This design comes from an exercise in tuning for small area on the open sky130 flow, not from production work.
RTL that was checked went through simulation tests only; none was proved equivalent to the original.
Some runs may be left out. An edit can pass the tests and still lose a function that they never use.
Only the layout flow was run in run 3; the RTL was not checked for function there.

==> flow/design.v <==
`timescale 1ns / 1ps
module dff (
input logic clk, enable, 
input logic [15:0] inData,
output logic [15:0] outData
);
always_ff @(posedge clk)
begin
    if(enable)
        outData <= inData;
end
endmodule
module filter (
input logic clk, enable,
input logic signed [15:0] inData,
output logic signed [15:0] outData
);
logic [15:0] din [0:1];
logic en [0:1];
always_ff @(posedge clk) begin
    din[0] <= inData;
    en[0] <= enable;
    din[1] <= din[0];
    en[1] <= en[0];
end
logic [15:0] x [0:31];
always_ff @(posedge clk)
    if (en[1]) begin
        x[0] <= din[1];
        for (int k = 1; k < 32; k++) x[k] <= x[k-1];
    end
wire s1, c2, s3, c4, s5, c6, s7, c8, s9, c10, s11, c12, s13, c14, s15, c16, s17, c18, s19, c20, s21, c22, s23, c24, s25, c26, s27, c28, s29, c30, s31, c32, s33, s34, c35, s36, c37, s38, c39, s40, c41, s42, c43, s44, c45, s46, c47, s48, c49, s50, c51, s52, c53, s54, c55, s56, c57, s58, c59, s60, c61, s62, c63, s64, c65, s66, s67, c68, s69, c70, s71, c72, s73, c74, s75, c76, s77, c78, s79, c80, s81, c82, s83, c84, s85, c86, s87, c88, s89, c90, s91, c92, s93, c94, s95, c96, s97, c98, s99, s100, c101, s102, c103, s104, c105, s106, c107, s108, c109, s110, c111, s112, c113, s114, c115, s116, c117, s118, c119, s120, c121, s122, c123, s124, c125, s126, c127, s128, c129, s130, c131, s132, s133, c134, s135, c136, s137, c138, s139, c140, s141, c142, s143, c144, s145, c146, s147, c148, s149, c150, s151, c152, s153, c154, s155, c156, s157, c158, s159, c160, s161, c162, s163, c164, s165, s166, c167, s168, c169, s170, c171, s172, c173, s174, c175, s176, c177, s178, c179, s180, c181, s182, c183, s184, c185, s186, c187, s188, c189, s190, c191, s192, c193, s194, c195, s196, c197, s198, s199, c200, s201, c202, s203, c204, s205, c206, s207, c208, s209, c210, s211, c212, s213, c214, s215, c216, s217, c218, s219, c220, s221, c222, s223, c224, s225, c226, s227, c228, s229, c230, s231, s232, c233, s234, c235, s236, c237, s238, c239, s240, c241, s242, c243, s244, c245, s246, c247, s248, c249, s250, c251, s252, c253, s254, c255, s256, c257, s258, c259, s260, c261, s262, c263, s264, s265, c266, s267, c268, s269, c270, s271, c272, s273, c274, s275, c276, s277, c278, s279, c280, s281, c282, s283, c284, s285, c286, s287, c288, s289, c290, s291, c292, s293, c294, s295, c296, s297, s298, c299, s300, c301, s302, c303, s304, c305, s306, c307, s308, c309, s310, c311, s312, c313, s314, c315, s316, c317, s318, c319, s320, c321, s322, c323, s324, c325, s326, c327, s328, c329, s330, s331, c332, s333, c334, s335, c336, s337, c338, s339, c340, s341, c342, s343, c344, s345, c346, s347, c348, s349, c350, s351, c352, s353, c354, s355, c356, s357, c358, s359, c360, s361, c362, s363, s364, c365, s366, c367, s368, c369, s370, c371, s372, c373, s374, c375, s376, c377, s378, c379, s380, c381, s382, c383, s384, c385, s386, c387, s388, c389, s390, c391, s392, c393, s394, c395, s396, s397, c398, s399, c400, s401, c402, s403, c404, s405, c406, s407, c408, s409, c410, s411, c412, s413, c414, s415, c416, s417, c418, s419, c420, s421, c422, s423, c424, s425, c426, s427, c428, s429, s430, c431, s432, c433, s434, c435, s436, c437, s438, c439, s440, c441, s442, c443, s444, c445, s446, c447, s448, c449, s450, c451, s452, c453, s454, c455, s456, c457, s458, c459, s460, c461, s462, s463, c464, s465, c466, s467, c468, s469, c470, s471, c472, s473, c474, s475, c476, s477, c478, s479, c480, s481, c482, s483, c484, s485, c486, s487, c488, s489, c490, s491, c492, s493, c494, s495, s496, c497, s498, c499, s500, c501, s502, c503, s504, c505, s506, c507, s508, c509, s510, c511, s512, c513, s514, c515, s516, c517, s518, c519, s520, c521, s522, c523, s524, c525, s526, c527, s528, i529, i530, i531, i532, i533, i534, i535, i536, i537, i538, i539, i540, i541, i542, i543, i544, i545, i546, i547, i548, i549, i550, i551, i552, i553, i554, i555, i556, i557, i558, i559, i560, i561, i562, i563, i564, i565, i566, i567, i568, i569, i570, i571, i572, i573, i574, i575, i576, i577, i578, i579, i580, i581, i582, i583, i584, i585, i586, i587, i588, i589, i590, i591, i592, i593, i594, i595, i596, i597, i598, i599, i600, i601, i602, i603, i604, i605, i606, i607, i608, i609, i610, i611, i612, i613, i614, i615, i616, i617, i618, i619, i620, i621, i622, i623, i624, i625, i626, i627, i628, i629, i630, i631, i632, i633, i634, i635, i636, i637, i638, i639, i640, i641, i642, i643, i644, i645, i646, i647, i648, i649, i650, i651, i652, i653, i654, i655, i656, i657, i658, i659, i660, i661, i662, i663, i664, i665, i666, i667, i668, i669, i670, i671, i672, i673, i674, i675, i676, i677, i678, i679, i680, i681, i682, i683, i684, i685, i686, i687, i688, i689, i690, i691, i692, i693, i694, i695, i696, i697, i698, i699, i700, i701, i702, i703, i704, i705, i706, i707, i708, i709, i710, i711, i712, i713, i714, i715, i716, i717, i718, i719, i720, i721, i722, i723, i724, i725, i726, i727, i728, i729, i730, i731, i732, i733, i734, i735, i736, i737, i738, i739, i740, i741, i742, i743, i744, i745, i746, i747, i748, i749, i750, i751, i752, i753, i754, i755, i756, i757, i758, i759, i760, i761, i762, i763, i764, i765, i766, i767, i768, i769, i770, i771, i772, i773, i774, i775, i776, i777, i778, i779, i780, i781, i782, i783, i784, i785, i786, i787, i788, i789, i790, i791, i792, i793, i794, i795, i796, i797, i798, i799, i800, i801, i802, i803, i804, i805, i806, i807, i808, i809, i810, s811, c812, s813, c814, s815, c816, s817, c818, s819, c820, s821, c822, s823, c824, s825, c826, s827, c828, s829, c830, s831, c832, s833, c834, s835, c836, s837, c838, s839, c840, s841, c842, s843, c844, s845, c846, s847, c848, s849, c850, s851, c852, s853, c854, s855, c856, s857, c858, s859, c860, s861, c862, s863, c864, s865, c866, s867, c868, s869, c870, s871, c872, s873, c874, s875, c876, s877, c878, s879, c880, s881, c882, s883, c884, s885, c886, s887, c888, s889, c890, s891, c892, s893, c894, s895, c896, s897, c898, s899, c900, s901, c902, s903, c904, s905, c906, s907, c908, s909, c910, s911, c912, s913, c914, s915, c916, s917, c918, s919, c920, s921, c922, s923, c924, s925, c926, s927, c928, s929, c930, s931, c932, s933, c934, s935, c936, s937, c938, s939, c940, s941, c942, s943, c944, s945, c946, s947, c948, s949, c950, s951, c952, s953, c954, s955, c956, s957, c958, s959, c960, s961, c962, s963, c964, s965, c966, s967, c968, s969, c970, s971, c972, s973, c974, s975, c976, s977, c978, s979, c980, s981, c982, s983, c984, s985, c986, s987, c988, s989, c990, s991, c992, s993, c994, s995, c996, s997, c998, s999, c1000, s1001, c1002, s1003, c1004, s1005, c1006, s1007, c1008, s1009, c1010, s1011, c1012, s1013, c1014, s1015, c1016, s1017, c1018, s1019, c1020, s1021, c1022, s1023, c1024, s1025, c1026, s1027, c1028, s1029, c1030, s1031, c1032, s1033, c1034, s1035, c1036, s1037, c1038, s1039, c1040, s1041, c1042, s1043, c1044, s1045, c1046, s1047, c1048, s1049, c1050, s1051, c1052, s1053, c1054, s1055, c1056, s1057, c1058, s1059, c1060, s1061, c1062, s1063, c1064, s1065, c1066, s1067, c1068, s1069, c1070, s1071, c1072, s1073, c1074, s1075, c1076, s1077, c1078, s1079, c1080, s1081, c1082, s1083, c1084, s1085, c1086, s1087, c1088, s1089, c1090, s1091, c1092, s1093, c1094, s1095, c1096, s1097, c1098, s1099, c1100, s1101, c1102, s1103, c1104, s1105, c1106, s1107, c1108, s1109, c1110, s1111, c1112, s1113, c1114, s1115, c1116, s1117, c1118, s1119, c1120, s1121, c1122, s1123, c1124, s1125, c1126, s1127, c1128, s1129, c1130, s1131, c1132, s1133, c1134, s1135, c1136, s1137, c1138, s1139, c1140, s1141, c1142, s1143, c1144, s1145, c1146, s1147, c1148, s1149, c1150, s1151, c1152, s1153, c1154, s1155, c1156, s1157, c1158, s1159, c1160, s1161, c1162, s1163, c1164, s1165, c1166, s1167, c1168, s1169, c1170, s1171, c1172, s1173, c1174, s1175, c1176, s1177, c1178, s1179, c1180, s1181, c1182, s1183, c1184, s1185, c1186, s1187, c1188, s1189, c1190, s1191, c1192, s1193, c1194, s1195, c1196, s1197, c1198, s1199, c1200, s1201, c1202, s1203, c1204, s1205, c1206, s1207, c1208, s1209, c1210, s1211, c1212, s1213, c1214, s1215, c1216, s1217, c1218, s1219, c1220, s1221, c1222, s1223, c1224, s1225, c1226, s1227, c1228, s1229, c1230, s1231, c1232, s1233, c1234, s1235, c1236, s1237, c1238, s1239, c1240, s1241, c1242, s1243, c1244, s1245, c1246, s1247, c1248, s1249, c1250, s1251, c1252, s1253, c1254, s1255, c1256, s1257, c1258, s1259, c1260, s1261, c1262, s1263, c1264, s1265, c1266, s1267, c1268, s1269, c1270, s1271, c1272, s1273, c1274, s1275, c1276, s1277, c1278, s1279, c1280, s1281, c1282, s1283, c1284, s1285, c1286, s1287, c1288, s1289, c1290, s1291, c1292, s1293, c1294, s1295, c1296, s1297, c1298, s1299, c1300, s1301, c1302, s1303, c1304, s1305, c1306, s1307, c1308, s1309, c1310, s1311, c1312, s1313, c1314, s1315, c1316, s1317, c1318, s1319, c1320, s1321, c1322, s1323, c1324, s1325, c1326, s1327, c1328, s1329, c1330, s1331, c1332, s1333, c1334, s1335, c1336, s1337, c1338, s1339, c1340, s1341, c1342, s1343, c1344, s1345, c1346, s1347, c1348, s1349, c1350, s1351, c1352, s1353, c1354, s1355, c1356, s1357, c1358, s1359, c1360, s1361, c1362, s1363, c1364, s1365, c1366, s1367, c1368, s1369, c1370, s1371, c1372, s1373, c1374, s1375, c1376, s1377, c1378, s1379, c1380, s1381, c1382, s1383, c1384, s1385, c1386, s1387, c1388, s1389, c1390, s1391, c1392, s1393, c1394, s1395, c1396, s1397, c1398, s1399, c1400, s1401, c1402, s1403, c1404, s1405, c1406, s1407, c1408, s1409, c1410, s1411, c1412, s1413, c1414, s1415, c1416, s1417, c1418, s1419, c1420, s1421, c1422, s1423, c1424, s1425, c1426, s1427, c1428, s1429, c1430, s1431, c1432, s1433, c1434, s1435, c1436, s1437, c1438, s1439, c1440, s1441, c1442, s1443, c1444, s1445, c1446, s1447, c1448, s1449, c1450, s1451, c1452, s1453, c1454, s1455, c1456, s1457, c1458, s1459, c1460, s1461, c1462, s1463, c1464, s1465, c1466, s1467, c1468, s1469, c1470, s1471, c1472, s1473, c1474, s1475, c1476, s1477, c1478, s1479, c1480, s1481, c1482, s1483, c1484, s1485, c1486, s1487, c1488, s1489, c1490, s1491, c1492, s1493, c1494, s1495, c1496, s1497, c1498, s1499, c1500, s1501, c1502, s1503, c1504, s1505, c1506, s1507, c1508, s1509, c1510, s1511, c1512, s1513, c1514, s1515, c1516, s1517, c1518, s1519, c1520, s1521, c1522, s1523, c1524, s1525, c1526, s1527, c1528, s1529, c1530, s1531, c1532, s1533, c1534, s1535, c1536, s1537, c1538, s1539, c1540, s1541, c1542, s1543, c1544, s1545, c1546, s1547, c1548, s1549, c1550, s1551, c1552, s1553, c1554, s1555, c1556, s1557, c1558, s1559, c1560, s1561, c1562, s1563, c1564, s1565, c1566, s1567, c1568, s1569, c1570, s1571, c1572, s1573, c1574, s1575, c1576, s1577, c1578, s1579, c1580, s1581, c1582, s1583, c1584, s1585, c1586, s1587, c1588, s1589, c1590, s1591, c1592, s1593, c1594, s1595, c1596, s1597, c1598, s1599, c1600, s1601, c1602, s1603, c1604, s1605, c1606, s1607, c1608, s1609, c1610, s1611, c1612, s1613, c1614, s1615, c1616, s1617, c1618, s1619, c1620, s1621, c1622, s1623, c1624, s1625, c1626, s1627, c1628, s1629, c1630, s1631, c1632, s1633, c1634, s1635, c1636, s1637, c1638, s1639, c1640, s1641, c1642, s1643, c1644, s1645, c1646, s1647, c1648, s1649, c1650, s1651, c1652, s1653, c1654, s1655, c1656, s1657, c1658, s1659, c1660, s1661, c1662, s1663, c1664, s1665, c1666, s1667, c1668, s1669, c1670, s1671, c1672, s1673, c1674, s1675, c1676, s1677, c1678, s1679, c1680, s1681, c1682, s1683, c1684, s1685, c1686, s1687, c1688, s1689, c1690, s1691, c1692, s1693, c1694, s1695, c1696, s1697, c1698, s1699, c1700, s1701, c1702, s1703, c1704, s1705, c1706, s1707, c1708, s1709, c1710, s1711, c1712, s1713, c1714, s1715, c1716, s1717, c1718, s1719, c1720, s1721, c1722, s1723, c1724, s1725, c1726, s1727, c1728, s1729, c1730, s1731, c1732, s1733, c1734, s1735, c1736, s1737, c1738, s1739, c1740, s1741, c1742, s1743, c1744, s1745, c1746, s1747, c1748, s1749, c1750, s1751, c1752, s1753, c1754, s1755, c1756, s1757, c1758, s1759, c1760, s1761, c1762, s1763, c1764, s1765, c1766, s1767, c1768, s1769, c1770, s1771, c1772, s1773, c1774, s1775, c1776, s1777, c1778, s1779, c1780, s1781, c1782, s1783, c1784, s1785, c1786, s1787, c1788, s1789, c1790, s1791, c1792, s1793, c1794, s1795, c1796, s1797, c1798, s1799, c1800, s1801, c1802, s1803, c1804, s1805, c1806, s1807, c1808, s1809, c1810, s1811, c1812, s1813, c1814, s1815, c1816, s1817, c1818, s1819, c1820, s1821, c1822, s1823, c1824, s1825, c1826, s1827, c1828, s1829, c1830, s1831, c1832, s1833, c1834, s1835, c1836, s1837, c1838, s1839, c1840, s1841, c1842, s1843, c1844, s1845, c1846, s1847, c1848, s1849, c1850, s1851, c1852, s1853, c1854, s1855, c1856, s1857, c1858, s1859, c1860, s1861, c1862, s1863, c1864, s1865, c1866, s1867, c1868, s1869, c1870, s1871, c1872, s1873, c1874, s1875, c1876, s1877, c1878, s1879, c1880, s1881, c1882, s1883, c1884, s1885, c1886, s1887, c1888, s1889, c1890, s1891, c1892, s1893, c1894, s1895, c1896, s1897, c1898, s1899, c1900, s1901, c1902, s1903, c1904, s1905, c1906, s1907, c1908, s1909, c1910, s1911, c1912, s1913, c1914, s1915, c1916, s1917, c1918, s1919, c1920, s1921, c1922, s1923, c1924, s1925, c1926, s1927, c1928, s1929, c1930, s1931, c1932, s1933, c1934, s1935, c1936, s1937, c1938, s1939, c1940, s1941, c1942, s1943, c1944, s1945, c1946, s1947, c1948, s1949, c1950, s1951, c1952, s1953, c1954, s1955, c1956, s1957, c1958, s1959, c1960, s1961, c1962, s1963, c1964, s1965, c1966, s1967, c1968, s1969, c1970, s1971, c1972, s1973, c1974, s1975, c1976, s1977, c1978, s1979, c1980, s1981, c1982, s1983, c1984, s1985, c1986, s1987, c1988, s1989, c1990, s1991, c1992, s1993, c1994, s1995, c1996, s1997, c1998, s1999, c2000, s2001, c2002, s2003, c2004, s2005, c2006, s2007, c2008, s2009, c2010, s2011, c2012, s2013, c2014, s2015, c2016, s2017, c2018, s2019, c2020, s2021, c2022, s2023, c2024, s2025, c2026, s2027, c2028, s2029, c2030, s2031, c2032, s2033, c2034, s2035, c2036, s2037, c2038, s2039, c2040, s2041, c2042, s2043, c2044, s2045, c2046, s2047, c2048, s2049, c2050, s2051, c2052, s2053, c2054, s2055, c2056, s2057, c2058, s2059, c2060, s2061, c2062, s2063, c2064, s2065, c2066, s2067, c2068, s2069, c2070, s2071, c2072, s2073, c2074, s2075, c2076, s2077, c2078, s2079, c2080, s2081, c2082, s2083, c2084, s2085, c2086, s2087, c2088, s2089, c2090, s2091, c2092, s2093, c2094, s2095, c2096, s2097, c2098, s2099, c2100, s2101, c2102, s2103, c2104, s2105, c2106, s2107, c2108, s2109, c2110, s2111, c2112, s2113, c2114, s2115, c2116, s2117, c2118, s2119, c2120, s2121, c2122, s2123, c2124, s2125, c2126, s2127, c2128, s2129, c2130, s2131, c2132, s2133, c2134, s2135, c2136, s2137, c2138, s2139, c2140, s2141, c2142, s2143, c2144, s2145, c2146, s2147, c2148, s2149, c2150, s2151, c2152, s2153, c2154, s2155, c2156, s2157, c2158, s2159, c2160, s2161, c2162, s2163, c2164, s2165, c2166, s2167, c2168, s2169, c2170, s2171, c2172, s2173, c2174, s2175, c2176, s2177, c2178, s2179, c2180, s2181, c2182, s2183, c2184, s2185, c2186, s2187, c2188, s2189, c2190, s2191, c2192, s2193, c2194, s2195, c2196, s2197, c2198, s2199, c2200, s2201, c2202, s2203, c2204, s2205, c2206, s2207, c2208, s2209, c2210, s2211, c2212, s2213, c2214, s2215, c2216, s2217, c2218, s2219, c2220, s2221, c2222, s2223, c2224, s2225, c2226, s2227, c2228, s2229, c2230, s2231, c2232, s2233, c2234, s2235, c2236, s2237, c2238, s2239, c2240, s2241, c2242, s2243, c2244, s2245, c2246, s2247, c2248, s2249, c2250, s2251, c2252, s2253, c2254, s2255, c2256, s2257, c2258, s2259, c2260, s2261, c2262, s2263, c2264, s2265, c2266, s2267, c2268, s2269, c2270, s2271, c2272, s2273, c2274, s2275, c2276, s2277, c2278, s2279, c2280, s2281, c2282, s2283, c2284, s2285, c2286, s2287, c2288, s2289, c2290, s2291, c2292, s2293, c2294, s2295, c2296, s2297, c2298, s2299, c2300, s2301, c2302, s2303, c2304, s2305, c2306, s2307, c2308, s2309, c2310, s2311, c2312, s2313, c2314, s2315, c2316, s2317, c2318, s2319, c2320, s2321, c2322, s2323, c2324, s2325, c2326, s2327, c2328, s2329, c2330, s2331, c2332, s2333, c2334, s2335, c2336, s2337, c2338, s2339, c2340, s2341, c2342, s2343, c2344, s2345, c2346, s2347, c2348, s2349, c2350, s2351, c2352, s2353, c2354, s2355, c2356, s2357, c2358, s2359, c2360, s2361, c2362, s2363, c2364, s2365, c2366, s2367, c2368, s2369, c2370, s2371, c2372, s2373, c2374, s2375, c2376, s2377, c2378, s2379, c2380, s2381, c2382, s2383, c2384, s2385, c2386, s2387, c2388, s2389, c2390, s2391, c2392, s2393, c2394, s2395, c2396, s2397, c2398, s2399, c2400, s2401, c2402, s2403, c2404, s2405, c2406, s2407, c2408, s2409, c2410, s2411, c2412, s2413, c2414, s2415, c2416, s2417, c2418, s2419, c2420, s2421, c2422, s2423, c2424, s2425, c2426, s2427, c2428, s2429, c2430, s2431, c2432, s2433, c2434, s2435, c2436, s2437, c2438, s2439, c2440, s2441, c2442, s2443, c2444, s2445, c2446, s2447, c2448, s2449, c2450, s2451, c2452, s2453, c2454, s2455, c2456, s2457, c2458, s2459, c2460, s2461, c2462, s2463, c2464, s2465, c2466, s2467, c2468, s2469, c2470, s2471, c2472, s2473, c2474, s2475, c2476, s2477, c2478, s2479, c2480, s2481, c2482, s2483, c2484, s2485, c2486, s2487, c2488, s2489, c2490, s2491, c2492, s2493, c2494, s2495, c2496, s2497, c2498, s2499, c2500, s2501, c2502, s2503, c2504, s2505, c2506, s2507, c2508, s2509, c2510, s2511, c2512, s2513, c2514, s2515, c2516, s2517, c2518, s2519, c2520, s2521, c2522, s2523, c2524, s2525, c2526, s2527, c2528, s2529, c2530, s2531, c2532, s2533, c2534, s2535, c2536, s2537, c2538, s2539, c2540, s2541, c2542, s2543, c2544, s2545, c2546, s2547, c2548, s2549, c2550, s2551, c2552, s2553, c2554, s2555, c2556, s2557, c2558, s2559, c2560, s2561, c2562, s2563, c2564, s2565, c2566, s2567, c2568, s2569, c2570, s2571, c2572, s2573, c2574, s2575, c2576, s2577, c2578, s2579, c2580, s2581, c2582, s2583, c2584, s2585, c2586, s2587, c2588, s2589, c2590, s2591, c2592, s2593, c2594, s2595, c2596, s2597, c2598, s2599, c2600, s2601, c2602, s2603, c2604, s2605, c2606, s2607, c2608, s2609, c2610, s2611, c2612, s2613, c2614, s2615, c2616, s2617, c2618, s2619, c2620, s2621, c2622, s2623, c2624, s2625, c2626, s2627, c2628, s2629, c2630, s2631, c2632, s2633, c2634, s2635, c2636, s2637, c2638, s2639, c2640, s2641, c2642, s2643, c2644, s2645, c2646, s2647, c2648, s2649, c2650, s2651, c2652, s2653, c2654, s2655, c2656, s2657, c2658, s2659, c2660, s2661, c2662, s2663, c2664, s2665, c2666, s2667, c2668, s2669, c2670, s2671, c2672, s2673, c2674, s2675, c2676, s2677, c2678, s2679, c2680, s2681, c2682, s2683, c2684, s2685, c2686, s2687, c2688, s2689, c2690, s2691, c2692, s2693, c2694, s2695, c2696, s2697, c2698, s2699, c2700, s2701, c2702, s2703, c2704, s2705, c2706, s2707, c2708, s2709, c2710, s2711, c2712, s2713, c2714, s2715, c2716, s2717, c2718, s2719, c2720, s2721, c2722, s2723, c2724, s2725, c2726, s2727, c2728, s2729, c2730, s2731, c2732, s2733, c2734, s2735, c2736, s2737, c2738, s2739, c2740, s2741, c2742, s2743, c2744, s2745, c2746, s2747, c2748, s2749, c2750, s2751, c2752, s2753, c2754, s2755, c2756, s2757, c2758, s2759, c2760, s2761, c2762, s2763, c2764, s2765, c2766, s2767, c2768, s2769, c2770, s2771, c2772, s2773, c2774, s2775, c2776, s2777, c2778, s2779, c2780, s2781, c2782, s2783, c2784, s2785, c2786, s2787, c2788, s2789, c2790, s2791, c2792, s2793, c2794, s2795, c2796, s2797, c2798, s2799, c2800, s2801, c2802, s2803, c2804, s2805, c2806, s2807, c2808, s2809, c2810, s2811, c2812, s2813, c2814, s2815, c2816, s2817, c2818, s2819, c2820, s2821, c2822, s2823, c2824, s2825, c2826, s2827, c2828, s2829, c2830, s2831, c2832, s2833, c2834, s2835, c2836, s2837, c2838, s2839, c2840, s2841, c2842, s2843, c2844, s2845, c2846, s2847, c2848, s2849, c2850, s2851, c2852, s2853, c2854, s2855, c2856, s2857, c2858, s2859, c2860, s2861, c2862, s2863, c2864, s2865, c2866, s2867, c2868, s2869, c2870, s2871, c2872, s2873, c2874, s2875, c2876, s2877, c2878, s2879, c2880, s2881, c2882, s2883, c2884, s2885, c2886, s2887, c2888, s2889, c2890, s2891, c2892, s2893, c2894, s2895, c2896, s2897, c2898, s2899, c2900, s2901, c2902, s2903, c2904, s2905, c2906, s2907, c2908, s2909, c2910, s2911, c2912, s2913, c2914, s2915, c2916, s2917, c2918, s2919, c2920, s2921, c2922, s2923, c2924, s2925, c2926, s2927, c2928, s2929, c2930, s2931, c2932, s2933, c2934, s2935, c2936, s2937, c2938, s2939, c2940, s2941, c2942, s2943, c2944, s2945, c2946, s2947, c2948, s2949, c2950, s2951, c2952, s2953, c2954, s2955, c2956, s2957, c2958, s2959, c2960, s2961, c2962, s2963, c2964, s2965, c2966, s2967, c2968, s2969, c2970, s2971, c2972, s2973, c2974, s2975, c2976, s2977, c2978, s2979, c2980, s2981, c2982, s2983, c2984, s2985, c2986, s2987, c2988, s2989, c2990, s2991, c2992, s2993, c2994, s2995, c2996, s2997, c2998, s2999, c3000, s3001, c3002, s3003, c3004, s3005, c3006, s3007, c3008, s3009, c3010, s3011, c3012, s3013, c3014, s3015, c3016, s3017, c3018, s3019, c3020, s3021, c3022, s3023, c3024, s3025, c3026, s3027, c3028, s3029, c3030, s3031, c3032, s3033, c3034, s3035, c3036, s3037, c3038, s3039, c3040, s3041, c3042, s3043, c3044, s3045, c3046, s3047, c3048, s3049, c3050, s3051, c3052, s3053, c3054, s3055, c3056, s3057, c3058, s3059, c3060, s3061, c3062, s3063, c3064, s3065, c3066, s3067, c3068, s3069, c3070, s3071, c3072, s3073, c3074, s3075, c3076, s3077, c3078, s3079, c3080, s3081, c3082, s3083, c3084, s3085, c3086, s3087, c3088, s3089, c3090, s3091, c3092, s3093, c3094, s3095, c3096, s3097, c3098, s3099, c3100, s3101, c3102, s3103, c3104, s3105, c3106, s3107, c3108, s3109, c3110, s3111, c3112, s3113, c3114, s3115, c3116, s3117, c3118, s3119, c3120, s3121, c3122, s3123, c3124, s3125, c3126, s3127, c3128, s3129, c3130, s3131, c3132, s3133, c3134, s3135, c3136, s3137, c3138, s3139, c3140, s3141, c3142, s3143, c3144, s3145, c3146, s3147, c3148, s3149, c3150, s3151, c3152, s3153, c3154, s3155, c3156, s3157, c3158, s3159, c3160, s3161, c3162, s3163, c3164, s3165, c3166, s3167, c3168, s3169, c3170, s3171, c3172, s3173, c3174, s3175, c3176, s3177, c3178, s3179, c3180, s3181, c3182, s3183, c3184, s3185, c3186, s3187, c3188, s3189, c3190, s3191, c3192, s3193, c3194, s3195, c3196, s3197, c3198, s3199, c3200, s3201, c3202, s3203, c3204, s3205, c3206, s3207, c3208, s3209, c3210, s3211, c3212, s3213, c3214, s3215, c3216, s3217, c3218, s3219, c3220, s3221, c3222, s3223, c3224, s3225, c3226, s3227, c3228, s3229, c3230, s3231, c3232, s3233, c3234, s3235, c3236, s3237, c3238, s3239, c3240, s3241, c3242, s3243, c3244, s3245, c3246, s3247, c3248, s3249, c3250, s3251, c3252, s3253, c3254, s3255, c3256, s3257, c3258, s3259, c3260, s3261, c3262, s3263, c3264, s3265, c3266, s3267, c3268, s3269, c3270, s3271, c3272, s3273, c3274, s3275, c3276, s3277, c3278, s3279, c3280, s3281, c3282, s3283, c3284, s3285, c3286, s3287, c3288, s3289, c3290, s3291, c3292, s3293, c3294, s3295, c3296, s3297, c3298, s3299, c3300, s3301, c3302, s3303, c3304, s3305, c3306, s3307, c3308, s3309, c3310, s3311, c3312, s3313, c3314, s3315, c3316, s3317, c3318, s3319, c3320, s3321, c3322, s3323, c3324, s3325, c3326, s3327, c3328, s3329, c3330, s3331, c3332, s3333, c3334, s3335, c3336, s3337, c3338, s3339, c3340, s3341, c3342, s3343, c3344, s3345, c3346, s3347, c3348, s3349, c3350, s3351, c3352, s3353, c3354, s3355, c3356, s3357, c3358, s3359, c3360, s3361, c3362, s3363, c3364, s3365, c3366, s3367, c3368, s3369, c3370, s3371, c3372, s3373, c3374, s3375, c3376, s3377, c3378, s3379, c3380, s3381, c3382, s3383, c3384, s3385, c3386, s3387, c3388, s3389, c3390, s3391, c3392, s3393, c3394, s3395, c3396, s3397, c3398, s3399, c3400, s3401, c3402, s3403, c3404, s3405, c3406, s3407, c3408, s3409, c3410, s3411, c3412, s3413, c3414, s3415, c3416, s3417, c3418, s3419, c3420, s3421, c3422, s3423, c3424, s3425, c3426, s3427, c3428, s3429, c3430, s3431, c3432, s3433, c3434, s3435, c3436, s3437, c3438, s3439, c3440, s3441, c3442, s3443, c3444, s3445, c3446, s3447, c3448, s3449, c3450, s3451, c3452, s3453, c3454, s3455, c3456, s3457, c3458, s3459, c3460, s3461, c3462, s3463, c3464, s3465, c3466, s3467, c3468, s3469, c3470, s3471, c3472, s3473, c3474, s3561, c3562, s3563, c3564, s3565, c3566, s3567, c3568, s3569, c3570, s3571, c3572, s3573, c3574, s3575, c3576, s3577, c3578, s3579, c3580, s3581, c3582, s3583, c3584, s3585, c3586, s3587, c3588, s3589, c3590, s3591, c3592, s3593, c3594, s3595, c3596, s3597, c3598, s3599, c3600, s3601, c3602, s3603, c3604, s3605, c3606, s3607, c3608, s3609, c3610, s3611, c3612, s3613, c3614, s3615, c3616, s3617, c3618, s3619, c3620, s3621, c3622, s3623, c3624, s3625, c3626, s3627, c3628, s3629, c3630, s3631, c3632, s3633, c3634, s3635, c3636, s3637, c3638;
  assign s1 = x[0][0] ^ x[31][0];
  assign c2 = x[0][0] & x[31][0];
  fa3 us3 (x[0][1], x[31][1], c2, s3, c4);
  fa3 us5 (x[0][2], x[31][2], c4, s5, c6);
  fa3 us7 (x[0][3], x[31][3], c6, s7, c8);
  assign s9 = x[0][4] ^ x[31][4];
  assign c10 = x[0][4] & x[31][4];
  fa3 us11 (x[0][5], x[31][5], c10, s11, c12);
  fa3 us13 (x[0][6], x[31][6], c12, s13, c14);
  fa3 us15 (x[0][7], x[31][7], c14, s15, c16);
  assign s17 = x[0][8] ^ x[31][8];
  assign c18 = x[0][8] & x[31][8];
  fa3 us19 (x[0][9], x[31][9], c18, s19, c20);
  fa3 us21 (x[0][10], x[31][10], c20, s21, c22);
  fa3 us23 (x[0][11], x[31][11], c22, s23, c24);
  assign s25 = x[0][12] ^ x[31][12];
  assign c26 = x[0][12] & x[31][12];
  fa3 us27 (x[0][13], x[31][13], c26, s27, c28);
  fa3 us29 (x[0][14], x[31][14], c28, s29, c30);
  fa3 us31 (x[0][15], x[31][15], c30, s31, c32);
  assign s33 = x[0][15] ^ x[31][15] ^ c32;
  assign s34 = x[1][0] ^ x[30][0];
  assign c35 = x[1][0] & x[30][0];
  fa3 us36 (x[1][1], x[30][1], c35, s36, c37);
  fa3 us38 (x[1][2], x[30][2], c37, s38, c39);
  fa3 us40 (x[1][3], x[30][3], c39, s40, c41);
  assign s42 = x[1][4] ^ x[30][4];
  assign c43 = x[1][4] & x[30][4];
  fa3 us44 (x[1][5], x[30][5], c43, s44, c45);
  fa3 us46 (x[1][6], x[30][6], c45, s46, c47);
  fa3 us48 (x[1][7], x[30][7], c47, s48, c49);
  assign s50 = x[1][8] ^ x[30][8];
  assign c51 = x[1][8] & x[30][8];
  fa3 us52 (x[1][9], x[30][9], c51, s52, c53);
  fa3 us54 (x[1][10], x[30][10], c53, s54, c55);
  fa3 us56 (x[1][11], x[30][11], c55, s56, c57);
  assign s58 = x[1][12] ^ x[30][12];
  assign c59 = x[1][12] & x[30][12];
  fa3 us60 (x[1][13], x[30][13], c59, s60, c61);
  fa3 us62 (x[1][14], x[30][14], c61, s62, c63);
  fa3 us64 (x[1][15], x[30][15], c63, s64, c65);
  assign s66 = x[1][15] ^ x[30][15] ^ c65;
  assign s67 = x[2][0] ^ x[29][0];
  assign c68 = x[2][0] & x[29][0];
  fa3 us69 (x[2][1], x[29][1], c68, s69, c70);
  fa3 us71 (x[2][2], x[29][2], c70, s71, c72);
  fa3 us73 (x[2][3], x[29][3], c72, s73, c74);
  assign s75 = x[2][4] ^ x[29][4];
  assign c76 = x[2][4] & x[29][4];
  fa3 us77 (x[2][5], x[29][5], c76, s77, c78);
  fa3 us79 (x[2][6], x[29][6], c78, s79, c80);
  fa3 us81 (x[2][7], x[29][7], c80, s81, c82);
  assign s83 = x[2][8] ^ x[29][8];
  assign c84 = x[2][8] & x[29][8];
  fa3 us85 (x[2][9], x[29][9], c84, s85, c86);
  fa3 us87 (x[2][10], x[29][10], c86, s87, c88);
  fa3 us89 (x[2][11], x[29][11], c88, s89, c90);
  assign s91 = x[2][12] ^ x[29][12];
  assign c92 = x[2][12] & x[29][12];
  fa3 us93 (x[2][13], x[29][13], c92, s93, c94);
  fa3 us95 (x[2][14], x[29][14], c94, s95, c96);
  fa3 us97 (x[2][15], x[29][15], c96, s97, c98);
  assign s99 = x[2][15] ^ x[29][15] ^ c98;
  assign s100 = x[3][0] ^ x[28][0];
  assign c101 = x[3][0] & x[28][0];
  fa3 us102 (x[3][1], x[28][1], c101, s102, c103);
  fa3 us104 (x[3][2], x[28][2], c103, s104, c105);
  fa3 us106 (x[3][3], x[28][3], c105, s106, c107);
  assign s108 = x[3][4] ^ x[28][4];
  assign c109 = x[3][4] & x[28][4];
  fa3 us110 (x[3][5], x[28][5], c109, s110, c111);
  fa3 us112 (x[3][6], x[28][6], c111, s112, c113);
  fa3 us114 (x[3][7], x[28][7], c113, s114, c115);
  assign s116 = x[3][8] ^ x[28][8];
  assign c117 = x[3][8] & x[28][8];
  fa3 us118 (x[3][9], x[28][9], c117, s118, c119);
  fa3 us120 (x[3][10], x[28][10], c119, s120, c121);
  fa3 us122 (x[3][11], x[28][11], c121, s122, c123);
  assign s124 = x[3][12] ^ x[28][12];
  assign c125 = x[3][12] & x[28][12];
  fa3 us126 (x[3][13], x[28][13], c125, s126, c127);
  fa3 us128 (x[3][14], x[28][14], c127, s128, c129);
  fa3 us130 (x[3][15], x[28][15], c129, s130, c131);
  assign s132 = x[3][15] ^ x[28][15] ^ c131;
  assign s133 = x[4][0] ^ x[27][0];
  assign c134 = x[4][0] & x[27][0];
  fa3 us135 (x[4][1], x[27][1], c134, s135, c136);
  fa3 us137 (x[4][2], x[27][2], c136, s137, c138);
  fa3 us139 (x[4][3], x[27][3], c138, s139, c140);
  assign s141 = x[4][4] ^ x[27][4];
  assign c142 = x[4][4] & x[27][4];
  fa3 us143 (x[4][5], x[27][5], c142, s143, c144);
  fa3 us145 (x[4][6], x[27][6], c144, s145, c146);
  fa3 us147 (x[4][7], x[27][7], c146, s147, c148);
  assign s149 = x[4][8] ^ x[27][8];
  assign c150 = x[4][8] & x[27][8];
  fa3 us151 (x[4][9], x[27][9], c150, s151, c152);
  fa3 us153 (x[4][10], x[27][10], c152, s153, c154);
  fa3 us155 (x[4][11], x[27][11], c154, s155, c156);
  assign s157 = x[4][12] ^ x[27][12];
  assign c158 = x[4][12] & x[27][12];
  fa3 us159 (x[4][13], x[27][13], c158, s159, c160);
  fa3 us161 (x[4][14], x[27][14], c160, s161, c162);
  fa3 us163 (x[4][15], x[27][15], c162, s163, c164);
  assign s165 = x[4][15] ^ x[27][15] ^ c164;
  assign s166 = x[5][0] ^ x[26][0];
  assign c167 = x[5][0] & x[26][0];
  fa3 us168 (x[5][1], x[26][1], c167, s168, c169);
  fa3 us170 (x[5][2], x[26][2], c169, s170, c171);
  fa3 us172 (x[5][3], x[26][3], c171, s172, c173);
  assign s174 = x[5][4] ^ x[26][4];
  assign c175 = x[5][4] & x[26][4];
  fa3 us176 (x[5][5], x[26][5], c175, s176, c177);
  fa3 us178 (x[5][6], x[26][6], c177, s178, c179);
  fa3 us180 (x[5][7], x[26][7], c179, s180, c181);
  assign s182 = x[5][8] ^ x[26][8];
  assign c183 = x[5][8] & x[26][8];
  fa3 us184 (x[5][9], x[26][9], c183, s184, c185);
  fa3 us186 (x[5][10], x[26][10], c185, s186, c187);
  fa3 us188 (x[5][11], x[26][11], c187, s188, c189);
  assign s190 = x[5][12] ^ x[26][12];
  assign c191 = x[5][12] & x[26][12];
  fa3 us192 (x[5][13], x[26][13], c191, s192, c193);
  fa3 us194 (x[5][14], x[26][14], c193, s194, c195);
  fa3 us196 (x[5][15], x[26][15], c195, s196, c197);
  assign s198 = x[5][15] ^ x[26][15] ^ c197;
  assign s199 = x[6][0] ^ x[25][0];
  assign c200 = x[6][0] & x[25][0];
  fa3 us201 (x[6][1], x[25][1], c200, s201, c202);
  fa3 us203 (x[6][2], x[25][2], c202, s203, c204);
  fa3 us205 (x[6][3], x[25][3], c204, s205, c206);
  assign s207 = x[6][4] ^ x[25][4];
  assign c208 = x[6][4] & x[25][4];
  fa3 us209 (x[6][5], x[25][5], c208, s209, c210);
  fa3 us211 (x[6][6], x[25][6], c210, s211, c212);
  fa3 us213 (x[6][7], x[25][7], c212, s213, c214);
  assign s215 = x[6][8] ^ x[25][8];
  assign c216 = x[6][8] & x[25][8];
  fa3 us217 (x[6][9], x[25][9], c216, s217, c218);
  fa3 us219 (x[6][10], x[25][10], c218, s219, c220);
  fa3 us221 (x[6][11], x[25][11], c220, s221, c222);
  assign s223 = x[6][12] ^ x[25][12];
  assign c224 = x[6][12] & x[25][12];
  fa3 us225 (x[6][13], x[25][13], c224, s225, c226);
  fa3 us227 (x[6][14], x[25][14], c226, s227, c228);
  fa3 us229 (x[6][15], x[25][15], c228, s229, c230);
  assign s231 = x[6][15] ^ x[25][15] ^ c230;
  assign s232 = x[7][0] ^ x[24][0];
  assign c233 = x[7][0] & x[24][0];
  fa3 us234 (x[7][1], x[24][1], c233, s234, c235);
  fa3 us236 (x[7][2], x[24][2], c235, s236, c237);
  fa3 us238 (x[7][3], x[24][3], c237, s238, c239);
  assign s240 = x[7][4] ^ x[24][4];
  assign c241 = x[7][4] & x[24][4];
  fa3 us242 (x[7][5], x[24][5], c241, s242, c243);
  fa3 us244 (x[7][6], x[24][6], c243, s244, c245);
  fa3 us246 (x[7][7], x[24][7], c245, s246, c247);
  assign s248 = x[7][8] ^ x[24][8];
  assign c249 = x[7][8] & x[24][8];
  fa3 us250 (x[7][9], x[24][9], c249, s250, c251);
  fa3 us252 (x[7][10], x[24][10], c251, s252, c253);
  fa3 us254 (x[7][11], x[24][11], c253, s254, c255);
  assign s256 = x[7][12] ^ x[24][12];
  assign c257 = x[7][12] & x[24][12];
  fa3 us258 (x[7][13], x[24][13], c257, s258, c259);
  fa3 us260 (x[7][14], x[24][14], c259, s260, c261);
  fa3 us262 (x[7][15], x[24][15], c261, s262, c263);
  assign s264 = x[7][15] ^ x[24][15] ^ c263;
  assign s265 = x[8][0] ^ x[23][0];
  assign c266 = x[8][0] & x[23][0];
  fa3 us267 (x[8][1], x[23][1], c266, s267, c268);
  fa3 us269 (x[8][2], x[23][2], c268, s269, c270);
  fa3 us271 (x[8][3], x[23][3], c270, s271, c272);
  assign s273 = x[8][4] ^ x[23][4];
  assign c274 = x[8][4] & x[23][4];
  fa3 us275 (x[8][5], x[23][5], c274, s275, c276);
  fa3 us277 (x[8][6], x[23][6], c276, s277, c278);
  fa3 us279 (x[8][7], x[23][7], c278, s279, c280);
  assign s281 = x[8][8] ^ x[23][8];
  assign c282 = x[8][8] & x[23][8];
  fa3 us283 (x[8][9], x[23][9], c282, s283, c284);
  fa3 us285 (x[8][10], x[23][10], c284, s285, c286);
  fa3 us287 (x[8][11], x[23][11], c286, s287, c288);
  assign s289 = x[8][12] ^ x[23][12];
  assign c290 = x[8][12] & x[23][12];
  fa3 us291 (x[8][13], x[23][13], c290, s291, c292);
  fa3 us293 (x[8][14], x[23][14], c292, s293, c294);
  fa3 us295 (x[8][15], x[23][15], c294, s295, c296);
  assign s297 = x[8][15] ^ x[23][15] ^ c296;
  assign s298 = x[9][0] ^ x[22][0];
  assign c299 = x[9][0] & x[22][0];
  fa3 us300 (x[9][1], x[22][1], c299, s300, c301);
  fa3 us302 (x[9][2], x[22][2], c301, s302, c303);
  fa3 us304 (x[9][3], x[22][3], c303, s304, c305);
  assign s306 = x[9][4] ^ x[22][4];
  assign c307 = x[9][4] & x[22][4];
  fa3 us308 (x[9][5], x[22][5], c307, s308, c309);
  fa3 us310 (x[9][6], x[22][6], c309, s310, c311);
  fa3 us312 (x[9][7], x[22][7], c311, s312, c313);
  assign s314 = x[9][8] ^ x[22][8];
  assign c315 = x[9][8] & x[22][8];
  fa3 us316 (x[9][9], x[22][9], c315, s316, c317);
  fa3 us318 (x[9][10], x[22][10], c317, s318, c319);
  fa3 us320 (x[9][11], x[22][11], c319, s320, c321);
  assign s322 = x[9][12] ^ x[22][12];
  assign c323 = x[9][12] & x[22][12];
  fa3 us324 (x[9][13], x[22][13], c323, s324, c325);
  fa3 us326 (x[9][14], x[22][14], c325, s326, c327);
  fa3 us328 (x[9][15], x[22][15], c327, s328, c329);
  assign s330 = x[9][15] ^ x[22][15] ^ c329;
  assign s331 = x[10][0] ^ x[21][0];
  assign c332 = x[10][0] & x[21][0];
  fa3 us333 (x[10][1], x[21][1], c332, s333, c334);
  fa3 us335 (x[10][2], x[21][2], c334, s335, c336);
  fa3 us337 (x[10][3], x[21][3], c336, s337, c338);
  assign s339 = x[10][4] ^ x[21][4];
  assign c340 = x[10][4] & x[21][4];
  fa3 us341 (x[10][5], x[21][5], c340, s341, c342);
  fa3 us343 (x[10][6], x[21][6], c342, s343, c344);
  fa3 us345 (x[10][7], x[21][7], c344, s345, c346);
  assign s347 = x[10][8] ^ x[21][8];
  assign c348 = x[10][8] & x[21][8];
  fa3 us349 (x[10][9], x[21][9], c348, s349, c350);
  fa3 us351 (x[10][10], x[21][10], c350, s351, c352);
  fa3 us353 (x[10][11], x[21][11], c352, s353, c354);
  assign s355 = x[10][12] ^ x[21][12];
  assign c356 = x[10][12] & x[21][12];
  fa3 us357 (x[10][13], x[21][13], c356, s357, c358);
  fa3 us359 (x[10][14], x[21][14], c358, s359, c360);
  fa3 us361 (x[10][15], x[21][15], c360, s361, c362);
  assign s363 = x[10][15] ^ x[21][15] ^ c362;
  assign s364 = x[11][0] ^ x[20][0];
  assign c365 = x[11][0] & x[20][0];
  fa3 us366 (x[11][1], x[20][1], c365, s366, c367);
  fa3 us368 (x[11][2], x[20][2], c367, s368, c369);
  fa3 us370 (x[11][3], x[20][3], c369, s370, c371);
  assign s372 = x[11][4] ^ x[20][4];
  assign c373 = x[11][4] & x[20][4];
  fa3 us374 (x[11][5], x[20][5], c373, s374, c375);
  fa3 us376 (x[11][6], x[20][6], c375, s376, c377);
  fa3 us378 (x[11][7], x[20][7], c377, s378, c379);
  assign s380 = x[11][8] ^ x[20][8];
  assign c381 = x[11][8] & x[20][8];
  fa3 us382 (x[11][9], x[20][9], c381, s382, c383);
  fa3 us384 (x[11][10], x[20][10], c383, s384, c385);
  fa3 us386 (x[11][11], x[20][11], c385, s386, c387);
  assign s388 = x[11][12] ^ x[20][12];
  assign c389 = x[11][12] & x[20][12];
  fa3 us390 (x[11][13], x[20][13], c389, s390, c391);
  fa3 us392 (x[11][14], x[20][14], c391, s392, c393);
  fa3 us394 (x[11][15], x[20][15], c393, s394, c395);
  assign s396 = x[11][15] ^ x[20][15] ^ c395;
  assign s397 = x[12][0] ^ x[19][0];
  assign c398 = x[12][0] & x[19][0];
  fa3 us399 (x[12][1], x[19][1], c398, s399, c400);
  fa3 us401 (x[12][2], x[19][2], c400, s401, c402);
  fa3 us403 (x[12][3], x[19][3], c402, s403, c404);
  assign s405 = x[12][4] ^ x[19][4];
  assign c406 = x[12][4] & x[19][4];
  fa3 us407 (x[12][5], x[19][5], c406, s407, c408);
  fa3 us409 (x[12][6], x[19][6], c408, s409, c410);
  fa3 us411 (x[12][7], x[19][7], c410, s411, c412);
  assign s413 = x[12][8] ^ x[19][8];
  assign c414 = x[12][8] & x[19][8];
  fa3 us415 (x[12][9], x[19][9], c414, s415, c416);
  fa3 us417 (x[12][10], x[19][10], c416, s417, c418);
  fa3 us419 (x[12][11], x[19][11], c418, s419, c420);
  assign s421 = x[12][12] ^ x[19][12];
  assign c422 = x[12][12] & x[19][12];
  fa3 us423 (x[12][13], x[19][13], c422, s423, c424);
  fa3 us425 (x[12][14], x[19][14], c424, s425, c426);
  fa3 us427 (x[12][15], x[19][15], c426, s427, c428);
  assign s429 = x[12][15] ^ x[19][15] ^ c428;
  assign s430 = x[13][0] ^ x[18][0];
  assign c431 = x[13][0] & x[18][0];
  fa3 us432 (x[13][1], x[18][1], c431, s432, c433);
  fa3 us434 (x[13][2], x[18][2], c433, s434, c435);
  fa3 us436 (x[13][3], x[18][3], c435, s436, c437);
  assign s438 = x[13][4] ^ x[18][4];
  assign c439 = x[13][4] & x[18][4];
  fa3 us440 (x[13][5], x[18][5], c439, s440, c441);
  fa3 us442 (x[13][6], x[18][6], c441, s442, c443);
  fa3 us444 (x[13][7], x[18][7], c443, s444, c445);
  assign s446 = x[13][8] ^ x[18][8];
  assign c447 = x[13][8] & x[18][8];
  fa3 us448 (x[13][9], x[18][9], c447, s448, c449);
  fa3 us450 (x[13][10], x[18][10], c449, s450, c451);
  fa3 us452 (x[13][11], x[18][11], c451, s452, c453);
  assign s454 = x[13][12] ^ x[18][12];
  assign c455 = x[13][12] & x[18][12];
  fa3 us456 (x[13][13], x[18][13], c455, s456, c457);
  fa3 us458 (x[13][14], x[18][14], c457, s458, c459);
  fa3 us460 (x[13][15], x[18][15], c459, s460, c461);
  assign s462 = x[13][15] ^ x[18][15] ^ c461;
  assign s463 = x[14][0] ^ x[17][0];
  assign c464 = x[14][0] & x[17][0];
  fa3 us465 (x[14][1], x[17][1], c464, s465, c466);
  fa3 us467 (x[14][2], x[17][2], c466, s467, c468);
  fa3 us469 (x[14][3], x[17][3], c468, s469, c470);
  assign s471 = x[14][4] ^ x[17][4];
  assign c472 = x[14][4] & x[17][4];
  fa3 us473 (x[14][5], x[17][5], c472, s473, c474);
  fa3 us475 (x[14][6], x[17][6], c474, s475, c476);
  fa3 us477 (x[14][7], x[17][7], c476, s477, c478);
  assign s479 = x[14][8] ^ x[17][8];
  assign c480 = x[14][8] & x[17][8];
  fa3 us481 (x[14][9], x[17][9], c480, s481, c482);
  fa3 us483 (x[14][10], x[17][10], c482, s483, c484);
  fa3 us485 (x[14][11], x[17][11], c484, s485, c486);
  assign s487 = x[14][12] ^ x[17][12];
  assign c488 = x[14][12] & x[17][12];
  fa3 us489 (x[14][13], x[17][13], c488, s489, c490);
  fa3 us491 (x[14][14], x[17][14], c490, s491, c492);
  fa3 us493 (x[14][15], x[17][15], c492, s493, c494);
  assign s495 = x[14][15] ^ x[17][15] ^ c494;
  assign s496 = x[15][0] ^ x[16][0];
  assign c497 = x[15][0] & x[16][0];
  fa3 us498 (x[15][1], x[16][1], c497, s498, c499);
  fa3 us500 (x[15][2], x[16][2], c499, s500, c501);
  fa3 us502 (x[15][3], x[16][3], c501, s502, c503);
  assign s504 = x[15][4] ^ x[16][4];
  assign c505 = x[15][4] & x[16][4];
  fa3 us506 (x[15][5], x[16][5], c505, s506, c507);
  fa3 us508 (x[15][6], x[16][6], c507, s508, c509);
  fa3 us510 (x[15][7], x[16][7], c509, s510, c511);
  assign s512 = x[15][8] ^ x[16][8];
  assign c513 = x[15][8] & x[16][8];
  fa3 us514 (x[15][9], x[16][9], c513, s514, c515);
  fa3 us516 (x[15][10], x[16][10], c515, s516, c517);
  fa3 us518 (x[15][11], x[16][11], c517, s518, c519);
  assign s520 = x[15][12] ^ x[16][12];
  assign c521 = x[15][12] & x[16][12];
  fa3 us522 (x[15][13], x[16][13], c521, s522, c523);
  fa3 us524 (x[15][14], x[16][14], c523, s524, c525);
  fa3 us526 (x[15][15], x[16][15], c525, s526, c527);
  assign s528 = x[15][15] ^ x[16][15] ^ c527;
  assign i529 = ~s1;
  assign i530 = ~s3;
  assign i531 = ~s5;
  assign i532 = ~s7;
  assign i533 = ~c8;
  assign i534 = ~s9;
  assign i535 = ~s11;
  assign i536 = ~s13;
  assign i537 = ~s15;
  assign i538 = ~c16;
  assign i539 = ~s17;
  assign i540 = ~s19;
  assign i541 = ~s21;
  assign i542 = ~s23;
  assign i543 = ~c24;
  assign i544 = ~s25;
  assign i545 = ~s27;
  assign i546 = ~s29;
  assign i547 = ~s31;
  assign i548 = ~s33;
  assign i549 = ~s66;
  assign i550 = ~s99;
  assign i551 = ~s67;
  assign i552 = ~s69;
  assign i553 = ~s71;
  assign i554 = ~s73;
  assign i555 = ~c74;
  assign i556 = ~s75;
  assign i557 = ~s77;
  assign i558 = ~s79;
  assign i559 = ~s81;
  assign i560 = ~c82;
  assign i561 = ~s83;
  assign i562 = ~s85;
  assign i563 = ~s87;
  assign i564 = ~s89;
  assign i565 = ~c90;
  assign i566 = ~s91;
  assign i567 = ~s93;
  assign i568 = ~s95;
  assign i569 = ~s97;
  assign i570 = ~s132;
  assign i571 = ~s100;
  assign i572 = ~s102;
  assign i573 = ~s104;
  assign i574 = ~s106;
  assign i575 = ~c107;
  assign i576 = ~s108;
  assign i577 = ~s110;
  assign i578 = ~s112;
  assign i579 = ~s114;
  assign i580 = ~c115;
  assign i581 = ~s116;
  assign i582 = ~s118;
  assign i583 = ~s120;
  assign i584 = ~s122;
  assign i585 = ~c123;
  assign i586 = ~s124;
  assign i587 = ~s126;
  assign i588 = ~s128;
  assign i589 = ~s130;
  assign i590 = ~s133;
  assign i591 = ~s135;
  assign i592 = ~s137;
  assign i593 = ~s139;
  assign i594 = ~c140;
  assign i595 = ~s141;
  assign i596 = ~s143;
  assign i597 = ~s145;
  assign i598 = ~s147;
  assign i599 = ~c148;
  assign i600 = ~s149;
  assign i601 = ~s151;
  assign i602 = ~s153;
  assign i603 = ~s155;
  assign i604 = ~c156;
  assign i605 = ~s157;
  assign i606 = ~s159;
  assign i607 = ~s161;
  assign i608 = ~s163;
  assign i609 = ~s165;
  assign i610 = ~s166;
  assign i611 = ~s168;
  assign i612 = ~s170;
  assign i613 = ~s172;
  assign i614 = ~c173;
  assign i615 = ~s174;
  assign i616 = ~s176;
  assign i617 = ~s178;
  assign i618 = ~s180;
  assign i619 = ~c181;
  assign i620 = ~s182;
  assign i621 = ~s184;
  assign i622 = ~s186;
  assign i623 = ~s188;
  assign i624 = ~c189;
  assign i625 = ~s190;
  assign i626 = ~s192;
  assign i627 = ~s194;
  assign i628 = ~s196;
  assign i629 = ~s198;
  assign i630 = ~s231;
  assign i631 = ~s199;
  assign i632 = ~s201;
  assign i633 = ~s203;
  assign i634 = ~s205;
  assign i635 = ~c206;
  assign i636 = ~s207;
  assign i637 = ~s209;
  assign i638 = ~s211;
  assign i639 = ~s213;
  assign i640 = ~c214;
  assign i641 = ~s215;
  assign i642 = ~s217;
  assign i643 = ~s219;
  assign i644 = ~s221;
  assign i645 = ~c222;
  assign i646 = ~s223;
  assign i647 = ~s225;
  assign i648 = ~s227;
  assign i649 = ~s229;
  assign i650 = ~s232;
  assign i651 = ~s234;
  assign i652 = ~s236;
  assign i653 = ~s238;
  assign i654 = ~c239;
  assign i655 = ~s240;
  assign i656 = ~s242;
  assign i657 = ~s244;
  assign i658 = ~s246;
  assign i659 = ~c247;
  assign i660 = ~s248;
  assign i661 = ~s250;
  assign i662 = ~s252;
  assign i663 = ~s254;
  assign i664 = ~c255;
  assign i665 = ~s256;
  assign i666 = ~s258;
  assign i667 = ~s260;
  assign i668 = ~s262;
  assign i669 = ~s264;
  assign i670 = ~s265;
  assign i671 = ~s267;
  assign i672 = ~s269;
  assign i673 = ~s271;
  assign i674 = ~c272;
  assign i675 = ~s273;
  assign i676 = ~s275;
  assign i677 = ~s277;
  assign i678 = ~s279;
  assign i679 = ~c280;
  assign i680 = ~s281;
  assign i681 = ~s283;
  assign i682 = ~s285;
  assign i683 = ~s287;
  assign i684 = ~c288;
  assign i685 = ~s289;
  assign i686 = ~s291;
  assign i687 = ~s293;
  assign i688 = ~s295;
  assign i689 = ~s297;
  assign i690 = ~s330;
  assign i691 = ~s298;
  assign i692 = ~s300;
  assign i693 = ~s302;
  assign i694 = ~s304;
  assign i695 = ~c305;
  assign i696 = ~s306;
  assign i697 = ~s308;
  assign i698 = ~s310;
  assign i699 = ~s312;
  assign i700 = ~c313;
  assign i701 = ~s314;
  assign i702 = ~s316;
  assign i703 = ~s318;
  assign i704 = ~s320;
  assign i705 = ~c321;
  assign i706 = ~s322;
  assign i707 = ~s324;
  assign i708 = ~s326;
  assign i709 = ~s328;
  assign i710 = ~s363;
  assign i711 = ~s331;
  assign i712 = ~s333;
  assign i713 = ~s335;
  assign i714 = ~s337;
  assign i715 = ~c338;
  assign i716 = ~s339;
  assign i717 = ~s341;
  assign i718 = ~s343;
  assign i719 = ~s345;
  assign i720 = ~c346;
  assign i721 = ~s347;
  assign i722 = ~s349;
  assign i723 = ~s351;
  assign i724 = ~s353;
  assign i725 = ~c354;
  assign i726 = ~s355;
  assign i727 = ~s357;
  assign i728 = ~s359;
  assign i729 = ~s361;
  assign i730 = ~s396;
  assign i731 = ~s364;
  assign i732 = ~s366;
  assign i733 = ~s368;
  assign i734 = ~s370;
  assign i735 = ~c371;
  assign i736 = ~s372;
  assign i737 = ~s374;
  assign i738 = ~s376;
  assign i739 = ~s378;
  assign i740 = ~c379;
  assign i741 = ~s380;
  assign i742 = ~s382;
  assign i743 = ~s384;
  assign i744 = ~s386;
  assign i745 = ~c387;
  assign i746 = ~s388;
  assign i747 = ~s390;
  assign i748 = ~s392;
  assign i749 = ~s394;
  assign i750 = ~s397;
  assign i751 = ~s399;
  assign i752 = ~s401;
  assign i753 = ~s403;
  assign i754 = ~c404;
  assign i755 = ~s405;
  assign i756 = ~s407;
  assign i757 = ~s409;
  assign i758 = ~s411;
  assign i759 = ~c412;
  assign i760 = ~s413;
  assign i761 = ~s415;
  assign i762 = ~s417;
  assign i763 = ~s419;
  assign i764 = ~c420;
  assign i765 = ~s421;
  assign i766 = ~s423;
  assign i767 = ~s425;
  assign i768 = ~s427;
  assign i769 = ~s429;
  assign i770 = ~s430;
  assign i771 = ~s432;
  assign i772 = ~s434;
  assign i773 = ~s436;
  assign i774 = ~c437;
  assign i775 = ~s438;
  assign i776 = ~s440;
  assign i777 = ~s442;
  assign i778 = ~s444;
  assign i779 = ~c445;
  assign i780 = ~s446;
  assign i781 = ~s448;
  assign i782 = ~s450;
  assign i783 = ~s452;
  assign i784 = ~c453;
  assign i785 = ~s454;
  assign i786 = ~s456;
  assign i787 = ~s458;
  assign i788 = ~s460;
  assign i789 = ~s462;
  assign i790 = ~s463;
  assign i791 = ~s465;
  assign i792 = ~s467;
  assign i793 = ~s469;
  assign i794 = ~c470;
  assign i795 = ~s471;
  assign i796 = ~s473;
  assign i797 = ~s475;
  assign i798 = ~s477;
  assign i799 = ~c478;
  assign i800 = ~s479;
  assign i801 = ~s481;
  assign i802 = ~s483;
  assign i803 = ~s485;
  assign i804 = ~c486;
  assign i805 = ~s487;
  assign i806 = ~s489;
  assign i807 = ~s491;
  assign i808 = ~s493;
  assign i809 = ~s495;
  assign i810 = ~s528;
  assign s811 = ~(s199 ^ s364);
  assign c812 = s199 | s364;
  fa3 us813 (i529, i610, i650, s813, c814);
  fa3 us815 (i670, i750, s811, s815, c816);
  fa3 us817 (s100, s34, s496, s817, c818);
  fa3 us819 (s67, i770, i790, s819, c820);
  fa3 us821 (c812, s201, s366, s821, c822);
  fa3 us823 (c814, s817, i530, s823, c824);
  fa3 us825 (i611, i651, i671, s825, c826);
  fa3 us827 (i751, s819, c816, s827, c828);
  fa3 us829 (s821, s823, s825, s829, c830);
  fa3 us831 (s1, s232, s331, s831, c832);
  fa3 us833 (i590, i750, c818, s833, c834);
  fa3 us835 (s102, s36, s498, s835, c836);
  fa3 us837 (s69, c820, s831, s837, c838);
  fa3 us839 (i771, i791, c822, s839, c840);
  fa3 us841 (s203, s368, s833, s841, c842);
  fa3 us843 (c824, c826, i531, s843, c844);
  fa3 us845 (i612, i652, i672, s845, c846);
  fa3 us847 (i752, s835, s837, s847, c848);
  fa3 us849 (c828, s839, s841, s849, c850);
  fa3 us851 (c830, s843, s845, s851, c852);
  fa3 us853 (s847, s849, s851, s853, c854);
  fa3 us855 (s298, s34, s364, s855, c856);
  fa3 us857 (s496, i551, i631, s857, c858);
  fa3 us859 (c832, s234, s3, s859, c860);
  fa3 us861 (s333, s855, i591, s861, c862);
  fa3 us863 (i751, s857, c834, s863, c864);
  fa3 us865 (c836, s104, s38, s865, c866);
  fa3 us867 (s500, s71, c838, s867, c868);
  fa3 us869 (i772, i792, s859, s869, c870);
  fa3 us871 (s861, c840, s205, s871, c872);
  fa3 us873 (s370, s863, c842, s873, c874);
  fa3 us875 (i532, i613, i653, s875, c876);
  fa3 us877 (i673, i753, c844, s877, c878);
  fa3 us879 (c846, s865, c848, s879, c880);
  fa3 us881 (s867, s869, s871, s881, c882);
  fa3 us883 (c850, s873, s875, s883, c884);
  fa3 us885 (c852, s877, s879, s885, c886);
  fa3 us887 (s881, s883, c854, s887, c888);
  assign s889 = ~(s207 ^ s331);
  assign c890 = s207 | s331;
  fa3 us891 (s372, s397, s463, s891, c892);
  fa3 us893 (i534, i590, i615, s893, c894);
  fa3 us895 (i650, i655, i675, s895, c896);
  fa3 us897 (i755, s889, c856, s897, c898);
  fa3 us899 (s300, s36, s366, s899, c900);
  fa3 us901 (s498, c858, s891, s901, c902);
  fa3 us903 (i552, i632, s893, s903, c904);
  fa3 us905 (s895, c860, s236, s905, c906);
  fa3 us907 (s335, s5, s897, s907, c908);
  fa3 us909 (c862, i592, i752, s909, c910);
  fa3 us911 (s899, s901, s903, s911, c912);
  fa3 us913 (c206, c371, c864, s913, c914);
  fa3 us915 (i533, i614, i654, s915, c916);
  fa3 us917 (i674, i754, s106, s917, c918);
  fa3 us919 (s40, s502, s73, s919, c920);
  fa3 us921 (c866, c868, i773, s921, c922);
  fa3 us923 (i793, c870, s905, s923, c924);
  fa3 us925 (s907, s909, s911, s925, c926);
  fa3 us927 (c872, s913, c874, s927, c928);
  fa3 us929 (c876, s915, c878, s929, c930);
  fa3 us931 (s917, s919, c880, s931, c932);
  fa3 us933 (s921, s923, s925, s933, c934);
  fa3 us935 (c882, s927, c884, s935, c936);
  fa3 us937 (s929, c886, s931, s937, c938);
  fa3 us939 (s933, s935, c888, s939, c940);
  assign s941 = ~(s108 ^ s199);
  assign c942 = s108 | s199;
  fa3 us943 (s364, s42, s430, s943, c944);
  fa3 us945 (s504, s75, i529, s945, c946);
  fa3 us947 (i551, i571, i691, s947, c948);
  fa3 us949 (i775, i795, c890, s949, c950);
  fa3 us951 (s941, c892, s209, s951, c952);
  fa3 us953 (s333, s374, s399, s953, c954);
  fa3 us955 (s465, c894, c896, s955, c956);
  fa3 us957 (s943, i535, i591, s957, c958);
  fa3 us959 (i616, i651, i656, s959, c960);
  fa3 us961 (i676, i756, s945, s961, c962);
  fa3 us963 (s947, s949, c898, s963, c964);
  fa3 us965 (c900, s302, s368, s965, c966);
  fa3 us967 (s38, s500, c902, s967, c968);
  fa3 us969 (i553, i633, s951, s969, c970);
  fa3 us971 (s953, c904, s955, s971, c972);
  fa3 us973 (s957, s959, s961, s973, c974);
  fa3 us975 (c107, c41, c503, s975, c976);
  fa3 us977 (c74, i774, i794, s977, c978);
  fa3 us979 (s238, s337, s7, s979, c980);
  fa3 us981 (c906, s963, c908, s981, c982);
  fa3 us983 (i593, i753, c910, s983, c984);
  fa3 us985 (s965, s967, s969, s985, c986);
  fa3 us987 (c912, s971, s973, s987, c988);
  fa3 us989 (c914, c916, c918, s989, c990);
  fa3 us991 (c920, s975, c922, s991, c992);
  fa3 us993 (s977, s979, c924, s993, c994);
  fa3 us995 (s981, s983, s985, s995, c996);
  fa3 us997 (c926, s987, c928, s997, c998);
  fa3 us999 (c930, s989, c932, s999, c1000);
  fa3 us1001 (s991, s993, s995, s1001, c1002);
  fa3 us1003 (c934, s997, c936, s1003, c1004);
  fa3 us1005 (c938, s999, s1001, s1005, c1006);
  fa3 us1007 (s1003, c940, s1005, s1007, c1008);
  assign s1009 = ~(s133 ^ s166);
  assign c1010 = s133 | s166;
  fa3 us1011 (s232, s240, s339, s1011, c1012);
  fa3 us1013 (s397, s9, i595, s1013, c1014);
  fa3 us1015 (i711, i755, c942, s1015, c1016);
  fa3 us1017 (s1009, c944, s110, s1017, c1018);
  fa3 us1019 (s201, s366, s432, s1019, c1020);
  fa3 us1021 (s44, s506, s77, s1021, c1022);
  fa3 us1023 (c946, c948, s1011, s1023, c1024);
  fa3 us1025 (i530, i552, i572, s1025, c1026);
  fa3 us1027 (i692, i776, i796, s1027, c1028);
  fa3 us1029 (s1013, c950, s1015, s1029, c1030);
  fa3 us1031 (c952, c954, s211, s1031, c1032);
  fa3 us1033 (s335, s376, s401, s1033, c1034);
  fa3 us1035 (s467, c956, c958, s1035, c1036);
  fa3 us1037 (c960, i536, i592, s1037, c1038);
  fa3 us1039 (i617, i652, i657, s1039, c1040);
  fa3 us1041 (i677, i757, s1017, s1041, c1042);
  fa3 us1043 (s1019, s1021, c962, s1043, c1044);
  fa3 us1045 (s1023, s1025, s1027, s1045, c1046);
  fa3 us1047 (c239, c338, c8, s1047, c1048);
  fa3 us1049 (c964, s1029, i594, s1049, c1050);
  fa3 us1051 (i754, s304, s370, s1051, c1052);
  fa3 us1053 (s40, s502, c966, s1053, c1054);
  fa3 us1055 (c968, i554, i634, s1055, c1056);
  fa3 us1057 (c970, s1031, s1033, s1057, c1058);
  fa3 us1059 (c972, s1035, s1037, s1059, c1060);
  fa3 us1061 (s1039, s1041, c974, s1061, c1062);
  fa3 us1063 (s1043, s1045, c976, s1063, c1064);
  fa3 us1065 (c978, c980, s1047, s1065, c1066);
  fa3 us1067 (c982, s1049, c984, s1067, c1068);
  fa3 us1069 (s1051, s1053, s1055, s1069, c1070);
  fa3 us1071 (c986, s1057, s1059, s1071, c1072);
  fa3 us1073 (c988, s1061, c990, s1073, c1074);
  fa3 us1075 (s1063, c992, s1065, s1075, c1076);
  fa3 us1077 (c994, s1067, s1069, s1077, c1078);
  fa3 us1079 (c996, s1071, c998, s1079, c1080);
  fa3 us1081 (s1073, c1000, s1075, s1081, c1082);
  fa3 us1083 (s1077, c1002, s1079, s1083, c1084);
  fa3 us1085 (c1004, s1081, c1006, s1085, c1086);
  fa3 us1087 (s1083, c1008, s1085, s1087, c1088);
  fa3 us1089 (s1, s199, s306, s1089, c1090);
  fa3 us1091 (s34, s372, s42, s1091, c1092);
  fa3 us1093 (s430, s504, i556, s1093, c1094);
  fa3 us1095 (i571, i636, i731, s1095, c1096);
  fa3 us1097 (i790, c1010, c1012, s1097, c1098);
  fa3 us1099 (s11, s135, s168, s1099, c1100);
  fa3 us1101 (s234, s242, s341, s1101, c1102);
  fa3 us1103 (s399, c1014, s1089, s1103, c1104);
  fa3 us1105 (s1091, i596, i712, s1105, c1106);
  fa3 us1107 (i756, s1093, s1095, s1107, c1108);
  fa3 us1109 (c1016, c1018, c1020, s1109, c1110);
  fa3 us1111 (c1022, s112, s203, s1111, c1112);
  fa3 us1113 (s368, s434, s46, s1113, c1114);
  fa3 us1115 (s508, s79, c1024, s1115, c1116);
  fa3 us1117 (s1097, c1026, c1028, s1117, c1118);
  fa3 us1119 (i531, i553, i573, s1119, c1120);
  fa3 us1121 (i693, i777, i797, s1121, c1122);
  fa3 us1123 (s1099, s1101, s1103, s1123, c1124);
  fa3 us1125 (s1105, s1107, c1030, s1125, c1126);
  fa3 us1127 (c305, c371, c41, s1127, c1128);
  fa3 us1129 (c503, i555, i635, s1129, c1130);
  fa3 us1131 (s213, s337, s378, s1131, c1132);
  fa3 us1133 (s403, s469, c1032, s1133, c1134);
  fa3 us1135 (c1034, c1036, i537, s1135, c1136);
  fa3 us1137 (i593, i618, i653, s1137, c1138);
  fa3 us1139 (i658, i678, i758, s1139, c1140);
  fa3 us1141 (c1038, c1040, c1042, s1141, c1142);
  fa3 us1143 (s1109, s1111, s1113, s1143, c1144);
  fa3 us1145 (c1044, s1115, c1046, s1145, c1146);
  fa3 us1147 (s1117, s1119, s1121, s1147, c1148);
  fa3 us1149 (s1123, c1048, s1125, s1149, c1150);
  fa3 us1151 (c1050, c1052, s1127, s1151, c1152);
  fa3 us1153 (c1054, c1056, s1129, s1153, c1154);
  fa3 us1155 (s1131, c1058, s1133, s1155, c1156);
  fa3 us1157 (s1135, s1137, s1139, s1157, c1158);
  fa3 us1159 (c1060, s1141, s1143, s1159, c1160);
  fa3 us1161 (c1062, s1145, s1147, s1161, c1162);
  fa3 us1163 (c1064, c1066, s1149, s1163, c1164);
  fa3 us1165 (c1068, s1151, c1070, s1165, c1166);
  fa3 us1167 (s1153, s1155, s1157, s1167, c1168);
  fa3 us1169 (c1072, s1159, s1161, s1169, c1170);
  fa3 us1171 (c1074, c1076, s1163, s1171, c1172);
  fa3 us1173 (c1078, s1165, s1167, s1173, c1174);
  fa3 us1175 (s1169, c1080, c1082, s1175, c1176);
  fa3 us1177 (s1171, s1173, c1084, s1177, c1178);
  fa3 us1179 (s1175, c1086, s1177, s1179, c1180);
  assign s1181 = ~(s215 ^ s339);
  assign c1182 = s215 | s339;
  fa3 us1183 (s380, s405, s471, s1183, c1184);
  fa3 us1185 (s67, i539, i595, s1185, c1186);
  fa3 us1187 (i610, i620, i655, s1187, c1188);
  fa3 us1189 (i660, i680, i750, s1189, c1190);
  fa3 us1191 (i760, s1181, c1090, s1191, c1192);
  fa3 us1193 (c1092, s201, s3, s1193, c1194);
  fa3 us1195 (s308, s36, s374, s1195, c1196);
  fa3 us1197 (s432, s44, s506, s1197, c1198);
  fa3 us1199 (c1094, c1096, s1183, s1199, c1200);
  fa3 us1201 (i557, i572, i637, s1201, c1202);
  fa3 us1203 (i732, i791, s1185, s1203, c1204);
  fa3 us1205 (s1187, s1189, c1098, s1205, c1206);
  fa3 us1207 (c1100, c1102, s13, s1207, c1208);
  fa3 us1209 (s137, s170, s236, s1209, c1210);
  fa3 us1211 (s244, s343, s401, s1211, c1212);
  fa3 us1213 (c1104, s1191, c1106, s1213, c1214);
  fa3 us1215 (i597, i713, i757, s1215, c1216);
  fa3 us1217 (s1193, s1195, s1197, s1217, c1218);
  fa3 us1219 (c1108, s1199, s1201, s1219, c1220);
  fa3 us1221 (s1203, c214, c338, s1221, c1222);
  fa3 us1223 (c379, c404, c470, s1223, c1224);
  fa3 us1225 (i538, i594, i619, s1225, c1226);
  fa3 us1227 (i654, i659, i679, s1227, c1228);
  fa3 us1229 (i759, c1110, s114, s1229, c1230);
  fa3 us1231 (s205, s370, s436, s1231, c1232);
  fa3 us1233 (s48, s510, s81, s1233, c1234);
  fa3 us1235 (c1112, c1114, s1205, s1235, c1236);
  fa3 us1237 (c1116, c1118, i532, s1237, c1238);
  fa3 us1239 (i554, i574, i694, s1239, c1240);
  fa3 us1241 (i778, i798, c1120, s1241, c1242);
  fa3 us1243 (c1122, s1207, s1209, s1243, c1244);
  fa3 us1245 (s1211, c1124, s1213, s1245, c1246);
  fa3 us1247 (s1215, s1217, s1219, s1247, c1248);
  fa3 us1249 (c1126, c1128, c1130, s1249, c1250);
  fa3 us1251 (c1132, s1221, s1223, s1251, c1252);
  fa3 us1253 (c1134, c1136, c1138, s1253, c1254);
  fa3 us1255 (c1140, s1225, s1227, s1255, c1256);
  fa3 us1257 (s1229, s1231, s1233, s1257, c1258);
  fa3 us1259 (c1142, c1144, s1235, s1259, c1260);
  fa3 us1261 (s1237, s1239, c1146, s1261, c1262);
  fa3 us1263 (c1148, s1241, s1243, s1263, c1264);
  fa3 us1265 (s1245, s1247, c1150, s1265, c1266);
  fa3 us1267 (c1152, c1154, s1249, s1267, c1268);
  fa3 us1269 (s1251, c1156, c1158, s1269, c1270);
  fa3 us1271 (s1253, s1255, s1257, s1271, c1272);
  fa3 us1273 (c1160, s1259, c1162, s1273, c1274);
  fa3 us1275 (s1261, s1263, c1164, s1275, c1276);
  fa3 us1277 (s1265, c1166, s1267, s1277, c1278);
  fa3 us1279 (c1168, s1269, s1271, s1279, c1280);
  fa3 us1281 (c1170, s1273, c1172, s1281, c1282);
  fa3 us1283 (s1275, s1277, c1174, s1283, c1284);
  fa3 us1285 (s1279, c1176, s1281, s1285, c1286);
  fa3 us1287 (s1283, c1178, s1285, s1287, c1288);
  assign s1289 = ~(s100 ^ s116);
  assign c1290 = s100 | s116;
  fa3 us1291 (s133, s207, s298, s1291, c1292);
  fa3 us1293 (s372, s438, s463, s1293, c1294);
  fa3 us1295 (s496, s50, s512, s1295, c1296);
  fa3 us1297 (s83, i534, i556, s1297, c1298);
  fa3 us1299 (i576, i650, i696, s1299, c1300);
  fa3 us1301 (i731, i780, i800, s1301, c1302);
  fa3 us1303 (c1182, s1289, c1184, s1303, c1304);
  fa3 us1305 (s217, s341, s382, s1305, c1306);
  fa3 us1307 (s407, s473, s69, s1307, c1308);
  fa3 us1309 (c1186, c1188, c1190, s1309, c1310);
  fa3 us1311 (s1291, s1293, s1295, s1311, c1312);
  fa3 us1313 (i540, i596, i611, s1313, c1314);
  fa3 us1315 (i621, i656, i661, s1315, c1316);
  fa3 us1317 (i681, i751, i761, s1317, c1318);
  fa3 us1319 (s1297, s1299, s1301, s1319, c1320);
  fa3 us1321 (c1192, c1194, c1196, s1321, c1322);
  fa3 us1323 (c1198, s203, s310, s1323, c1324);
  fa3 us1325 (s376, s38, s434, s1325, c1326);
  fa3 us1327 (s46, s5, s508, s1327, c1328);
  fa3 us1329 (c1200, s1303, c1202, s1329, c1330);
  fa3 us1331 (i558, i573, i638, s1331, c1332);
  fa3 us1333 (i733, i792, s1305, s1333, c1334);
  fa3 us1335 (s1307, c1204, s1309, s1335, c1336);
  fa3 us1337 (s1311, s1313, s1315, s1337, c1338);
  fa3 us1339 (s1317, s1319, c115, s1339, c1340);
  fa3 us1341 (c206, c371, c437, s1341, c1342);
  fa3 us1343 (c49, c511, c82, s1343, c1344);
  fa3 us1345 (c1206, i533, i555, s1345, c1346);
  fa3 us1347 (i575, i695, i779, s1347, c1348);
  fa3 us1349 (i799, s139, s15, s1349, c1350);
  fa3 us1351 (s172, s238, s246, s1351, c1352);
  fa3 us1353 (s345, s403, c1208, s1353, c1354);
  fa3 us1355 (c1210, c1212, c1214, s1355, c1356);
  fa3 us1357 (i598, i714, i758, s1357, c1358);
  fa3 us1359 (c1216, c1218, s1321, s1359, c1360);
  fa3 us1361 (s1323, s1325, s1327, s1361, c1362);
  fa3 us1363 (c1220, s1329, s1331, s1363, c1364);
  fa3 us1365 (s1333, s1335, s1337, s1365, c1366);
  fa3 us1367 (c1222, c1224, c1226, s1367, c1368);
  fa3 us1369 (c1228, c1230, c1232, s1369, c1370);
  fa3 us1371 (c1234, s1339, s1341, s1371, c1372);
  fa3 us1373 (s1343, c1236, c1238, s1373, c1374);
  fa3 us1375 (c1240, s1345, s1347, s1375, c1376);
  fa3 us1377 (c1242, s1349, s1351, s1377, c1378);
  fa3 us1379 (c1244, s1353, s1355, s1379, c1380);
  fa3 us1381 (s1357, c1246, s1359, s1381, c1382);
  fa3 us1383 (s1361, c1248, s1363, s1383, c1384);
  fa3 us1385 (s1365, c1250, c1252, s1385, c1386);
  fa3 us1387 (c1254, c1256, s1367, s1387, c1388);
  fa3 us1389 (c1258, s1369, s1371, s1389, c1390);
  fa3 us1391 (c1260, s1373, s1375, s1391, c1392);
  fa3 us1393 (c1262, s1377, c1264, s1393, c1394);
  fa3 us1395 (s1379, s1381, s1383, s1395, c1396);
  fa3 us1397 (c1266, c1268, s1385, s1397, c1398);
  fa3 us1399 (c1270, s1387, c1272, s1399, c1400);
  fa3 us1401 (s1389, s1391, c1274, s1401, c1402);
  fa3 us1403 (s1393, s1395, c1276, s1403, c1404);
  fa3 us1405 (c1278, s1397, c1280, s1405, c1406);
  fa3 us1407 (s1399, s1401, c1282, s1407, c1408);
  fa3 us1409 (s1403, c1284, s1405, s1409, c1410);
  fa3 us1411 (c1286, s1407, s1409, s1411, c1412);
  fa3 us1413 (s141, s166, s17, s1413, c1414);
  fa3 us1415 (s174, s199, s240, s1415, c1416);
  fa3 us1417 (s248, s347, s405, s1417, c1418);
  fa3 us1419 (i600, i711, i716, s1419, c1420);
  fa3 us1421 (i760, c1290, c1292, s1421, c1422);
  fa3 us1423 (c1294, c1296, s102, s1423, c1424);
  fa3 us1425 (s118, s135, s209, s1425, c1426);
  fa3 us1427 (s300, s374, s440, s1427, c1428);
  fa3 us1429 (s465, s498, s514, s1429, c1430);
  fa3 us1431 (s52, s85, c1298, s1431, c1432);
  fa3 us1433 (c1300, c1302, s1413, s1433, c1434);
  fa3 us1435 (s1415, s1417, i535, s1435, c1436);
  fa3 us1437 (i557, i577, i651, s1437, c1438);
  fa3 us1439 (i697, i732, i781, s1439, c1440);
  fa3 us1441 (i801, s1419, c1304, s1441, c1442);
  fa3 us1443 (c1306, c1308, s219, s1443, c1444);
  fa3 us1445 (s343, s384, s409, s1445, c1446);
  fa3 us1447 (s475, s71, c1310, s1447, c1448);
  fa3 us1449 (c1312, s1421, c1314, s1449, c1450);
  fa3 us1451 (c1316, c1318, i541, s1451, c1452);
  fa3 us1453 (i597, i612, i622, s1453, c1454);
  fa3 us1455 (i657, i662, i682, s1455, c1456);
  fa3 us1457 (i752, i762, s1423, s1457, c1458);
  fa3 us1459 (s1425, s1427, s1429, s1459, c1460);
  fa3 us1461 (c1320, s1431, s1433, s1461, c1462);
  fa3 us1463 (s1435, s1437, s1439, s1463, c1464);
  fa3 us1465 (c140, c16, c173, s1465, c1466);
  fa3 us1467 (c239, c247, c346, s1467, c1468);
  fa3 us1469 (c404, i599, i715, s1469, c1470);
  fa3 us1471 (i759, c1322, s205, s1471, c1472);
  fa3 us1473 (s312, s378, s40, s1473, c1474);
  fa3 us1475 (s436, s48, s510, s1475, c1476);
  fa3 us1477 (s7, c1324, c1326, s1477, c1478);
  fa3 us1479 (c1328, s1441, c1330, s1479, c1480);
  fa3 us1481 (i559, i574, i639, s1481, c1482);
  fa3 us1483 (i734, i793, c1332, s1483, c1484);
  fa3 us1485 (c1334, s1443, s1445, s1485, c1486);
  fa3 us1487 (s1447, c1336, c1338, s1487, c1488);
  fa3 us1489 (s1449, s1451, s1453, s1489, c1490);
  fa3 us1491 (s1455, s1457, s1459, s1491, c1492);
  fa3 us1493 (s1461, s1463, c1340, s1493, c1494);
  fa3 us1495 (c1342, c1344, c1346, s1495, c1496);
  fa3 us1497 (c1348, c1350, c1352, s1497, c1498);
  fa3 us1499 (s1465, s1467, c1354, s1499, c1500);
  fa3 us1501 (c1356, c1358, s1469, s1501, c1502);
  fa3 us1503 (s1471, s1473, s1475, s1503, c1504);
  fa3 us1505 (c1360, c1362, s1477, s1505, c1506);
  fa3 us1507 (s1479, s1481, c1364, s1507, c1508);
  fa3 us1509 (s1483, s1485, c1366, s1509, c1510);
  fa3 us1511 (s1487, s1489, s1491, s1511, c1512);
  fa3 us1513 (c1368, c1370, c1372, s1513, c1514);
  fa3 us1515 (s1493, c1374, c1376, s1515, c1516);
  fa3 us1517 (s1495, c1378, s1497, s1517, c1518);
  fa3 us1519 (s1499, c1380, s1501, s1519, c1520);
  fa3 us1521 (s1503, c1382, s1505, s1521, c1522);
  fa3 us1523 (c1384, s1507, s1509, s1523, c1524);
  fa3 us1525 (s1511, c1386, c1388, s1525, c1526);
  fa3 us1527 (c1390, s1513, c1392, s1527, c1528);
  fa3 us1529 (s1515, s1517, c1394, s1529, c1530);
  fa3 us1531 (s1519, s1521, c1396, s1531, c1532);
  fa3 us1533 (s1523, c1398, s1525, s1533, c1534);
  fa3 us1535 (c1400, s1527, c1402, s1535, c1536);
  fa3 us1537 (s1529, s1531, c1404, s1537, c1538);
  fa3 us1539 (s1533, c1406, s1535, s1539, c1540);
  fa3 us1541 (c1408, s1537, c1410, s1541, c1542);
  fa3 us1543 (s207, s232, s265, s1543, c1544);
  fa3 us1545 (s298, s314, s380, s1545, c1546);
  fa3 us1547 (s42, s438, s50, s1547, c1548);
  fa3 us1549 (s512, s9, i561, s1549, c1550);
  fa3 us1551 (i576, i641, i736, s1551, c1552);
  fa3 us1553 (i795, c1414, c1416, s1553, c1554);
  fa3 us1555 (c1418, s143, s168, s1555, c1556);
  fa3 us1557 (s176, s19, s201, s1557, c1558);
  fa3 us1559 (s242, s250, s349, s1559, c1560);
  fa3 us1561 (s407, c1420, s1543, s1561, c1562);
  fa3 us1563 (s1545, s1547, i601, s1563, c1564);
  fa3 us1565 (i712, i717, i761, s1565, c1566);
  fa3 us1567 (s1549, s1551, c1422, s1567, c1568);
  fa3 us1569 (c1424, c1426, c1428, s1569, c1570);
  fa3 us1571 (c1430, s104, s120, s1571, c1572);
  fa3 us1573 (s137, s211, s302, s1573, c1574);
  fa3 us1575 (s376, s442, s467, s1575, c1576);
  fa3 us1577 (s500, s516, s54, s1577, c1578);
  fa3 us1579 (s87, c1432, c1434, s1579, c1580);
  fa3 us1581 (s1553, c1436, c1438, s1581, c1582);
  fa3 us1583 (c1440, i536, i558, s1583, c1584);
  fa3 us1585 (i578, i652, i698, s1585, c1586);
  fa3 us1587 (i733, i782, i802, s1587, c1588);
  fa3 us1589 (s1555, s1557, s1559, s1589, c1590);
  fa3 us1591 (s1561, s1563, s1565, s1591, c1592);
  fa3 us1593 (c206, c313, c379, s1593, c1594);
  fa3 us1595 (c41, c437, c49, s1595, c1596);
  fa3 us1597 (c511, c8, c1442, s1597, c1598);
  fa3 us1599 (i560, i575, i640, s1599, c1600);
  fa3 us1601 (i735, i794, s221, s1601, c1602);
  fa3 us1603 (s345, s386, s411, s1603, c1604);
  fa3 us1605 (s477, s73, c1444, s1605, c1606);
  fa3 us1607 (c1446, c1448, s1567, s1607, c1608);
  fa3 us1609 (c1450, i542, i598, s1609, c1610);
  fa3 us1611 (i613, i623, i658, s1611, c1612);
  fa3 us1613 (i663, i683, i753, s1613, c1614);
  fa3 us1615 (i763, c1452, c1454, s1615, c1616);
  fa3 us1617 (c1456, c1458, c1460, s1617, c1618);
  fa3 us1619 (s1569, s1571, s1573, s1619, c1620);
  fa3 us1621 (s1575, s1577, c1462, s1621, c1622);
  fa3 us1623 (s1579, c1464, s1581, s1623, c1624);
  fa3 us1625 (s1583, s1585, s1587, s1625, c1626);
  fa3 us1627 (s1589, s1591, c1466, s1627, c1628);
  fa3 us1629 (c1468, c1470, c1472, s1629, c1630);
  fa3 us1631 (c1474, c1476, s1593, s1631, c1632);
  fa3 us1633 (s1595, c1478, s1597, s1633, c1634);
  fa3 us1635 (c1480, c1482, s1599, s1635, c1636);
  fa3 us1637 (c1484, s1601, s1603, s1637, c1638);
  fa3 us1639 (c1486, s1605, s1607, s1639, c1640);
  fa3 us1641 (s1609, s1611, s1613, s1641, c1642);
  fa3 us1643 (c1488, c1490, s1615, s1643, c1644);
  fa3 us1645 (c1492, s1617, s1619, s1645, c1646);
  fa3 us1647 (s1621, s1623, s1625, s1647, c1648);
  fa3 us1649 (c1494, c1496, c1498, s1649, c1650);
  fa3 us1651 (s1627, c1500, c1502, s1651, c1652);
  fa3 us1653 (c1504, s1629, s1631, s1653, c1654);
  fa3 us1655 (c1506, s1633, s1635, s1655, c1656);
  fa3 us1657 (c1508, s1637, s1639, s1657, c1658);
  fa3 us1659 (s1641, c1510, s1643, s1659, c1660);
  fa3 us1661 (c1512, s1645, s1647, s1661, c1662);
  fa3 us1663 (c1514, c1516, c1518, s1663, c1664);
  fa3 us1665 (s1649, c1520, s1651, s1665, c1666);
  fa3 us1667 (s1653, c1522, s1655, s1667, c1668);
  fa3 us1669 (s1657, c1524, s1659, s1669, c1670);
  fa3 us1671 (s1661, c1526, c1528, s1671, c1672);
  fa3 us1673 (s1663, c1530, s1665, s1673, c1674);
  fa3 us1675 (s1667, c1532, s1669, s1675, c1676);
  fa3 us1677 (c1534, s1671, c1536, s1677, c1678);
  fa3 us1679 (s1673, c1538, s1675, s1679, c1680);
  fa3 us1681 (c1540, s1677, s1679, s1681, c1682);
  assign s1683 = ~(s223 ^ s331);
  assign c1684 = s223 | s331;
  fa3 us1685 (s347, s364, s388, s1685, c1686);
  fa3 us1687 (s397, s413, s430, s1687, c1688);
  fa3 us1689 (s463, s479, s496, s1689, c1690);
  fa3 us1691 (s75, i544, i600, s1691, c1692);
  fa3 us1693 (i615, i625, i660, s1693, c1694);
  fa3 us1695 (i665, i685, i755, s1695, c1696);
  fa3 us1697 (i765, s1683, c1544, s1697, c1698);
  fa3 us1699 (c1546, c1548, s11, s1699, c1700);
  fa3 us1701 (s209, s234, s267, s1701, c1702);
  fa3 us1703 (s300, s316, s382, s1703, c1704);
  fa3 us1705 (s44, s440, s514, s1705, c1706);
  fa3 us1707 (s52, c1550, c1552, s1707, c1708);
  fa3 us1709 (s1685, s1687, s1689, s1709, c1710);
  fa3 us1711 (i562, i577, i642, s1711, c1712);
  fa3 us1713 (i737, i796, s1691, s1713, c1714);
  fa3 us1715 (s1693, s1695, c1554, s1715, c1716);
  fa3 us1717 (c1556, c1558, c1560, s1717, c1718);
  fa3 us1719 (s145, s170, s178, s1719, c1720);
  fa3 us1721 (s203, s21, s244, s1721, c1722);
  fa3 us1723 (s252, s351, s409, s1723, c1724);
  fa3 us1725 (c1562, s1697, c1564, s1725, c1726);
  fa3 us1727 (c1566, i602, i713, s1727, c1728);
  fa3 us1729 (i718, i762, s1699, s1729, c1730);
  fa3 us1731 (s1701, s1703, s1705, s1731, c1732);
  fa3 us1733 (s1707, s1709, s1711, s1733, c1734);
  fa3 us1735 (s1713, c222, c346, s1735, c1736);
  fa3 us1737 (c387, c412, c478, s1737, c1738);
  fa3 us1739 (c74, c1568, i543, s1739, c1740);
  fa3 us1741 (i599, i614, i624, s1741, c1742);
  fa3 us1743 (i659, i664, i684, s1743, c1744);
  fa3 us1745 (i754, i764, c1570, s1745, c1746);
  fa3 us1747 (s106, s122, s139, s1747, c1748);
  fa3 us1749 (s213, s304, s378, s1749, c1750);
  fa3 us1751 (s444, s469, s502, s1751, c1752);
  fa3 us1753 (s518, s56, s89, s1753, c1754);
  fa3 us1755 (c1572, c1574, c1576, s1755, c1756);
  fa3 us1757 (c1578, s1715, c1580, s1757, c1758);
  fa3 us1759 (c1582, i537, i559, s1759, c1760);
  fa3 us1761 (i579, i653, i699, s1761, c1762);
  fa3 us1763 (i734, i783, i803, s1763, c1764);
  fa3 us1765 (c1584, c1586, c1588, s1765, c1766);
  fa3 us1767 (c1590, s1717, s1719, s1767, c1768);
  fa3 us1769 (s1721, s1723, c1592, s1769, c1770);
  fa3 us1771 (s1725, s1727, s1729, s1771, c1772);
  fa3 us1773 (s1731, s1733, c1594, s1773, c1774);
  fa3 us1775 (c1596, c1598, c1600, s1775, c1776);
  fa3 us1777 (c1602, c1604, s1735, s1777, c1778);
  fa3 us1779 (s1737, c1606, c1608, s1779, c1780);
  fa3 us1781 (c1610, c1612, c1614, s1781, c1782);
  fa3 us1783 (s1739, s1741, s1743, s1783, c1784);
  fa3 us1785 (c1616, s1745, s1747, s1785, c1786);
  fa3 us1787 (s1749, s1751, s1753, s1787, c1788);
  fa3 us1789 (c1618, c1620, s1755, s1789, c1790);
  fa3 us1791 (c1622, s1757, s1759, s1791, c1792);
  fa3 us1793 (s1761, s1763, c1624, s1793, c1794);
  fa3 us1795 (c1626, s1765, s1767, s1795, c1796);
  fa3 us1797 (s1769, s1771, c1628, s1797, c1798);
  fa3 us1799 (c1630, c1632, s1773, s1799, c1800);
  fa3 us1801 (c1634, c1636, s1775, s1801, c1802);
  fa3 us1803 (c1638, s1777, c1640, s1803, c1804);
  fa3 us1805 (s1779, c1642, s1781, s1805, c1806);
  fa3 us1807 (s1783, c1644, s1785, s1807, c1808);
  fa3 us1809 (s1787, c1646, s1789, s1809, c1810);
  fa3 us1811 (s1791, c1648, s1793, s1811, c1812);
  fa3 us1813 (s1795, c1650, s1797, s1813, c1814);
  fa3 us1815 (c1652, c1654, s1799, s1815, c1816);
  fa3 us1817 (c1656, s1801, c1658, s1817, c1818);
  fa3 us1819 (s1803, s1805, c1660, s1819, c1820);
  fa3 us1821 (s1807, s1809, c1662, s1821, c1822);
  fa3 us1823 (s1811, c1664, s1813, s1823, c1824);
  fa3 us1825 (c1666, s1815, c1668, s1825, c1826);
  fa3 us1827 (s1817, c1670, s1819, s1827, c1828);
  fa3 us1829 (s1821, c1672, s1823, s1829, c1830);
  fa3 us1831 (c1674, s1825, c1676, s1831, c1832);
  fa3 us1833 (s1827, c1678, s1829, s1833, c1834);
  assign s1835 = ~(s108 ^ s124);
  assign c1836 = s108 | s124;
  fa3 us1837 (s141, s215, s306, s1837, c1838);
  fa3 us1839 (s380, s446, s471, s1839, c1840);
  fa3 us1841 (s504, s520, s58, s1841, c1842);
  fa3 us1843 (s91, i539, i561, s1843, c1844);
  fa3 us1845 (i581, i655, i701, s1845, c1846);
  fa3 us1847 (i736, i785, i805, s1847, c1848);
  fa3 us1849 (c1684, s1835, c1686, s1849, c1850);
  fa3 us1851 (c1688, c1690, s225, s1851, c1852);
  fa3 us1853 (s333, s349, s366, s1853, c1854);
  fa3 us1855 (s390, s399, s415, s1855, c1856);
  fa3 us1857 (s432, s465, s481, s1857, c1858);
  fa3 us1859 (s498, s77, c1692, s1859, c1860);
  fa3 us1861 (c1694, c1696, s1837, s1861, c1862);
  fa3 us1863 (s1839, s1841, i545, s1863, c1864);
  fa3 us1865 (i601, i616, i626, s1865, c1866);
  fa3 us1867 (i661, i666, i686, s1867, c1868);
  fa3 us1869 (i756, i766, s1843, s1869, c1870);
  fa3 us1871 (s1845, s1847, c1698, s1871, c1872);
  fa3 us1873 (c1700, c1702, c1704, s1873, c1874);
  fa3 us1875 (c1706, s13, s211, s1875, c1876);
  fa3 us1877 (s236, s269, s302, s1877, c1878);
  fa3 us1879 (s318, s384, s442, s1879, c1880);
  fa3 us1881 (s46, s516, s54, s1881, c1882);
  fa3 us1883 (c1708, c1710, s1849, s1883, c1884);
  fa3 us1885 (c1712, i563, i578, s1885, c1886);
  fa3 us1887 (i643, i738, i797, s1887, c1888);
  fa3 us1889 (s1851, s1853, s1855, s1889, c1890);
  fa3 us1891 (s1857, c1714, s1859, s1891, c1892);
  fa3 us1893 (s1861, s1863, s1865, s1893, c1894);
  fa3 us1895 (s1867, s1869, c107, s1895, c1896);
  fa3 us1897 (c123, c140, c214, s1897, c1898);
  fa3 us1899 (c305, c379, c445, s1899, c1900);
  fa3 us1901 (c470, c503, c519, s1901, c1902);
  fa3 us1903 (c57, c90, c1716, s1903, c1904);
  fa3 us1905 (i538, i560, i580, s1905, c1906);
  fa3 us1907 (i654, i700, i735, s1907, c1908);
  fa3 us1909 (i784, i804, c1718, s1909, c1910);
  fa3 us1911 (s147, s172, s180, s1911, c1912);
  fa3 us1913 (s205, s23, s246, s1913, c1914);
  fa3 us1915 (s254, s353, s411, s1915, c1916);
  fa3 us1917 (c1720, c1722, c1724, s1917, c1918);
  fa3 us1919 (s1871, c1726, i603, s1919, c1920);
  fa3 us1921 (i714, i719, i763, s1921, c1922);
  fa3 us1923 (c1728, c1730, c1732, s1923, c1924);
  fa3 us1925 (s1873, s1875, s1877, s1925, c1926);
  fa3 us1927 (s1879, s1881, s1883, s1927, c1928);
  fa3 us1929 (c1734, s1885, s1887, s1929, c1930);
  fa3 us1931 (s1889, s1891, s1893, s1931, c1932);
  fa3 us1933 (c1736, c1738, c1740, s1933, c1934);
  fa3 us1935 (c1742, c1744, c1746, s1935, c1936);
  fa3 us1937 (c1748, c1750, c1752, s1937, c1938);
  fa3 us1939 (c1754, s1895, s1897, s1939, c1940);
  fa3 us1941 (s1899, s1901, c1756, s1941, c1942);
  fa3 us1943 (s1903, c1758, c1760, s1943, c1944);
  fa3 us1945 (c1762, c1764, s1905, s1945, c1946);
  fa3 us1947 (s1907, c1766, s1909, s1947, c1948);
  fa3 us1949 (s1911, s1913, s1915, s1949, c1950);
  fa3 us1951 (c1768, s1917, s1919, s1951, c1952);
  fa3 us1953 (s1921, c1770, c1772, s1953, c1954);
  fa3 us1955 (s1923, s1925, s1927, s1955, c1956);
  fa3 us1957 (s1929, c1774, s1931, s1957, c1958);
  fa3 us1959 (c1776, c1778, c1780, s1959, c1960);
  fa3 us1961 (c1782, c1784, s1933, s1961, c1962);
  fa3 us1963 (c1786, c1788, s1935, s1963, c1964);
  fa3 us1965 (s1937, s1939, c1790, s1965, c1966);
  fa3 us1967 (s1941, c1792, s1943, s1967, c1968);
  fa3 us1969 (s1945, c1794, s1947, s1969, c1970);
  fa3 us1971 (s1949, c1796, s1951, s1971, c1972);
  fa3 us1973 (s1953, s1955, c1798, s1973, c1974);
  fa3 us1975 (c1800, s1957, c1802, s1975, c1976);
  fa3 us1977 (c1804, s1959, c1806, s1977, c1978);
  fa3 us1979 (s1961, c1808, s1963, s1979, c1980);
  fa3 us1981 (c1810, s1965, s1967, s1981, c1982);
  fa3 us1983 (c1812, s1969, s1971, s1983, c1984);
  fa3 us1985 (c1814, s1973, c1816, s1985, c1986);
  fa3 us1987 (s1975, c1818, s1977, s1987, c1988);
  fa3 us1989 (c1820, s1979, s1981, s1989, c1990);
  fa3 us1991 (c1822, s1983, c1824, s1991, c1992);
  fa3 us1993 (s1985, c1826, s1987, s1993, c1994);
  fa3 us1995 (c1828, s1989, c1830, s1995, c1996);
  fa3 us1997 (s1991, s1993, c1832, s1997, c1998);
  fa3 us1999 (s149, s174, s182, s1999, c2000);
  fa3 us2001 (s207, s248, s25, s2001, c2002);
  fa3 us2003 (s256, s355, s413, s2003, c2004);
  fa3 us2005 (i605, i716, i721, s2005, c2006);
  fa3 us2007 (i765, c1836, c1838, s2007, c2008);
  fa3 us2009 (c1840, c1842, s110, s2009, c2010);
  fa3 us2011 (s126, s143, s217, s2011, c2012);
  fa3 us2013 (s308, s382, s448, s2013, c2014);
  fa3 us2015 (s473, s506, s522, s2015, c2016);
  fa3 us2017 (s60, s93, c1844, s2017, c2018);
  fa3 us2019 (c1846, c1848, s1999, s2019, c2020);
  fa3 us2021 (s2001, s2003, i540, s2021, c2022);
  fa3 us2023 (i562, i582, i656, s2023, c2024);
  fa3 us2025 (i702, i737, i786, s2025, c2026);
  fa3 us2027 (i806, s2005, c1850, s2027, c2028);
  fa3 us2029 (c1852, c1854, c1856, s2029, c2030);
  fa3 us2031 (c1858, s227, s335, s2031, c2032);
  fa3 us2033 (s351, s368, s392, s2033, c2034);
  fa3 us2035 (s401, s417, s434, s2035, c2036);
  fa3 us2037 (s467, s483, s500, s2037, c2038);
  fa3 us2039 (s79, c1860, c1862, s2039, c2040);
  fa3 us2041 (s2007, c1864, c1866, s2041, c2042);
  fa3 us2043 (c1868, i546, i602, s2043, c2044);
  fa3 us2045 (i617, i627, i662, s2045, c2046);
  fa3 us2047 (i667, i687, i757, s2047, c2048);
  fa3 us2049 (i767, s2009, s2011, s2049, c2050);
  fa3 us2051 (s2013, s2015, c1870, s2051, c2052);
  fa3 us2053 (s2017, s2019, s2021, s2053, c2054);
  fa3 us2055 (s2023, s2025, c148, s2055, c2056);
  fa3 us2057 (c173, c181, c206, s2057, c2058);
  fa3 us2059 (c24, c247, c255, s2059, c2060);
  fa3 us2061 (c354, c412, c1872, s2061, c2062);
  fa3 us2063 (i604, i715, i720, s2063, c2064);
  fa3 us2065 (i764, c1874, s15, s2065, c2066);
  fa3 us2067 (s213, s238, s271, s2067, c2068);
  fa3 us2069 (s304, s320, s386, s2069, c2070);
  fa3 us2071 (s444, s48, s518, s2071, c2072);
  fa3 us2073 (s56, c1876, c1878, s2073, c2074);
  fa3 us2075 (c1880, c1882, s2027, s2075, c2076);
  fa3 us2077 (c1884, i564, i579, s2077, c2078);
  fa3 us2079 (i644, i739, i798, s2079, c2080);
  fa3 us2081 (c1886, c1888, c1890, s2081, c2082);
  fa3 us2083 (s2029, s2031, s2033, s2083, c2084);
  fa3 us2085 (s2035, s2037, c1892, s2085, c2086);
  fa3 us2087 (s2039, c1894, s2041, s2087, c2088);
  fa3 us2089 (s2043, s2045, s2047, s2089, c2090);
  fa3 us2091 (s2049, s2051, s2053, s2091, c2092);
  fa3 us2093 (c1896, c1898, c1900, s2093, c2094);
  fa3 us2095 (c1902, c1904, c1906, s2095, c2096);
  fa3 us2097 (c1908, c1910, c1912, s2097, c2098);
  fa3 us2099 (c1914, c1916, s2055, s2099, c2100);
  fa3 us2101 (s2057, s2059, c1918, s2101, c2102);
  fa3 us2103 (s2061, c1920, c1922, s2103, c2104);
  fa3 us2105 (s2063, s2065, s2067, s2105, c2106);
  fa3 us2107 (s2069, s2071, c1924, s2107, c2108);
  fa3 us2109 (c1926, s2073, s2075, s2109, c2110);
  fa3 us2111 (c1928, s2077, s2079, s2111, c2112);
  fa3 us2113 (c1930, s2081, s2083, s2113, c2114);
  fa3 us2115 (s2085, c1932, s2087, s2115, c2116);
  fa3 us2117 (s2089, s2091, c1934, s2117, c2118);
  fa3 us2119 (c1936, c1938, c1940, s2119, c2120);
  fa3 us2121 (s2093, c1942, c1944, s2121, c2122);
  fa3 us2123 (c1946, s2095, c1948, s2123, c2124);
  fa3 us2125 (c1950, s2097, s2099, s2125, c2126);
  fa3 us2127 (s2101, c1952, s2103, s2127, c2128);
  fa3 us2129 (s2105, c1954, s2107, s2129, c2130);
  fa3 us2131 (s2109, c1956, s2111, s2131, c2132);
  fa3 us2133 (s2113, c1958, s2115, s2133, c2134);
  fa3 us2135 (c1960, c1962, s2117, s2135, c2136);
  fa3 us2137 (c1964, s2119, c1966, s2137, c2138);
  fa3 us2139 (c1968, s2121, c1970, s2139, c2140);
  fa3 us2141 (s2123, s2125, c1972, s2141, c2142);
  fa3 us2143 (s2127, s2129, c1974, s2143, c2144);
  fa3 us2145 (s2131, s2133, c1976, s2145, c2146);
  fa3 us2147 (c1978, s2135, c1980, s2147, c2148);
  fa3 us2149 (s2137, c1982, s2139, s2149, c2150);
  fa3 us2151 (c1984, s2141, s2143, s2151, c2152);
  fa3 us2153 (c1986, s2145, c1988, s2153, c2154);
  fa3 us2155 (s2147, c1990, s2149, s2155, c2156);
  fa3 us2157 (c1992, s2151, c1994, s2157, c2158);
  fa3 us2159 (s2153, s2155, c1996, s2159, c2160);
  assign s2161 = ~(s17 ^ s215);
  assign c2162 = s17 | s215;
  fa3 us2163 (s240, s273, s306, s2163, c2164);
  fa3 us2165 (s322, s388, s446, s2165, c2166);
  fa3 us2167 (s50, s520, s58, s2167, c2168);
  fa3 us2169 (i566, i581, i646, s2169, c2170);
  fa3 us2171 (i741, i800, s2161, s2171, c2172);
  fa3 us2173 (c2000, c2002, c2004, s2173, c2174);
  fa3 us2175 (s151, s176, s184, s2175, c2176);
  fa3 us2177 (s209, s250, s258, s2177, c2178);
  fa3 us2179 (s27, s357, s415, s2179, c2180);
  fa3 us2181 (c2006, s2163, s2165, s2181, c2182);
  fa3 us2183 (s2167, i606, i717, s2183, c2184);
  fa3 us2185 (i722, i766, s2169, s2185, c2186);
  fa3 us2187 (c2008, s2171, c2010, s2187, c2188);
  fa3 us2189 (c2012, c2014, c2016, s2189, c2190);
  fa3 us2191 (s112, s128, s145, s2191, c2192);
  fa3 us2193 (s219, s310, s384, s2193, c2194);
  fa3 us2195 (s450, s475, s508, s2195, c2196);
  fa3 us2197 (s524, s62, s95, s2197, c2198);
  fa3 us2199 (c2018, c2020, s2173, s2199, c2200);
  fa3 us2201 (c2022, c2024, c2026, s2201, c2202);
  fa3 us2203 (i541, i563, i583, s2203, c2204);
  fa3 us2205 (i657, i703, i738, s2205, c2206);
  fa3 us2207 (i787, i807, s2175, s2207, c2208);
  fa3 us2209 (s2177, s2179, s2181, s2209, c2210);
  fa3 us2211 (s2183, s2185, c16, s2211, c2212);
  fa3 us2213 (c214, c239, c272, s2213, c2214);
  fa3 us2215 (c305, c321, c387, s2215, c2216);
  fa3 us2217 (c445, c49, c519, s2217, c2218);
  fa3 us2219 (c57, c2028, i565, s2219, c2220);
  fa3 us2221 (i580, i645, i740, s2221, c2222);
  fa3 us2223 (i799, c2030, s229, s2223, c2224);
  fa3 us2225 (s337, s353, s370, s2225, c2226);
  fa3 us2227 (s394, s403, s419, s2227, c2228);
  fa3 us2229 (s436, s469, s485, s2229, c2230);
  fa3 us2231 (s502, s81, c2032, s2231, c2232);
  fa3 us2233 (c2034, c2036, c2038, s2233, c2234);
  fa3 us2235 (c2040, c2042, i547, s2235, c2236);
  fa3 us2237 (i603, i618, i628, s2237, c2238);
  fa3 us2239 (i663, i668, i688, s2239, c2240);
  fa3 us2241 (i758, i768, c2044, s2241, c2242);
  fa3 us2243 (c2046, c2048, c2050, s2243, c2244);
  fa3 us2245 (s2187, s2189, s2191, s2245, c2246);
  fa3 us2247 (s2193, s2195, s2197, s2247, c2248);
  fa3 us2249 (c2052, s2199, c2054, s2249, c2250);
  fa3 us2251 (s2201, s2203, s2205, s2251, c2252);
  fa3 us2253 (s2207, s2209, c2056, s2253, c2254);
  fa3 us2255 (c2058, c2060, c2062, s2255, c2256);
  fa3 us2257 (c2064, c2066, c2068, s2257, c2258);
  fa3 us2259 (c2070, c2072, s2211, s2259, c2260);
  fa3 us2261 (s2213, s2215, s2217, s2261, c2262);
  fa3 us2263 (c2074, c2076, c2078, s2263, c2264);
  fa3 us2265 (c2080, s2219, s2221, s2265, c2266);
  fa3 us2267 (s2223, s2225, s2227, s2267, c2268);
  fa3 us2269 (s2229, c2082, c2084, s2269, c2270);
  fa3 us2271 (s2231, s2233, c2086, s2271, c2272);
  fa3 us2273 (s2235, s2237, s2239, s2273, c2274);
  fa3 us2275 (c2088, c2090, s2241, s2275, c2276);
  fa3 us2277 (s2243, s2245, s2247, s2277, c2278);
  fa3 us2279 (c2092, s2249, s2251, s2279, c2280);
  fa3 us2281 (c2094, c2096, c2098, s2281, c2282);
  fa3 us2283 (c2100, s2253, c2102, s2283, c2284);
  fa3 us2285 (s2255, c2104, c2106, s2285, c2286);
  fa3 us2287 (s2257, s2259, s2261, s2287, c2288);
  fa3 us2289 (c2108, c2110, c2112, s2289, c2290);
  fa3 us2291 (s2263, s2265, s2267, s2291, c2292);
  fa3 us2293 (c2114, s2269, s2271, s2293, c2294);
  fa3 us2295 (s2273, c2116, s2275, s2295, c2296);
  fa3 us2297 (s2277, s2279, c2118, s2297, c2298);
  fa3 us2299 (c2120, c2122, c2124, s2299, c2300);
  fa3 us2301 (c2126, s2281, s2283, s2301, c2302);
  fa3 us2303 (c2128, s2285, s2287, s2303, c2304);
  fa3 us2305 (c2130, c2132, s2289, s2305, c2306);
  fa3 us2307 (s2291, s2293, c2134, s2307, c2308);
  fa3 us2309 (s2295, c2136, s2297, s2309, c2310);
  fa3 us2311 (c2138, c2140, s2299, s2311, c2312);
  fa3 us2313 (s2301, c2142, s2303, s2313, c2314);
  fa3 us2315 (c2144, s2305, s2307, s2315, c2316);
  fa3 us2317 (c2146, s2309, c2148, s2317, c2318);
  fa3 us2319 (c2150, s2311, s2313, s2319, c2320);
  fa3 us2321 (c2152, s2315, c2154, s2321, c2322);
  fa3 us2323 (s2317, c2156, s2319, s2323, c2324);
  assign s2325 = ~(s339 ^ s355);
  assign c2326 = s339 | s355;
  fa3 us2327 (s372, s405, s421, s2327, c2328);
  fa3 us2329 (s438, s471, s487, s2329, c2330);
  fa3 us2331 (s504, s83, i605, s2331, c2332);
  fa3 us2333 (i620, i665, i760, s2333, c2334);
  fa3 us2335 (c2162, s2325, c2164, s2335, c2336);
  fa3 us2337 (c2166, c2168, s19, s2337, c2338);
  fa3 us2339 (s217, s242, s275, s2339, c2340);
  fa3 us2341 (s308, s324, s390, s2341, c2342);
  fa3 us2343 (s448, s52, s522, s2343, c2344);
  fa3 us2345 (s60, c2170, s2327, s2345, c2346);
  fa3 us2347 (s2329, i567, i582, s2347, c2348);
  fa3 us2349 (i647, i742, i801, s2349, c2350);
  fa3 us2351 (s2331, s2333, c2172, s2351, c2352);
  fa3 us2353 (c2174, c2176, c2178, s2353, c2354);
  fa3 us2355 (c2180, s153, s178, s2355, c2356);
  fa3 us2357 (s186, s211, s252, s2357, c2358);
  fa3 us2359 (s260, s29, s359, s2359, c2360);
  fa3 us2361 (s417, c2182, s2335, s2361, c2362);
  fa3 us2363 (c2184, i607, i718, s2363, c2364);
  fa3 us2365 (i723, i767, s2337, s2365, c2366);
  fa3 us2367 (s2339, s2341, s2343, s2367, c2368);
  fa3 us2369 (c2186, s2345, s2347, s2369, c2370);
  fa3 us2371 (s2349, c338, c354, s2371, c2372);
  fa3 us2373 (c371, c404, c420, s2373, c2374);
  fa3 us2375 (c437, c470, c486, s2375, c2376);
  fa3 us2377 (c503, c82, s2351, s2377, c2378);
  fa3 us2379 (i604, i619, i664, s2379, c2380);
  fa3 us2381 (i759, c2188, c2190, s2381, c2382);
  fa3 us2383 (s114, s130, s147, s2383, c2384);
  fa3 us2385 (s221, s312, s386, s2385, c2386);
  fa3 us2387 (s452, s477, s510, s2387, c2388);
  fa3 us2389 (s526, s64, s97, s2389, c2390);
  fa3 us2391 (c2192, c2194, c2196, s2391, c2392);
  fa3 us2393 (c2198, c2200, c2202, s2393, c2394);
  fa3 us2395 (i542, i564, i584, s2395, c2396);
  fa3 us2397 (i658, i704, i739, s2397, c2398);
  fa3 us2399 (i788, i808, c2204, s2399, c2400);
  fa3 us2401 (c2206, c2208, s2353, s2401, c2402);
  fa3 us2403 (s2355, s2357, s2359, s2403, c2404);
  fa3 us2405 (c2210, s2361, s2363, s2405, c2406);
  fa3 us2407 (s2365, s2367, s2369, s2407, c2408);
  fa3 us2409 (c2212, c2214, c2216, s2409, c2410);
  fa3 us2411 (c2218, c2220, c2222, s2411, c2412);
  fa3 us2413 (c2224, c2226, c2228, s2413, c2414);
  fa3 us2415 (c2230, s198, s2371, s2415, c2416);
  fa3 us2417 (s2373, s2375, s264, s2417, c2418);
  fa3 us2419 (s297, s33, s429, s2419, c2420);
  fa3 us2421 (c2232, c2234, s2377, s2421, c2422);
  fa3 us2423 (c2236, c2238, c2240, s2423, c2424);
  fa3 us2425 (i630, i730, s2379, s2425, c2426);
  fa3 us2427 (c2242, s2381, s2383, s2427, c2428);
  fa3 us2429 (s2385, s2387, s2389, s2429, c2430);
  fa3 us2431 (c2244, c2246, c2248, s2431, c2432);
  fa3 us2433 (s2391, s2393, s2395, s2433, c2434);
  fa3 us2435 (s2397, c2250, c2252, s2435, c2436);
  fa3 us2437 (s2399, s2401, s2403, s2437, c2438);
  fa3 us2439 (s2405, c2254, s2407, s2439, c2440);
  fa3 us2441 (c2256, c2258, c2260, s2441, c2442);
  fa3 us2443 (c2262, s2409, c2264, s2443, c2444);
  fa3 us2445 (c2266, s2411, c2268, s2445, c2446);
  fa3 us2447 (s2413, s2415, s2417, s2447, c2448);
  fa3 us2449 (s2419, c2270, c2272, s2449, c2450);
  fa3 us2451 (s2421, c2274, s2423, s2451, c2452);
  fa3 us2453 (s2425, c2276, s2427, s2453, c2454);
  fa3 us2455 (s2429, c2278, s2431, s2455, c2456);
  fa3 us2457 (s2433, c2280, s2435, s2457, c2458);
  fa3 us2459 (s2437, c2282, c2284, s2459, c2460);
  fa3 us2461 (s2439, c2286, c2288, s2461, c2462);
  fa3 us2463 (s2441, c2290, s2443, s2463, c2464);
  fa3 us2465 (c2292, s2445, s2447, s2465, c2466);
  fa3 us2467 (c2294, s2449, s2451, s2467, c2468);
  fa3 us2469 (c2296, s2453, s2455, s2469, c2470);
  fa3 us2471 (s2457, c2298, c2300, s2471, c2472);
  fa3 us2473 (c2302, s2459, c2304, s2473, c2474);
  fa3 us2475 (s2461, c2306, s2463, s2475, c2476);
  fa3 us2477 (s2465, s2467, c2308, s2477, c2478);
  fa3 us2479 (s2469, c2310, c2312, s2479, c2480);
  fa3 us2481 (s2471, c2314, s2473, s2481, c2482);
  fa3 us2483 (s2475, c2316, s2477, s2483, c2484);
  fa3 us2485 (c2318, s2479, c2320, s2485, c2486);
  assign s2487 = ~(s116 ^ s149);
  assign c2488 = s116 | s149;
  fa3 us2489 (s223, s314, s388, s2489, c2490);
  fa3 us2491 (s454, s479, s512, s2491, c2492);
  fa3 us2493 (i544, i566, i586, s2493, c2494);
  fa3 us2495 (i660, i706, i741, s2495, c2496);
  fa3 us2497 (c2326, s2487, c2328, s2497, c2498);
  fa3 us2499 (c2330, s341, s357, s2499, c2500);
  fa3 us2501 (s374, s407, s423, s2501, c2502);
  fa3 us2503 (s440, s473, s489, s2503, c2504);
  fa3 us2505 (s506, s85, c2332, s2505, c2506);
  fa3 us2507 (c2334, s2489, s2491, s2507, c2508);
  fa3 us2509 (i606, i621, i666, s2509, c2510);
  fa3 us2511 (i761, s2493, s2495, s2511, c2512);
  fa3 us2513 (c2336, c2338, c2340, s2513, c2514);
  fa3 us2515 (c2342, c2344, s21, s2515, c2516);
  fa3 us2517 (s219, s244, s277, s2517, c2518);
  fa3 us2519 (s310, s326, s392, s2519, c2520);
  fa3 us2521 (s450, s524, s54, s2521, c2522);
  fa3 us2523 (s62, c2346, s2497, s2523, c2524);
  fa3 us2525 (c2348, c2350, i568, s2525, c2526);
  fa3 us2527 (i583, i648, i743, s2527, c2528);
  fa3 us2529 (i802, s2499, s2501, s2529, c2530);
  fa3 us2531 (s2503, s2505, s2507, s2531, c2532);
  fa3 us2533 (s2509, s2511, c2352, s2533, c2534);
  fa3 us2535 (c115, c148, c222, s2535, c2536);
  fa3 us2537 (c313, c387, c453, s2537, c2538);
  fa3 us2539 (c478, c511, i543, s2539, c2540);
  fa3 us2541 (i565, i585, i659, s2541, c2542);
  fa3 us2543 (i705, i740, c2354, s2543, c2544);
  fa3 us2545 (s155, s180, s188, s2545, c2546);
  fa3 us2547 (s213, s254, s262, s2547, c2548);
  fa3 us2549 (s31, s361, s419, s2549, c2550);
  fa3 us2551 (c2356, c2358, c2360, s2551, c2552);
  fa3 us2553 (c2362, i608, i719, s2553, c2554);
  fa3 us2555 (i724, i768, c2364, s2555, c2556);
  fa3 us2557 (c2366, c2368, s2513, s2557, c2558);
  fa3 us2559 (s2515, s2517, s2519, s2559, c2560);
  fa3 us2561 (s2521, s2523, c2370, s2561, c2562);
  fa3 us2563 (s2525, s2527, s2529, s2563, c2564);
  fa3 us2565 (s2531, c2372, c2374, s2565, c2566);
  fa3 us2567 (c2376, c2378, s2533, s2567, c2568);
  fa3 us2569 (c2380, c2382, c2384, s2569, c2570);
  fa3 us2571 (c2386, c2388, c2390, s2571, c2572);
  fa3 us2573 (s2535, s2537, s462, s2573, c2574);
  fa3 us2575 (s495, c2392, c2394, s2575, c2576);
  fa3 us2577 (c2396, c2398, i549, s2577, c2578);
  fa3 us2579 (i550, i570, i810, s2579, c2580);
  fa3 us2581 (s2539, s2541, c2400, s2581, c2582);
  fa3 us2583 (s2543, s2545, s2547, s2583, c2584);
  fa3 us2585 (s2549, c2402, c2404, s2585, c2586);
  fa3 us2587 (s2551, s2553, c2406, s2587, c2588);
  fa3 us2589 (s2555, s2557, s2559, s2589, c2590);
  fa3 us2591 (c2408, s2561, s2563, s2591, c2592);
  fa3 us2593 (c2410, c2412, c2414, s2593, c2594);
  fa3 us2595 (c2416, c2418, c2420, s2595, c2596);
  fa3 us2597 (s2565, c2422, s2567, s2597, c2598);
  fa3 us2599 (c2424, c2426, c2428, s2599, c2600);
  fa3 us2601 (c2430, s2569, s2571, s2601, c2602);
  fa3 us2603 (s2573, c2432, c2434, s2603, c2604);
  fa3 us2605 (s2575, s2577, s2579, s2605, c2606);
  fa3 us2607 (c2436, s2581, s2583, s2607, c2608);
  fa3 us2609 (c2438, s2585, s2587, s2609, c2610);
  fa3 us2611 (s2589, c2440, s2591, s2611, c2612);
  fa3 us2613 (c2442, c2444, c2446, s2613, c2614);
  fa3 us2615 (c2448, s2593, s2595, s2615, c2616);
  fa3 us2617 (c2450, s2597, c2452, s2617, c2618);
  fa3 us2619 (c2454, s2599, s2601, s2619, c2620);
  fa3 us2621 (c2456, s2603, s2605, s2621, c2622);
  fa3 us2623 (c2458, s2607, s2609, s2623, c2624);
  fa3 us2625 (c2460, s2611, c2462, s2625, c2626);
  fa3 us2627 (c2464, c2466, s2613, s2627, c2628);
  fa3 us2629 (s2615, c2468, s2617, s2629, c2630);
  fa3 us2631 (s2619, c2470, s2621, s2631, c2632);
  fa3 us2633 (s2623, c2472, c2474, s2633, c2634);
  fa3 us2635 (s2625, c2476, s2627, s2635, c2636);
  fa3 us2637 (s2629, c2478, s2631, s2637, c2638);
  fa3 us2639 (c2480, c2482, s2633, s2639, c2640);
  fa3 us2641 (s2635, c2484, s2637, s2641, c2642);
  fa3 us2643 (s157, s182, s190, s2643, c2644);
  fa3 us2645 (s215, s256, s421, s2645, c2646);
  fa3 us2647 (i721, i726, c2488, s2647, c2648);
  fa3 us2649 (c2490, c2492, s118, s2649, c2650);
  fa3 us2651 (s151, s225, s316, s2651, c2652);
  fa3 us2653 (s390, s456, s481, s2653, c2654);
  fa3 us2655 (s514, c2494, c2496, s2655, c2656);
  fa3 us2657 (s2643, s2645, i545, s2657, c2658);
  fa3 us2659 (i567, i587, i661, s2659, c2660);
  fa3 us2661 (i707, i742, s2647, s2661, c2662);
  fa3 us2663 (c2498, c2500, c2502, s2663, c2664);
  fa3 us2665 (c2504, s343, s359, s2665, c2666);
  fa3 us2667 (s376, s409, s425, s2667, c2668);
  fa3 us2669 (s442, s475, s491, s2669, c2670);
  fa3 us2671 (s508, s87, c2506, s2671, c2672);
  fa3 us2673 (c2508, c2510, i607, s2673, c2674);
  fa3 us2675 (i622, i667, i762, s2675, c2676);
  fa3 us2677 (s2649, s2651, s2653, s2677, c2678);
  fa3 us2679 (c2512, s2655, s2657, s2679, c2680);
  fa3 us2681 (s2659, c156, c181, s2681, c2682);
  fa3 us2683 (c189, c214, c255, s2683, c2684);
  fa3 us2685 (c420, s2661, i720, s2685, c2686);
  fa3 us2687 (i725, c2514, s221, s2687, c2688);
  fa3 us2689 (s23, s246, s279, s2689, c2690);
  fa3 us2691 (s312, s328, s394, s2691, c2692);
  fa3 us2693 (s452, s526, s56, s2693, c2694);
  fa3 us2695 (s64, c2516, c2518, s2695, c2696);
  fa3 us2697 (c2520, c2522, c2524, s2697, c2698);
  fa3 us2699 (i569, i584, i649, s2699, c2700);
  fa3 us2701 (i744, i803, c2526, s2701, c2702);
  fa3 us2703 (c2528, c2530, s2663, s2703, c2704);
  fa3 us2705 (s2665, s2667, s2669, s2705, c2706);
  fa3 us2707 (s2671, c2532, s2673, s2707, c2708);
  fa3 us2709 (s2675, s2677, s2679, s2709, c2710);
  fa3 us2711 (c2534, c2536, c2538, s2711, c2712);
  fa3 us2713 (c2540, c2542, c2544, s2713, c2714);
  fa3 us2715 (c2546, c2548, c2550, s2715, c2716);
  fa3 us2717 (s165, s2681, s2683, s2717, c2718);
  fa3 us2719 (s429, c2552, c2554, s2719, c2720);
  fa3 us2721 (i548, i669, i710, s2721, c2722);
  fa3 us2723 (s2685, c2556, s2687, s2723, c2724);
  fa3 us2725 (s2689, s2691, s2693, s2725, c2726);
  fa3 us2727 (c2558, c2560, s2695, s2727, c2728);
  fa3 us2729 (s2697, s2699, c2562, s2729, c2730);
  fa3 us2731 (s2701, c2564, s2703, s2731, c2732);
  fa3 us2733 (s2705, s2707, c2566, s2733, c2734);
  fa3 us2735 (s2709, c2568, c2570, s2735, c2736);
  fa3 us2737 (c2572, c2574, s2711, s2737, c2738);
  fa3 us2739 (c2576, c2578, c2580, s2739, c2740);
  fa3 us2741 (c2582, c2584, s2713, s2741, c2742);
  fa3 us2743 (s2715, s2717, c2586, s2743, c2744);
  fa3 us2745 (s2719, s2721, c2588, s2745, c2746);
  fa3 us2747 (s2723, s2725, c2590, s2747, c2748);
  fa3 us2749 (s2727, s2729, c2592, s2749, c2750);
  fa3 us2751 (s2731, c2594, c2596, s2751, c2752);
  fa3 us2753 (s2733, c2598, c2600, s2753, c2754);
  fa3 us2755 (c2602, s2735, s2737, s2755, c2756);
  fa3 us2757 (c2604, c2606, s2739, s2757, c2758);
  fa3 us2759 (c2608, s2741, s2743, s2759, c2760);
  fa3 us2761 (c2610, s2745, s2747, s2761, c2762);
  fa3 us2763 (c2612, s2749, c2614, s2763, c2764);
  fa3 us2765 (c2616, s2751, c2618, s2765, c2766);
  fa3 us2767 (c2620, s2753, s2755, s2767, c2768);
  fa3 us2769 (c2622, s2757, s2759, s2769, c2770);
  fa3 us2771 (c2624, s2761, c2626, s2771, c2772);
  fa3 us2773 (c2628, s2763, c2630, s2773, c2774);
  fa3 us2775 (s2765, s2767, c2632, s2775, c2776);
  fa3 us2777 (s2769, c2634, s2771, s2777, c2778);
  fa3 us2779 (c2636, s2773, c2638, s2779, c2780);
  fa3 us2781 (s223, s248, s25, s2781, c2782);
  fa3 us2783 (s281, s314, s454, s2783, c2784);
  fa3 us2785 (s58, i586, i746, s2785, c2786);
  fa3 us2787 (i805, c2644, c2646, s2787, c2788);
  fa3 us2789 (s159, s184, s192, s2789, c2790);
  fa3 us2791 (s217, s258, s423, s2791, c2792);
  fa3 us2793 (s2781, s2783, i722, s2793, c2794);
  fa3 us2795 (i727, s2785, c2648, s2795, c2796);
  fa3 us2797 (c2650, c2652, c2654, s2797, c2798);
  fa3 us2799 (s120, s153, s227, s2799, c2800);
  fa3 us2801 (s318, s392, s458, s2801, c2802);
  fa3 us2803 (s483, s516, c2656, s2803, c2804);
  fa3 us2805 (s2787, c2658, c2660, s2805, c2806);
  fa3 us2807 (i546, i568, i588, s2807, c2808);
  fa3 us2809 (i662, i708, i743, s2809, c2810);
  fa3 us2811 (s2789, s2791, s2793, s2811, c2812);
  fa3 us2813 (c2662, s2795, c222, s2813, c2814);
  fa3 us2815 (c24, c247, c280, s2815, c2816);
  fa3 us2817 (c313, c453, c57, s2817, c2818);
  fa3 us2819 (i585, i745, i804, s2819, c2820);
  fa3 us2821 (c2664, s345, s361, s2821, c2822);
  fa3 us2823 (s378, s411, s427, s2823, c2824);
  fa3 us2825 (s444, s477, s493, s2825, c2826);
  fa3 us2827 (s510, s89, c2666, s2827, c2828);
  fa3 us2829 (c2668, c2670, c2672, s2829, c2830);
  fa3 us2831 (i608, i623, i668, s2831, c2832);
  fa3 us2833 (i763, c2674, c2676, s2833, c2834);
  fa3 us2835 (c2678, s2797, s2799, s2835, c2836);
  fa3 us2837 (s2801, s2803, c2680, s2837, c2838);
  fa3 us2839 (s2805, s2807, s2809, s2839, c2840);
  fa3 us2841 (s2811, c2682, c2684, s2841, c2842);
  fa3 us2843 (c2686, c2688, c2690, s2843, c2844);
  fa3 us2845 (c2692, c2694, s231, s2845, c2846);
  fa3 us2847 (s2813, s2815, s2817, s2847, c2848);
  fa3 us2849 (s99, c2696, c2698, s2849, c2850);
  fa3 us2851 (c2700, i549, i690, s2851, c2852);
  fa3 us2853 (i730, i810, s2819, s2853, c2854);
  fa3 us2855 (c2702, s2821, s2823, s2855, c2856);
  fa3 us2857 (s2825, c2704, c2706, s2857, c2858);
  fa3 us2859 (s2827, s2829, s2831, s2859, c2860);
  fa3 us2861 (c2708, s2833, s2835, s2861, c2862);
  fa3 us2863 (c2710, s2837, s2839, s2863, c2864);
  fa3 us2865 (c2712, c2714, c2716, s2865, c2866);
  fa3 us2867 (c2718, s2841, c2720, s2867, c2868);
  fa3 us2869 (c2722, c2724, c2726, s2869, c2870);
  fa3 us2871 (s2843, s2845, s2847, s2871, c2872);
  fa3 us2873 (c2728, s2849, s2851, s2873, c2874);
  fa3 us2875 (s2853, c2730, s2855, s2875, c2876);
  fa3 us2877 (c2732, s2857, s2859, s2877, c2878);
  fa3 us2879 (s2861, c2734, s2863, s2879, c2880);
  fa3 us2881 (c2736, c2738, c2740, s2881, c2882);
  fa3 us2883 (c2742, s2865, c2744, s2883, c2884);
  fa3 us2885 (s2867, c2746, s2869, s2885, c2886);
  fa3 us2887 (s2871, c2748, s2873, s2887, c2888);
  fa3 us2889 (s2875, c2750, s2877, s2889, c2890);
  fa3 us2891 (c2752, s2879, c2754, s2891, c2892);
  fa3 us2893 (c2756, c2758, s2881, s2893, c2894);
  fa3 us2895 (c2760, s2883, s2885, s2895, c2896);
  fa3 us2897 (c2762, s2887, s2889, s2897, c2898);
  fa3 us2899 (c2764, c2766, c2768, s2899, c2900);
  fa3 us2901 (s2891, s2893, c2770, s2901, c2902);
  fa3 us2903 (s2895, c2772, s2897, s2903, c2904);
  fa3 us2905 (c2774, s2899, c2776, s2905, c2906);
  fa3 us2907 (s2901, c2778, s2903, s2907, c2908);
  fa3 us2909 (s347, s380, s413, s2909, c2910);
  fa3 us2911 (s446, s479, s512, s2911, c2912);
  fa3 us2913 (s91, i625, i765, s2913, c2914);
  fa3 us2915 (c2782, c2784, s225, s2915, c2916);
  fa3 us2917 (s250, s27, s283, s2917, c2918);
  fa3 us2919 (s316, s456, s60, s2919, c2920);
  fa3 us2921 (c2786, s2909, s2911, s2921, c2922);
  fa3 us2923 (i587, i747, i806, s2923, c2924);
  fa3 us2925 (s2913, c2788, c2790, s2925, c2926);
  fa3 us2927 (c2792, s161, s186, s2927, c2928);
  fa3 us2929 (s194, s219, s260, s2929, c2930);
  fa3 us2931 (s425, c2794, i723, s2931, c2932);
  fa3 us2933 (i728, s2915, s2917, s2933, c2934);
  fa3 us2935 (s2919, s2921, s2923, s2935, c2936);
  fa3 us2937 (c2796, c346, c379, s2937, c2938);
  fa3 us2939 (c412, c445, c478, s2939, c2940);
  fa3 us2941 (c511, c90, i624, s2941, c2942);
  fa3 us2943 (i764, c2798, s122, s2943, c2944);
  fa3 us2945 (s155, s229, s320, s2945, c2946);
  fa3 us2947 (s394, s460, s485, s2947, c2948);
  fa3 us2949 (s518, c2800, c2802, s2949, c2950);
  fa3 us2951 (c2804, c2806, i547, s2951, c2952);
  fa3 us2953 (i569, i589, i663, s2953, c2954);
  fa3 us2955 (i709, i744, c2808, s2955, c2956);
  fa3 us2957 (c2810, s2925, s2927, s2957, c2958);
  fa3 us2959 (s2929, c2812, s2931, s2959, c2960);
  fa3 us2961 (s2933, s2935, c2814, s2961, c2962);
  fa3 us2963 (c2816, c2818, c2820, s2963, c2964);
  fa3 us2965 (c2822, c2824, c2826, s2965, c2966);
  fa3 us2967 (s165, s264, s2937, s2967, c2968);
  fa3 us2969 (s2939, c2828, c2830, s2969, c2970);
  fa3 us2971 (c2832, i710, i769, s2971, c2972);
  fa3 us2973 (i809, s2941, c2834, s2973, c2974);
  fa3 us2975 (s2943, s2945, s2947, s2975, c2976);
  fa3 us2977 (c2836, s2949, s2951, s2977, c2978);
  fa3 us2979 (s2953, c2838, c2840, s2979, c2980);
  fa3 us2981 (s2955, s2957, s2959, s2981, c2982);
  fa3 us2983 (c2842, c2844, c2846, s2983, c2984);
  fa3 us2985 (c2848, s2961, c2850, s2985, c2986);
  fa3 us2987 (c2852, c2854, s2963, s2987, c2988);
  fa3 us2989 (c2856, s2965, s2967, s2989, c2990);
  fa3 us2991 (c2858, s2969, c2860, s2991, c2992);
  fa3 us2993 (s2971, s2973, s2975, s2993, c2994);
  fa3 us2995 (c2862, s2977, c2864, s2995, c2996);
  fa3 us2997 (s2979, s2981, c2866, s2997, c2998);
  fa3 us2999 (c2868, c2870, c2872, s2999, c3000);
  fa3 us3001 (s2983, s2985, c2874, s3001, c3002);
  fa3 us3003 (s2987, c2876, s2989, s3003, c3004);
  fa3 us3005 (c2878, s2991, s2993, s3005, c3006);
  fa3 us3007 (c2880, s2995, c2882, s3007, c3008);
  fa3 us3009 (s2997, c2884, c2886, s3009, c3010);
  fa3 us3011 (s2999, c2888, s3001, s3011, c3012);
  fa3 us3013 (s3003, c2890, s3005, s3013, c3014);
  fa3 us3015 (c2892, c2894, s3007, s3015, c3016);
  fa3 us3017 (c2896, s3009, s3011, s3017, c3018);
  fa3 us3019 (c2898, s3013, c2900, s3019, c3020);
  fa3 us3021 (s3015, c2902, s3017, s3021, c3022);
  assign s3023 = ~(s124 ^ s157);
  assign c3024 = s124 | s157;
  fa3 us3025 (s322, s487, s520, s3025, c3026);
  fa3 us3027 (i665, i746, s3023, s3027, c3028);
  fa3 us3029 (c2910, c2912, s349, s3029, c3030);
  fa3 us3031 (s382, s415, s448, s3031, c3032);
  fa3 us3033 (s481, s514, s93, s3033, c3034);
  fa3 us3035 (c2914, s3025, i626, s3035, c3036);
  fa3 us3037 (i766, s3027, c2916, s3037, c3038);
  fa3 us3039 (c2918, c2920, s227, s3039, c3040);
  fa3 us3041 (s252, s285, s29, s3041, c3042);
  fa3 us3043 (s318, s458, s62, s3043, c3044);
  fa3 us3045 (c2922, c2924, i588, s3045, c3046);
  fa3 us3047 (i748, i807, s3029, s3047, c3048);
  fa3 us3049 (s3031, s3033, s3035, s3049, c3050);
  fa3 us3051 (c123, c156, c321, s3051, c3052);
  fa3 us3053 (c486, c519, i664, s3053, c3054);
  fa3 us3055 (i745, c2926, s163, s3055, c3056);
  fa3 us3057 (s188, s196, s221, s3057, c3058);
  fa3 us3059 (s262, s427, c2928, s3059, c3060);
  fa3 us3061 (c2930, i724, i729, s3061, c3062);
  fa3 us3063 (c2932, c2934, s3037, s3063, c3064);
  fa3 us3065 (s3039, s3041, s3043, s3065, c3066);
  fa3 us3067 (c2936, s3045, s3047, s3067, c3068);
  fa3 us3069 (s3049, c2938, c2940, s3069, c3070);
  fa3 us3071 (c2942, c2944, c2946, s3071, c3072);
  fa3 us3073 (c2948, s132, s3051, s3073, c3074);
  fa3 us3075 (s33, s330, s99, s3075, c3076);
  fa3 us3077 (c2950, c2952, c2954, s3077, c3078);
  fa3 us3079 (i630, i730, i789, s3079, c3080);
  fa3 us3081 (s3053, c2956, s3055, s3081, c3082);
  fa3 us3083 (s3057, c2958, s3059, s3083, c3084);
  fa3 us3085 (s3061, c2960, s3063, s3085, c3086);
  fa3 us3087 (s3065, s3067, c2962, s3087, c3088);
  fa3 us3089 (c2964, c2966, c2968, s3089, c3090);
  fa3 us3091 (s3069, c2970, c2972, s3091, c3092);
  fa3 us3093 (c2974, c2976, s3071, s3093, c3094);
  fa3 us3095 (s3073, s3075, c2978, s3095, c3096);
  fa3 us3097 (s3077, s3079, c2980, s3097, c3098);
  fa3 us3099 (s3081, s3083, c2982, s3099, c3100);
  fa3 us3101 (s3085, c2984, s3087, s3101, c3102);
  fa3 us3103 (c2986, c2988, c2990, s3103, c3104);
  fa3 us3105 (s3089, c2992, s3091, s3105, c3106);
  fa3 us3107 (c2994, s3093, s3095, s3107, c3108);
  fa3 us3109 (c2996, s3097, s3099, s3109, c3110);
  fa3 us3111 (c2998, c3000, s3101, s3111, c3112);
  fa3 us3113 (c3002, c3004, s3103, s3113, c3114);
  fa3 us3115 (s3105, c3006, s3107, s3115, c3116);
  fa3 us3117 (s3109, c3008, c3010, s3117, c3118);
  fa3 us3119 (s3111, c3012, s3113, s3119, c3120);
  fa3 us3121 (c3014, s3115, c3016, s3121, c3122);
  fa3 us3123 (s3117, c3018, s3119, s3123, c3124);
  assign s3125 = ~(s190 ^ s223);
  assign c3126 = s190 | s223;
  fa3 us3127 (i726, c3024, s3125, s3127, c3128);
  fa3 us3129 (c3026, s126, s159, s3129, c3130);
  fa3 us3131 (s324, s489, s522, s3131, c3132);
  fa3 us3133 (i666, i747, c3028, s3133, c3134);
  fa3 us3135 (s3127, c3030, c3032, s3135, c3136);
  fa3 us3137 (c3034, s351, s384, s3137, c3138);
  fa3 us3139 (s417, s450, s483, s3139, c3140);
  fa3 us3141 (s516, s95, c3036, s3141, c3142);
  fa3 us3143 (i627, i767, s3129, s3143, c3144);
  fa3 us3145 (s3131, c189, c222, s3145, c3146);
  fa3 us3147 (s3133, i725, c3038, s3147, c3148);
  fa3 us3149 (s229, s254, s287, s3149, c3150);
  fa3 us3151 (s31, s320, s460, s3151, c3152);
  fa3 us3153 (s64, c3040, c3042, s3153, c3154);
  fa3 us3155 (c3044, i589, i749, s3155, c3156);
  fa3 us3157 (i808, c3046, c3048, s3157, c3158);
  fa3 us3159 (s3135, s3137, s3139, s3159, c3160);
  fa3 us3161 (c3050, s3141, s3143, s3161, c3162);
  fa3 us3163 (c3052, c3054, c3056, s3163, c3164);
  fa3 us3165 (c3058, s3145, s363, s3165, c3166);
  fa3 us3167 (c3060, c3062, i609, s3167, c3168);
  fa3 us3169 (i629, i669, i769, s3169, c3170);
  fa3 us3171 (s3147, s3149, s3151, s3171, c3172);
  fa3 us3173 (c3064, c3066, s3153, s3173, c3174);
  fa3 us3175 (s3155, c3068, s3157, s3175, c3176);
  fa3 us3177 (s3159, s3161, c3070, s3177, c3178);
  fa3 us3179 (c3072, c3074, c3076, s3179, c3180);
  fa3 us3181 (c3078, c3080, c3082, s3181, c3182);
  fa3 us3183 (s3163, s3165, c3084, s3183, c3184);
  fa3 us3185 (s3167, s3169, s3171, s3185, c3186);
  fa3 us3187 (c3086, s3173, s3175, s3187, c3188);
  fa3 us3189 (c3088, c3090, s3177, s3189, c3190);
  fa3 us3191 (c3092, c3094, s3179, s3191, c3192);
  fa3 us3193 (c3096, c3098, s3181, s3193, c3194);
  fa3 us3195 (s3183, c3100, s3185, s3195, c3196);
  fa3 us3197 (s3187, c3102, c3104, s3197, c3198);
  fa3 us3199 (s3189, c3106, s3191, s3199, c3200);
  fa3 us3201 (c3108, s3193, c3110, s3201, c3202);
  fa3 us3203 (s3195, c3112, c3114, s3203, c3204);
  fa3 us3205 (s3197, s3199, c3116, s3205, c3206);
  fa3 us3207 (s3201, c3118, c3120, s3207, c3208);
  fa3 us3209 (s3203, s3205, c3122, s3209, c3210);
  assign s3211 = ~(s256 ^ s289);
  assign c3212 = s256 | s289;
  fa3 us3213 (s322, c3126, s3211, s3213, c3214);
  fa3 us3215 (s192, s225, i727, s3215, c3216);
  fa3 us3217 (c3128, s3213, c3130, s3217, c3218);
  fa3 us3219 (c3132, s128, s161, s3219, c3220);
  fa3 us3221 (s326, s491, s524, s3221, c3222);
  fa3 us3223 (i667, i748, s3215, s3223, c3224);
  fa3 us3225 (c3134, c255, c288, s3225, c3226);
  fa3 us3227 (c321, c3136, s353, s3227, c3228);
  fa3 us3229 (s386, s419, s452, s3229, c3230);
  fa3 us3231 (s485, s518, s97, s3231, c3232);
  fa3 us3233 (c3138, c3140, c3142, s3233, c3234);
  fa3 us3235 (i628, i768, c3144, s3235, c3236);
  fa3 us3237 (s3217, s3219, s3221, s3237, c3238);
  fa3 us3239 (s3223, c3146, c3148, s3239, c3240);
  fa3 us3241 (c3150, c3152, s132, s3241, c3242);
  fa3 us3243 (s3225, s396, s495, s3243, c3244);
  fa3 us3245 (c3154, c3156, i548, s3245, c3246);
  fa3 us3247 (i549, i630, i789, s3247, c3248);
  fa3 us3249 (s3227, s3229, s3231, s3249, c3250);
  fa3 us3251 (c3158, c3160, s3233, s3251, c3252);
  fa3 us3253 (c3162, s3235, s3237, s3253, c3254);
  fa3 us3255 (c3164, c3166, c3168, s3255, c3256);
  fa3 us3257 (c3170, c3172, s3239, s3257, c3258);
  fa3 us3259 (s3241, s3243, c3174, s3259, c3260);
  fa3 us3261 (s3245, s3247, s3249, s3261, c3262);
  fa3 us3263 (c3176, s3251, s3253, s3263, c3264);
  fa3 us3265 (c3178, c3180, c3182, s3265, c3266);
  fa3 us3267 (c3184, s3255, c3186, s3267, c3268);
  fa3 us3269 (s3257, s3259, s3261, s3269, c3270);
  fa3 us3271 (c3188, s3263, c3190, s3271, c3272);
  fa3 us3273 (c3192, c3194, s3265, s3273, c3274);
  fa3 us3275 (c3196, s3267, s3269, s3275, c3276);
  fa3 us3277 (c3198, s3271, c3200, s3277, c3278);
  fa3 us3279 (s3273, c3202, s3275, s3279, c3280);
  fa3 us3281 (c3204, s3277, c3206, s3281, c3282);
  assign s3283 = ~(s355 ^ s388);
  assign c3284 = s355 | s388;
  fa3 us3285 (s421, s454, s487, s3285, c3286);
  fa3 us3287 (s520, c3212, s3283, s3287, c3288);
  fa3 us3289 (s258, s291, s324, s3289, c3290);
  fa3 us3291 (s3285, c3214, s3287, s3291, c3292);
  fa3 us3293 (s194, s227, c3216, s3293, c3294);
  fa3 us3295 (i728, s3289, c354, s3295, c3296);
  fa3 us3297 (c387, c420, c453, s3297, c3298);
  fa3 us3299 (c486, c519, c3218, s3299, c3300);
  fa3 us3301 (s130, s163, s328, s3301, c3302);
  fa3 us3303 (s493, s526, c3220, s3303, c3304);
  fa3 us3305 (c3222, s3291, i668, s3305, c3306);
  fa3 us3307 (i749, c3224, s3293, s3307, c3308);
  fa3 us3309 (c3226, c3228, c3230, s3309, c3310);
  fa3 us3311 (c3232, s198, s3295, s3311, c3312);
  fa3 us3313 (s3297, s429, c3234, s3313, c3314);
  fa3 us3315 (i550, s3299, s3301, s3315, c3316);
  fa3 us3317 (c3236, c3238, s3303, s3317, c3318);
  fa3 us3319 (s3305, s3307, c3240, s3319, c3320);
  fa3 us3321 (c3242, c3244, c3246, s3321, c3322);
  fa3 us3323 (c3248, c3250, s3309, s3323, c3324);
  fa3 us3325 (s3311, c3252, s3313, s3325, c3326);
  fa3 us3327 (s3315, c3254, s3317, s3327, c3328);
  fa3 us3329 (c3256, c3258, s3319, s3329, c3330);
  fa3 us3331 (c3260, s3321, c3262, s3331, c3332);
  fa3 us3333 (s3323, s3325, c3264, s3333, c3334);
  fa3 us3335 (s3327, c3266, c3268, s3335, c3336);
  fa3 us3337 (s3329, c3270, s3331, s3337, c3338);
  fa3 us3339 (s3333, c3272, c3274, s3339, c3340);
  fa3 us3341 (s3335, c3276, s3337, s3341, c3342);
  fa3 us3343 (c3278, s3339, c3280, s3343, c3344);
  assign s3345 = ~(c3284 ^ c3286);
  assign c3346 = c3284 | c3286;
  fa3 us3347 (s357, s390, s423, s3347, c3348);
  fa3 us3349 (s456, s489, s522, s3349, c3350);
  fa3 us3351 (s3345, c3288, c3290, s3351, c3352);
  fa3 us3353 (s260, s293, s326, s3353, c3354);
  fa3 us3355 (s3347, s3349, c3292, s3355, c3356);
  fa3 us3357 (s196, s229, c3294, s3357, c3358);
  fa3 us3359 (i729, s3351, s3353, s3359, c3360);
  fa3 us3361 (c3296, c3298, c3300, s3361, c3362);
  fa3 us3363 (c3302, s264, s396, s3363, c3364);
  fa3 us3365 (c3304, s3355, c3306, s3365, c3366);
  fa3 us3367 (i570, i609, i690, s3367, c3368);
  fa3 us3369 (i809, i810, s3357, s3369, c3370);
  fa3 us3371 (c3308, s3359, c3310, s3371, c3372);
  fa3 us3373 (c3312, c3314, c3316, s3373, c3374);
  fa3 us3375 (s3361, s3363, c3318, s3375, c3376);
  fa3 us3377 (s3365, s3367, s3369, s3377, c3378);
  fa3 us3379 (c3320, c3322, c3324, s3379, c3380);
  fa3 us3381 (s3371, c3326, s3373, s3381, c3382);
  fa3 us3383 (c3328, s3375, s3377, s3383, c3384);
  fa3 us3385 (c3330, c3332, s3379, s3385, c3386);
  fa3 us3387 (s3381, c3334, s3383, s3387, c3388);
  fa3 us3389 (c3336, c3338, s3385, s3389, c3390);
  fa3 us3391 (s3387, c3340, c3342, s3391, c3392);
  fa3 us3393 (c3346, c3348, c3350, s3393, c3394);
  fa3 us3395 (s359, s392, s425, s3395, c3396);
  fa3 us3397 (s458, s491, s524, s3397, c3398);
  fa3 us3399 (c3352, s262, s295, s3399, c3400);
  fa3 us3401 (s328, c3354, s3393, s3401, c3402);
  fa3 us3403 (s3395, s3397, c3356, s3403, c3404);
  fa3 us3405 (s363, c3358, i629, s3405, c3406);
  fa3 us3407 (i630, s3399, c3360, s3407, c3408);
  fa3 us3409 (s3401, c3362, c3364, s3409, c3410);
  fa3 us3411 (s3403, c3366, c3368, s3411, c3412);
  fa3 us3413 (c3370, s3405, s3407, s3413, c3414);
  fa3 us3415 (c3372, c3374, s3409, s3415, c3416);
  fa3 us3417 (c3376, s3411, c3378, s3417, c3418);
  fa3 us3419 (s3413, c3380, c3382, s3419, c3420);
  fa3 us3421 (s3415, c3384, s3417, s3421, c3422);
  fa3 us3423 (c3386, s3419, c3388, s3423, c3424);
  fa3 us3425 (s3421, c3390, s3423, s3425, c3426);
  fa3 us3427 (c3394, s361, s394, s3427, c3428);
  fa3 us3429 (s427, s460, s493, s3429, c3430);
  fa3 us3431 (s526, c3396, c3398, s3431, c3432);
  fa3 us3433 (c3400, i669, i689, s3433, c3434);
  fa3 us3435 (i690, s3427, s3429, s3435, c3436);
  fa3 us3437 (c3402, s3431, c3404, s3437, c3438);
  fa3 us3439 (c3406, c3408, s3433, s3439, c3440);
  fa3 us3441 (s3435, c3410, s3437, s3441, c3442);
  fa3 us3443 (c3412, c3414, s3439, s3443, c3444);
  fa3 us3445 (c3416, s3441, c3418, s3445, c3446);
  fa3 us3447 (s3443, c3420, c3422, s3447, c3448);
  fa3 us3449 (s3445, c3424, s3447, s3449, c3450);
  fa3 us3451 (c3428, c3430, c3432, s3451, c3452);
  fa3 us3453 (i710, i730, i769, s3453, c3454);
  fa3 us3455 (i789, i809, i810, s3455, c3456);
  fa3 us3457 (c3434, c3436, s3451, s3457, c3458);
  fa3 us3459 (s3453, s3455, c3438, s3459, c3460);
  fa3 us3461 (c3440, s3457, c3442, s3461, c3462);
  fa3 us3463 (s3459, c3444, s3461, s3463, c3464);
  fa3 us3465 (c3446, s3463, c3448, s3465, c3466);
  assign s3467 = ~(c3452 ^ c3454);
  assign c3468 = c3452 | c3454;
  fa3 us3469 (c3456, s3467, c3458, s3469, c3470);
  fa3 us3471 (c3460, s3469, c3462, s3471, c3472);
  assign s3473 = ~(c3468 ^ c3470);
  assign c3474 = c3468 | c3470;
  fa3 us3561 (q3492, q3493, q3494, s3561, c3562);
  fa3 us3563 (q3495, q3496, c3562, s3563, c3564);
  fa3 us3565 (q3497, q3498, q3499, s3565, c3566);
  fa3 us3567 (q3500, s3565, c3564, s3567, c3568);
  fa3 us3569 (q3501, q3502, q3503, s3569, c3570);
  fa3 us3571 (c3566, s3569, c3568, s3571, c3572);
  fa3 us3573 (q3504, q3505, q3506, s3573, c3574);
  fa3 us3575 (c3570, s3573, c3572, s3575, c3576);
  fa3 us3577 (q3507, q3508, q3509, s3577, c3578);
  fa3 us3579 (q3510, c3574, s3577, s3579, c3580);
  fa3 us3581 (q3511, q3512, q3513, s3581, c3582);
  fa3 us3583 (q3514, q3515, c3578, s3583, c3584);
  fa3 us3585 (s3581, c3580, s3583, s3585, c3586);
  fa3 us3587 (q3516, q3517, q3518, s3587, c3588);
  fa3 us3589 (c3582, s3587, c3584, s3589, c3590);
  fa3 us3591 (q3519, q3520, q3521, s3591, c3592);
  fa3 us3593 (q3522, q3523, c3588, s3593, c3594);
  fa3 us3595 (s3591, s3593, c3590, s3595, c3596);
  fa3 us3597 (q3524, q3525, q3526, s3597, c3598);
  fa3 us3599 (c3592, s3597, c3594, s3599, c3600);
  fa3 us3601 (q3527, q3528, q3529, s3601, c3602);
  fa3 us3603 (q3530, q3531, c3598, s3603, c3604);
  fa3 us3605 (s3601, s3603, c3600, s3605, c3606);
  fa3 us3607 (q3532, q3533, q3534, s3607, c3608);
  fa3 us3609 (q3535, c3602, s3607, s3609, c3610);
  fa3 us3611 (c3604, s3609, c3606, s3611, c3612);
  fa3 us3613 (q3536, q3537, q3538, s3613, c3614);
  fa3 us3615 (c3608, s3613, c3610, s3615, c3616);
  fa3 us3617 (q3539, q3540, q3541, s3617, c3618);
  fa3 us3619 (q3542, c3614, s3617, s3619, c3620);
  fa3 us3621 (q3543, q3544, q3545, s3621, c3622);
  fa3 us3623 (c3618, s3621, c3620, s3623, c3624);
  fa3 us3625 (q3546, q3547, q3548, s3625, c3626);
  fa3 us3627 (c3622, s3625, c3624, s3627, c3628);
  fa3 us3629 (q3549, q3550, c3626, s3629, c3630);
  fa3 us3631 (q3551, q3552, c3630, s3631, c3632);
  fa3 us3633 (q3553, q3554, c3632, s3633, c3634);
  fa3 us3635 (q3555, q3556, q3557, s3635, c3636);
  fa3 us3637 (q3558, q3559, c3636, s3637, c3638);
logic q3475, q3476, q3477, q3478, q3479, q3480, q3481, q3482, q3483, q3484, q3485, q3486, q3487, q3488, q3489, q3490, q3491, q3492, q3493, q3494, q3495, q3496, q3497, q3498, q3499, q3500, q3501, q3502, q3503, q3504, q3505, q3506, q3507, q3508, q3509, q3510, q3511, q3512, q3513, q3514, q3515, q3516, q3517, q3518, q3519, q3520, q3521, q3522, q3523, q3524, q3525, q3526, q3527, q3528, q3529, q3530, q3531, q3532, q3533, q3534, q3535, q3536, q3537, q3538, q3539, q3540, q3541, q3542, q3543, q3544, q3545, q3546, q3547, q3548, q3549, q3550, q3551, q3552, q3553, q3554, q3555, q3556, q3557, q3558, q3559, q3560;
always_ff @(posedge clk) begin
    q3475 <= s813;
    q3476 <= s815;
    q3477 <= s827;
    q3478 <= s829;
    q3479 <= s853;
    q3480 <= s885;
    q3481 <= s887;
    q3482 <= s937;
    q3483 <= s939;
    q3484 <= s1007;
    q3485 <= s1087;
    q3486 <= c1088;
    q3487 <= s1179;
    q3488 <= c1180;
    q3489 <= s1287;
    q3490 <= c1288;
    q3491 <= s1411;
    q3492 <= s1539;
    q3493 <= c1412;
    q3494 <= s1541;
    q3495 <= c1542;
    q3496 <= s1681;
    q3497 <= c1680;
    q3498 <= s1831;
    q3499 <= s1833;
    q3500 <= c1682;
    q3501 <= c1834;
    q3502 <= s1995;
    q3503 <= s1997;
    q3504 <= s2157;
    q3505 <= c1998;
    q3506 <= s2159;
    q3507 <= c2158;
    q3508 <= s2321;
    q3509 <= s2323;
    q3510 <= c2160;
    q3511 <= s2481;
    q3512 <= s2483;
    q3513 <= c2322;
    q3514 <= c2324;
    q3515 <= s2485;
    q3516 <= c2486;
    q3517 <= s2639;
    q3518 <= s2641;
    q3519 <= s2775;
    q3520 <= c2640;
    q3521 <= s2777;
    q3522 <= c2642;
    q3523 <= s2779;
    q3524 <= c2780;
    q3525 <= s2905;
    q3526 <= s2907;
    q3527 <= c2904;
    q3528 <= s3019;
    q3529 <= c2906;
    q3530 <= s3021;
    q3531 <= c2908;
    q3532 <= c3020;
    q3533 <= s3121;
    q3534 <= c3022;
    q3535 <= s3123;
    q3536 <= c3124;
    q3537 <= s3207;
    q3538 <= s3209;
    q3539 <= s3279;
    q3540 <= c3208;
    q3541 <= s3281;
    q3542 <= c3210;
    q3543 <= s3341;
    q3544 <= c3282;
    q3545 <= s3343;
    q3546 <= s3389;
    q3547 <= c3344;
    q3548 <= s3391;
    q3549 <= c3392;
    q3550 <= s3425;
    q3551 <= c3426;
    q3552 <= s3449;
    q3553 <= c3450;
    q3554 <= s3465;
    q3555 <= c3464;
    q3556 <= s3471;
    q3557 <= c3466;
    q3558 <= s3473;
    q3559 <= c3472;
    q3560 <= c3474;
end
wire [31:0] ra = {q3560, s3637, s3635, s3633, s3631, s3629, s3627, s3623, s3619, s3615, s3611, s3605, s3599, s3595, c3586, s3585, s3579, s3575, s3571, s3567, s3563, s3561, q3490, q3488, q3486, q3485, q3484, q3482, q3480, q3479, q3477, q3475};
wire [31:0] rb = {c3638, 1'b0, c3634, 1'b0, 1'b0, c3628, 1'b0, 1'b0, c3616, c3612, 1'b0, 1'b0, c3596, 1'b0, s3589, 1'b0, c3576, 1'b0, 1'b0, 1'b0, 1'b0, 1'b0, q3491, q3489, q3487, 1'b0, 1'b0, q3483, q3481, 1'b0, q3478, q3476};
wire [31:0] sum = ra + rb;
always_ff @(posedge clk)
    outData <= sum[31:16];
endmodule
module fa3 (input logic a, b, c, output logic s, co);
assign s = a ^ b ^ c;
assign co = (a & b) | (c & (a ^ b));
endmodule
==> flow/run.sh <==
#!/bin/bash
# synth_recipe.tcl (not shown) runs the flow's synth.tcl, then flattens the netlist and writes it again
# the make line also repeats each setting of config.mk as NAME=value (left out here)
make -C /OpenROAD-flow-scripts/flow DESIGN_CONFIG=/design/flow/config.mk WORK_HOME=/design/flow/orfs CLKGATE_MAP_FILE= SYNTH_SCRIPT=/design/flow/synth_recipe.tcl finish
==> flow/config.mk <==
export PLATFORM = sky130hd
export DESIGN_NAME = filter
export DESIGN_NICKNAME = filter
export VERILOG_FILES = /design/flow/design.v
export SDC_FILE = /design/flow/constraint.sdc
export NUM_CORES = 4
export LEC_CHECK = 0
export CAP_MARGIN = 20
export CORE_MARGIN = 2
export CORE_UTILIZATION = 45
export SLEW_MARGIN = 20
export SYNTH_HIERARCHICAL = 1
==> flow/constraint.sdc <==
create_clock -name core_clock -period 6.5 [get_ports {clk}]
set_input_delay 1.3000 -clock core_clock [delete_from_list [all_inputs] [get_ports {clk}]]
set_output_delay 1.3000 -clock core_clock [all_outputs]
set_load 0.01 [all_outputs]
### Routing congestion, run 1

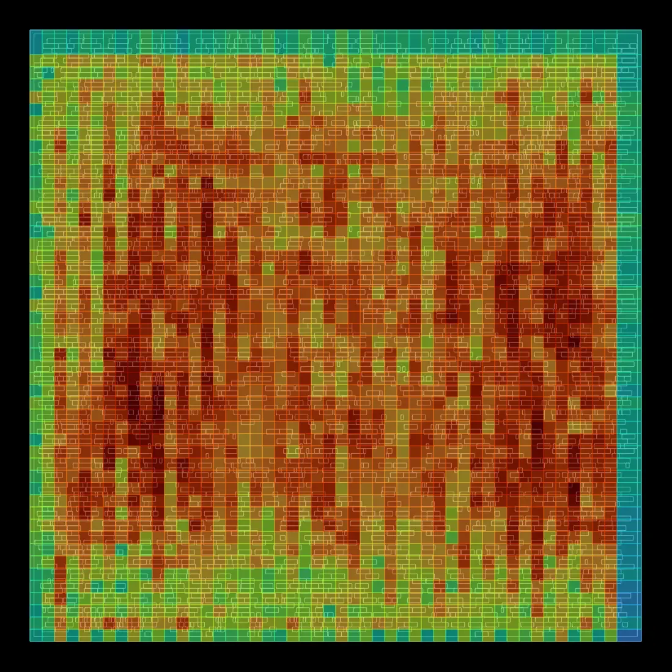
Util after Layout: 0.511
met2 usage: 0.597
DR WL/cell: 43.3 um
grt met3 use: 0.0646
global route hottest layer: met2

### Cell classes on the final placement, run 1

Fill, decap, tap and diode cells in grey.
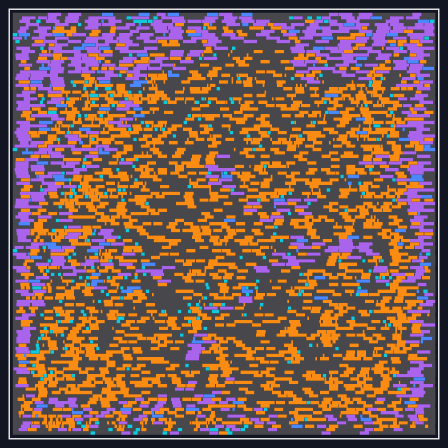
| class | colour | cells | share of their area |
|---|---|---|---|
| other buffers and delay cells | cyan | 279 | 3.9% |
| clock drivers and dummy loads | blue | 140 | 4.5% |
| combinational and other logic | orange | 2082 | 60% |
| flops | purple | 648 | 32% |

### Routed metal, one colour a layer, run 1

Two of the layers only.
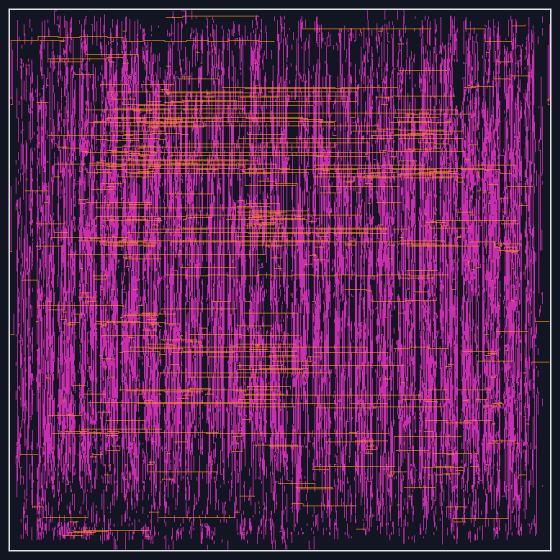
| layer | colour | wire length |
|---|---|---|
| metal 2 | magenta | 102 mm |
| metal 3 | orange | 12400 um |

==> summary.md, run 1 <==
| Metric | Value |
|---|---|
| Status | timing/DRC/antenna clean |
| First-pass GRT wire length | 270000 um |
| Core ar. | 0.116 mm^2 |
| Multi-input gate area in the final layout | 0.0330 mm^2 |
| FFs & Latches | 648 |
| Post-synthesis sequential area ratio | 0.346 |
| Reg2reg end | q3496 |
| Pin count of the biggest net entering global routing | 177 |
| Most used cell, CP | fa_1 |
| Sequential cell area share | 0.306 |
| CP Capture Type | register |
| Comb_multi_in | 1761 |
| Final #Nets | 4745 |
| CP delay by family, top | adder cells |
| Max cap viols | 0 |
| Post-CTS sizing | 0 |
| Critical Path End | q3496 |
| Tapcells inserted | 1524 |
| Post-synthesis instance total | 2733 |
| Final non-clock buffer share | 0.0379 |
| Top cells by count, synth | fa_1 (1545), edfxtp_1 (512), inv_1 (321), dfxtp_1 (136), ha_1 (95) |
| Setup TNS Final | 0 ns |
| Vias/cell | 5.53 |
| Final hold violation count | 0 |
| Yosys warning count | 13 |
| Count leader, synth | fa_1 |
## Run 2: what changed since run 1
--- a/flow/config.mk
+++ b/flow/config.mk
@@ -10,2 +10,4 @@
 export CORE_UTILIZATION = 45
+export CTS_BUF_LIST = sky130_fd_sc_hd__clkbuf_4
+export GPL_TIMING_DRIVEN = 0
 export SLEW_MARGIN = 20
==> summary.md, run 2 <==
| Metric | Value |
|---|---|
| Reg2Reg Setup Slack | 0.1 ns |
| Tapcells inserted | 1524 (unchanged) |
| Hold path cells | 0 |
| Global route hottest layer | met2 |
| Max cap viols | 0 (unchanged) |
| Grt met3 use | 0.0644 (-0.000220) |
| Final non-clock buffer share | 0.0120 (-0.0259) |
| Yosys warning count | 13 (unchanged) |
| Core ar. | 0.116 mm^2 (unchanged) |
| Hold-fix buffers, CTS | 0 |
| Setup TNS Final | 0 ns (unchanged) |
| Final #Nets | 4625 (-2.5%) |
| Sequential cell area share | 0.315 (+0.00849) |
| Met2 usage | 0.561 (-0.0365) |
| Register bit count reported by yosys | 648 |
| Comb_multi_in | 1761 (unchanged) |
| Post-CTS sizing | 40 (+40) |
| Syn Area/Cell | 19.1 um^2 |
| Crit path kind | reg -> reg |
| CP delay by family, top | adder cells |
| Vias/cell | 5.51 (-0.42%) |
| Post-synthesis instance total | 2733 (unchanged) |
| Inserted Diodes | 9 |
| DR WL/cell | 41.8 um (-3.5%) |
| Routed met3 length | 11200 um |
| First-pass GRT wire length | 260000 um (-3.9%) |
| Tcrit/Tclk final | 0.985 |
| Most used cell, CP | fa_1 |
| Crit path DAT | 7.43 ns |
| Util after Layout | 0.497 (-0.0138) |
| Mapped Area | 0.0523 mm^2 |
| CP Capture Type | register |
| Mux cell area share after synthesis | 0 |
| Top cells by count, synth | fa_1 (1545), edfxtp_1 (512), inv_1 (321), dfxtp_1 (136), ha_1 (95) |
| Multi-input gate area in the final layout | 0.0333 mm^2 (+0.70%) |
| Layout fillers | 9583 |
| Max Root-Sink Buffers | 3 |
| Final hold violation count | 0 (unchanged) |
| Reg2reg end | q3506 |
| Status | timing/DRC/antenna clean |
| DR iter-0 viols | 2263 |
| Ys flop type | edfxtp_1 |
| CLK BUF | 257 |
| Post-synthesis sequential area ratio | 0.346 (unchanged) |
| Pin count of the biggest net entering global routing | 65 (-63%) |
| Commonest non-fill, non-tap cell in the layout | fa_1 |
| Critical Path End | q3506 |
| TritonCTS clock tree | done |
| Count leader, synth | fa_1 |
| FFs & Latches | 648 (unchanged) |
### Routed metal, one colour a layer, run 2

Two of the layers only.
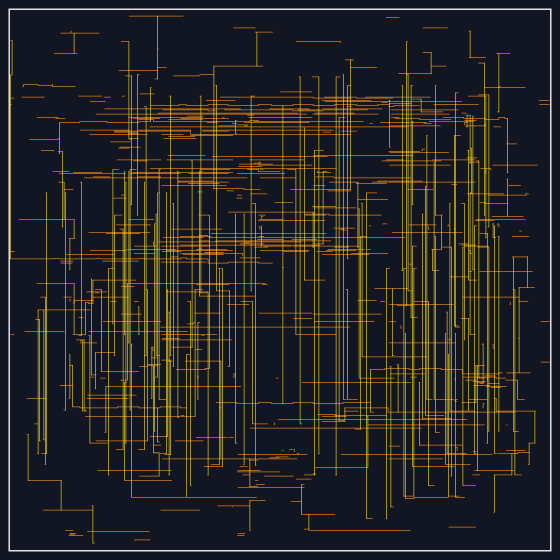
| layer | colour | wire length |
|---|---|---|
| metal 3 | orange | 11200 um |
| metal 4 | yellow | 15700 um |

### Clock wires, drivers and flops, run 2

Scale bar: 100 um.
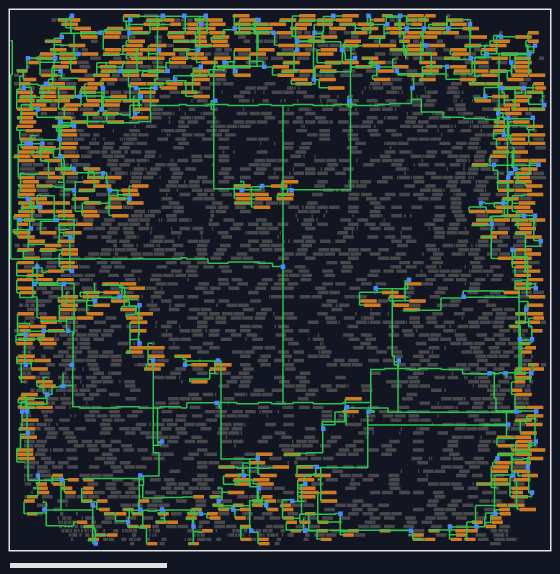
[clock wires] green | length: 10700 um
[clock drivers] blue | count: 176
[flip-flops] orange | count: 648
routed clock nets: 177

### PDN straps and rails, run 2

Scale bar: 100 um. Pins as bars on the die edge.
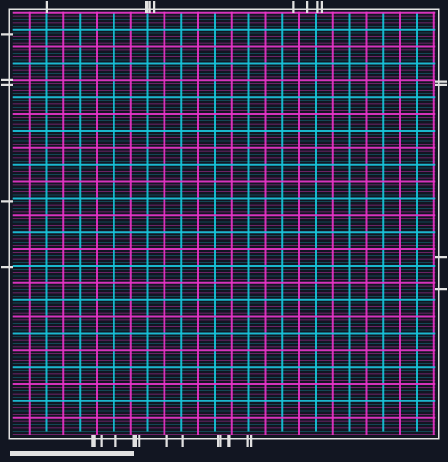
| net | colour |
|---|---|
| VSS | magenta |
| VDD | cyan |
met5 straps: 25
rows: 125
met4 straps: 25
signal pins: 34
met1 rails: 126

==> run 3: a larger rewrite; changed files in full <==
==> flow/design.v <==
`timescale 1ns / 1ps
module dff (
input logic clk, enable, 
input logic [15:0] inData,
output logic [15:0] outData
);
always_ff @(posedge clk)
begin
    if(enable)
        outData <= inData;
end
endmodule
`timescale 1ns / 1ps
(* use_dsp = "yes" *)
module filter (
input logic clk, enable,
input logic signed [15:0] inData,
output logic signed [15:0] outData
);
logic signed [15:0] b [0:31];
localparam logic [511:0] B_INIT = {16'h0063, 16'h008a, 16'h00da, 16'h0162, 16'h022c, 16'h033f, 16'h0499, 16'h0633, 
            16'h07ff, 16'h09e8, 16'h0bd4, 16'h0da9, 16'h0f4b, 16'h109e, 16'h118e, 16'h120a, 
            16'h120a, 16'h118e, 16'h109e, 16'h0f4b, 16'h0da9, 16'h0bd4, 16'h09e8, 16'h07ff, 
            16'h0633, 16'h0499, 16'h033f, 16'h022c, 16'h0162, 16'h00da, 16'h008a, 16'h0063};
genvar k;
generate
    for (k=0; k<32; k++)
        begin: Coef_Block
            assign b[k] = B_INIT[511-16*k -: 16];
        end
endgenerate
logic signed [15:0] x [0:31];
logic signed [31:0] mul [0:31];
logic signed [32:0] sumInt1 [0:7];
logic signed [33:0] sumInt2 [0:1];
logic signed [34:0] sum;
genvar i;
dff DFF(clk, enable, inData, x[0]);
generate
    for (i=1; i<32; i++) 
        begin: FlipFlop_Block
            dff DFF(clk, enable, x[i-1], x[i]);
        end
endgenerate
always @(posedge clk)
begin
    for(int i=0;i<32;i++)
        mul[i] <= x[i]*b[i];
end
always @(posedge clk)
begin
    sumInt1[0] <= mul[0]+mul[1]+mul[2]+mul[3];
    sumInt1[1] <= mul[4]+mul[5]+mul[6]+mul[7];
    sumInt1[2] <= mul[8]+mul[9]+mul[10]+mul[11];
    sumInt1[3] <= mul[12]+mul[13]+mul[14]+mul[15];
    sumInt1[4] <= mul[16]+mul[17]+mul[18]+mul[19];
    sumInt1[5] <= mul[20]+mul[21]+mul[22]+mul[23];
    sumInt1[6] <= mul[24]+mul[25]+mul[26]+mul[27];
    sumInt1[7] <= mul[28]+mul[29]+mul[30]+mul[31];
end
always @(posedge clk)
begin
    sumInt2[0] <= sumInt1[0]+sumInt1[1]+sumInt1[2]+sumInt1[3];
    sumInt2[1] <= sumInt1[4]+sumInt1[5]+sumInt1[6]+sumInt1[7];
end
always @(posedge clk)
begin
    sum <= sumInt2[0]+sumInt2[1];
end
assign outData = sum[31:16];
endmodule
==> flow/config.mk <==
export PLATFORM = sky130hd
export DESIGN_NAME = filter
export DESIGN_NICKNAME = filter
export VERILOG_FILES = /design/flow/design.v
export SDC_FILE = /design/flow/constraint.sdc
export NUM_CORES = 4
export LEC_CHECK = 0
export CAP_MARGIN = 20
export CORE_MARGIN = 2
export CORE_UTILIZATION = 45
export SLEW_MARGIN = 20
==> summary.md, run 3 <==
| Metric | Value |
|---|---|
| Crit path DAT | 6.75 ns (-0.68 ns) |
| Syn Area/Cell | 10.8 um^2 (-44%) |
| Reg2Reg Setup Slack | 0.58 ns (+0.48 ns) |
| CLK BUF | 271 (+5.4%) |
| Multi-input gate area in the final layout | 0.113 mm^2 (+240%) |
| CP Capture Type | register |
| Final hold violation count | 0 (unchanged) |
| Setup TNS Final | 0 ns (unchanged) |
| Ys flop type | dfxtp_1 |
| Count leader, synth | inv_1 |
| Vias/cell | 4.98 (-9.5%) |
| First-pass GRT wire length | 617000 um (+140%) |
| Global route hottest layer | met2 |
| Final #Nets | 20800 (+350%) |
| Status | timing/DRC/antenna clean |
| DR WL/cell | 18.5 um (-56%) |
| Tcrit/Tclk final | 0.911 (-0.0737) |
| FFs & Latches | 1710 (+160%) |
| TritonCTS clock tree | done |
| Critical Path End | mul[23][27] |
| Sequential cell area share | 0.219 (-0.0954) |
| Post-synthesis instance total | 15400 (+460%) |
| Inserted Diodes | 6 (-3) |
| Top cells by count, synth | inv_1 (3475), ha_1 (2878), fa_1 (2237), dfxtp_1 (1198), xnor2_1 (829) |
| Final non-clock buffer share | 0.00421 (-0.00776) |
| Reg2reg end | mul[23][27] |
### Routing congestion, run 3

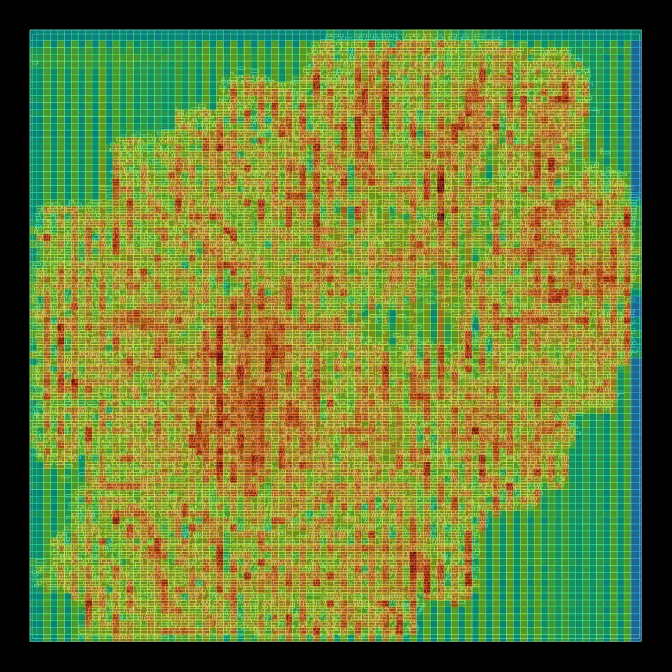
met2 usage: 0.349
grt met3 use: 0.0225

### Cell classes on the final placement, run 3

Fill, decap, tap and diode cells in grey.
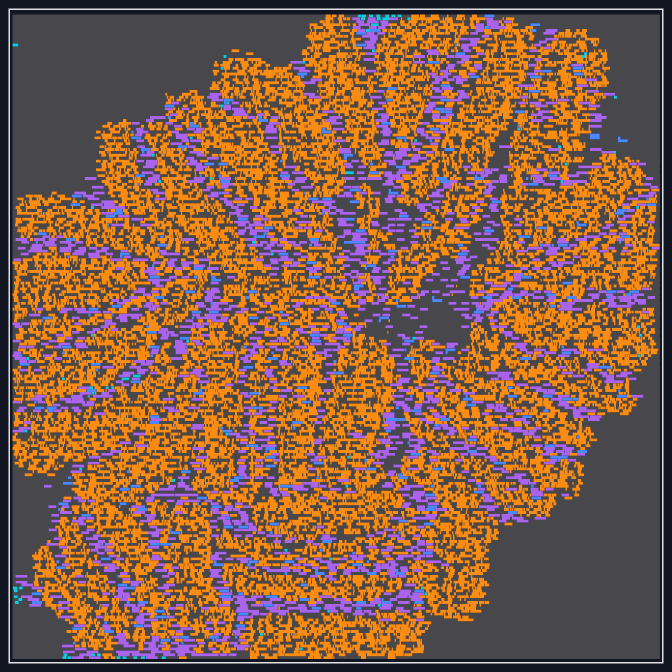
| class | colour | cells | share of their area |
|---|---|---|---|
| other buffers and delay cells | cyan | 84 | 0.44% |
| flops | purple | 1710 | 23% |
| clock drivers and dummy loads | blue | 388 | 4.1% |
| combinational and other logic | orange | 13639 | 73% |

### Routed metal, one colour a layer, run 3

Two of the layers only.
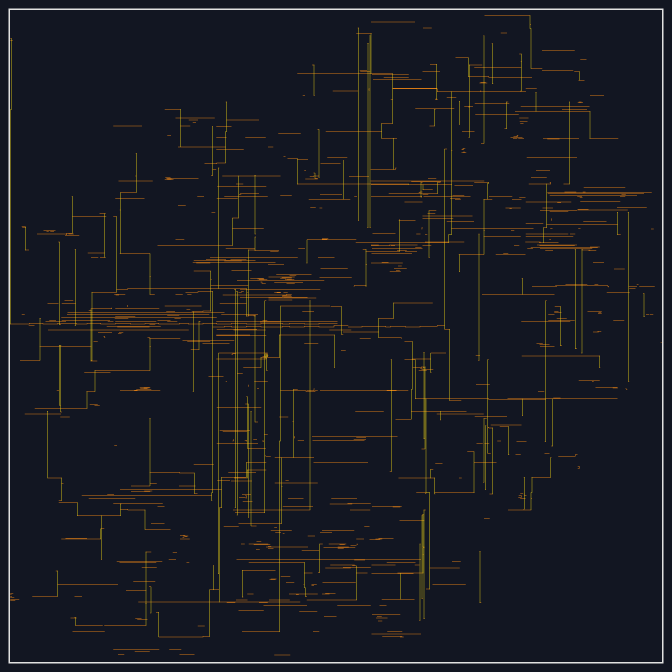
| layer | colour | wire length |
|---|---|---|
| metal 3 | orange | 14200 um |
| metal 4 | yellow | 8700 um |

--- run 4: outline of the changes from run 3 ---
flow/design.v: 71 -> 1957 lines; modules unchanged: 1
  filter: edited, 57 -> 1941 lines
  fa3: new, 4 lines
==> module fa3 as of run 4 <==
module fa3 (input logic a, b, c, output logic s, co);
assign s = a ^ b ^ c;
assign co = (a & b) | (c & (a ^ b));
endmodule
--- a/flow/config.mk
+++ b/flow/config.mk
@@ -9,3 +9,8 @@
 export CORE_MARGIN = 2
 export CORE_UTILIZATION = 45
+export CTS_BUF_LIST = sky130_fd_sc_hd__clkbuf_16
+export CTS_CLUSTER_DIAMETER = 60
+export CTS_CLUSTER_SIZE = 30
+export GPL_TIMING_DRIVEN = 0
 export SLEW_MARGIN = 20
+export SYNTH_HIERARCHICAL = 1
==> summary.md, run 4 <==
| Metric | Value |
|---|---|
| Status | timing/DRC/antenna clean |
| Global route hottest layer | met2 |
| Critical Path End | q3203 |
| Tcrit/Tclk final | 0.984 (+0.0726) |
| Drt total wl | 161000 um |
| Vias/cell | 5.45 (+9.4%) |
| H-tree levels | 3 |
| Syn Area/Cell | 19.7 um^2 (+83%) |
| FFs & Latches | 687 (-60%) |
| Layout Cells excl Fill | 4268 |
| Reg2reg end | q3203 |
| CP delay by family, top | adder cells |
| Crit path DAT | 6.94 ns (+0.19 ns) |
| Sequential cell area share | 0.336 (+0.116) |
| Final #Nets | 4283 (-79%) |
| Hold path cells | 0 |
| Top cells by count, synth | fa_1 (1474), edfxtp_1 (512), inv_1 (219), dfxtp_1 (175), ha_1 (79) |
| Setup TNS Final | 0 ns (unchanged) |
| Routed Antenna Nets | 0 |
| Final hold violation count | 0 (unchanged) |
| TritonCTS clock tree | done |
| Met2 usage | 0.512 (+0.164) |
| Post-Place Setup Slack | -0.609 ns |
| Total die area | 0.117 mm^2 |
| Initial antenna violation count | 1 |
| First-pass GRT wire length | 225000 um (-64%) |
| Count leader, synth | fa_1 |
| Inserted Diodes | 0 (-6) |
| Max Used Layer | met5 |
| Yosys warning count | 11 |
| Crit Path Max Fanout | 6 |
| Post-synthesis instance total | 2598 (-83%) |
| CLK BUF | 70 (-74%) |
| Placed cells | 4136 |
| Postcts setup bufs | 3 |
| CP Capture Type | register |
| Ys flop type | edfxtp_1 |
| DR WL/cell | 37.6 um (+100%) |
| Multi-input gate area in the final layout | 0.0317 mm^2 (-72%) |
| Reg2Reg Setup Slack | 0.11 ns (-0.47 ns) |
| Final non-clock buffer share | 0.00930 (+0.00509) |
### Routing congestion, run 4

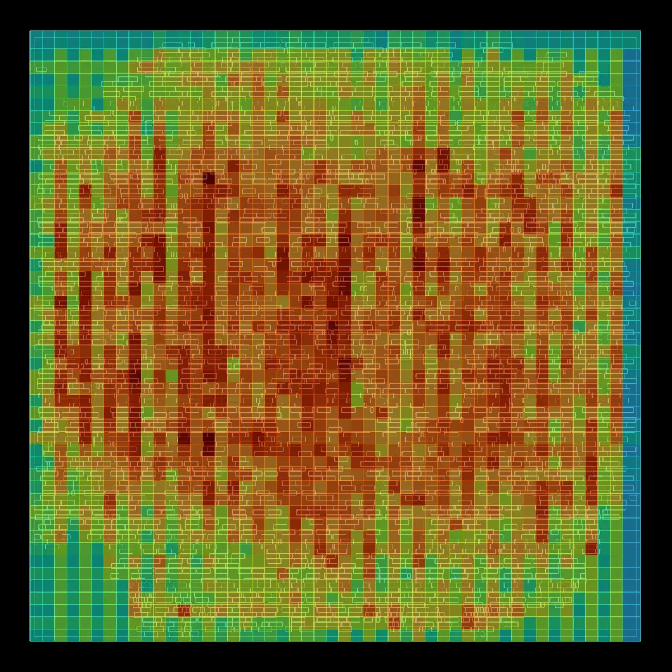
grt met3 use: 0.0378
Total GRT Usage: 0.292

### Routed metal, one colour a layer, run 4

Two of the layers only.
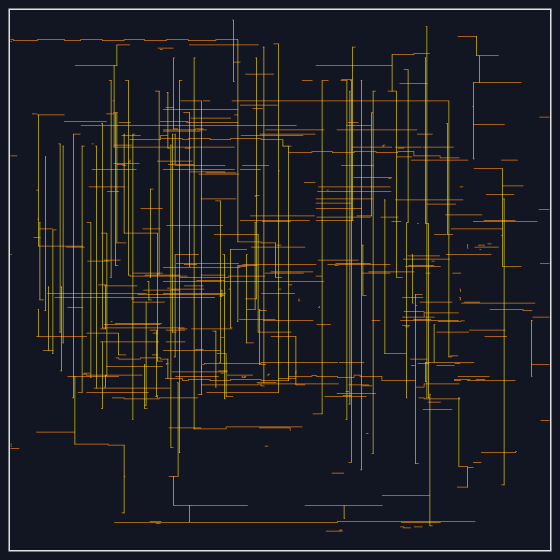
| layer | colour | wire length |
|---|---|---|
| metal 3 | orange | 6850 um |
| metal 4 | yellow | 8960 um |

### Clock wires, drivers and flops, run 4

Scale bar: 100 um.
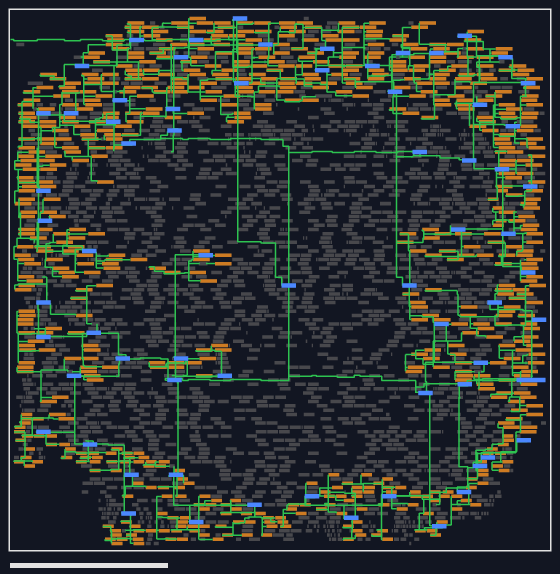
[clock drivers] blue | count: 69
[flip-flops] orange | count: 687
[clock wires] green | length: 9310 um
routed clock nets: 70
flops lie: spread over the die

## Run 5: what changed since run 4
--- a/flow/config.mk
+++ b/flow/config.mk
@@ -10,5 +10,5 @@
 export CORE_UTILIZATION = 45
-export CTS_BUF_LIST = sky130_fd_sc_hd__clkbuf_16
+export CTS_BUF_LIST = sky130_fd_sc_hd__clkbuf_8
 export CTS_CLUSTER_DIAMETER = 60
-export CTS_CLUSTER_SIZE = 30
+export CTS_CLUSTER_SIZE = 26
 export GPL_TIMING_DRIVEN = 0
==> summary.md, run 5 <==
| Metric | Value |
|---|---|
| Status | timing/DRC/antenna clean |
| Max Used Layer | met5 |
| Crit path DAT | 7.06 ns (+0.12 ns) |
| Initial antenna violation count | 2 (+1) |
| Yosys warning count | 11 (unchanged) |
| CP delay by family, top | adder cells |
| Drt total wl | 161000 um (about the same) |
| Post-synthesis instance total | 2598 (unchanged) |
| Final #Nets | 4284 (+0.023%) |
| Vias/cell | 5.40 (-0.85%) |
| Global route hottest layer | met2 |
| Multi-input gate area in the final layout | 0.0317 mm^2 (unchanged) |
| DR WL/cell | 37.7 um (about the same) |
| Tcrit/Tclk final | 0.986 (+0.00196) |
| Sequential cell area share | 0.341 (+0.00480) |
| Postcts setup bufs | 3 (unchanged) |
| Layout Cells excl Fill | 4271 (+0.070%) |
| Total die area | 0.117 mm^2 (unchanged) |
| Placed cells | 4136 (unchanged) |
| Post-Place Setup Slack | -0.609 ns (unchanged) |
| Final non-clock buffer share | 0.00957 (+0.000268) |
| First-pass GRT wire length | 225000 um (about the same) |
| Ys flop type | edfxtp_1 |
| Reg2Reg Setup Slack | 0.09 ns (about the same) |
| CP Capture Type | register |
| Inserted Diodes | 2 (+2) |
| Count leader, synth | fa_1 |
| Syn Area/Cell | 19.7 um^2 (unchanged) |
| Setup TNS Final | 0 ns (unchanged) |
| H-tree levels | 3 (unchanged) |
| Reg2reg end | q3183 |
| Top cells by count, synth | fa_1 (1474), edfxtp_1 (512), inv_1 (219), dfxtp_1 (175), ha_1 (79) |
| TritonCTS clock tree | done |
### PDN straps and rails, run 5

Scale bar: 100 um. Pins as bars on the die edge.
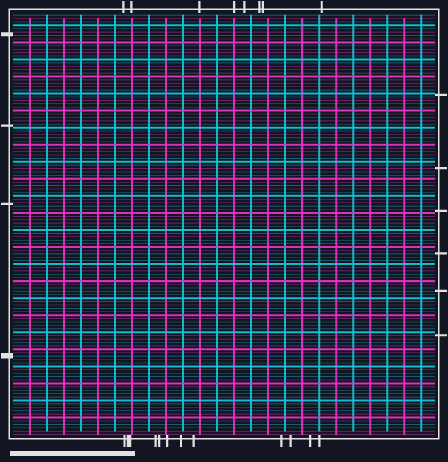
| net | colour |
|---|---|
| VSS | magenta |
| VDD | cyan |
met1 rails: 124
rows: 123

### Cell classes on the final placement, run 5

Fill, decap, tap and diode cells in grey.
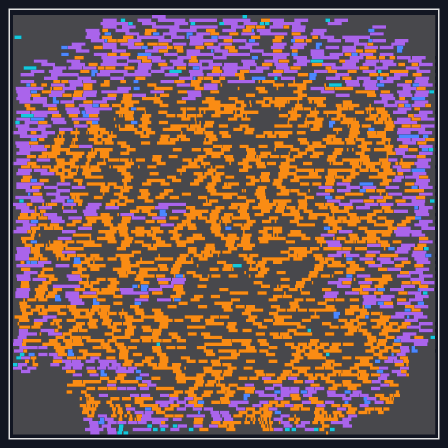
| class | colour | cells | share of their area |
|---|---|---|---|
| combinational and other logic | orange | 1911 | 61% |
| other buffers and delay cells | cyan | 44 | 0.99% |
| clock drivers and dummy loads | blue | 127 | 3.1% |
| flops | purple | 687 | 35% |

### Routing congestion, run 5

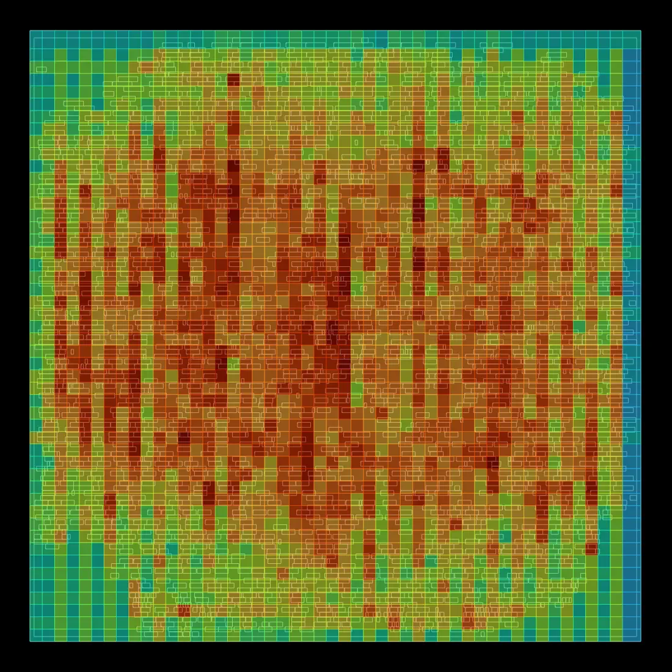
grt met3 use: 0.0379
Total GRT Usage: 0.292

## Run 6: what changed since run 5
--- a/flow/config.mk
+++ b/flow/config.mk
@@ -11,4 +11,4 @@
 export CTS_BUF_LIST = sky130_fd_sc_hd__clkbuf_8
-export CTS_CLUSTER_DIAMETER = 60
-export CTS_CLUSTER_SIZE = 26
+export CTS_CLUSTER_DIAMETER = 50
+export CTS_CLUSTER_SIZE = 20
 export GPL_TIMING_DRIVEN = 0
==> summary.md, run 6 <==
| Metric | Value |
|---|---|
| Placed cells | 4136 (unchanged) |
| H-tree levels | 3 (unchanged) |
| Inserted Diodes | 6 (+4) |
| Max Used Layer | met4 |
| Total die area | 0.117 mm^2 (unchanged) |
| CP Capture Type | register |
| Setup TNS Final | 0 ns (unchanged) |
| Reg2Reg Setup Slack | 0.07 ns (-0.03 ns) |
| Post-Place Setup Slack | -0.609 ns (unchanged) |
| Postcts setup bufs | 3 (unchanged) |
| Top cells by count, synth | fa_1 (1474), edfxtp_1 (512), inv_1 (219), dfxtp_1 (175), ha_1 (79) |
| Final #Nets | 4294 (+0.23%) |
| Yosys warning count | 11 (unchanged) |
| Syn Area/Cell | 19.7 um^2 (unchanged) |
| TritonCTS clock tree | done |
| Drt total wl | 161000 um (+0.31%) |
| Global route hottest layer | met2 |
| Total CTS buffers | 80 |
| Post-synthesis instance total | 2598 (unchanged) |
| Reg area | 0.0189 mm^2 |
| Layout Cells excl Fill | 4295 (+0.56%) |
| First-pass GRT wire length | 225000 um (+0.32%) |
| Cell taking the most area after synthesis | fa_1 |
| Critical Path End | q3203 |
| Share of async-settable or async-resettable flops after synthesis | 0 |
| Ys flop type | edfxtp_1 |
| Crit path DAT | 7.19 ns (+0.13 ns) |
| Status | timing/DRC/antenna clean |
| Initial antenna violation count | 2 (unchanged) |
| Tcrit/Tclk final | 0.990 (+0.00436) |
| Reg2reg end | q3203 |
| Vias/cell | 5.42 (+0.33%) |
### Clock wires, drivers and flops, run 6

Scale bar: 100 um.
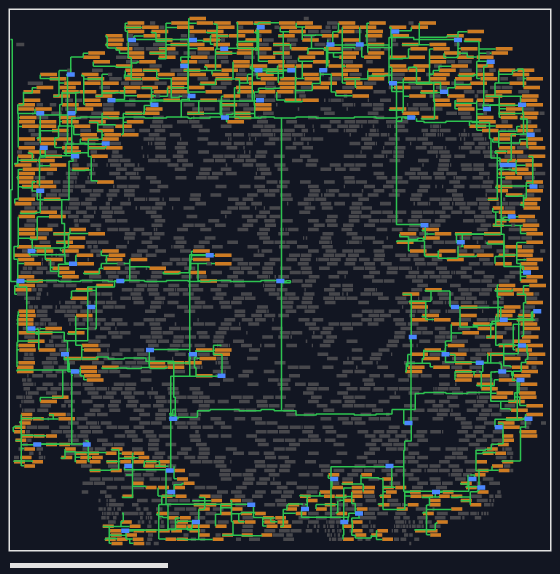
[clock wires] green | length: 9540 um
[clock drivers] blue | count: 80
[flip-flops] orange | count: 687
flops lie: spread over the die
routed clock nets: 81

### Routing congestion, run 6

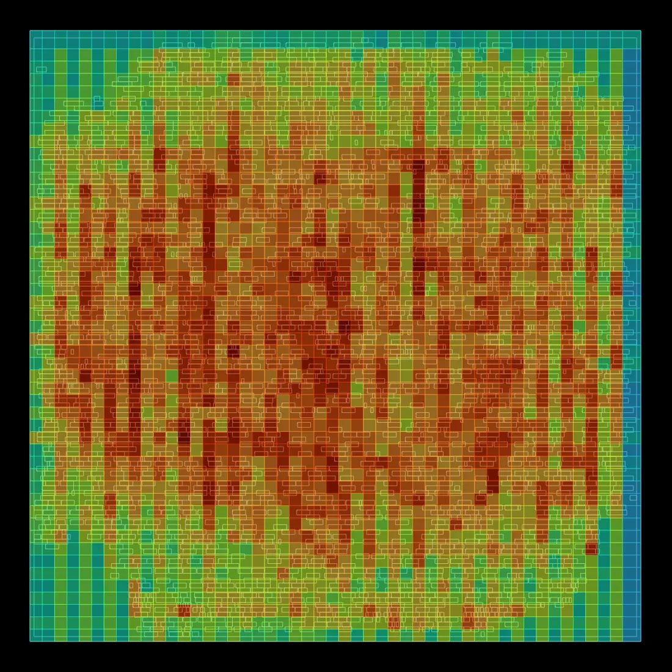
Util after Layout: 0.494
met2 usage: 0.513
grt met3 use: 0.0407
Total GRT Usage: 0.294
DR WL/cell: 37.6 um

### Cell classes on the final placement, run 6

Fill, decap, tap and diode cells in grey.
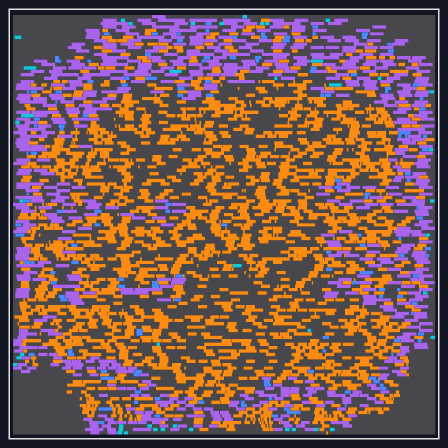
| class | colour | cells | share of their area |
|---|---|---|---|
| flops | purple | 687 | 35% |
| clock drivers and dummy loads | blue | 148 | 3.5% |
| combinational and other logic | orange | 1911 | 60% |
| other buffers and delay cells | cyan | 43 | 0.97% |

## Run 7: what changed since run 6
--- a/flow/config.mk
+++ b/flow/config.mk
@@ -9,3 +9,3 @@
 export CORE_MARGIN = 2
-export CORE_UTILIZATION = 45
+export CORE_UTILIZATION = 65
 export CTS_BUF_LIST = sky130_fd_sc_hd__clkbuf_8
### Routed metal, one colour a layer, run 7

Two of the layers only.
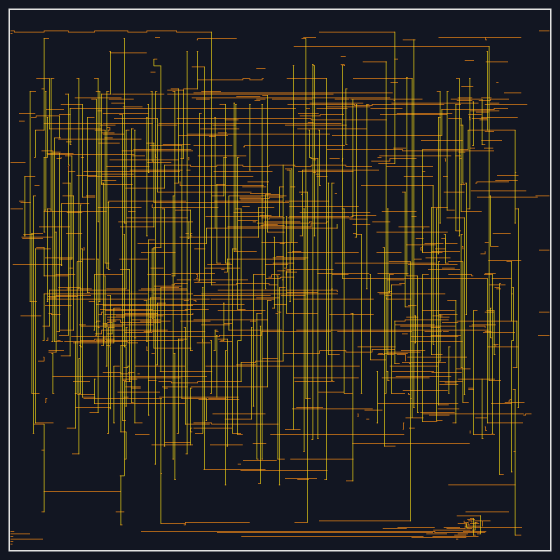
| layer | colour | wire length |
|---|---|---|
| metal 4 | yellow | 15000 um |
| metal 3 | orange | 11600 um |

### Cell classes on the final placement, run 7

Fill, decap, tap and diode cells in grey.
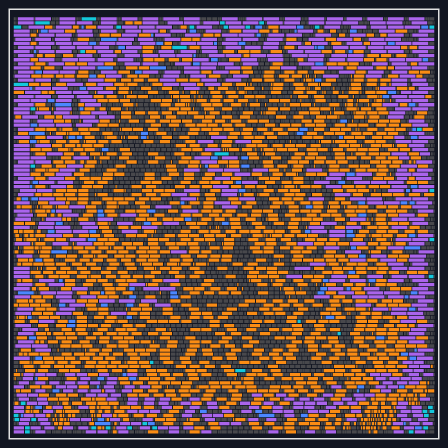
| class | colour | cells | share of their area |
|---|---|---|---|
| flops | purple | 687 | 35% |
| clock drivers and dummy loads | blue | 144 | 3.6% |
| combinational and other logic | orange | 1911 | 60% |
| other buffers and delay cells | cyan | 42 | 0.96% |

### Clock wires, drivers and flops, run 7

Scale bar: 100 um.
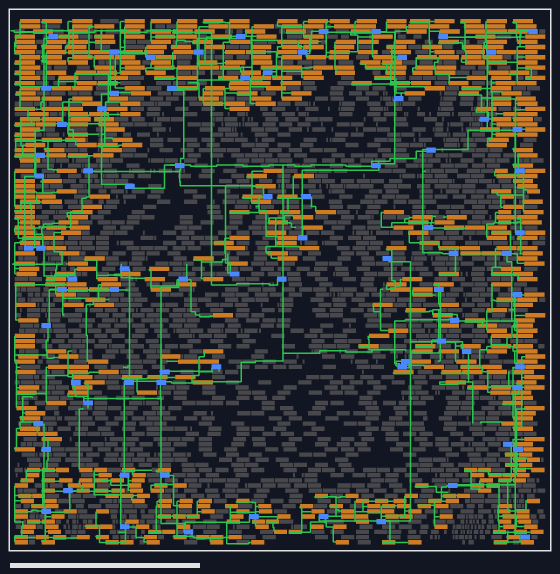
[clock wires] green | length: 8990 um
[flip-flops] orange | count: 687
[clock drivers] blue | count: 78
routed clock nets: 79
flops lie: spread over the die

==> summary.md, run 7 <==
| Metric | Value |
|---|---|
| Status | timing/DRC/antenna clean |
| Share of async-settable or async-resettable flops after synthesis | 0 (unchanged) |
| Final #Nets | 4291 (-0.070%) |
| Util after Layout | 0.709 (+0.215) |
| Total CTS buffers | 78 (-2.5%) |
| Setup TNS Final | 0 ns (unchanged) |
| Cell taking the most area after synthesis | fa_1 |
| Yosys warning count | 11 (unchanged) |
| Tcrit/Tclk final | 0.986 (-0.00361) |
| Tmin final | 6.41 ns |
| Crit path DAT | 7.02 ns (-0.17 ns) |
| Clock-cell share | 0.0350 |
| Total die area | 0.0811 mm^2 (-30%) |
| Drt total wl | 153000 um (-5.3%) |
| DR WL/cell | 39.9 um (+6.3%) |
| Worst-margin pin slew | 1.00 ns |
| Initial antenna violation count | 2 (unchanged) |
| Syn Area/Cell | 19.7 um^2 (unchanged) |
| Area contributors post-synth | fa_1 (58%), edfxtp_1 (30%), dfxtp_1 (6.8%), ha_1 (1.9%), inv_1 (1.6%) |
| Postcts setup bufs | 2 (-1) |
| RSZ-0062 raised after global routing | false |
| Row count | 102 |
| Critical Path End | q3176 |
| Post-synthesis instance total | 2598 (unchanged) |
| Ys flop type | edfxtp_1 |
| Post-Place Setup Slack | -0.429 ns (+0.179 ns) |
| Max Used Layer | met5 |
| CP Capture Type | register |
| Layout Cells excl Fill | 3827 (-11%) |
| Fin area | 0.0551 mm^2 |
| Initial Util | 0.659 |
| Top cells by count, synth | fa_1 (1474), edfxtp_1 (512), inv_1 (219), dfxtp_1 (175), ha_1 (79) |
| First-pass GRT wire length | 216000 um (-4.2%) |
| Global route hottest layer | met2 |
| Grt met3 use | 0.0758 (+0.0350) |
| Hold-fix buffers, CTS | 0 |
| Vias/cell | 6.32 (+17%) |
| DRC viols | 0 |
| TritonCTS clock tree | done |
| Inserted Diodes | 3 (-3) |
| Post-synth EDFFs | 512 |
| Total GRT Usage | 0.405 (+0.112) |
| Placed cells | 3676 (-11%) |
| Max Root-Sink Buffers | 3 |
| Hold slack | 0.329 ns |
| Reg2Reg Setup Slack | 0.09 ns (+0.02 ns) |
| CP Depth | 12 |
| Reg area | 0.0189 mm^2 (unchanged) |
| FFs & Latches | 687 |
| H-tree levels | 3 (unchanged) |
| Met2 usage | 0.653 (+0.140) |
| Crit Path Max Fanout | 4 |
## Run 8: what changed since run 7
--- a/flow/config.mk
+++ b/flow/config.mk
@@ -9,6 +9,4 @@
 export CORE_MARGIN = 2
-export CORE_UTILIZATION = 65
-export CTS_BUF_LIST = sky130_fd_sc_hd__clkbuf_8
-export CTS_CLUSTER_DIAMETER = 50
-export CTS_CLUSTER_SIZE = 20
+export CORE_UTILIZATION = 45
+export CTS_BUF_LIST = sky130_fd_sc_hd__clkbuf_4
 export GPL_TIMING_DRIVEN = 0
### Routing congestion, run 8

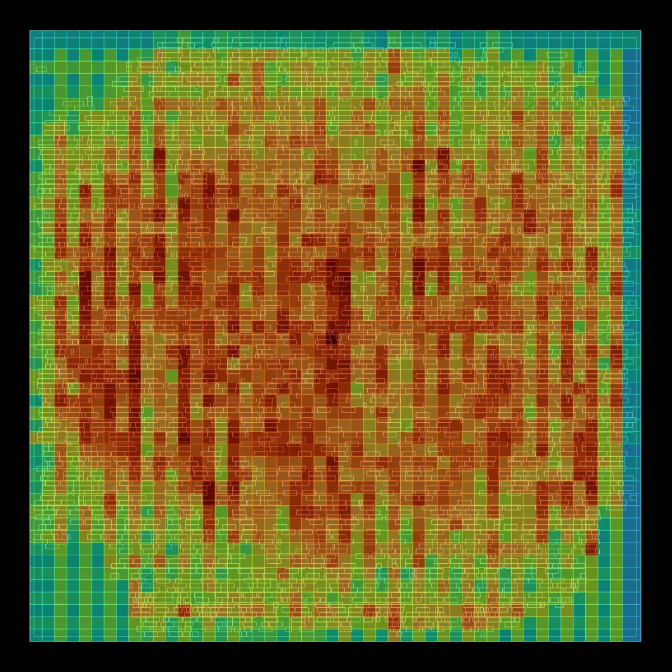
met2 usage: 0.507
grt met3 use: 0.0490
DR WL/cell: 36.3 um
Util after Layout: 0.498

### Clock wires, drivers and flops, run 8

Scale bar: 100 um.
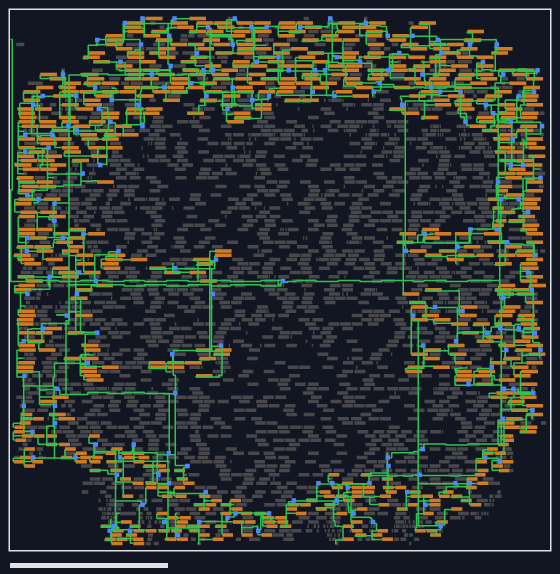
[clock drivers] blue | count: 188
[flip-flops] orange | count: 687
[clock wires] green | length: 11000 um
routed clock nets: 189
flops lie: spread over the die

### Cell classes on the final placement, run 8

Fill, decap, tap and diode cells in grey.
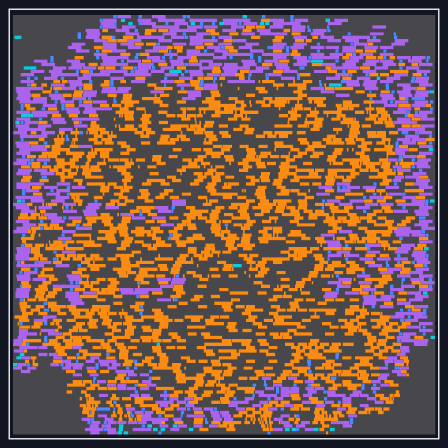
| class | colour | cells | share of their area |
|---|---|---|---|
| flops | purple | 687 | 35% |
| clock drivers and dummy loads | blue | 333 | 4.4% |
| other buffers and delay cells | cyan | 41 | 0.94% |
| combinational and other logic | orange | 1911 | 60% |

==> summary.md, run 8 <==
| Metric | Value |
|---|---|
| Hold-fix buffers, CTS | 0 (unchanged) |
| TritonCTS clock tree | done |
| H-tree levels | 4 (+1) |
| Tcrit/Tclk final | 0.986 (about the same) |
| Cell taking the most area after synthesis | fa_1 |
| Global route hottest layer | met2 |
| Hold slack | 0.322 ns (-0.00717 ns) |
| Worst-margin pin slew | 0.970 ns (-0.0353 ns) |
| Max Root-Sink Buffers | 3 (unchanged) |
| Total CTS buffers | 188 (+140%) |
| Status | timing/DRC/antenna clean |
| Placed cells | 4136 (+13%) |
| First-pass GRT wire length | 228000 um (+5.6%) |
| Layout Cells excl Fill | 4476 (+17%) |
| Total die area | 0.117 mm^2 (+44%) |
| Final #Nets | 4400 (+2.5%) |
| Critical Path End | q3183 |
| Crit path DAT | 7.49 ns (+0.47 ns) |
| Crit Path Max Fanout | 4 (unchanged) |
| Clock-cell share | 0.0426 (+0.00759) |
| Ys flop type | edfxtp_1 |
| Initial antenna violation count | 2 (unchanged) |
| Yosys warning count | 11 (unchanged) |
| Drt total wl | 163000 um (+6.4%) |
| Fin area | 0.0561 mm^2 (+1.9%) |
| Post-synthesis instance total | 2598 (unchanged) |
| Inserted Diodes | 4 (+1) |
| Syn Area/Cell | 19.7 um^2 (unchanged) |
| Tmin final | 6.41 ns (-0.000907 ns) |
| Top cells by count, synth | fa_1 (1474), edfxtp_1 (512), inv_1 (219), dfxtp_1 (175), ha_1 (79) |
| Max Used Layer | met4 |
| FFs & Latches | 687 (unchanged) |
| Post-Place Setup Slack | -0.609 ns (-0.179 ns) |
| Setup TNS Final | 0 ns (unchanged) |
| Area contributors post-synth | fa_1 (58%), edfxtp_1 (30%), dfxtp_1 (6.8%), ha_1 (1.9%), inv_1 (1.6%) |
| Initial Util | 0.455 (-0.204) |
| Postcts setup bufs | 3 (+1) |
## Run 9: large edit since run 8, in outline
flow/design.v: 1957 -> 1916 lines; modules unchanged: 2
  filter: edited, 1941 -> 1900 lines
--- a/flow/config.mk
+++ b/flow/config.mk
@@ -6,8 +6,11 @@
 export NUM_CORES = 4
 export LEC_CHECK = 0
+export ABC_AREA = 1
 export CAP_MARGIN = 20
 export CORE_MARGIN = 2
 export CORE_UTILIZATION = 45
-export CTS_BUF_LIST = sky130_fd_sc_hd__clkbuf_4
+export CTS_BUF_LIST = sky130_fd_sc_hd__clkbuf_8
+export CTS_CLUSTER_DIAMETER = 50
+export CTS_CLUSTER_SIZE = 20
 export GPL_TIMING_DRIVEN = 0
 export SLEW_MARGIN = 20
### Cell classes on the final placement, run 9

Fill, decap, tap and diode cells in grey.
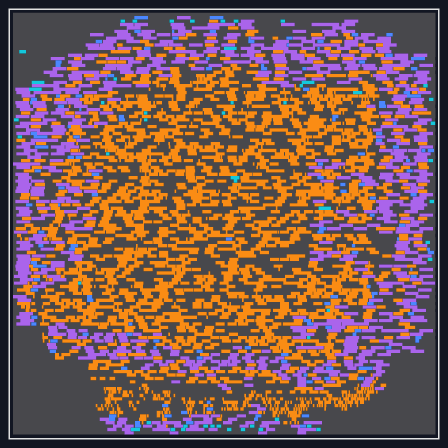
| class | colour | cells | share of their area |
|---|---|---|---|
| other buffers and delay cells | cyan | 53 | 1.1% |
| clock drivers and dummy loads | blue | 146 | 3.6% |
| flops | purple | 689 | 35% |
| combinational and other logic | orange | 2135 | 61% |

### Routed metal, one colour a layer, run 9

Two of the layers only.
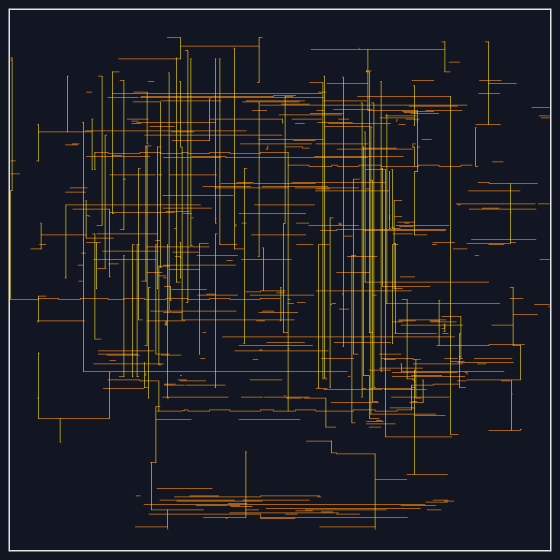
| layer | colour | wire length |
|---|---|---|
| metal 3 | orange | 9050 um |
| metal 4 | yellow | 8070 um |

### PDN straps and rails, run 9

Scale bar: 100 um. Pins as bars on the die edge.
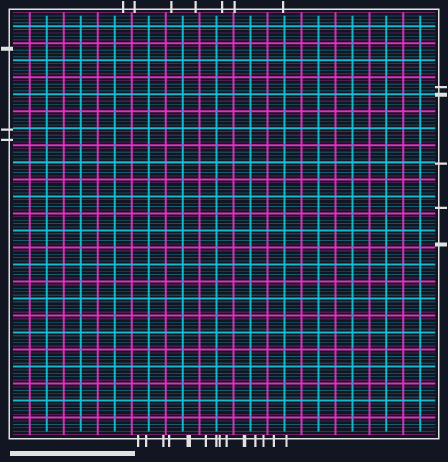
| net | colour |
|---|---|
| VDD | cyan |
| VSS | magenta |
met4 straps: 24
met5 straps: 24
rows: 124

==> summary.md, run 9 <==
| Metric | Value |
|---|---|
| First-pass GRT wire length | 213000 um (-6.5%) |
| Ys flop type | edfxtp_1 |
| Met2 usage | 0.442 (-0.0653) |
| Critical Path RT | 7.14 ns |
| Status | timing/DRC/antenna clean |
| TritonCTS clock tree | done |
| R2R cell count | 14 |
| Post-Place Setup Slack | -0.594 ns (+0.0146 ns) |
| Crit path DAT | 7.08 ns (-0.41 ns) |
| Util after Layout | 0.495 (-0.00333) |
| Post-synthesis instance total | 2824 (+8.7%) |
| Grt met3 use | 0.0535 (+0.00448) |
| Critical Path End | q3132 |
| Inserted Diodes | 7 (+3) |
| Final #Nets | 4497 (+2.2%) |
| DR WL/cell | 33.1 um (-8.8%) |
| Final non-clock buffer share | 0.0108 |
| Syn Area/Cell | 18.2 um^2 (-7.6%) |
| Setup TNS Final | 0 ns (unchanged) |
| Tcrit/Tclk final | 0.990 (+0.00395) |
| Vias/cell | 5.34 |
| Total CTS buffers | 79 (-58%) |
| R2r startpoint | x[5][8] |
| Worst-margin pin slew | 1.07 ns (+0.104 ns) |
| Clock-cell share | 0.0345 (-0.00808) |
| Tmin final | 6.44 ns (+0.0257 ns) |
| Hold slack | 0.321 ns (-0.000681 ns) |
| FFs & Latches | 689 (+0.29%) |
| Initial Util | 0.452 (-0.00286) |
| Layout Cells excl Fill | 4542 (+1.5%) |
| Max Used Layer | met5 |
| Area contributors post-synth | fa_1 (56%), edfxtp_1 (30%), dfxtp_1 (6.9%), inv_1 (2.2%), ha_1 (1.7%) |
| Yosys warning count | 11 (unchanged) |
| Fin area | 0.0564 mm^2 (+0.41%) |
| Global route hottest layer | met2 |
| Postcts setup bufs | 7 (+4) |
| Met2 wire len | 75500 um |
| Total die area | 0.117 mm^2 (+0.45%) |
| Routed met3 length | 9050 um |
| Cell taking the most area after synthesis | fa_1 |
| Hold-fix buffers, CTS | 0 (unchanged) |
| Synth Area in Simple Gates | 0.0213 |
| H-tree levels | 3 (-1) |
| Crit Path Max Fanout | 3 (-1) |
### Routing congestion, run 9

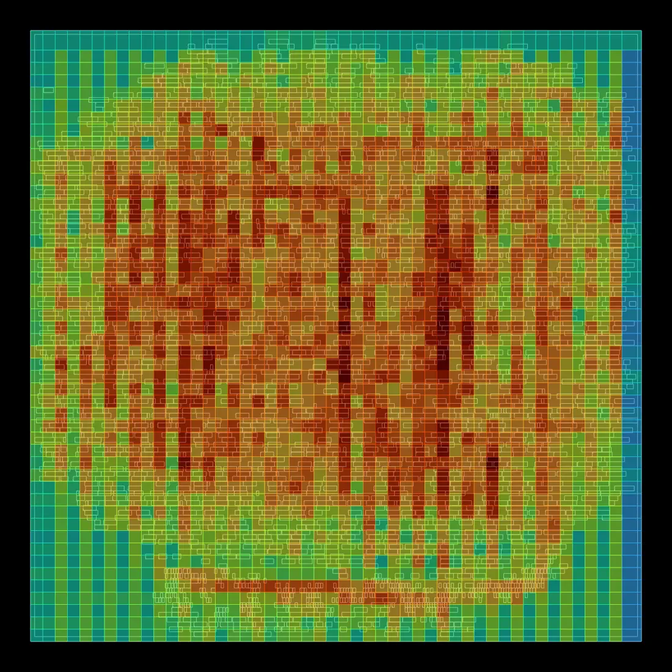

## Run 10: what changed since run 9
--- a/flow/config.mk
+++ b/flow/config.mk
@@ -7,3 +7,2 @@
 export LEC_CHECK = 0
-export ABC_AREA = 1
 export CAP_MARGIN = 20
### Routing congestion, run 10

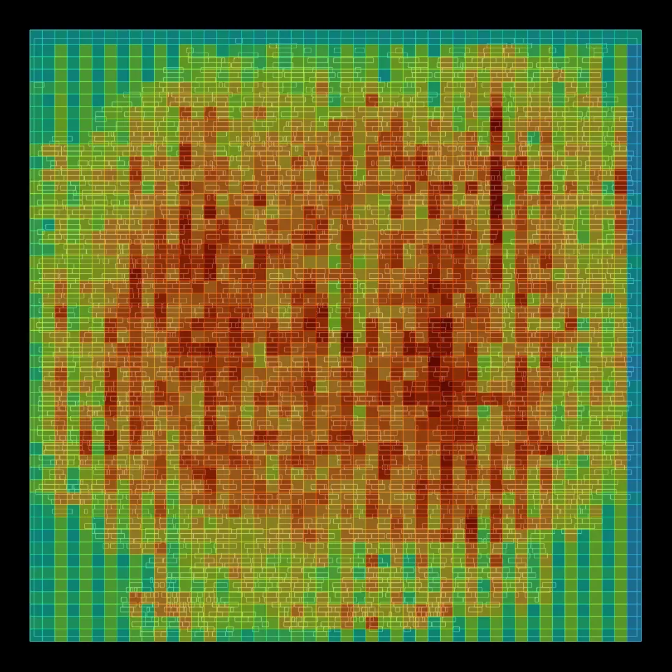
DR WL/cell: 34.5 um
Util after Layout: 0.500
Total GRT Usage: 0.269
met1 Resource Use GR: 0.350

### Cell classes on the final placement, run 10

Fill, decap, tap and diode cells in grey.
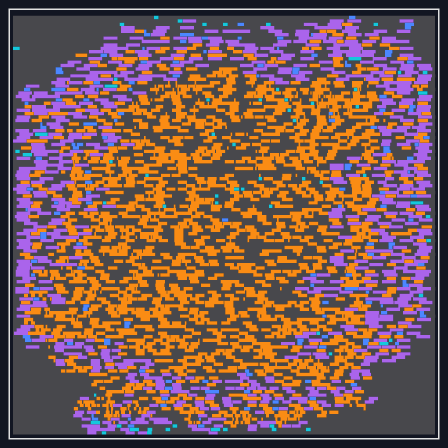
| class | colour | cells | share of their area |
|---|---|---|---|
| clock drivers and dummy loads | blue | 147 | 3.5% |
| flops | purple | 689 | 35% |
| combinational and other logic | orange | 1860 | 60% |
| other buffers and delay cells | cyan | 68 | 1.3% |

==> summary.md, run 10 <==
| Metric | Value |
|---|---|
| Cell taking the most area after synthesis | fa_1 |
| Status | timing/DRC/antenna clean |
| Initial Util | 0.455 (+0.00370) |
| Area contributors post-synth | fa_1 (57%), edfxtp_1 (30%), dfxtp_1 (7.0%), ha_1 (1.7%), inv_1 (1.5%) |
| Global route hottest layer | met2 |
| Final non-clock buffer share | 0.0124 (+0.00160) |
| Routed met3 length | 7580 um (-16%) |
| Inserted Diodes | 3 (-4) |
| Number of global-route vias before repair | 28000 |
| Layout Cells excl Fill | 4255 (-6.3%) |
| Synth Area in Simple Gates | 0.00473 (-0.0166) |
| Tcrit/Tclk final | 0.995 (+0.00446) |
| Hold slack | 0.330 ns (+0.00905 ns) |
| Clock-cell share | 0.0342 (-0.000315) |
| Total die area | 0.115 mm^2 (-1.7%) |
| Met2 usage | 0.454 (+0.0124) |
| First-pass GRT wire length | 209000 um (-1.8%) |
| TritonCTS clock tree | done |
| Syn Area/Cell | 19.8 um^2 (+8.8%) |
| Total CTS buffers | 79 (unchanged) |
| Ys flop type | edfxtp_1 |
| R2R cell count | 14 (unchanged) |
| Postcts setup bufs | 13 (+6) |
| Worst-margin pin slew | 1.20 ns (+0.122 ns) |
| Met2 wire len | 76400 um (+1.1%) |
| Drt pass-1 iters | 5 |
| Vias/cell | 5.36 (+0.40%) |
| Tmin final | 6.47 ns (+0.0290 ns) |
| Grt met3 use | 0.0450 (-0.00846) |
| Max Used Layer | met5 |
| Yosys warning count | 11 (unchanged) |
| Fin area | 0.0555 mm^2 (-1.5%) |
| Final hold violation count | 0 |
| WL met1 | 55500 um |
| Final #Nets | 4237 (-5.8%) |
| Post-synthesis instance total | 2550 (-9.7%) |
| Critical Path End | q3132 |
| Post-Place Setup Slack | -0.598 ns (-0.00388 ns) |
| Critical Path RT | 7.11 ns (-0.03 ns) |
### Routed metal, one colour a layer, run 10

Two of the layers only.
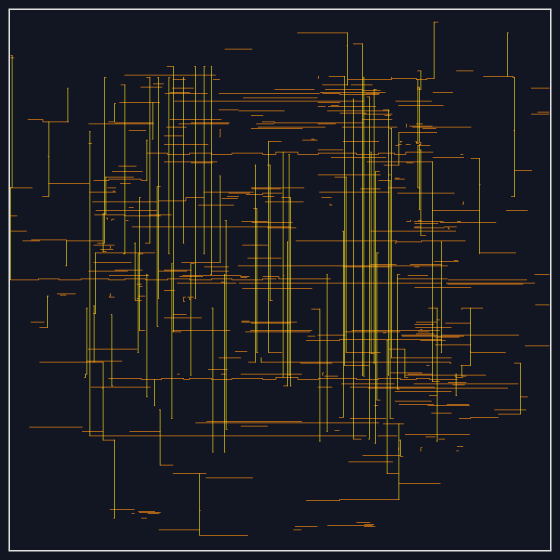
| layer | colour | wire length |
|---|---|---|
| metal 4 | yellow | 7450 um |
| metal 3 | orange | 7580 um |

==> run 11: too many edits to list; what changed since run 10 <==
flow/design.v: 1916 -> 1875 lines; modules unchanged: 2
  filter: edited, 1900 -> 1859 lines
--- a/flow/config.mk
+++ b/flow/config.mk
@@ -6,5 +6,5 @@
 export NUM_CORES = 4
 export LEC_CHECK = 0
-export CAP_MARGIN = 20
+export CAP_MARGIN = 5
 export CORE_MARGIN = 2
 export CORE_UTILIZATION = 45
@@ -13,4 +13,4 @@
 export CTS_CLUSTER_SIZE = 20
 export GPL_TIMING_DRIVEN = 0
-export SLEW_MARGIN = 20
+export SLEW_MARGIN = 5
 export SYNTH_HIERARCHICAL = 1
### Routed metal, one colour a layer, run 11

Two of the layers only.
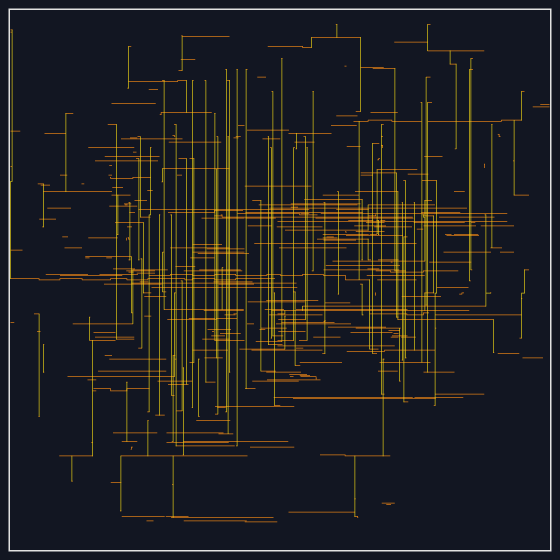
| layer | colour | wire length |
|---|---|---|
| metal 4 | yellow | 8440 um |
| metal 3 | orange | 7410 um |

### PDN straps and rails, run 11

Scale bar: 100 um. Pins as bars on the die edge.
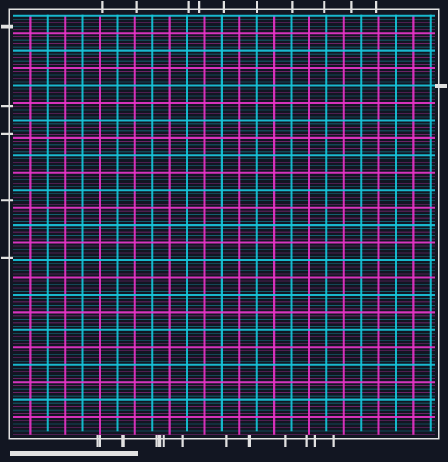
| net | colour |
|---|---|
| VSS | magenta |
| VDD | cyan |
met5 straps: 24
met4 straps: 24
rows: 120

==> summary.md, run 11 <==
| Metric | Value |
|---|---|
| Yosys warning count | 11 (unchanged) |
| Vias/cell | 5.35 (-0.23%) |
| Util after Layout | 0.493 (-0.00749) |
| Post-Place Setup Slack | 0.116 ns (+0.714 ns) |
| Tcrit/Tclk final | 0.976 (-0.0182) |
| Drt pass-1 iters | 7 (+2) |
| Final hold violation count | 0 (unchanged) |
| Syn Area/Cell | 19.7 um^2 (-0.64%) |
| Global route hottest layer | met2 |
| Critical Path End | q2974 |
| Postcts setup bufs | 0 (-13) |
| Routed met3 length | 7410 um (-2.2%) |
| Inserted Diodes | 2 (-1) |
| Layout Cells excl Fill | 4072 (-4.3%) |
| Tmin final | 6.35 ns (-0.118 ns) |
| First-pass GRT wire length | 200000 um (-4.6%) |
| WL met1 | 52200 um (-6.1%) |
| Critical Path RT | 7.13 ns (+0.02 ns) |
| R2R cell count | 11 (-3) |
| Total die area | 0.111 mm^2 (-3.2%) |
| Number of global-route vias before repair | 26400 (-5.9%) |
| Total GRT Usage | 0.269 (-0.000712) |
| Initial Util | 0.455 (about the same) |
| DR WL/cell | 34.9 um (+0.91%) |
| Total CTS buffers | 80 (+1.3%) |
| Worst-margin pin slew | 1.18 ns (-0.0118 ns) |
| Status | timing/DRC/antenna clean |
| Synth Area in Simple Gates | 0.00386 (-0.000863) |
| Max Used Layer | met5 |
| TritonCTS clock tree | done |
| Hold slack | 0.295 ns (-0.0350 ns) |
### Cell classes on the final placement, run 11

Fill, decap, tap and diode cells in grey.
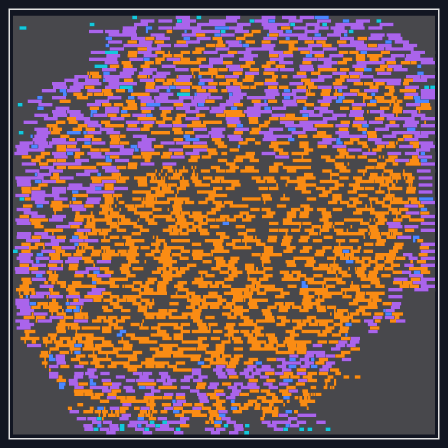
| class | colour | cells | share of their area |
|---|---|---|---|
| combinational and other logic | orange | 1791 | 59% |
| other buffers and delay cells | cyan | 37 | 0.87% |
| clock drivers and dummy loads | blue | 148 | 3.6% |
| flops | purple | 691 | 37% |

### Routing congestion, run 11

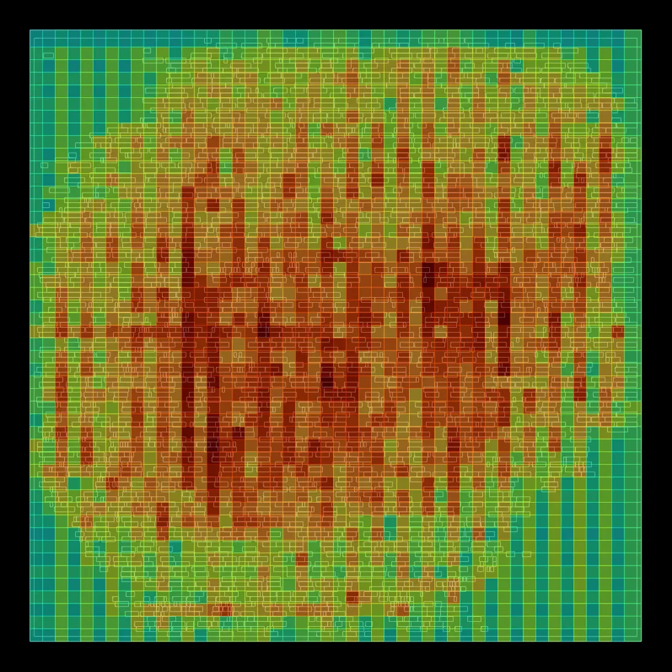

## Run 12: what changed since run 11
--- a/flow/config.mk
+++ b/flow/config.mk
@@ -7,3 +7,3 @@
 export LEC_CHECK = 0
-export CAP_MARGIN = 5
+export CAP_MARGIN = 20
 export CORE_MARGIN = 2
@@ -14,3 +14,3 @@
 export GPL_TIMING_DRIVEN = 0
-export SLEW_MARGIN = 5
+export SLEW_MARGIN = 20
 export SYNTH_HIERARCHICAL = 1
### Routing congestion, run 12

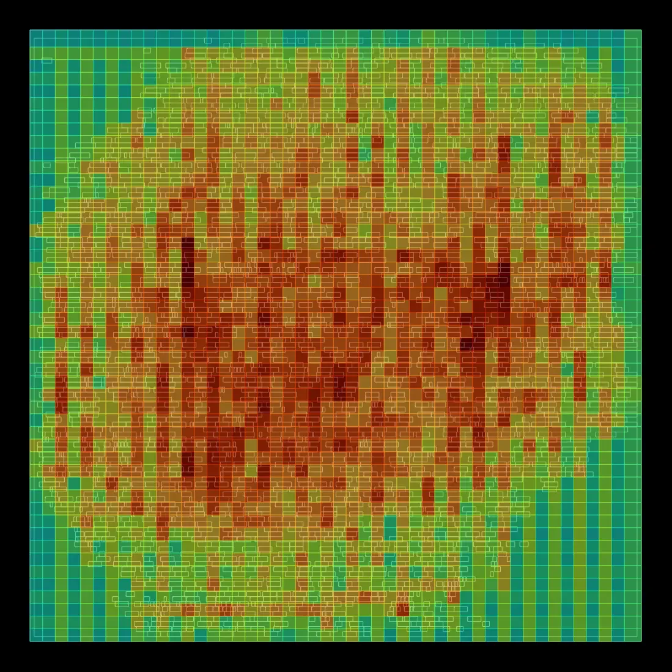
met2 usage: 0.455
DR WL/cell: 34.8 um
Util after Layout: 0.493
Total GRT Usage: 0.269
grt met3 use: 0.0466

### Routed metal, one colour a layer, run 12

Two of the layers only.
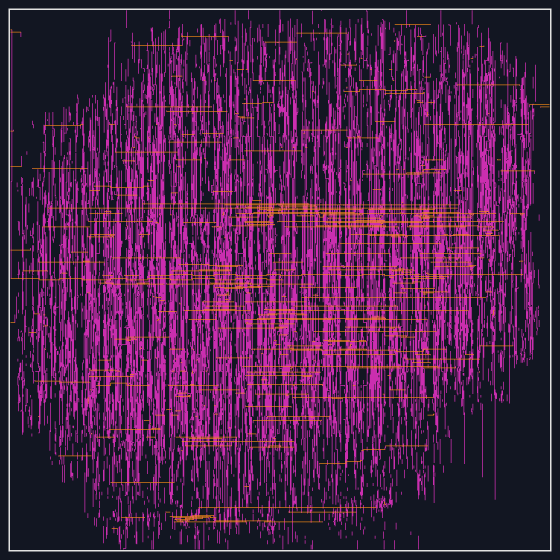
| layer | colour | wire length |
|---|---|---|
| metal 3 | orange | 7360 um |
| metal 2 | magenta | 73.7 mm |

### Cell classes on the final placement, run 12

Fill, decap, tap and diode cells in grey.
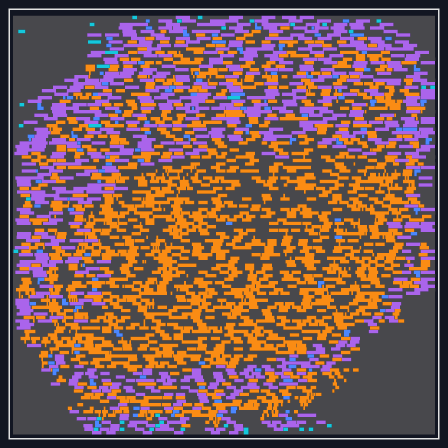
| class | colour | cells | share of their area |
|---|---|---|---|
| other buffers and delay cells | cyan | 38 | 0.93% |
| flops | purple | 691 | 37% |
| clock drivers and dummy loads | blue | 148 | 3.4% |
| combinational and other logic | orange | 1791 | 59% |

==> summary.md, run 12 <==
| Metric | Value |
|---|---|
| Status | timing/DRC/antenna clean |
| Global route hottest layer | met2 |
| Hold slack | 0.317 ns (+0.0218 ns) |
| R2R cell count | 12 (+1) |
| Largest Register | x |
| First-pass GRT wire length | 200000 um (+0.33%) |
| Worst-margin pin slew | 1.13 ns (-0.0557 ns) |
| Initial Util | 0.455 (unchanged) |
| Layout Cells excl Fill | 4072 (unchanged) |
| Total die area | 0.111 mm^2 (unchanged) |
| H-tree levels | 3 |
| Synth Area in Simple Gates | 0.00386 (unchanged) |
| Met2 wire len | 73700 um |
| Hold EP | dout[1][5] |
| Tmin final | 6.36 ns (+0.0134 ns) |
| Postcts setup bufs | 0 (unchanged) |
| Inserted Diodes | 1 (-1) |
| Max cap viols | 0 |
| Multi-input gate area in the final layout | 0.0290 mm^2 |
| Drt pass-1 iters | 5 (-2) |
| Crit path kind | reg -> reg |
| Routed met3 length | 7360 um (-0.66%) |
| Critical Path RT | 7.16 ns (+0.03 ns) |
| Post-Place Setup Slack | 0.119 ns (+0.00294 ns) |
| Total CTS buffers | 80 (unchanged) |
| Syn Area/Cell | 19.7 um^2 (unchanged) |
| Largest family of logic cells by synthesized area | adder cells |
| TritonCTS clock tree | done |
| Tcrit/Tclk final | 0.978 (+0.00206) |
| Critical Path End | q2999 |
| Mapped Area | 0.0489 mm^2 |
| Max Used Layer | met4 |
| Fin area | 0.0529 mm^2 |
| Share of the synthesized area in the top cell type | 0.555 |
| Number of global-route vias before repair | 26300 (-0.37%) |
| WL met1 | 52300 um (+0.20%) |
| Yosys warning count | 11 (unchanged) |
| Final hold violation count | 0 (unchanged) |
## Run 13: what changed since run 12
--- a/flow/config.mk
+++ b/flow/config.mk
@@ -11,5 +11,6 @@
 export CTS_BUF_LIST = sky130_fd_sc_hd__clkbuf_8
-export CTS_CLUSTER_DIAMETER = 50
-export CTS_CLUSTER_SIZE = 20
+export CTS_CLUSTER_DIAMETER = 55
+export CTS_CLUSTER_SIZE = 22
 export GPL_TIMING_DRIVEN = 0
+export PLACE_DENSITY = 0.88
 export SLEW_MARGIN = 20
==> summary.md, run 13 <==
| Metric | Value |
|---|---|
| Met2 wire len | 63200 um (-14%) |
| Grt met3 use | 0.0629 (+0.0163) |
| Tmin final | 6.32 ns (-0.0407 ns) |
| Yosys warning count | 11 (unchanged) |
| Max cap viols | 0 (unchanged) |
| Largest family of logic cells by synthesized area | adder cells |
| DR WL/cell | 32.1 um (-7.8%) |
| Critical Path End | q2999 |
| Crit path kind | reg -> reg |
| Initial Util | 0.455 (unchanged) |
| Largest Register | x |
| Met2 usage | 0.389 (-0.0656) |
| Status | timing/DRC/antenna clean |
| Final hold violation count | 0 (unchanged) |
| Syn Area/Cell | 19.7 um^2 (unchanged) |
| Total CTS buffers | 66 (-18%) |
| Share of the synthesized area in the top cell type | 0.555 (unchanged) |
| Tcrit/Tclk final | 0.972 (-0.00626) |
| TritonCTS clock tree | done |
| Worst-margin pin slew | 1.12 ns (-0.00801 ns) |
| Routed met3 length | 12500 um (+70%) |
| Global route hottest layer | met2 |
| WL met1 | 45500 um (-13%) |
| Hold slack | 0.313 ns (-0.00374 ns) |
| Mapped Area | 0.0489 mm^2 (unchanged) |
| Fin area | 0.0526 mm^2 (-0.50%) |
| Multi-input gate area in the final layout | 0.0290 mm^2 (about the same) |
| Number of global-route vias before repair | 26700 (+1.6%) |
| Inserted Diodes | 0 (-1) |
| Critical Path RT | 7.09 ns (-0.07 ns) |
### Cell classes on the final placement, run 13

Fill, decap, tap and diode cells in grey.
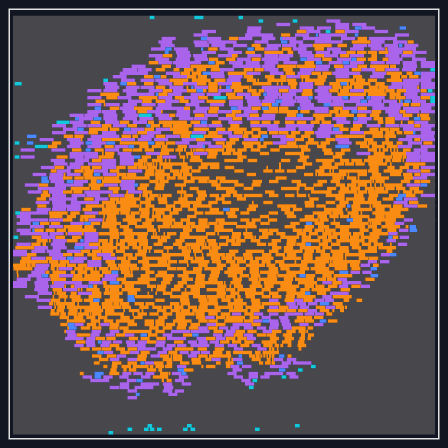
| class | colour | cells | share of their area |
|---|---|---|---|
| combinational and other logic | orange | 1791 | 59% |
| other buffers and delay cells | cyan | 38 | 0.93% |
| flops | purple | 691 | 37% |
| clock drivers and dummy loads | blue | 122 | 3.0% |

### Clock wires, drivers and flops, run 13

Scale bar: 100 um.
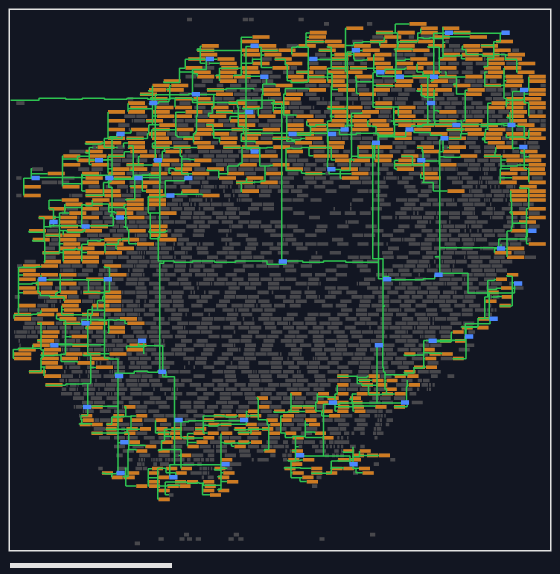
[clock drivers] blue | count: 66
[clock wires] green | length: 8400 um
[flip-flops] orange | count: 691
flops lie: spread over the die

### PDN straps and rails, run 13

Scale bar: 100 um. Pins as bars on the die edge.
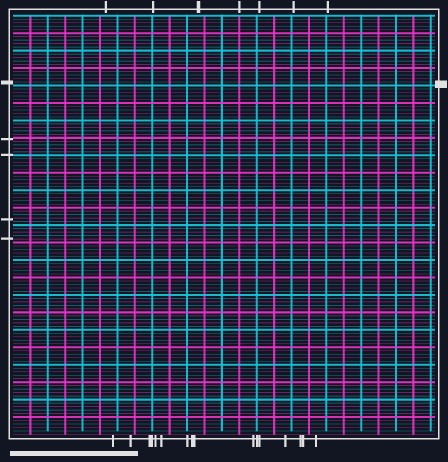
| net | colour |
|---|---|
| VSS | magenta |
| VDD | cyan |
met1 rails: 121
signal pins: 34
rows: 120

### Routing congestion, run 13

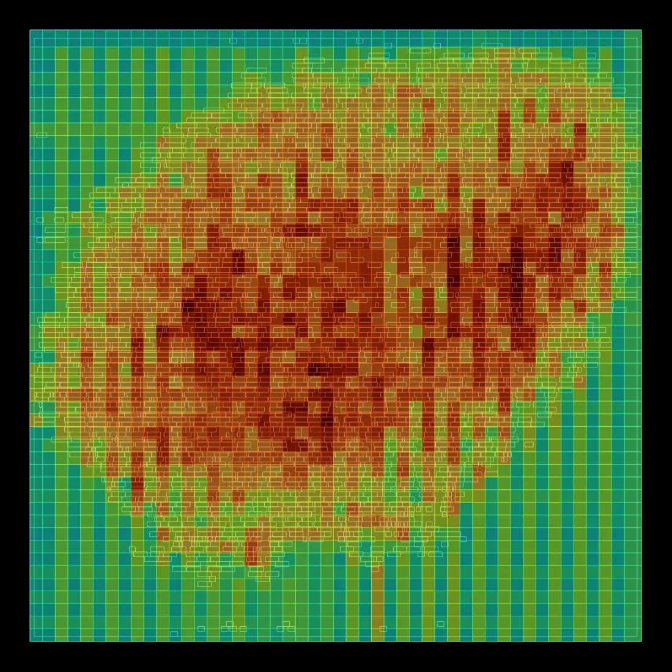

## Run 14: what changed since run 13
--- a/flow/config.mk
+++ b/flow/config.mk
@@ -14,3 +14,2 @@
 export GPL_TIMING_DRIVEN = 0
-export PLACE_DENSITY = 0.88
 export SLEW_MARGIN = 20
### Routing congestion, run 14

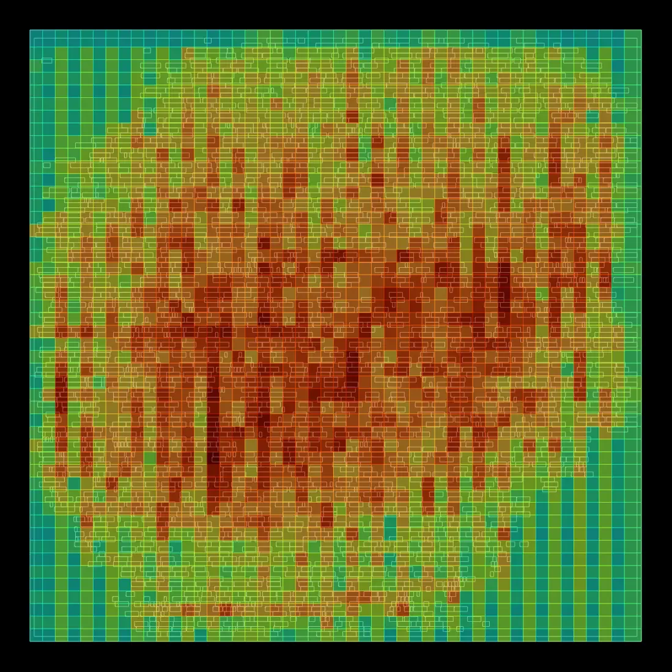
Total GRT Usage: 0.269
met2 usage: 0.459
met1 Resource Use GR: 0.334
Util after Layout: 0.491

### Routed metal, one colour a layer, run 14

Two of the layers only.
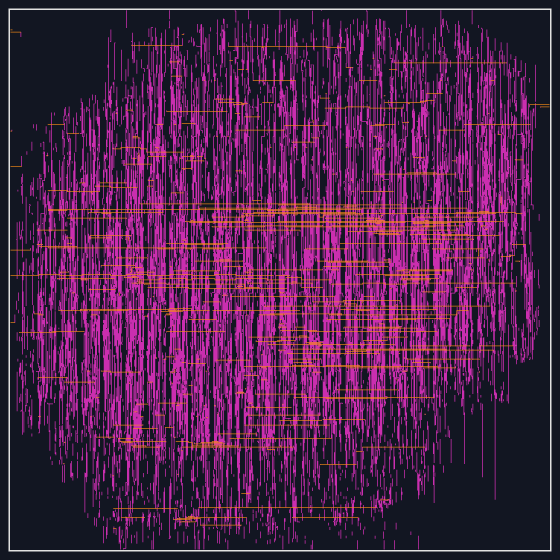
| layer | colour | wire length |
|---|---|---|
| metal 3 | orange | 7920 um |
| metal 2 | magenta | 74.1 mm |

### Cell classes on the final placement, run 14

Fill, decap, tap and diode cells in grey.
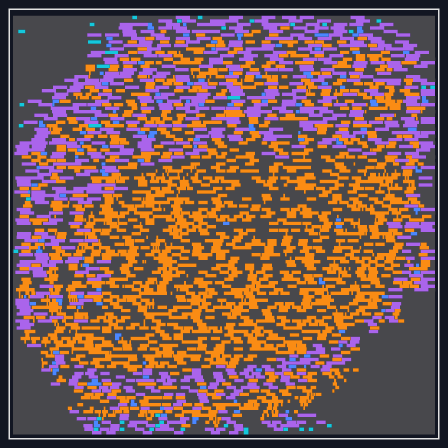
| class | colour | cells | share of their area |
|---|---|---|---|
| flops | purple | 691 | 37% |
| combinational and other logic | orange | 1791 | 59% |
| other buffers and delay cells | cyan | 38 | 0.93% |
| clock drivers and dummy loads | blue | 137 | 3.2% |

==> summary.md, run 14 <==
| Metric | Value |
|---|---|
| Number of global-route vias before repair | 26300 (-1.4%) |
| Routed met3 length | 7920 um (-37%) |
| Multi-input gate area in the final layout | 0.0290 mm^2 (about the same) |
| Critical Path End | q2999 |
| Fin area | 0.0527 mm^2 (+0.23%) |
| Placer congestion estimate | 1.03 |
| CP Depth | 12 |
| Met2 wire len | 74100 um (+17%) |
| Syn Area/Cell | 19.7 um^2 (unchanged) |
| TritonCTS clock tree | done |
| Worst-margin pin slew | 1.11 ns (-0.0130 ns) |
| Inserted Diodes | 2 (+2) |
| Critical Path RT | 7.13 ns (+0.04 ns) |
| DRC viols | 0 |
| CP bufs+invs | 0 |
| Pins Over Slew Limit | 0 |
| Max cap viols | 0 (unchanged) |
| Final non-clock buffer share | 0.00897 |
| Total CTS buffers | 74 (+12%) |
| DR WL/cell | 34.9 um (+8.7%) |
| Yosys warning count | 11 (unchanged) |
| Status | timing/DRC/antenna clean |
| Tmin final | 6.38 ns (+0.0593 ns) |
| Largest family of logic cells by synthesized area | adder cells |
| Initial Util | 0.455 (unchanged) |
| Global route hottest layer | met2 |
| Crit path kind | reg -> reg |
| Mux cell area share after synthesis | 0 |
| Final hold violation count | 0 (unchanged) |
| Clock-cell share | 0.0305 |
| Share of the synthesized area in the top cell type | 0.555 (unchanged) |
| Tcrit/Tclk final | 0.981 (+0.00912) |
| Post-synth cell types | 40 |
| Hold slack | 0.326 ns (+0.0130 ns) |
| Most frequent cells in the layout | fa_1 (1354), edfxtp_1 (512), inv_1 (245) |
| Grt met3 use | 0.0499 (-0.0130) |
| Post-CTS sizing | 0 |
| WL met1 | 51800 um (+14%) |
### Clock wires, drivers and flops, run 14

Scale bar: 100 um.
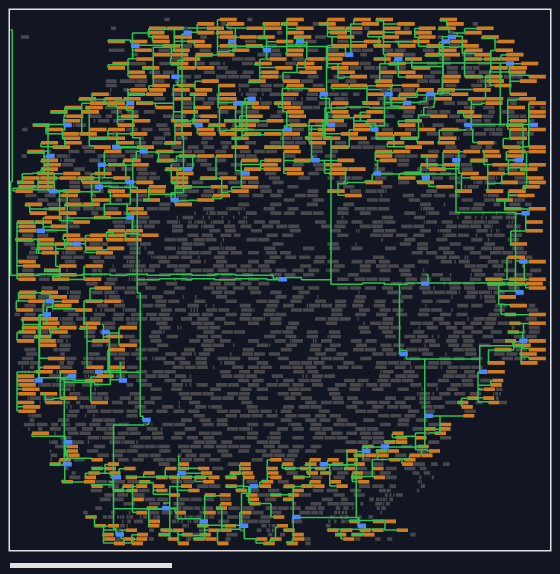

## Run 15: what changed since run 14
--- a/flow/config.mk
+++ b/flow/config.mk
@@ -14,2 +14,3 @@
 export GPL_TIMING_DRIVEN = 0
+export PLACE_DENSITY = 0.75
 export SLEW_MARGIN = 20
### Clock wires, drivers and flops, run 15

Scale bar: 100 um.
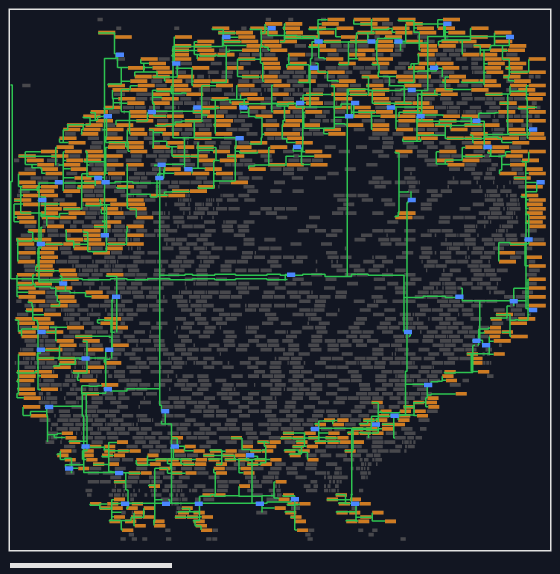
[clock drivers] blue | count: 69
[clock wires] green | length: 8570 um
[flip-flops] orange | count: 691
routed clock nets: 70
flops lie: spread over the die

### Routed metal, one colour a layer, run 15

Two of the layers only.
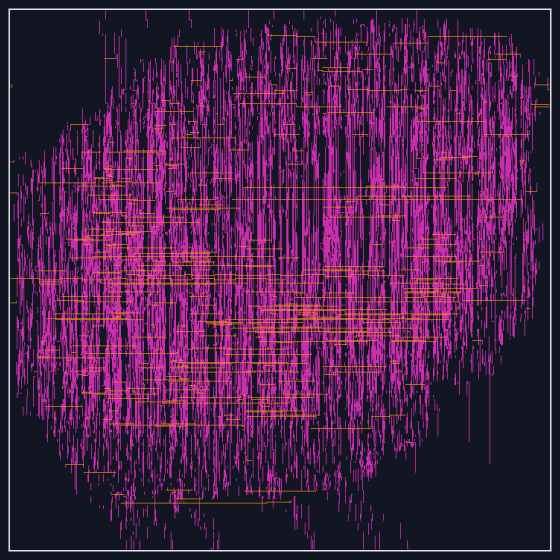
| layer | colour | wire length |
|---|---|---|
| metal 3 | orange | 7760 um |
| metal 2 | magenta | 71.3 mm |

==> summary.md, run 15 <==
| Metric | Value |
|---|---|
| Status | timing/DRC/antenna clean |
| Global route hottest layer | met2 |
| Inserted Diodes | 1 (-1) |
| Largest family of logic cells by synthesized area | adder cells |
| Tcrit/Tclk final | 0.974 (-0.00701) |
| Syn Area/Cell | 19.7 um^2 (unchanged) |
| Total CTS buffers | 69 (-6.8%) |
| Util after Layout | 0.490 (-0.000827) |
| DR WL/cell | 34.7 um (-0.50%) |
| Final hold violation count | 0 (unchanged) |
| Critical Path End | q2974 |
| Most frequent cells in the layout | fa_1 (1355), edfxtp_1 (512), inv_1 (246) |
| Met2 usage | 0.442 (-0.0171) |
| Tmin final | 6.33 ns (-0.0455 ns) |
| Yosys warning count | 11 (unchanged) |
| Max cap viols | 0 (unchanged) |
| Total GRT Usage | 0.267 (-0.00232) |
| Number of global-route vias before repair | 26600 (+1.2%) |
| Post-synth cell types | 40 (unchanged) |
| CP bufs+invs | 0 (unchanged) |
| Hold slack | 0.336 ns (+0.00982 ns) |
| Clock-cell share | 0.0294 (-0.00116) |
| Fin area | 0.0526 mm^2 (-0.17%) |
| Met1 Resource Use GR | 0.345 (+0.0114) |
### PDN straps and rails, run 15

Scale bar: 100 um. Pins as bars on the die edge.
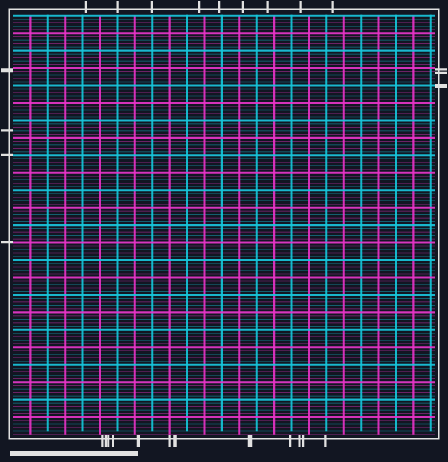
| net | colour |
|---|---|
| VSS | magenta |
| VDD | cyan |
signal pins: 34
met4 straps: 24
rows: 120
met5 straps: 24
met1 rails: 121

## Run 16: what changed since run 15
--- a/flow/config.mk
+++ b/flow/config.mk
@@ -9,3 +9,3 @@
 export CORE_MARGIN = 2
-export CORE_UTILIZATION = 45
+export CORE_UTILIZATION = 58
 export CTS_BUF_LIST = sky130_fd_sc_hd__clkbuf_8
@@ -14,3 +14,3 @@
 export GPL_TIMING_DRIVEN = 0
-export PLACE_DENSITY = 0.75
+export PLACE_DENSITY = 0.8
 export SLEW_MARGIN = 20
### PDN straps and rails, run 16

Scale bar: 100 um. Pins as bars on the die edge.
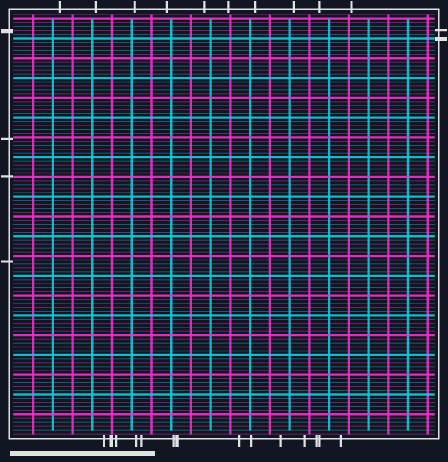
| net | colour |
|---|---|
| VDD | cyan |
| VSS | magenta |
met5 straps: 21
met1 rails: 107
met4 straps: 21
rows: 106

### Routing congestion, run 16

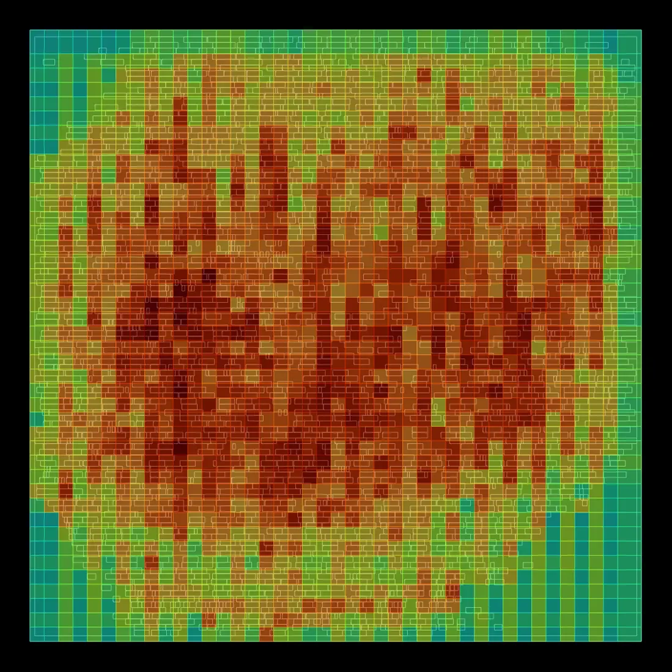
grt met3 use: 0.0676
met2 usage: 0.549
Util after Layout: 0.625

==> summary.md, run 16 <==
| Metric | Value |
|---|---|
| Critical Path RT | 7.15 ns |
| Mapped Area | 0.0489 mm^2 |
| Yosys warning count | 11 (unchanged) |
| Met1 Resource Use GR | 0.417 (+0.0719) |
| Final hold violation count | 0 (unchanged) |
| Tcrit/Tclk final | 0.980 (+0.00601) |
| H-tree levels | 2 |
| CP max-delay cell | ha_1 |
| Placed cells | 3600 |
| Fin area | 0.0522 mm^2 (-0.77%) |
| Share of the synthesized area in the top cell type | 0.555 |
| Vias/cell | 5.94 |
| CP bufs+invs | 0 (unchanged) |
| Commonest non-fill, non-tap cell in the layout | fa_1 |
| Critical Path, Cell by Cell | fa_1 -> fa_1 -> ha_1 -> fa_1 -> fa_1 -> fa_1 -> fa_1 -> fa_1 -> fa_1 -> fa_1 -> fa_1 |
| Most frequent cells in the layout | fa_1 (1354), edfxtp_1 (512), inv_1 (243) |
| Post-synth cell types | 40 (unchanged) |
| Mux cell area share after synthesis | 0 |
| Total GRT Usage | 0.338 (+0.0711) |
| Cell taking the most area after synthesis | fa_1 |
| Worst-margin pin slew | 1.10 ns |
| Max cap viols | 0 (unchanged) |
| WL met1 | 46500 um |
| Total CTS buffers | 61 (-12%) |
| Critical Path End | q2950 |
| Biggest regs | x (512), dout (32), outData (16) |
| Reg2reg end | q2950 |
| Reg clk slew, reported paths | 0.12 ns |
| DR WL/cell | 36.6 um (+5.4%) |
| Status | timing/DRC/antenna clean |
| Setup Viol. Count Final | 0 |
| Tmin final | 6.37 ns (+0.0391 ns) |
| Largest family of logic cells by synthesized area | adder cells |
| Slew HR | 0.263 |
| R2r startpoint | x[11][6] |
| Multi-input logic portion of the cell area | 0.556 |
| Syn Nets | 3942 |
| Hold-fix buffers, CTS | 0 |
| Hold slack | 0.302 ns (-0.0339 ns) |
| Pin count of the biggest net entering global routing | 114 |
| Largest register FFs | 512 |
| Placer congestion estimate | 1.04 |
| Inserted Diodes | 2 (+1) |
| Initial antenna violation count | 1 |
| Multi-input gate area in the final layout | 0.0290 mm^2 |
| Global route hottest layer | met2 |
| Syn Area/Cell | 19.7 um^2 (unchanged) |
| Drt pass-1 iters | 7 |
| Number of global-route vias before repair | 26500 (-0.52%) |
| Post-Place Setup Slack | 0.120 ns |
| Clock-cell share | 0.0291 (-0.000227) |
| Reg2Reg Setup Slack | 0.13 ns |
### Cell classes on the final placement, run 16

Fill, decap, tap and diode cells in grey.
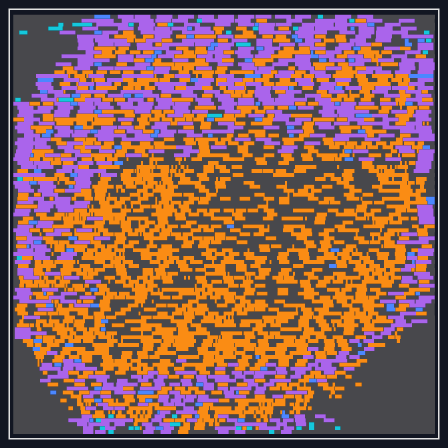
| class | colour | cells | share of their area |
|---|---|---|---|
| other buffers and delay cells | cyan | 38 | 0.93% |
| flops | purple | 691 | 37% |
| clock drivers and dummy loads | blue | 114 | 3.0% |
| combinational and other logic | orange | 1791 | 59% |

### Clock wires, drivers and flops, run 16

Scale bar: 100 um.
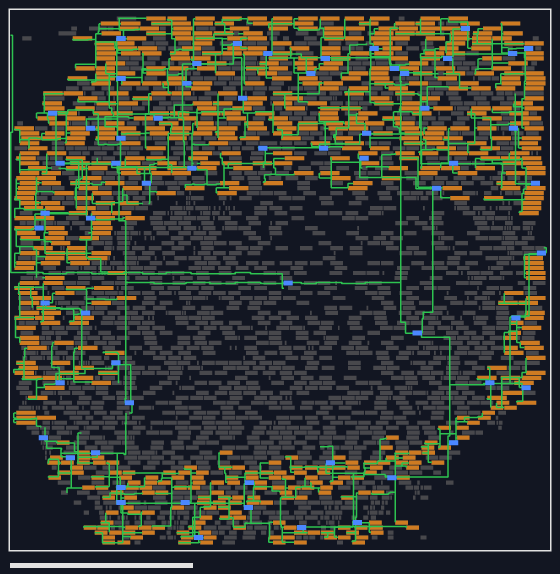

## Run 17: large edit since run 16, in outline
flow/design.v: 1875 -> 1867 lines; modules unchanged: 2
  filter: edited, 1859 -> 1851 lines
--- a/flow/config.mk
+++ b/flow/config.mk
@@ -8,10 +8,9 @@
 export CAP_MARGIN = 20
 export CORE_MARGIN = 2
-export CORE_UTILIZATION = 58
+export CORE_UTILIZATION = 45
 export CTS_BUF_LIST = sky130_fd_sc_hd__clkbuf_8
 export CTS_CLUSTER_DIAMETER = 55
 export CTS_CLUSTER_SIZE = 22
 export GPL_TIMING_DRIVEN = 0
-export PLACE_DENSITY = 0.8
 export SLEW_MARGIN = 20
 export SYNTH_HIERARCHICAL = 1
### Clock wires, drivers and flops, run 17

Scale bar: 100 um.
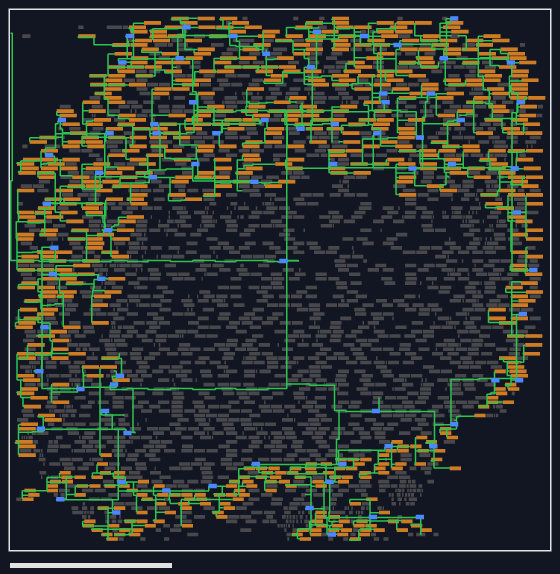
[flip-flops] orange | count: 675
[clock drivers] blue | count: 73
[clock wires] green | length: 8880 um
routed clock nets: 74

### Routed metal, one colour a layer, run 17

Two of the layers only.
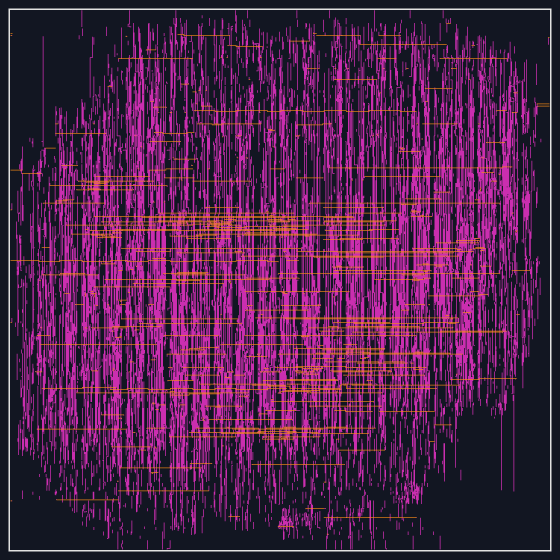
| layer | colour | wire length |
|---|---|---|
| metal 2 | magenta | 75.8 mm |
| metal 3 | orange | 8870 um |

==> summary.md, run 17 <==
| Metric | Value |
|---|---|
| Status | timing/DRC/antenna clean |
| Share of the synthesized area in the top cell type | 0.558 (+0.00252) |
| Critical Path, Cell by Cell | fa_1 -> fa_1 -> ha_1 -> fa_1 -> fa_1 -> fa_1 -> fa_1 -> fa_1 -> fa_1 -> fa_1 -> fa_1 -> fa_1 |
| Fin area | 0.0530 mm^2 (+1.4%) |
| Tcrit/Tclk final | 0.984 (+0.00410) |
| Multi-input gate area in the final layout | 0.0294 mm^2 (+1.2%) |
| Critical Path RT | 7.10 ns (-0.05 ns) |
| R2r startpoint | x[13][5] |
| Total GRT Usage | 0.275 (-0.0631) |
| Syn Nets | 3954 (+0.30%) |
| Slew HR | 0.397 (+0.134) |
| CP max-delay cell | fa_1 |
| Largest family of logic cells by synthesized area | adder cells |
| Placed cells | 3930 (+9.2%) |
| Post-Place Setup Slack | -0.137 ns (-0.258 ns) |
| Setup Viol. Count Final | 0 (unchanged) |
| Most frequent cells in the layout | fa_1 (1307), edfxtp_1 (512), inv_1 (253) |
| Pin count of the biggest net entering global routing | 109 (-4.4%) |
| Hold-fix buffers, CTS | 0 (unchanged) |
| Reg2reg end | q3027 |
| Total CTS buffers | 73 (+20%) |
| Cell taking the most area after synthesis | fa_1 |
### Cell classes on the final placement, run 17

Fill, decap, tap and diode cells in grey.
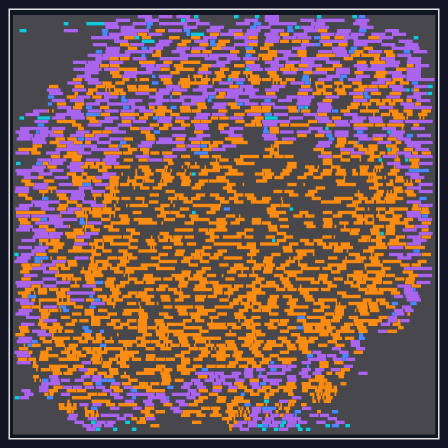
| class | colour | cells | share of their area |
|---|---|---|---|
| other buffers and delay cells | cyan | 53 | 1.2% |
| combinational and other logic | orange | 1813 | 59% |
| clock drivers and dummy loads | blue | 134 | 3.3% |
| flops | purple | 675 | 36% |


==> notes/layouts.md <==
Pictures saved along the way, in no particular order.

Routed metal, one colour a layer.
Two of the layers only.
image #1
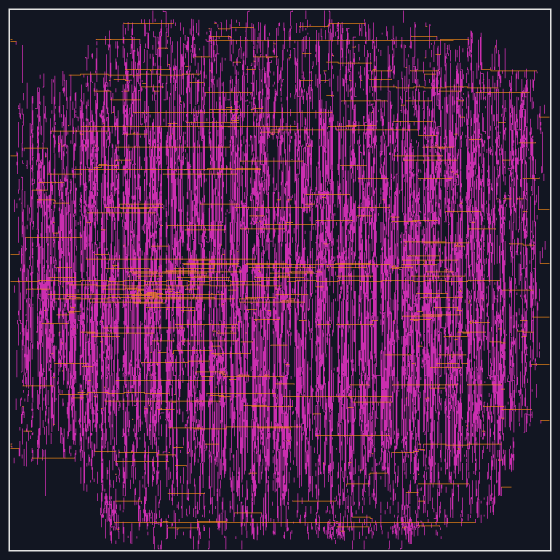
image #2
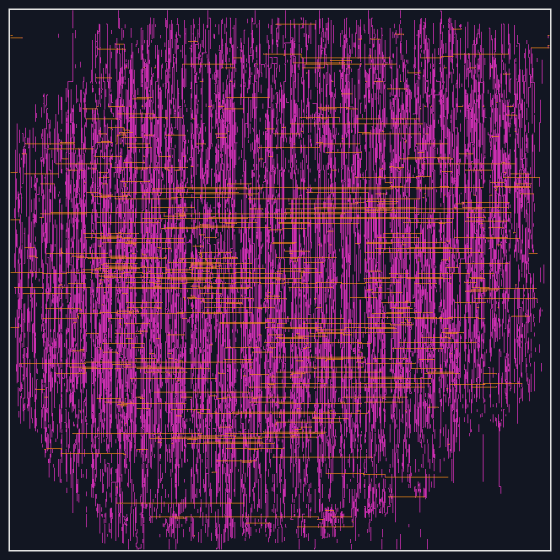
image #3
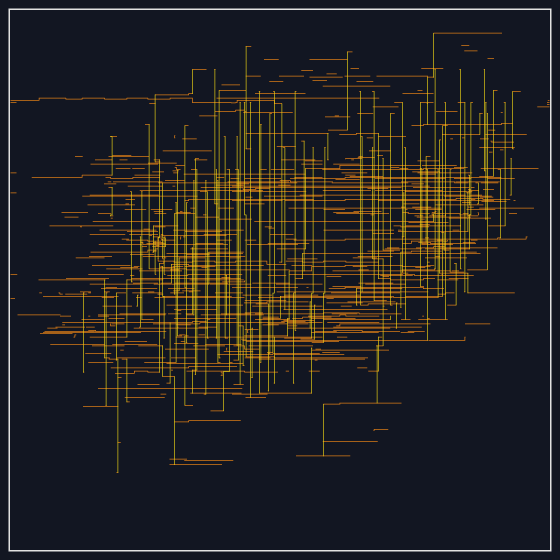
image #4
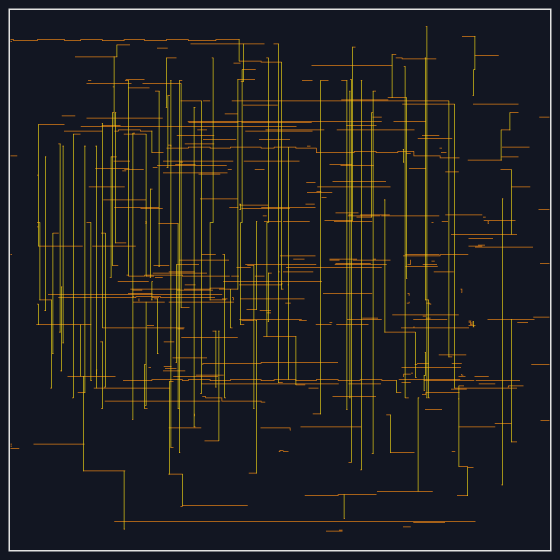
| picture | from |
|---|---|
| image #4 | run 5 |
| image #3 | run 13 |
| image #1 | run 8 |
| image #2 | run 16 |

Key to image #3:
| layer | colour | wire length |
|---|---|---|
| metal 3 | orange | 12500 um |
| metal 4 | yellow | 8620 um |


## Gallery

Clock wires, drivers and flops.
picture 1
Scale bar: 100 um.
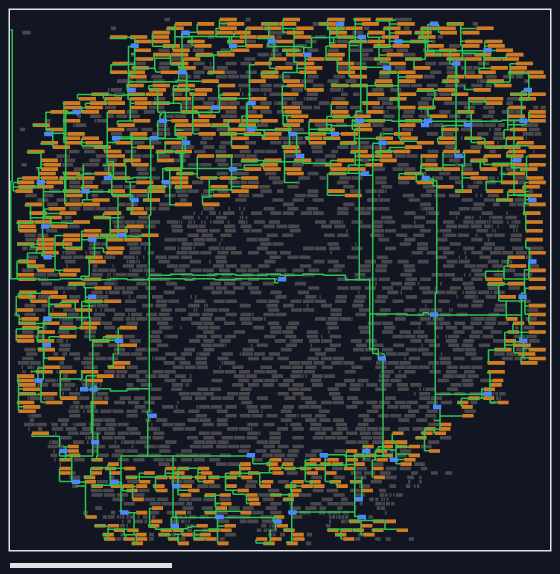
picture 2
Scale bar: 100 um.
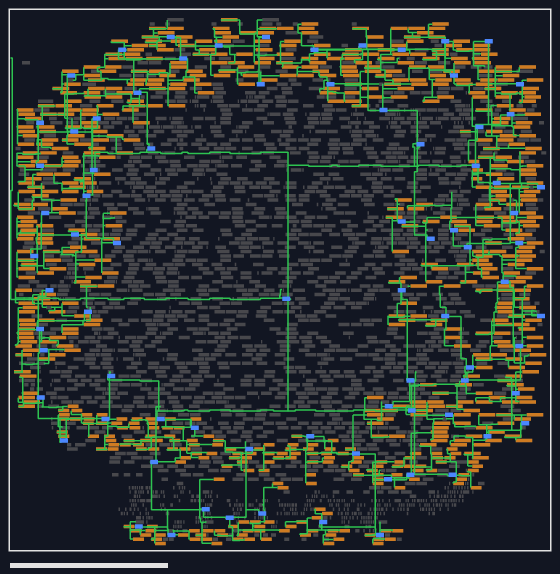
picture 3
Scale bar: 100 um.
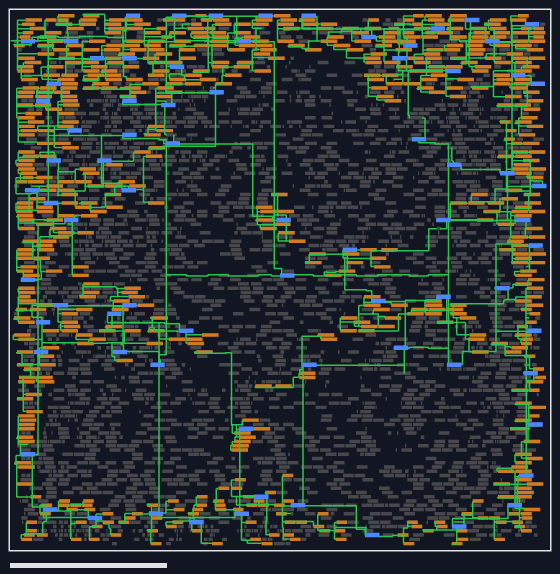
picture 4
Scale bar: 200 um.
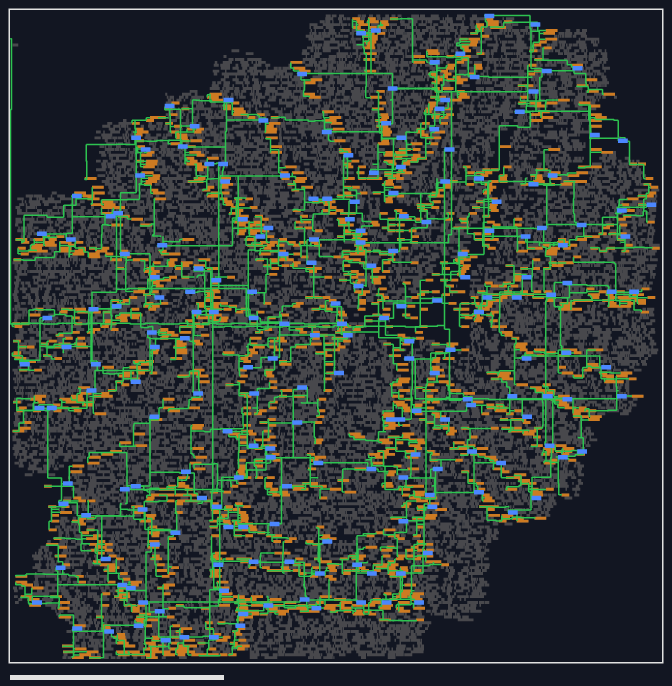
Picture 3 comes from run 1.
Picture 2 comes from run 9.
Picture 1 comes from run 11.
Picture 4 comes from run 3.
Of these, most sequential cells: picture 4
Of these, largest die: picture 4

## static timing again, ports no longer ideal
The results above use ideal ports. As a check the final layouts listed here were re-extracted and re-timed, cells and wires unchanged. Step 1: set_driving_cell puts a clkbuf_16 on clk and a buf_2 on each other input, an assumption about the parent block. Step 2 adds t to the input delays and takes it off the output delays; t is the mean of the earliest and latest rising clock arrival at the registers after step 1. Input paths then give back, and output paths get back, about the clock's delay inside the block. Three values: ideal, step 1, step 2; two values: the first two.
run | t, ns | setup WS [ns] | latest minus earliest clock arrival (ns)
run 1 | 0.754 | 0.062 / 0.062 / 0.062 | 0.050 / 0.051
run 2 | 1.218 | 0.099 / 0.099 / 0.099 | 0.109 / 0.109
run 3 | 1.000 | 0.578 / 0.578 / 0.578 | 0.062 / 0.063
run 4 | 0.738 | 0.106 / 0.106 / 0.106 | 0.044 / 0.044
run 5 | 0.820 | 0.094 / 0.094 / 0.094 | 0.064 / 0.064
run 6 | 0.904 | 0.065 / 0.065 / 0.065 | 0.070 / 0.069
run 7 | 0.804 | 0.089 / 0.089 / 0.089 | 0.058 / 0.058
run 8 | 1.224 | 0.090 / 0.090 / 0.090 | 0.096 / 0.096
run 9 | 0.850 | 0.064 / 0.064 / 0.064 | 0.063 / 0.062
run 10 | 0.825 | 0.035 / 0.035 / 0.035 | 0.062 / 0.062
run 11 | 0.828 | 0.153 / 0.153 / 0.153 | 0.058 / 0.058
run 12 | 0.821 | 0.140 / 0.140 / 0.140 | 0.060 / 0.059
run 13 | 0.786 | 0.181 / 0.181 / 0.181 | 0.070 / 0.070
run 14 | 0.810 | 0.121 / 0.121 / 0.121 | 0.060 / 0.061
run 15 | 0.786 | 0.167 / 0.167 / 0.167 | 0.078 / 0.078
run 16 | 0.822 | 0.128 / 0.128 / 0.128 | 0.057 / 0.057
run 17 | 0.804 | 0.101 / 0.101 / 0.101 | 0.074 / 0.074
After both steps setup and hold are still met in every run listed.
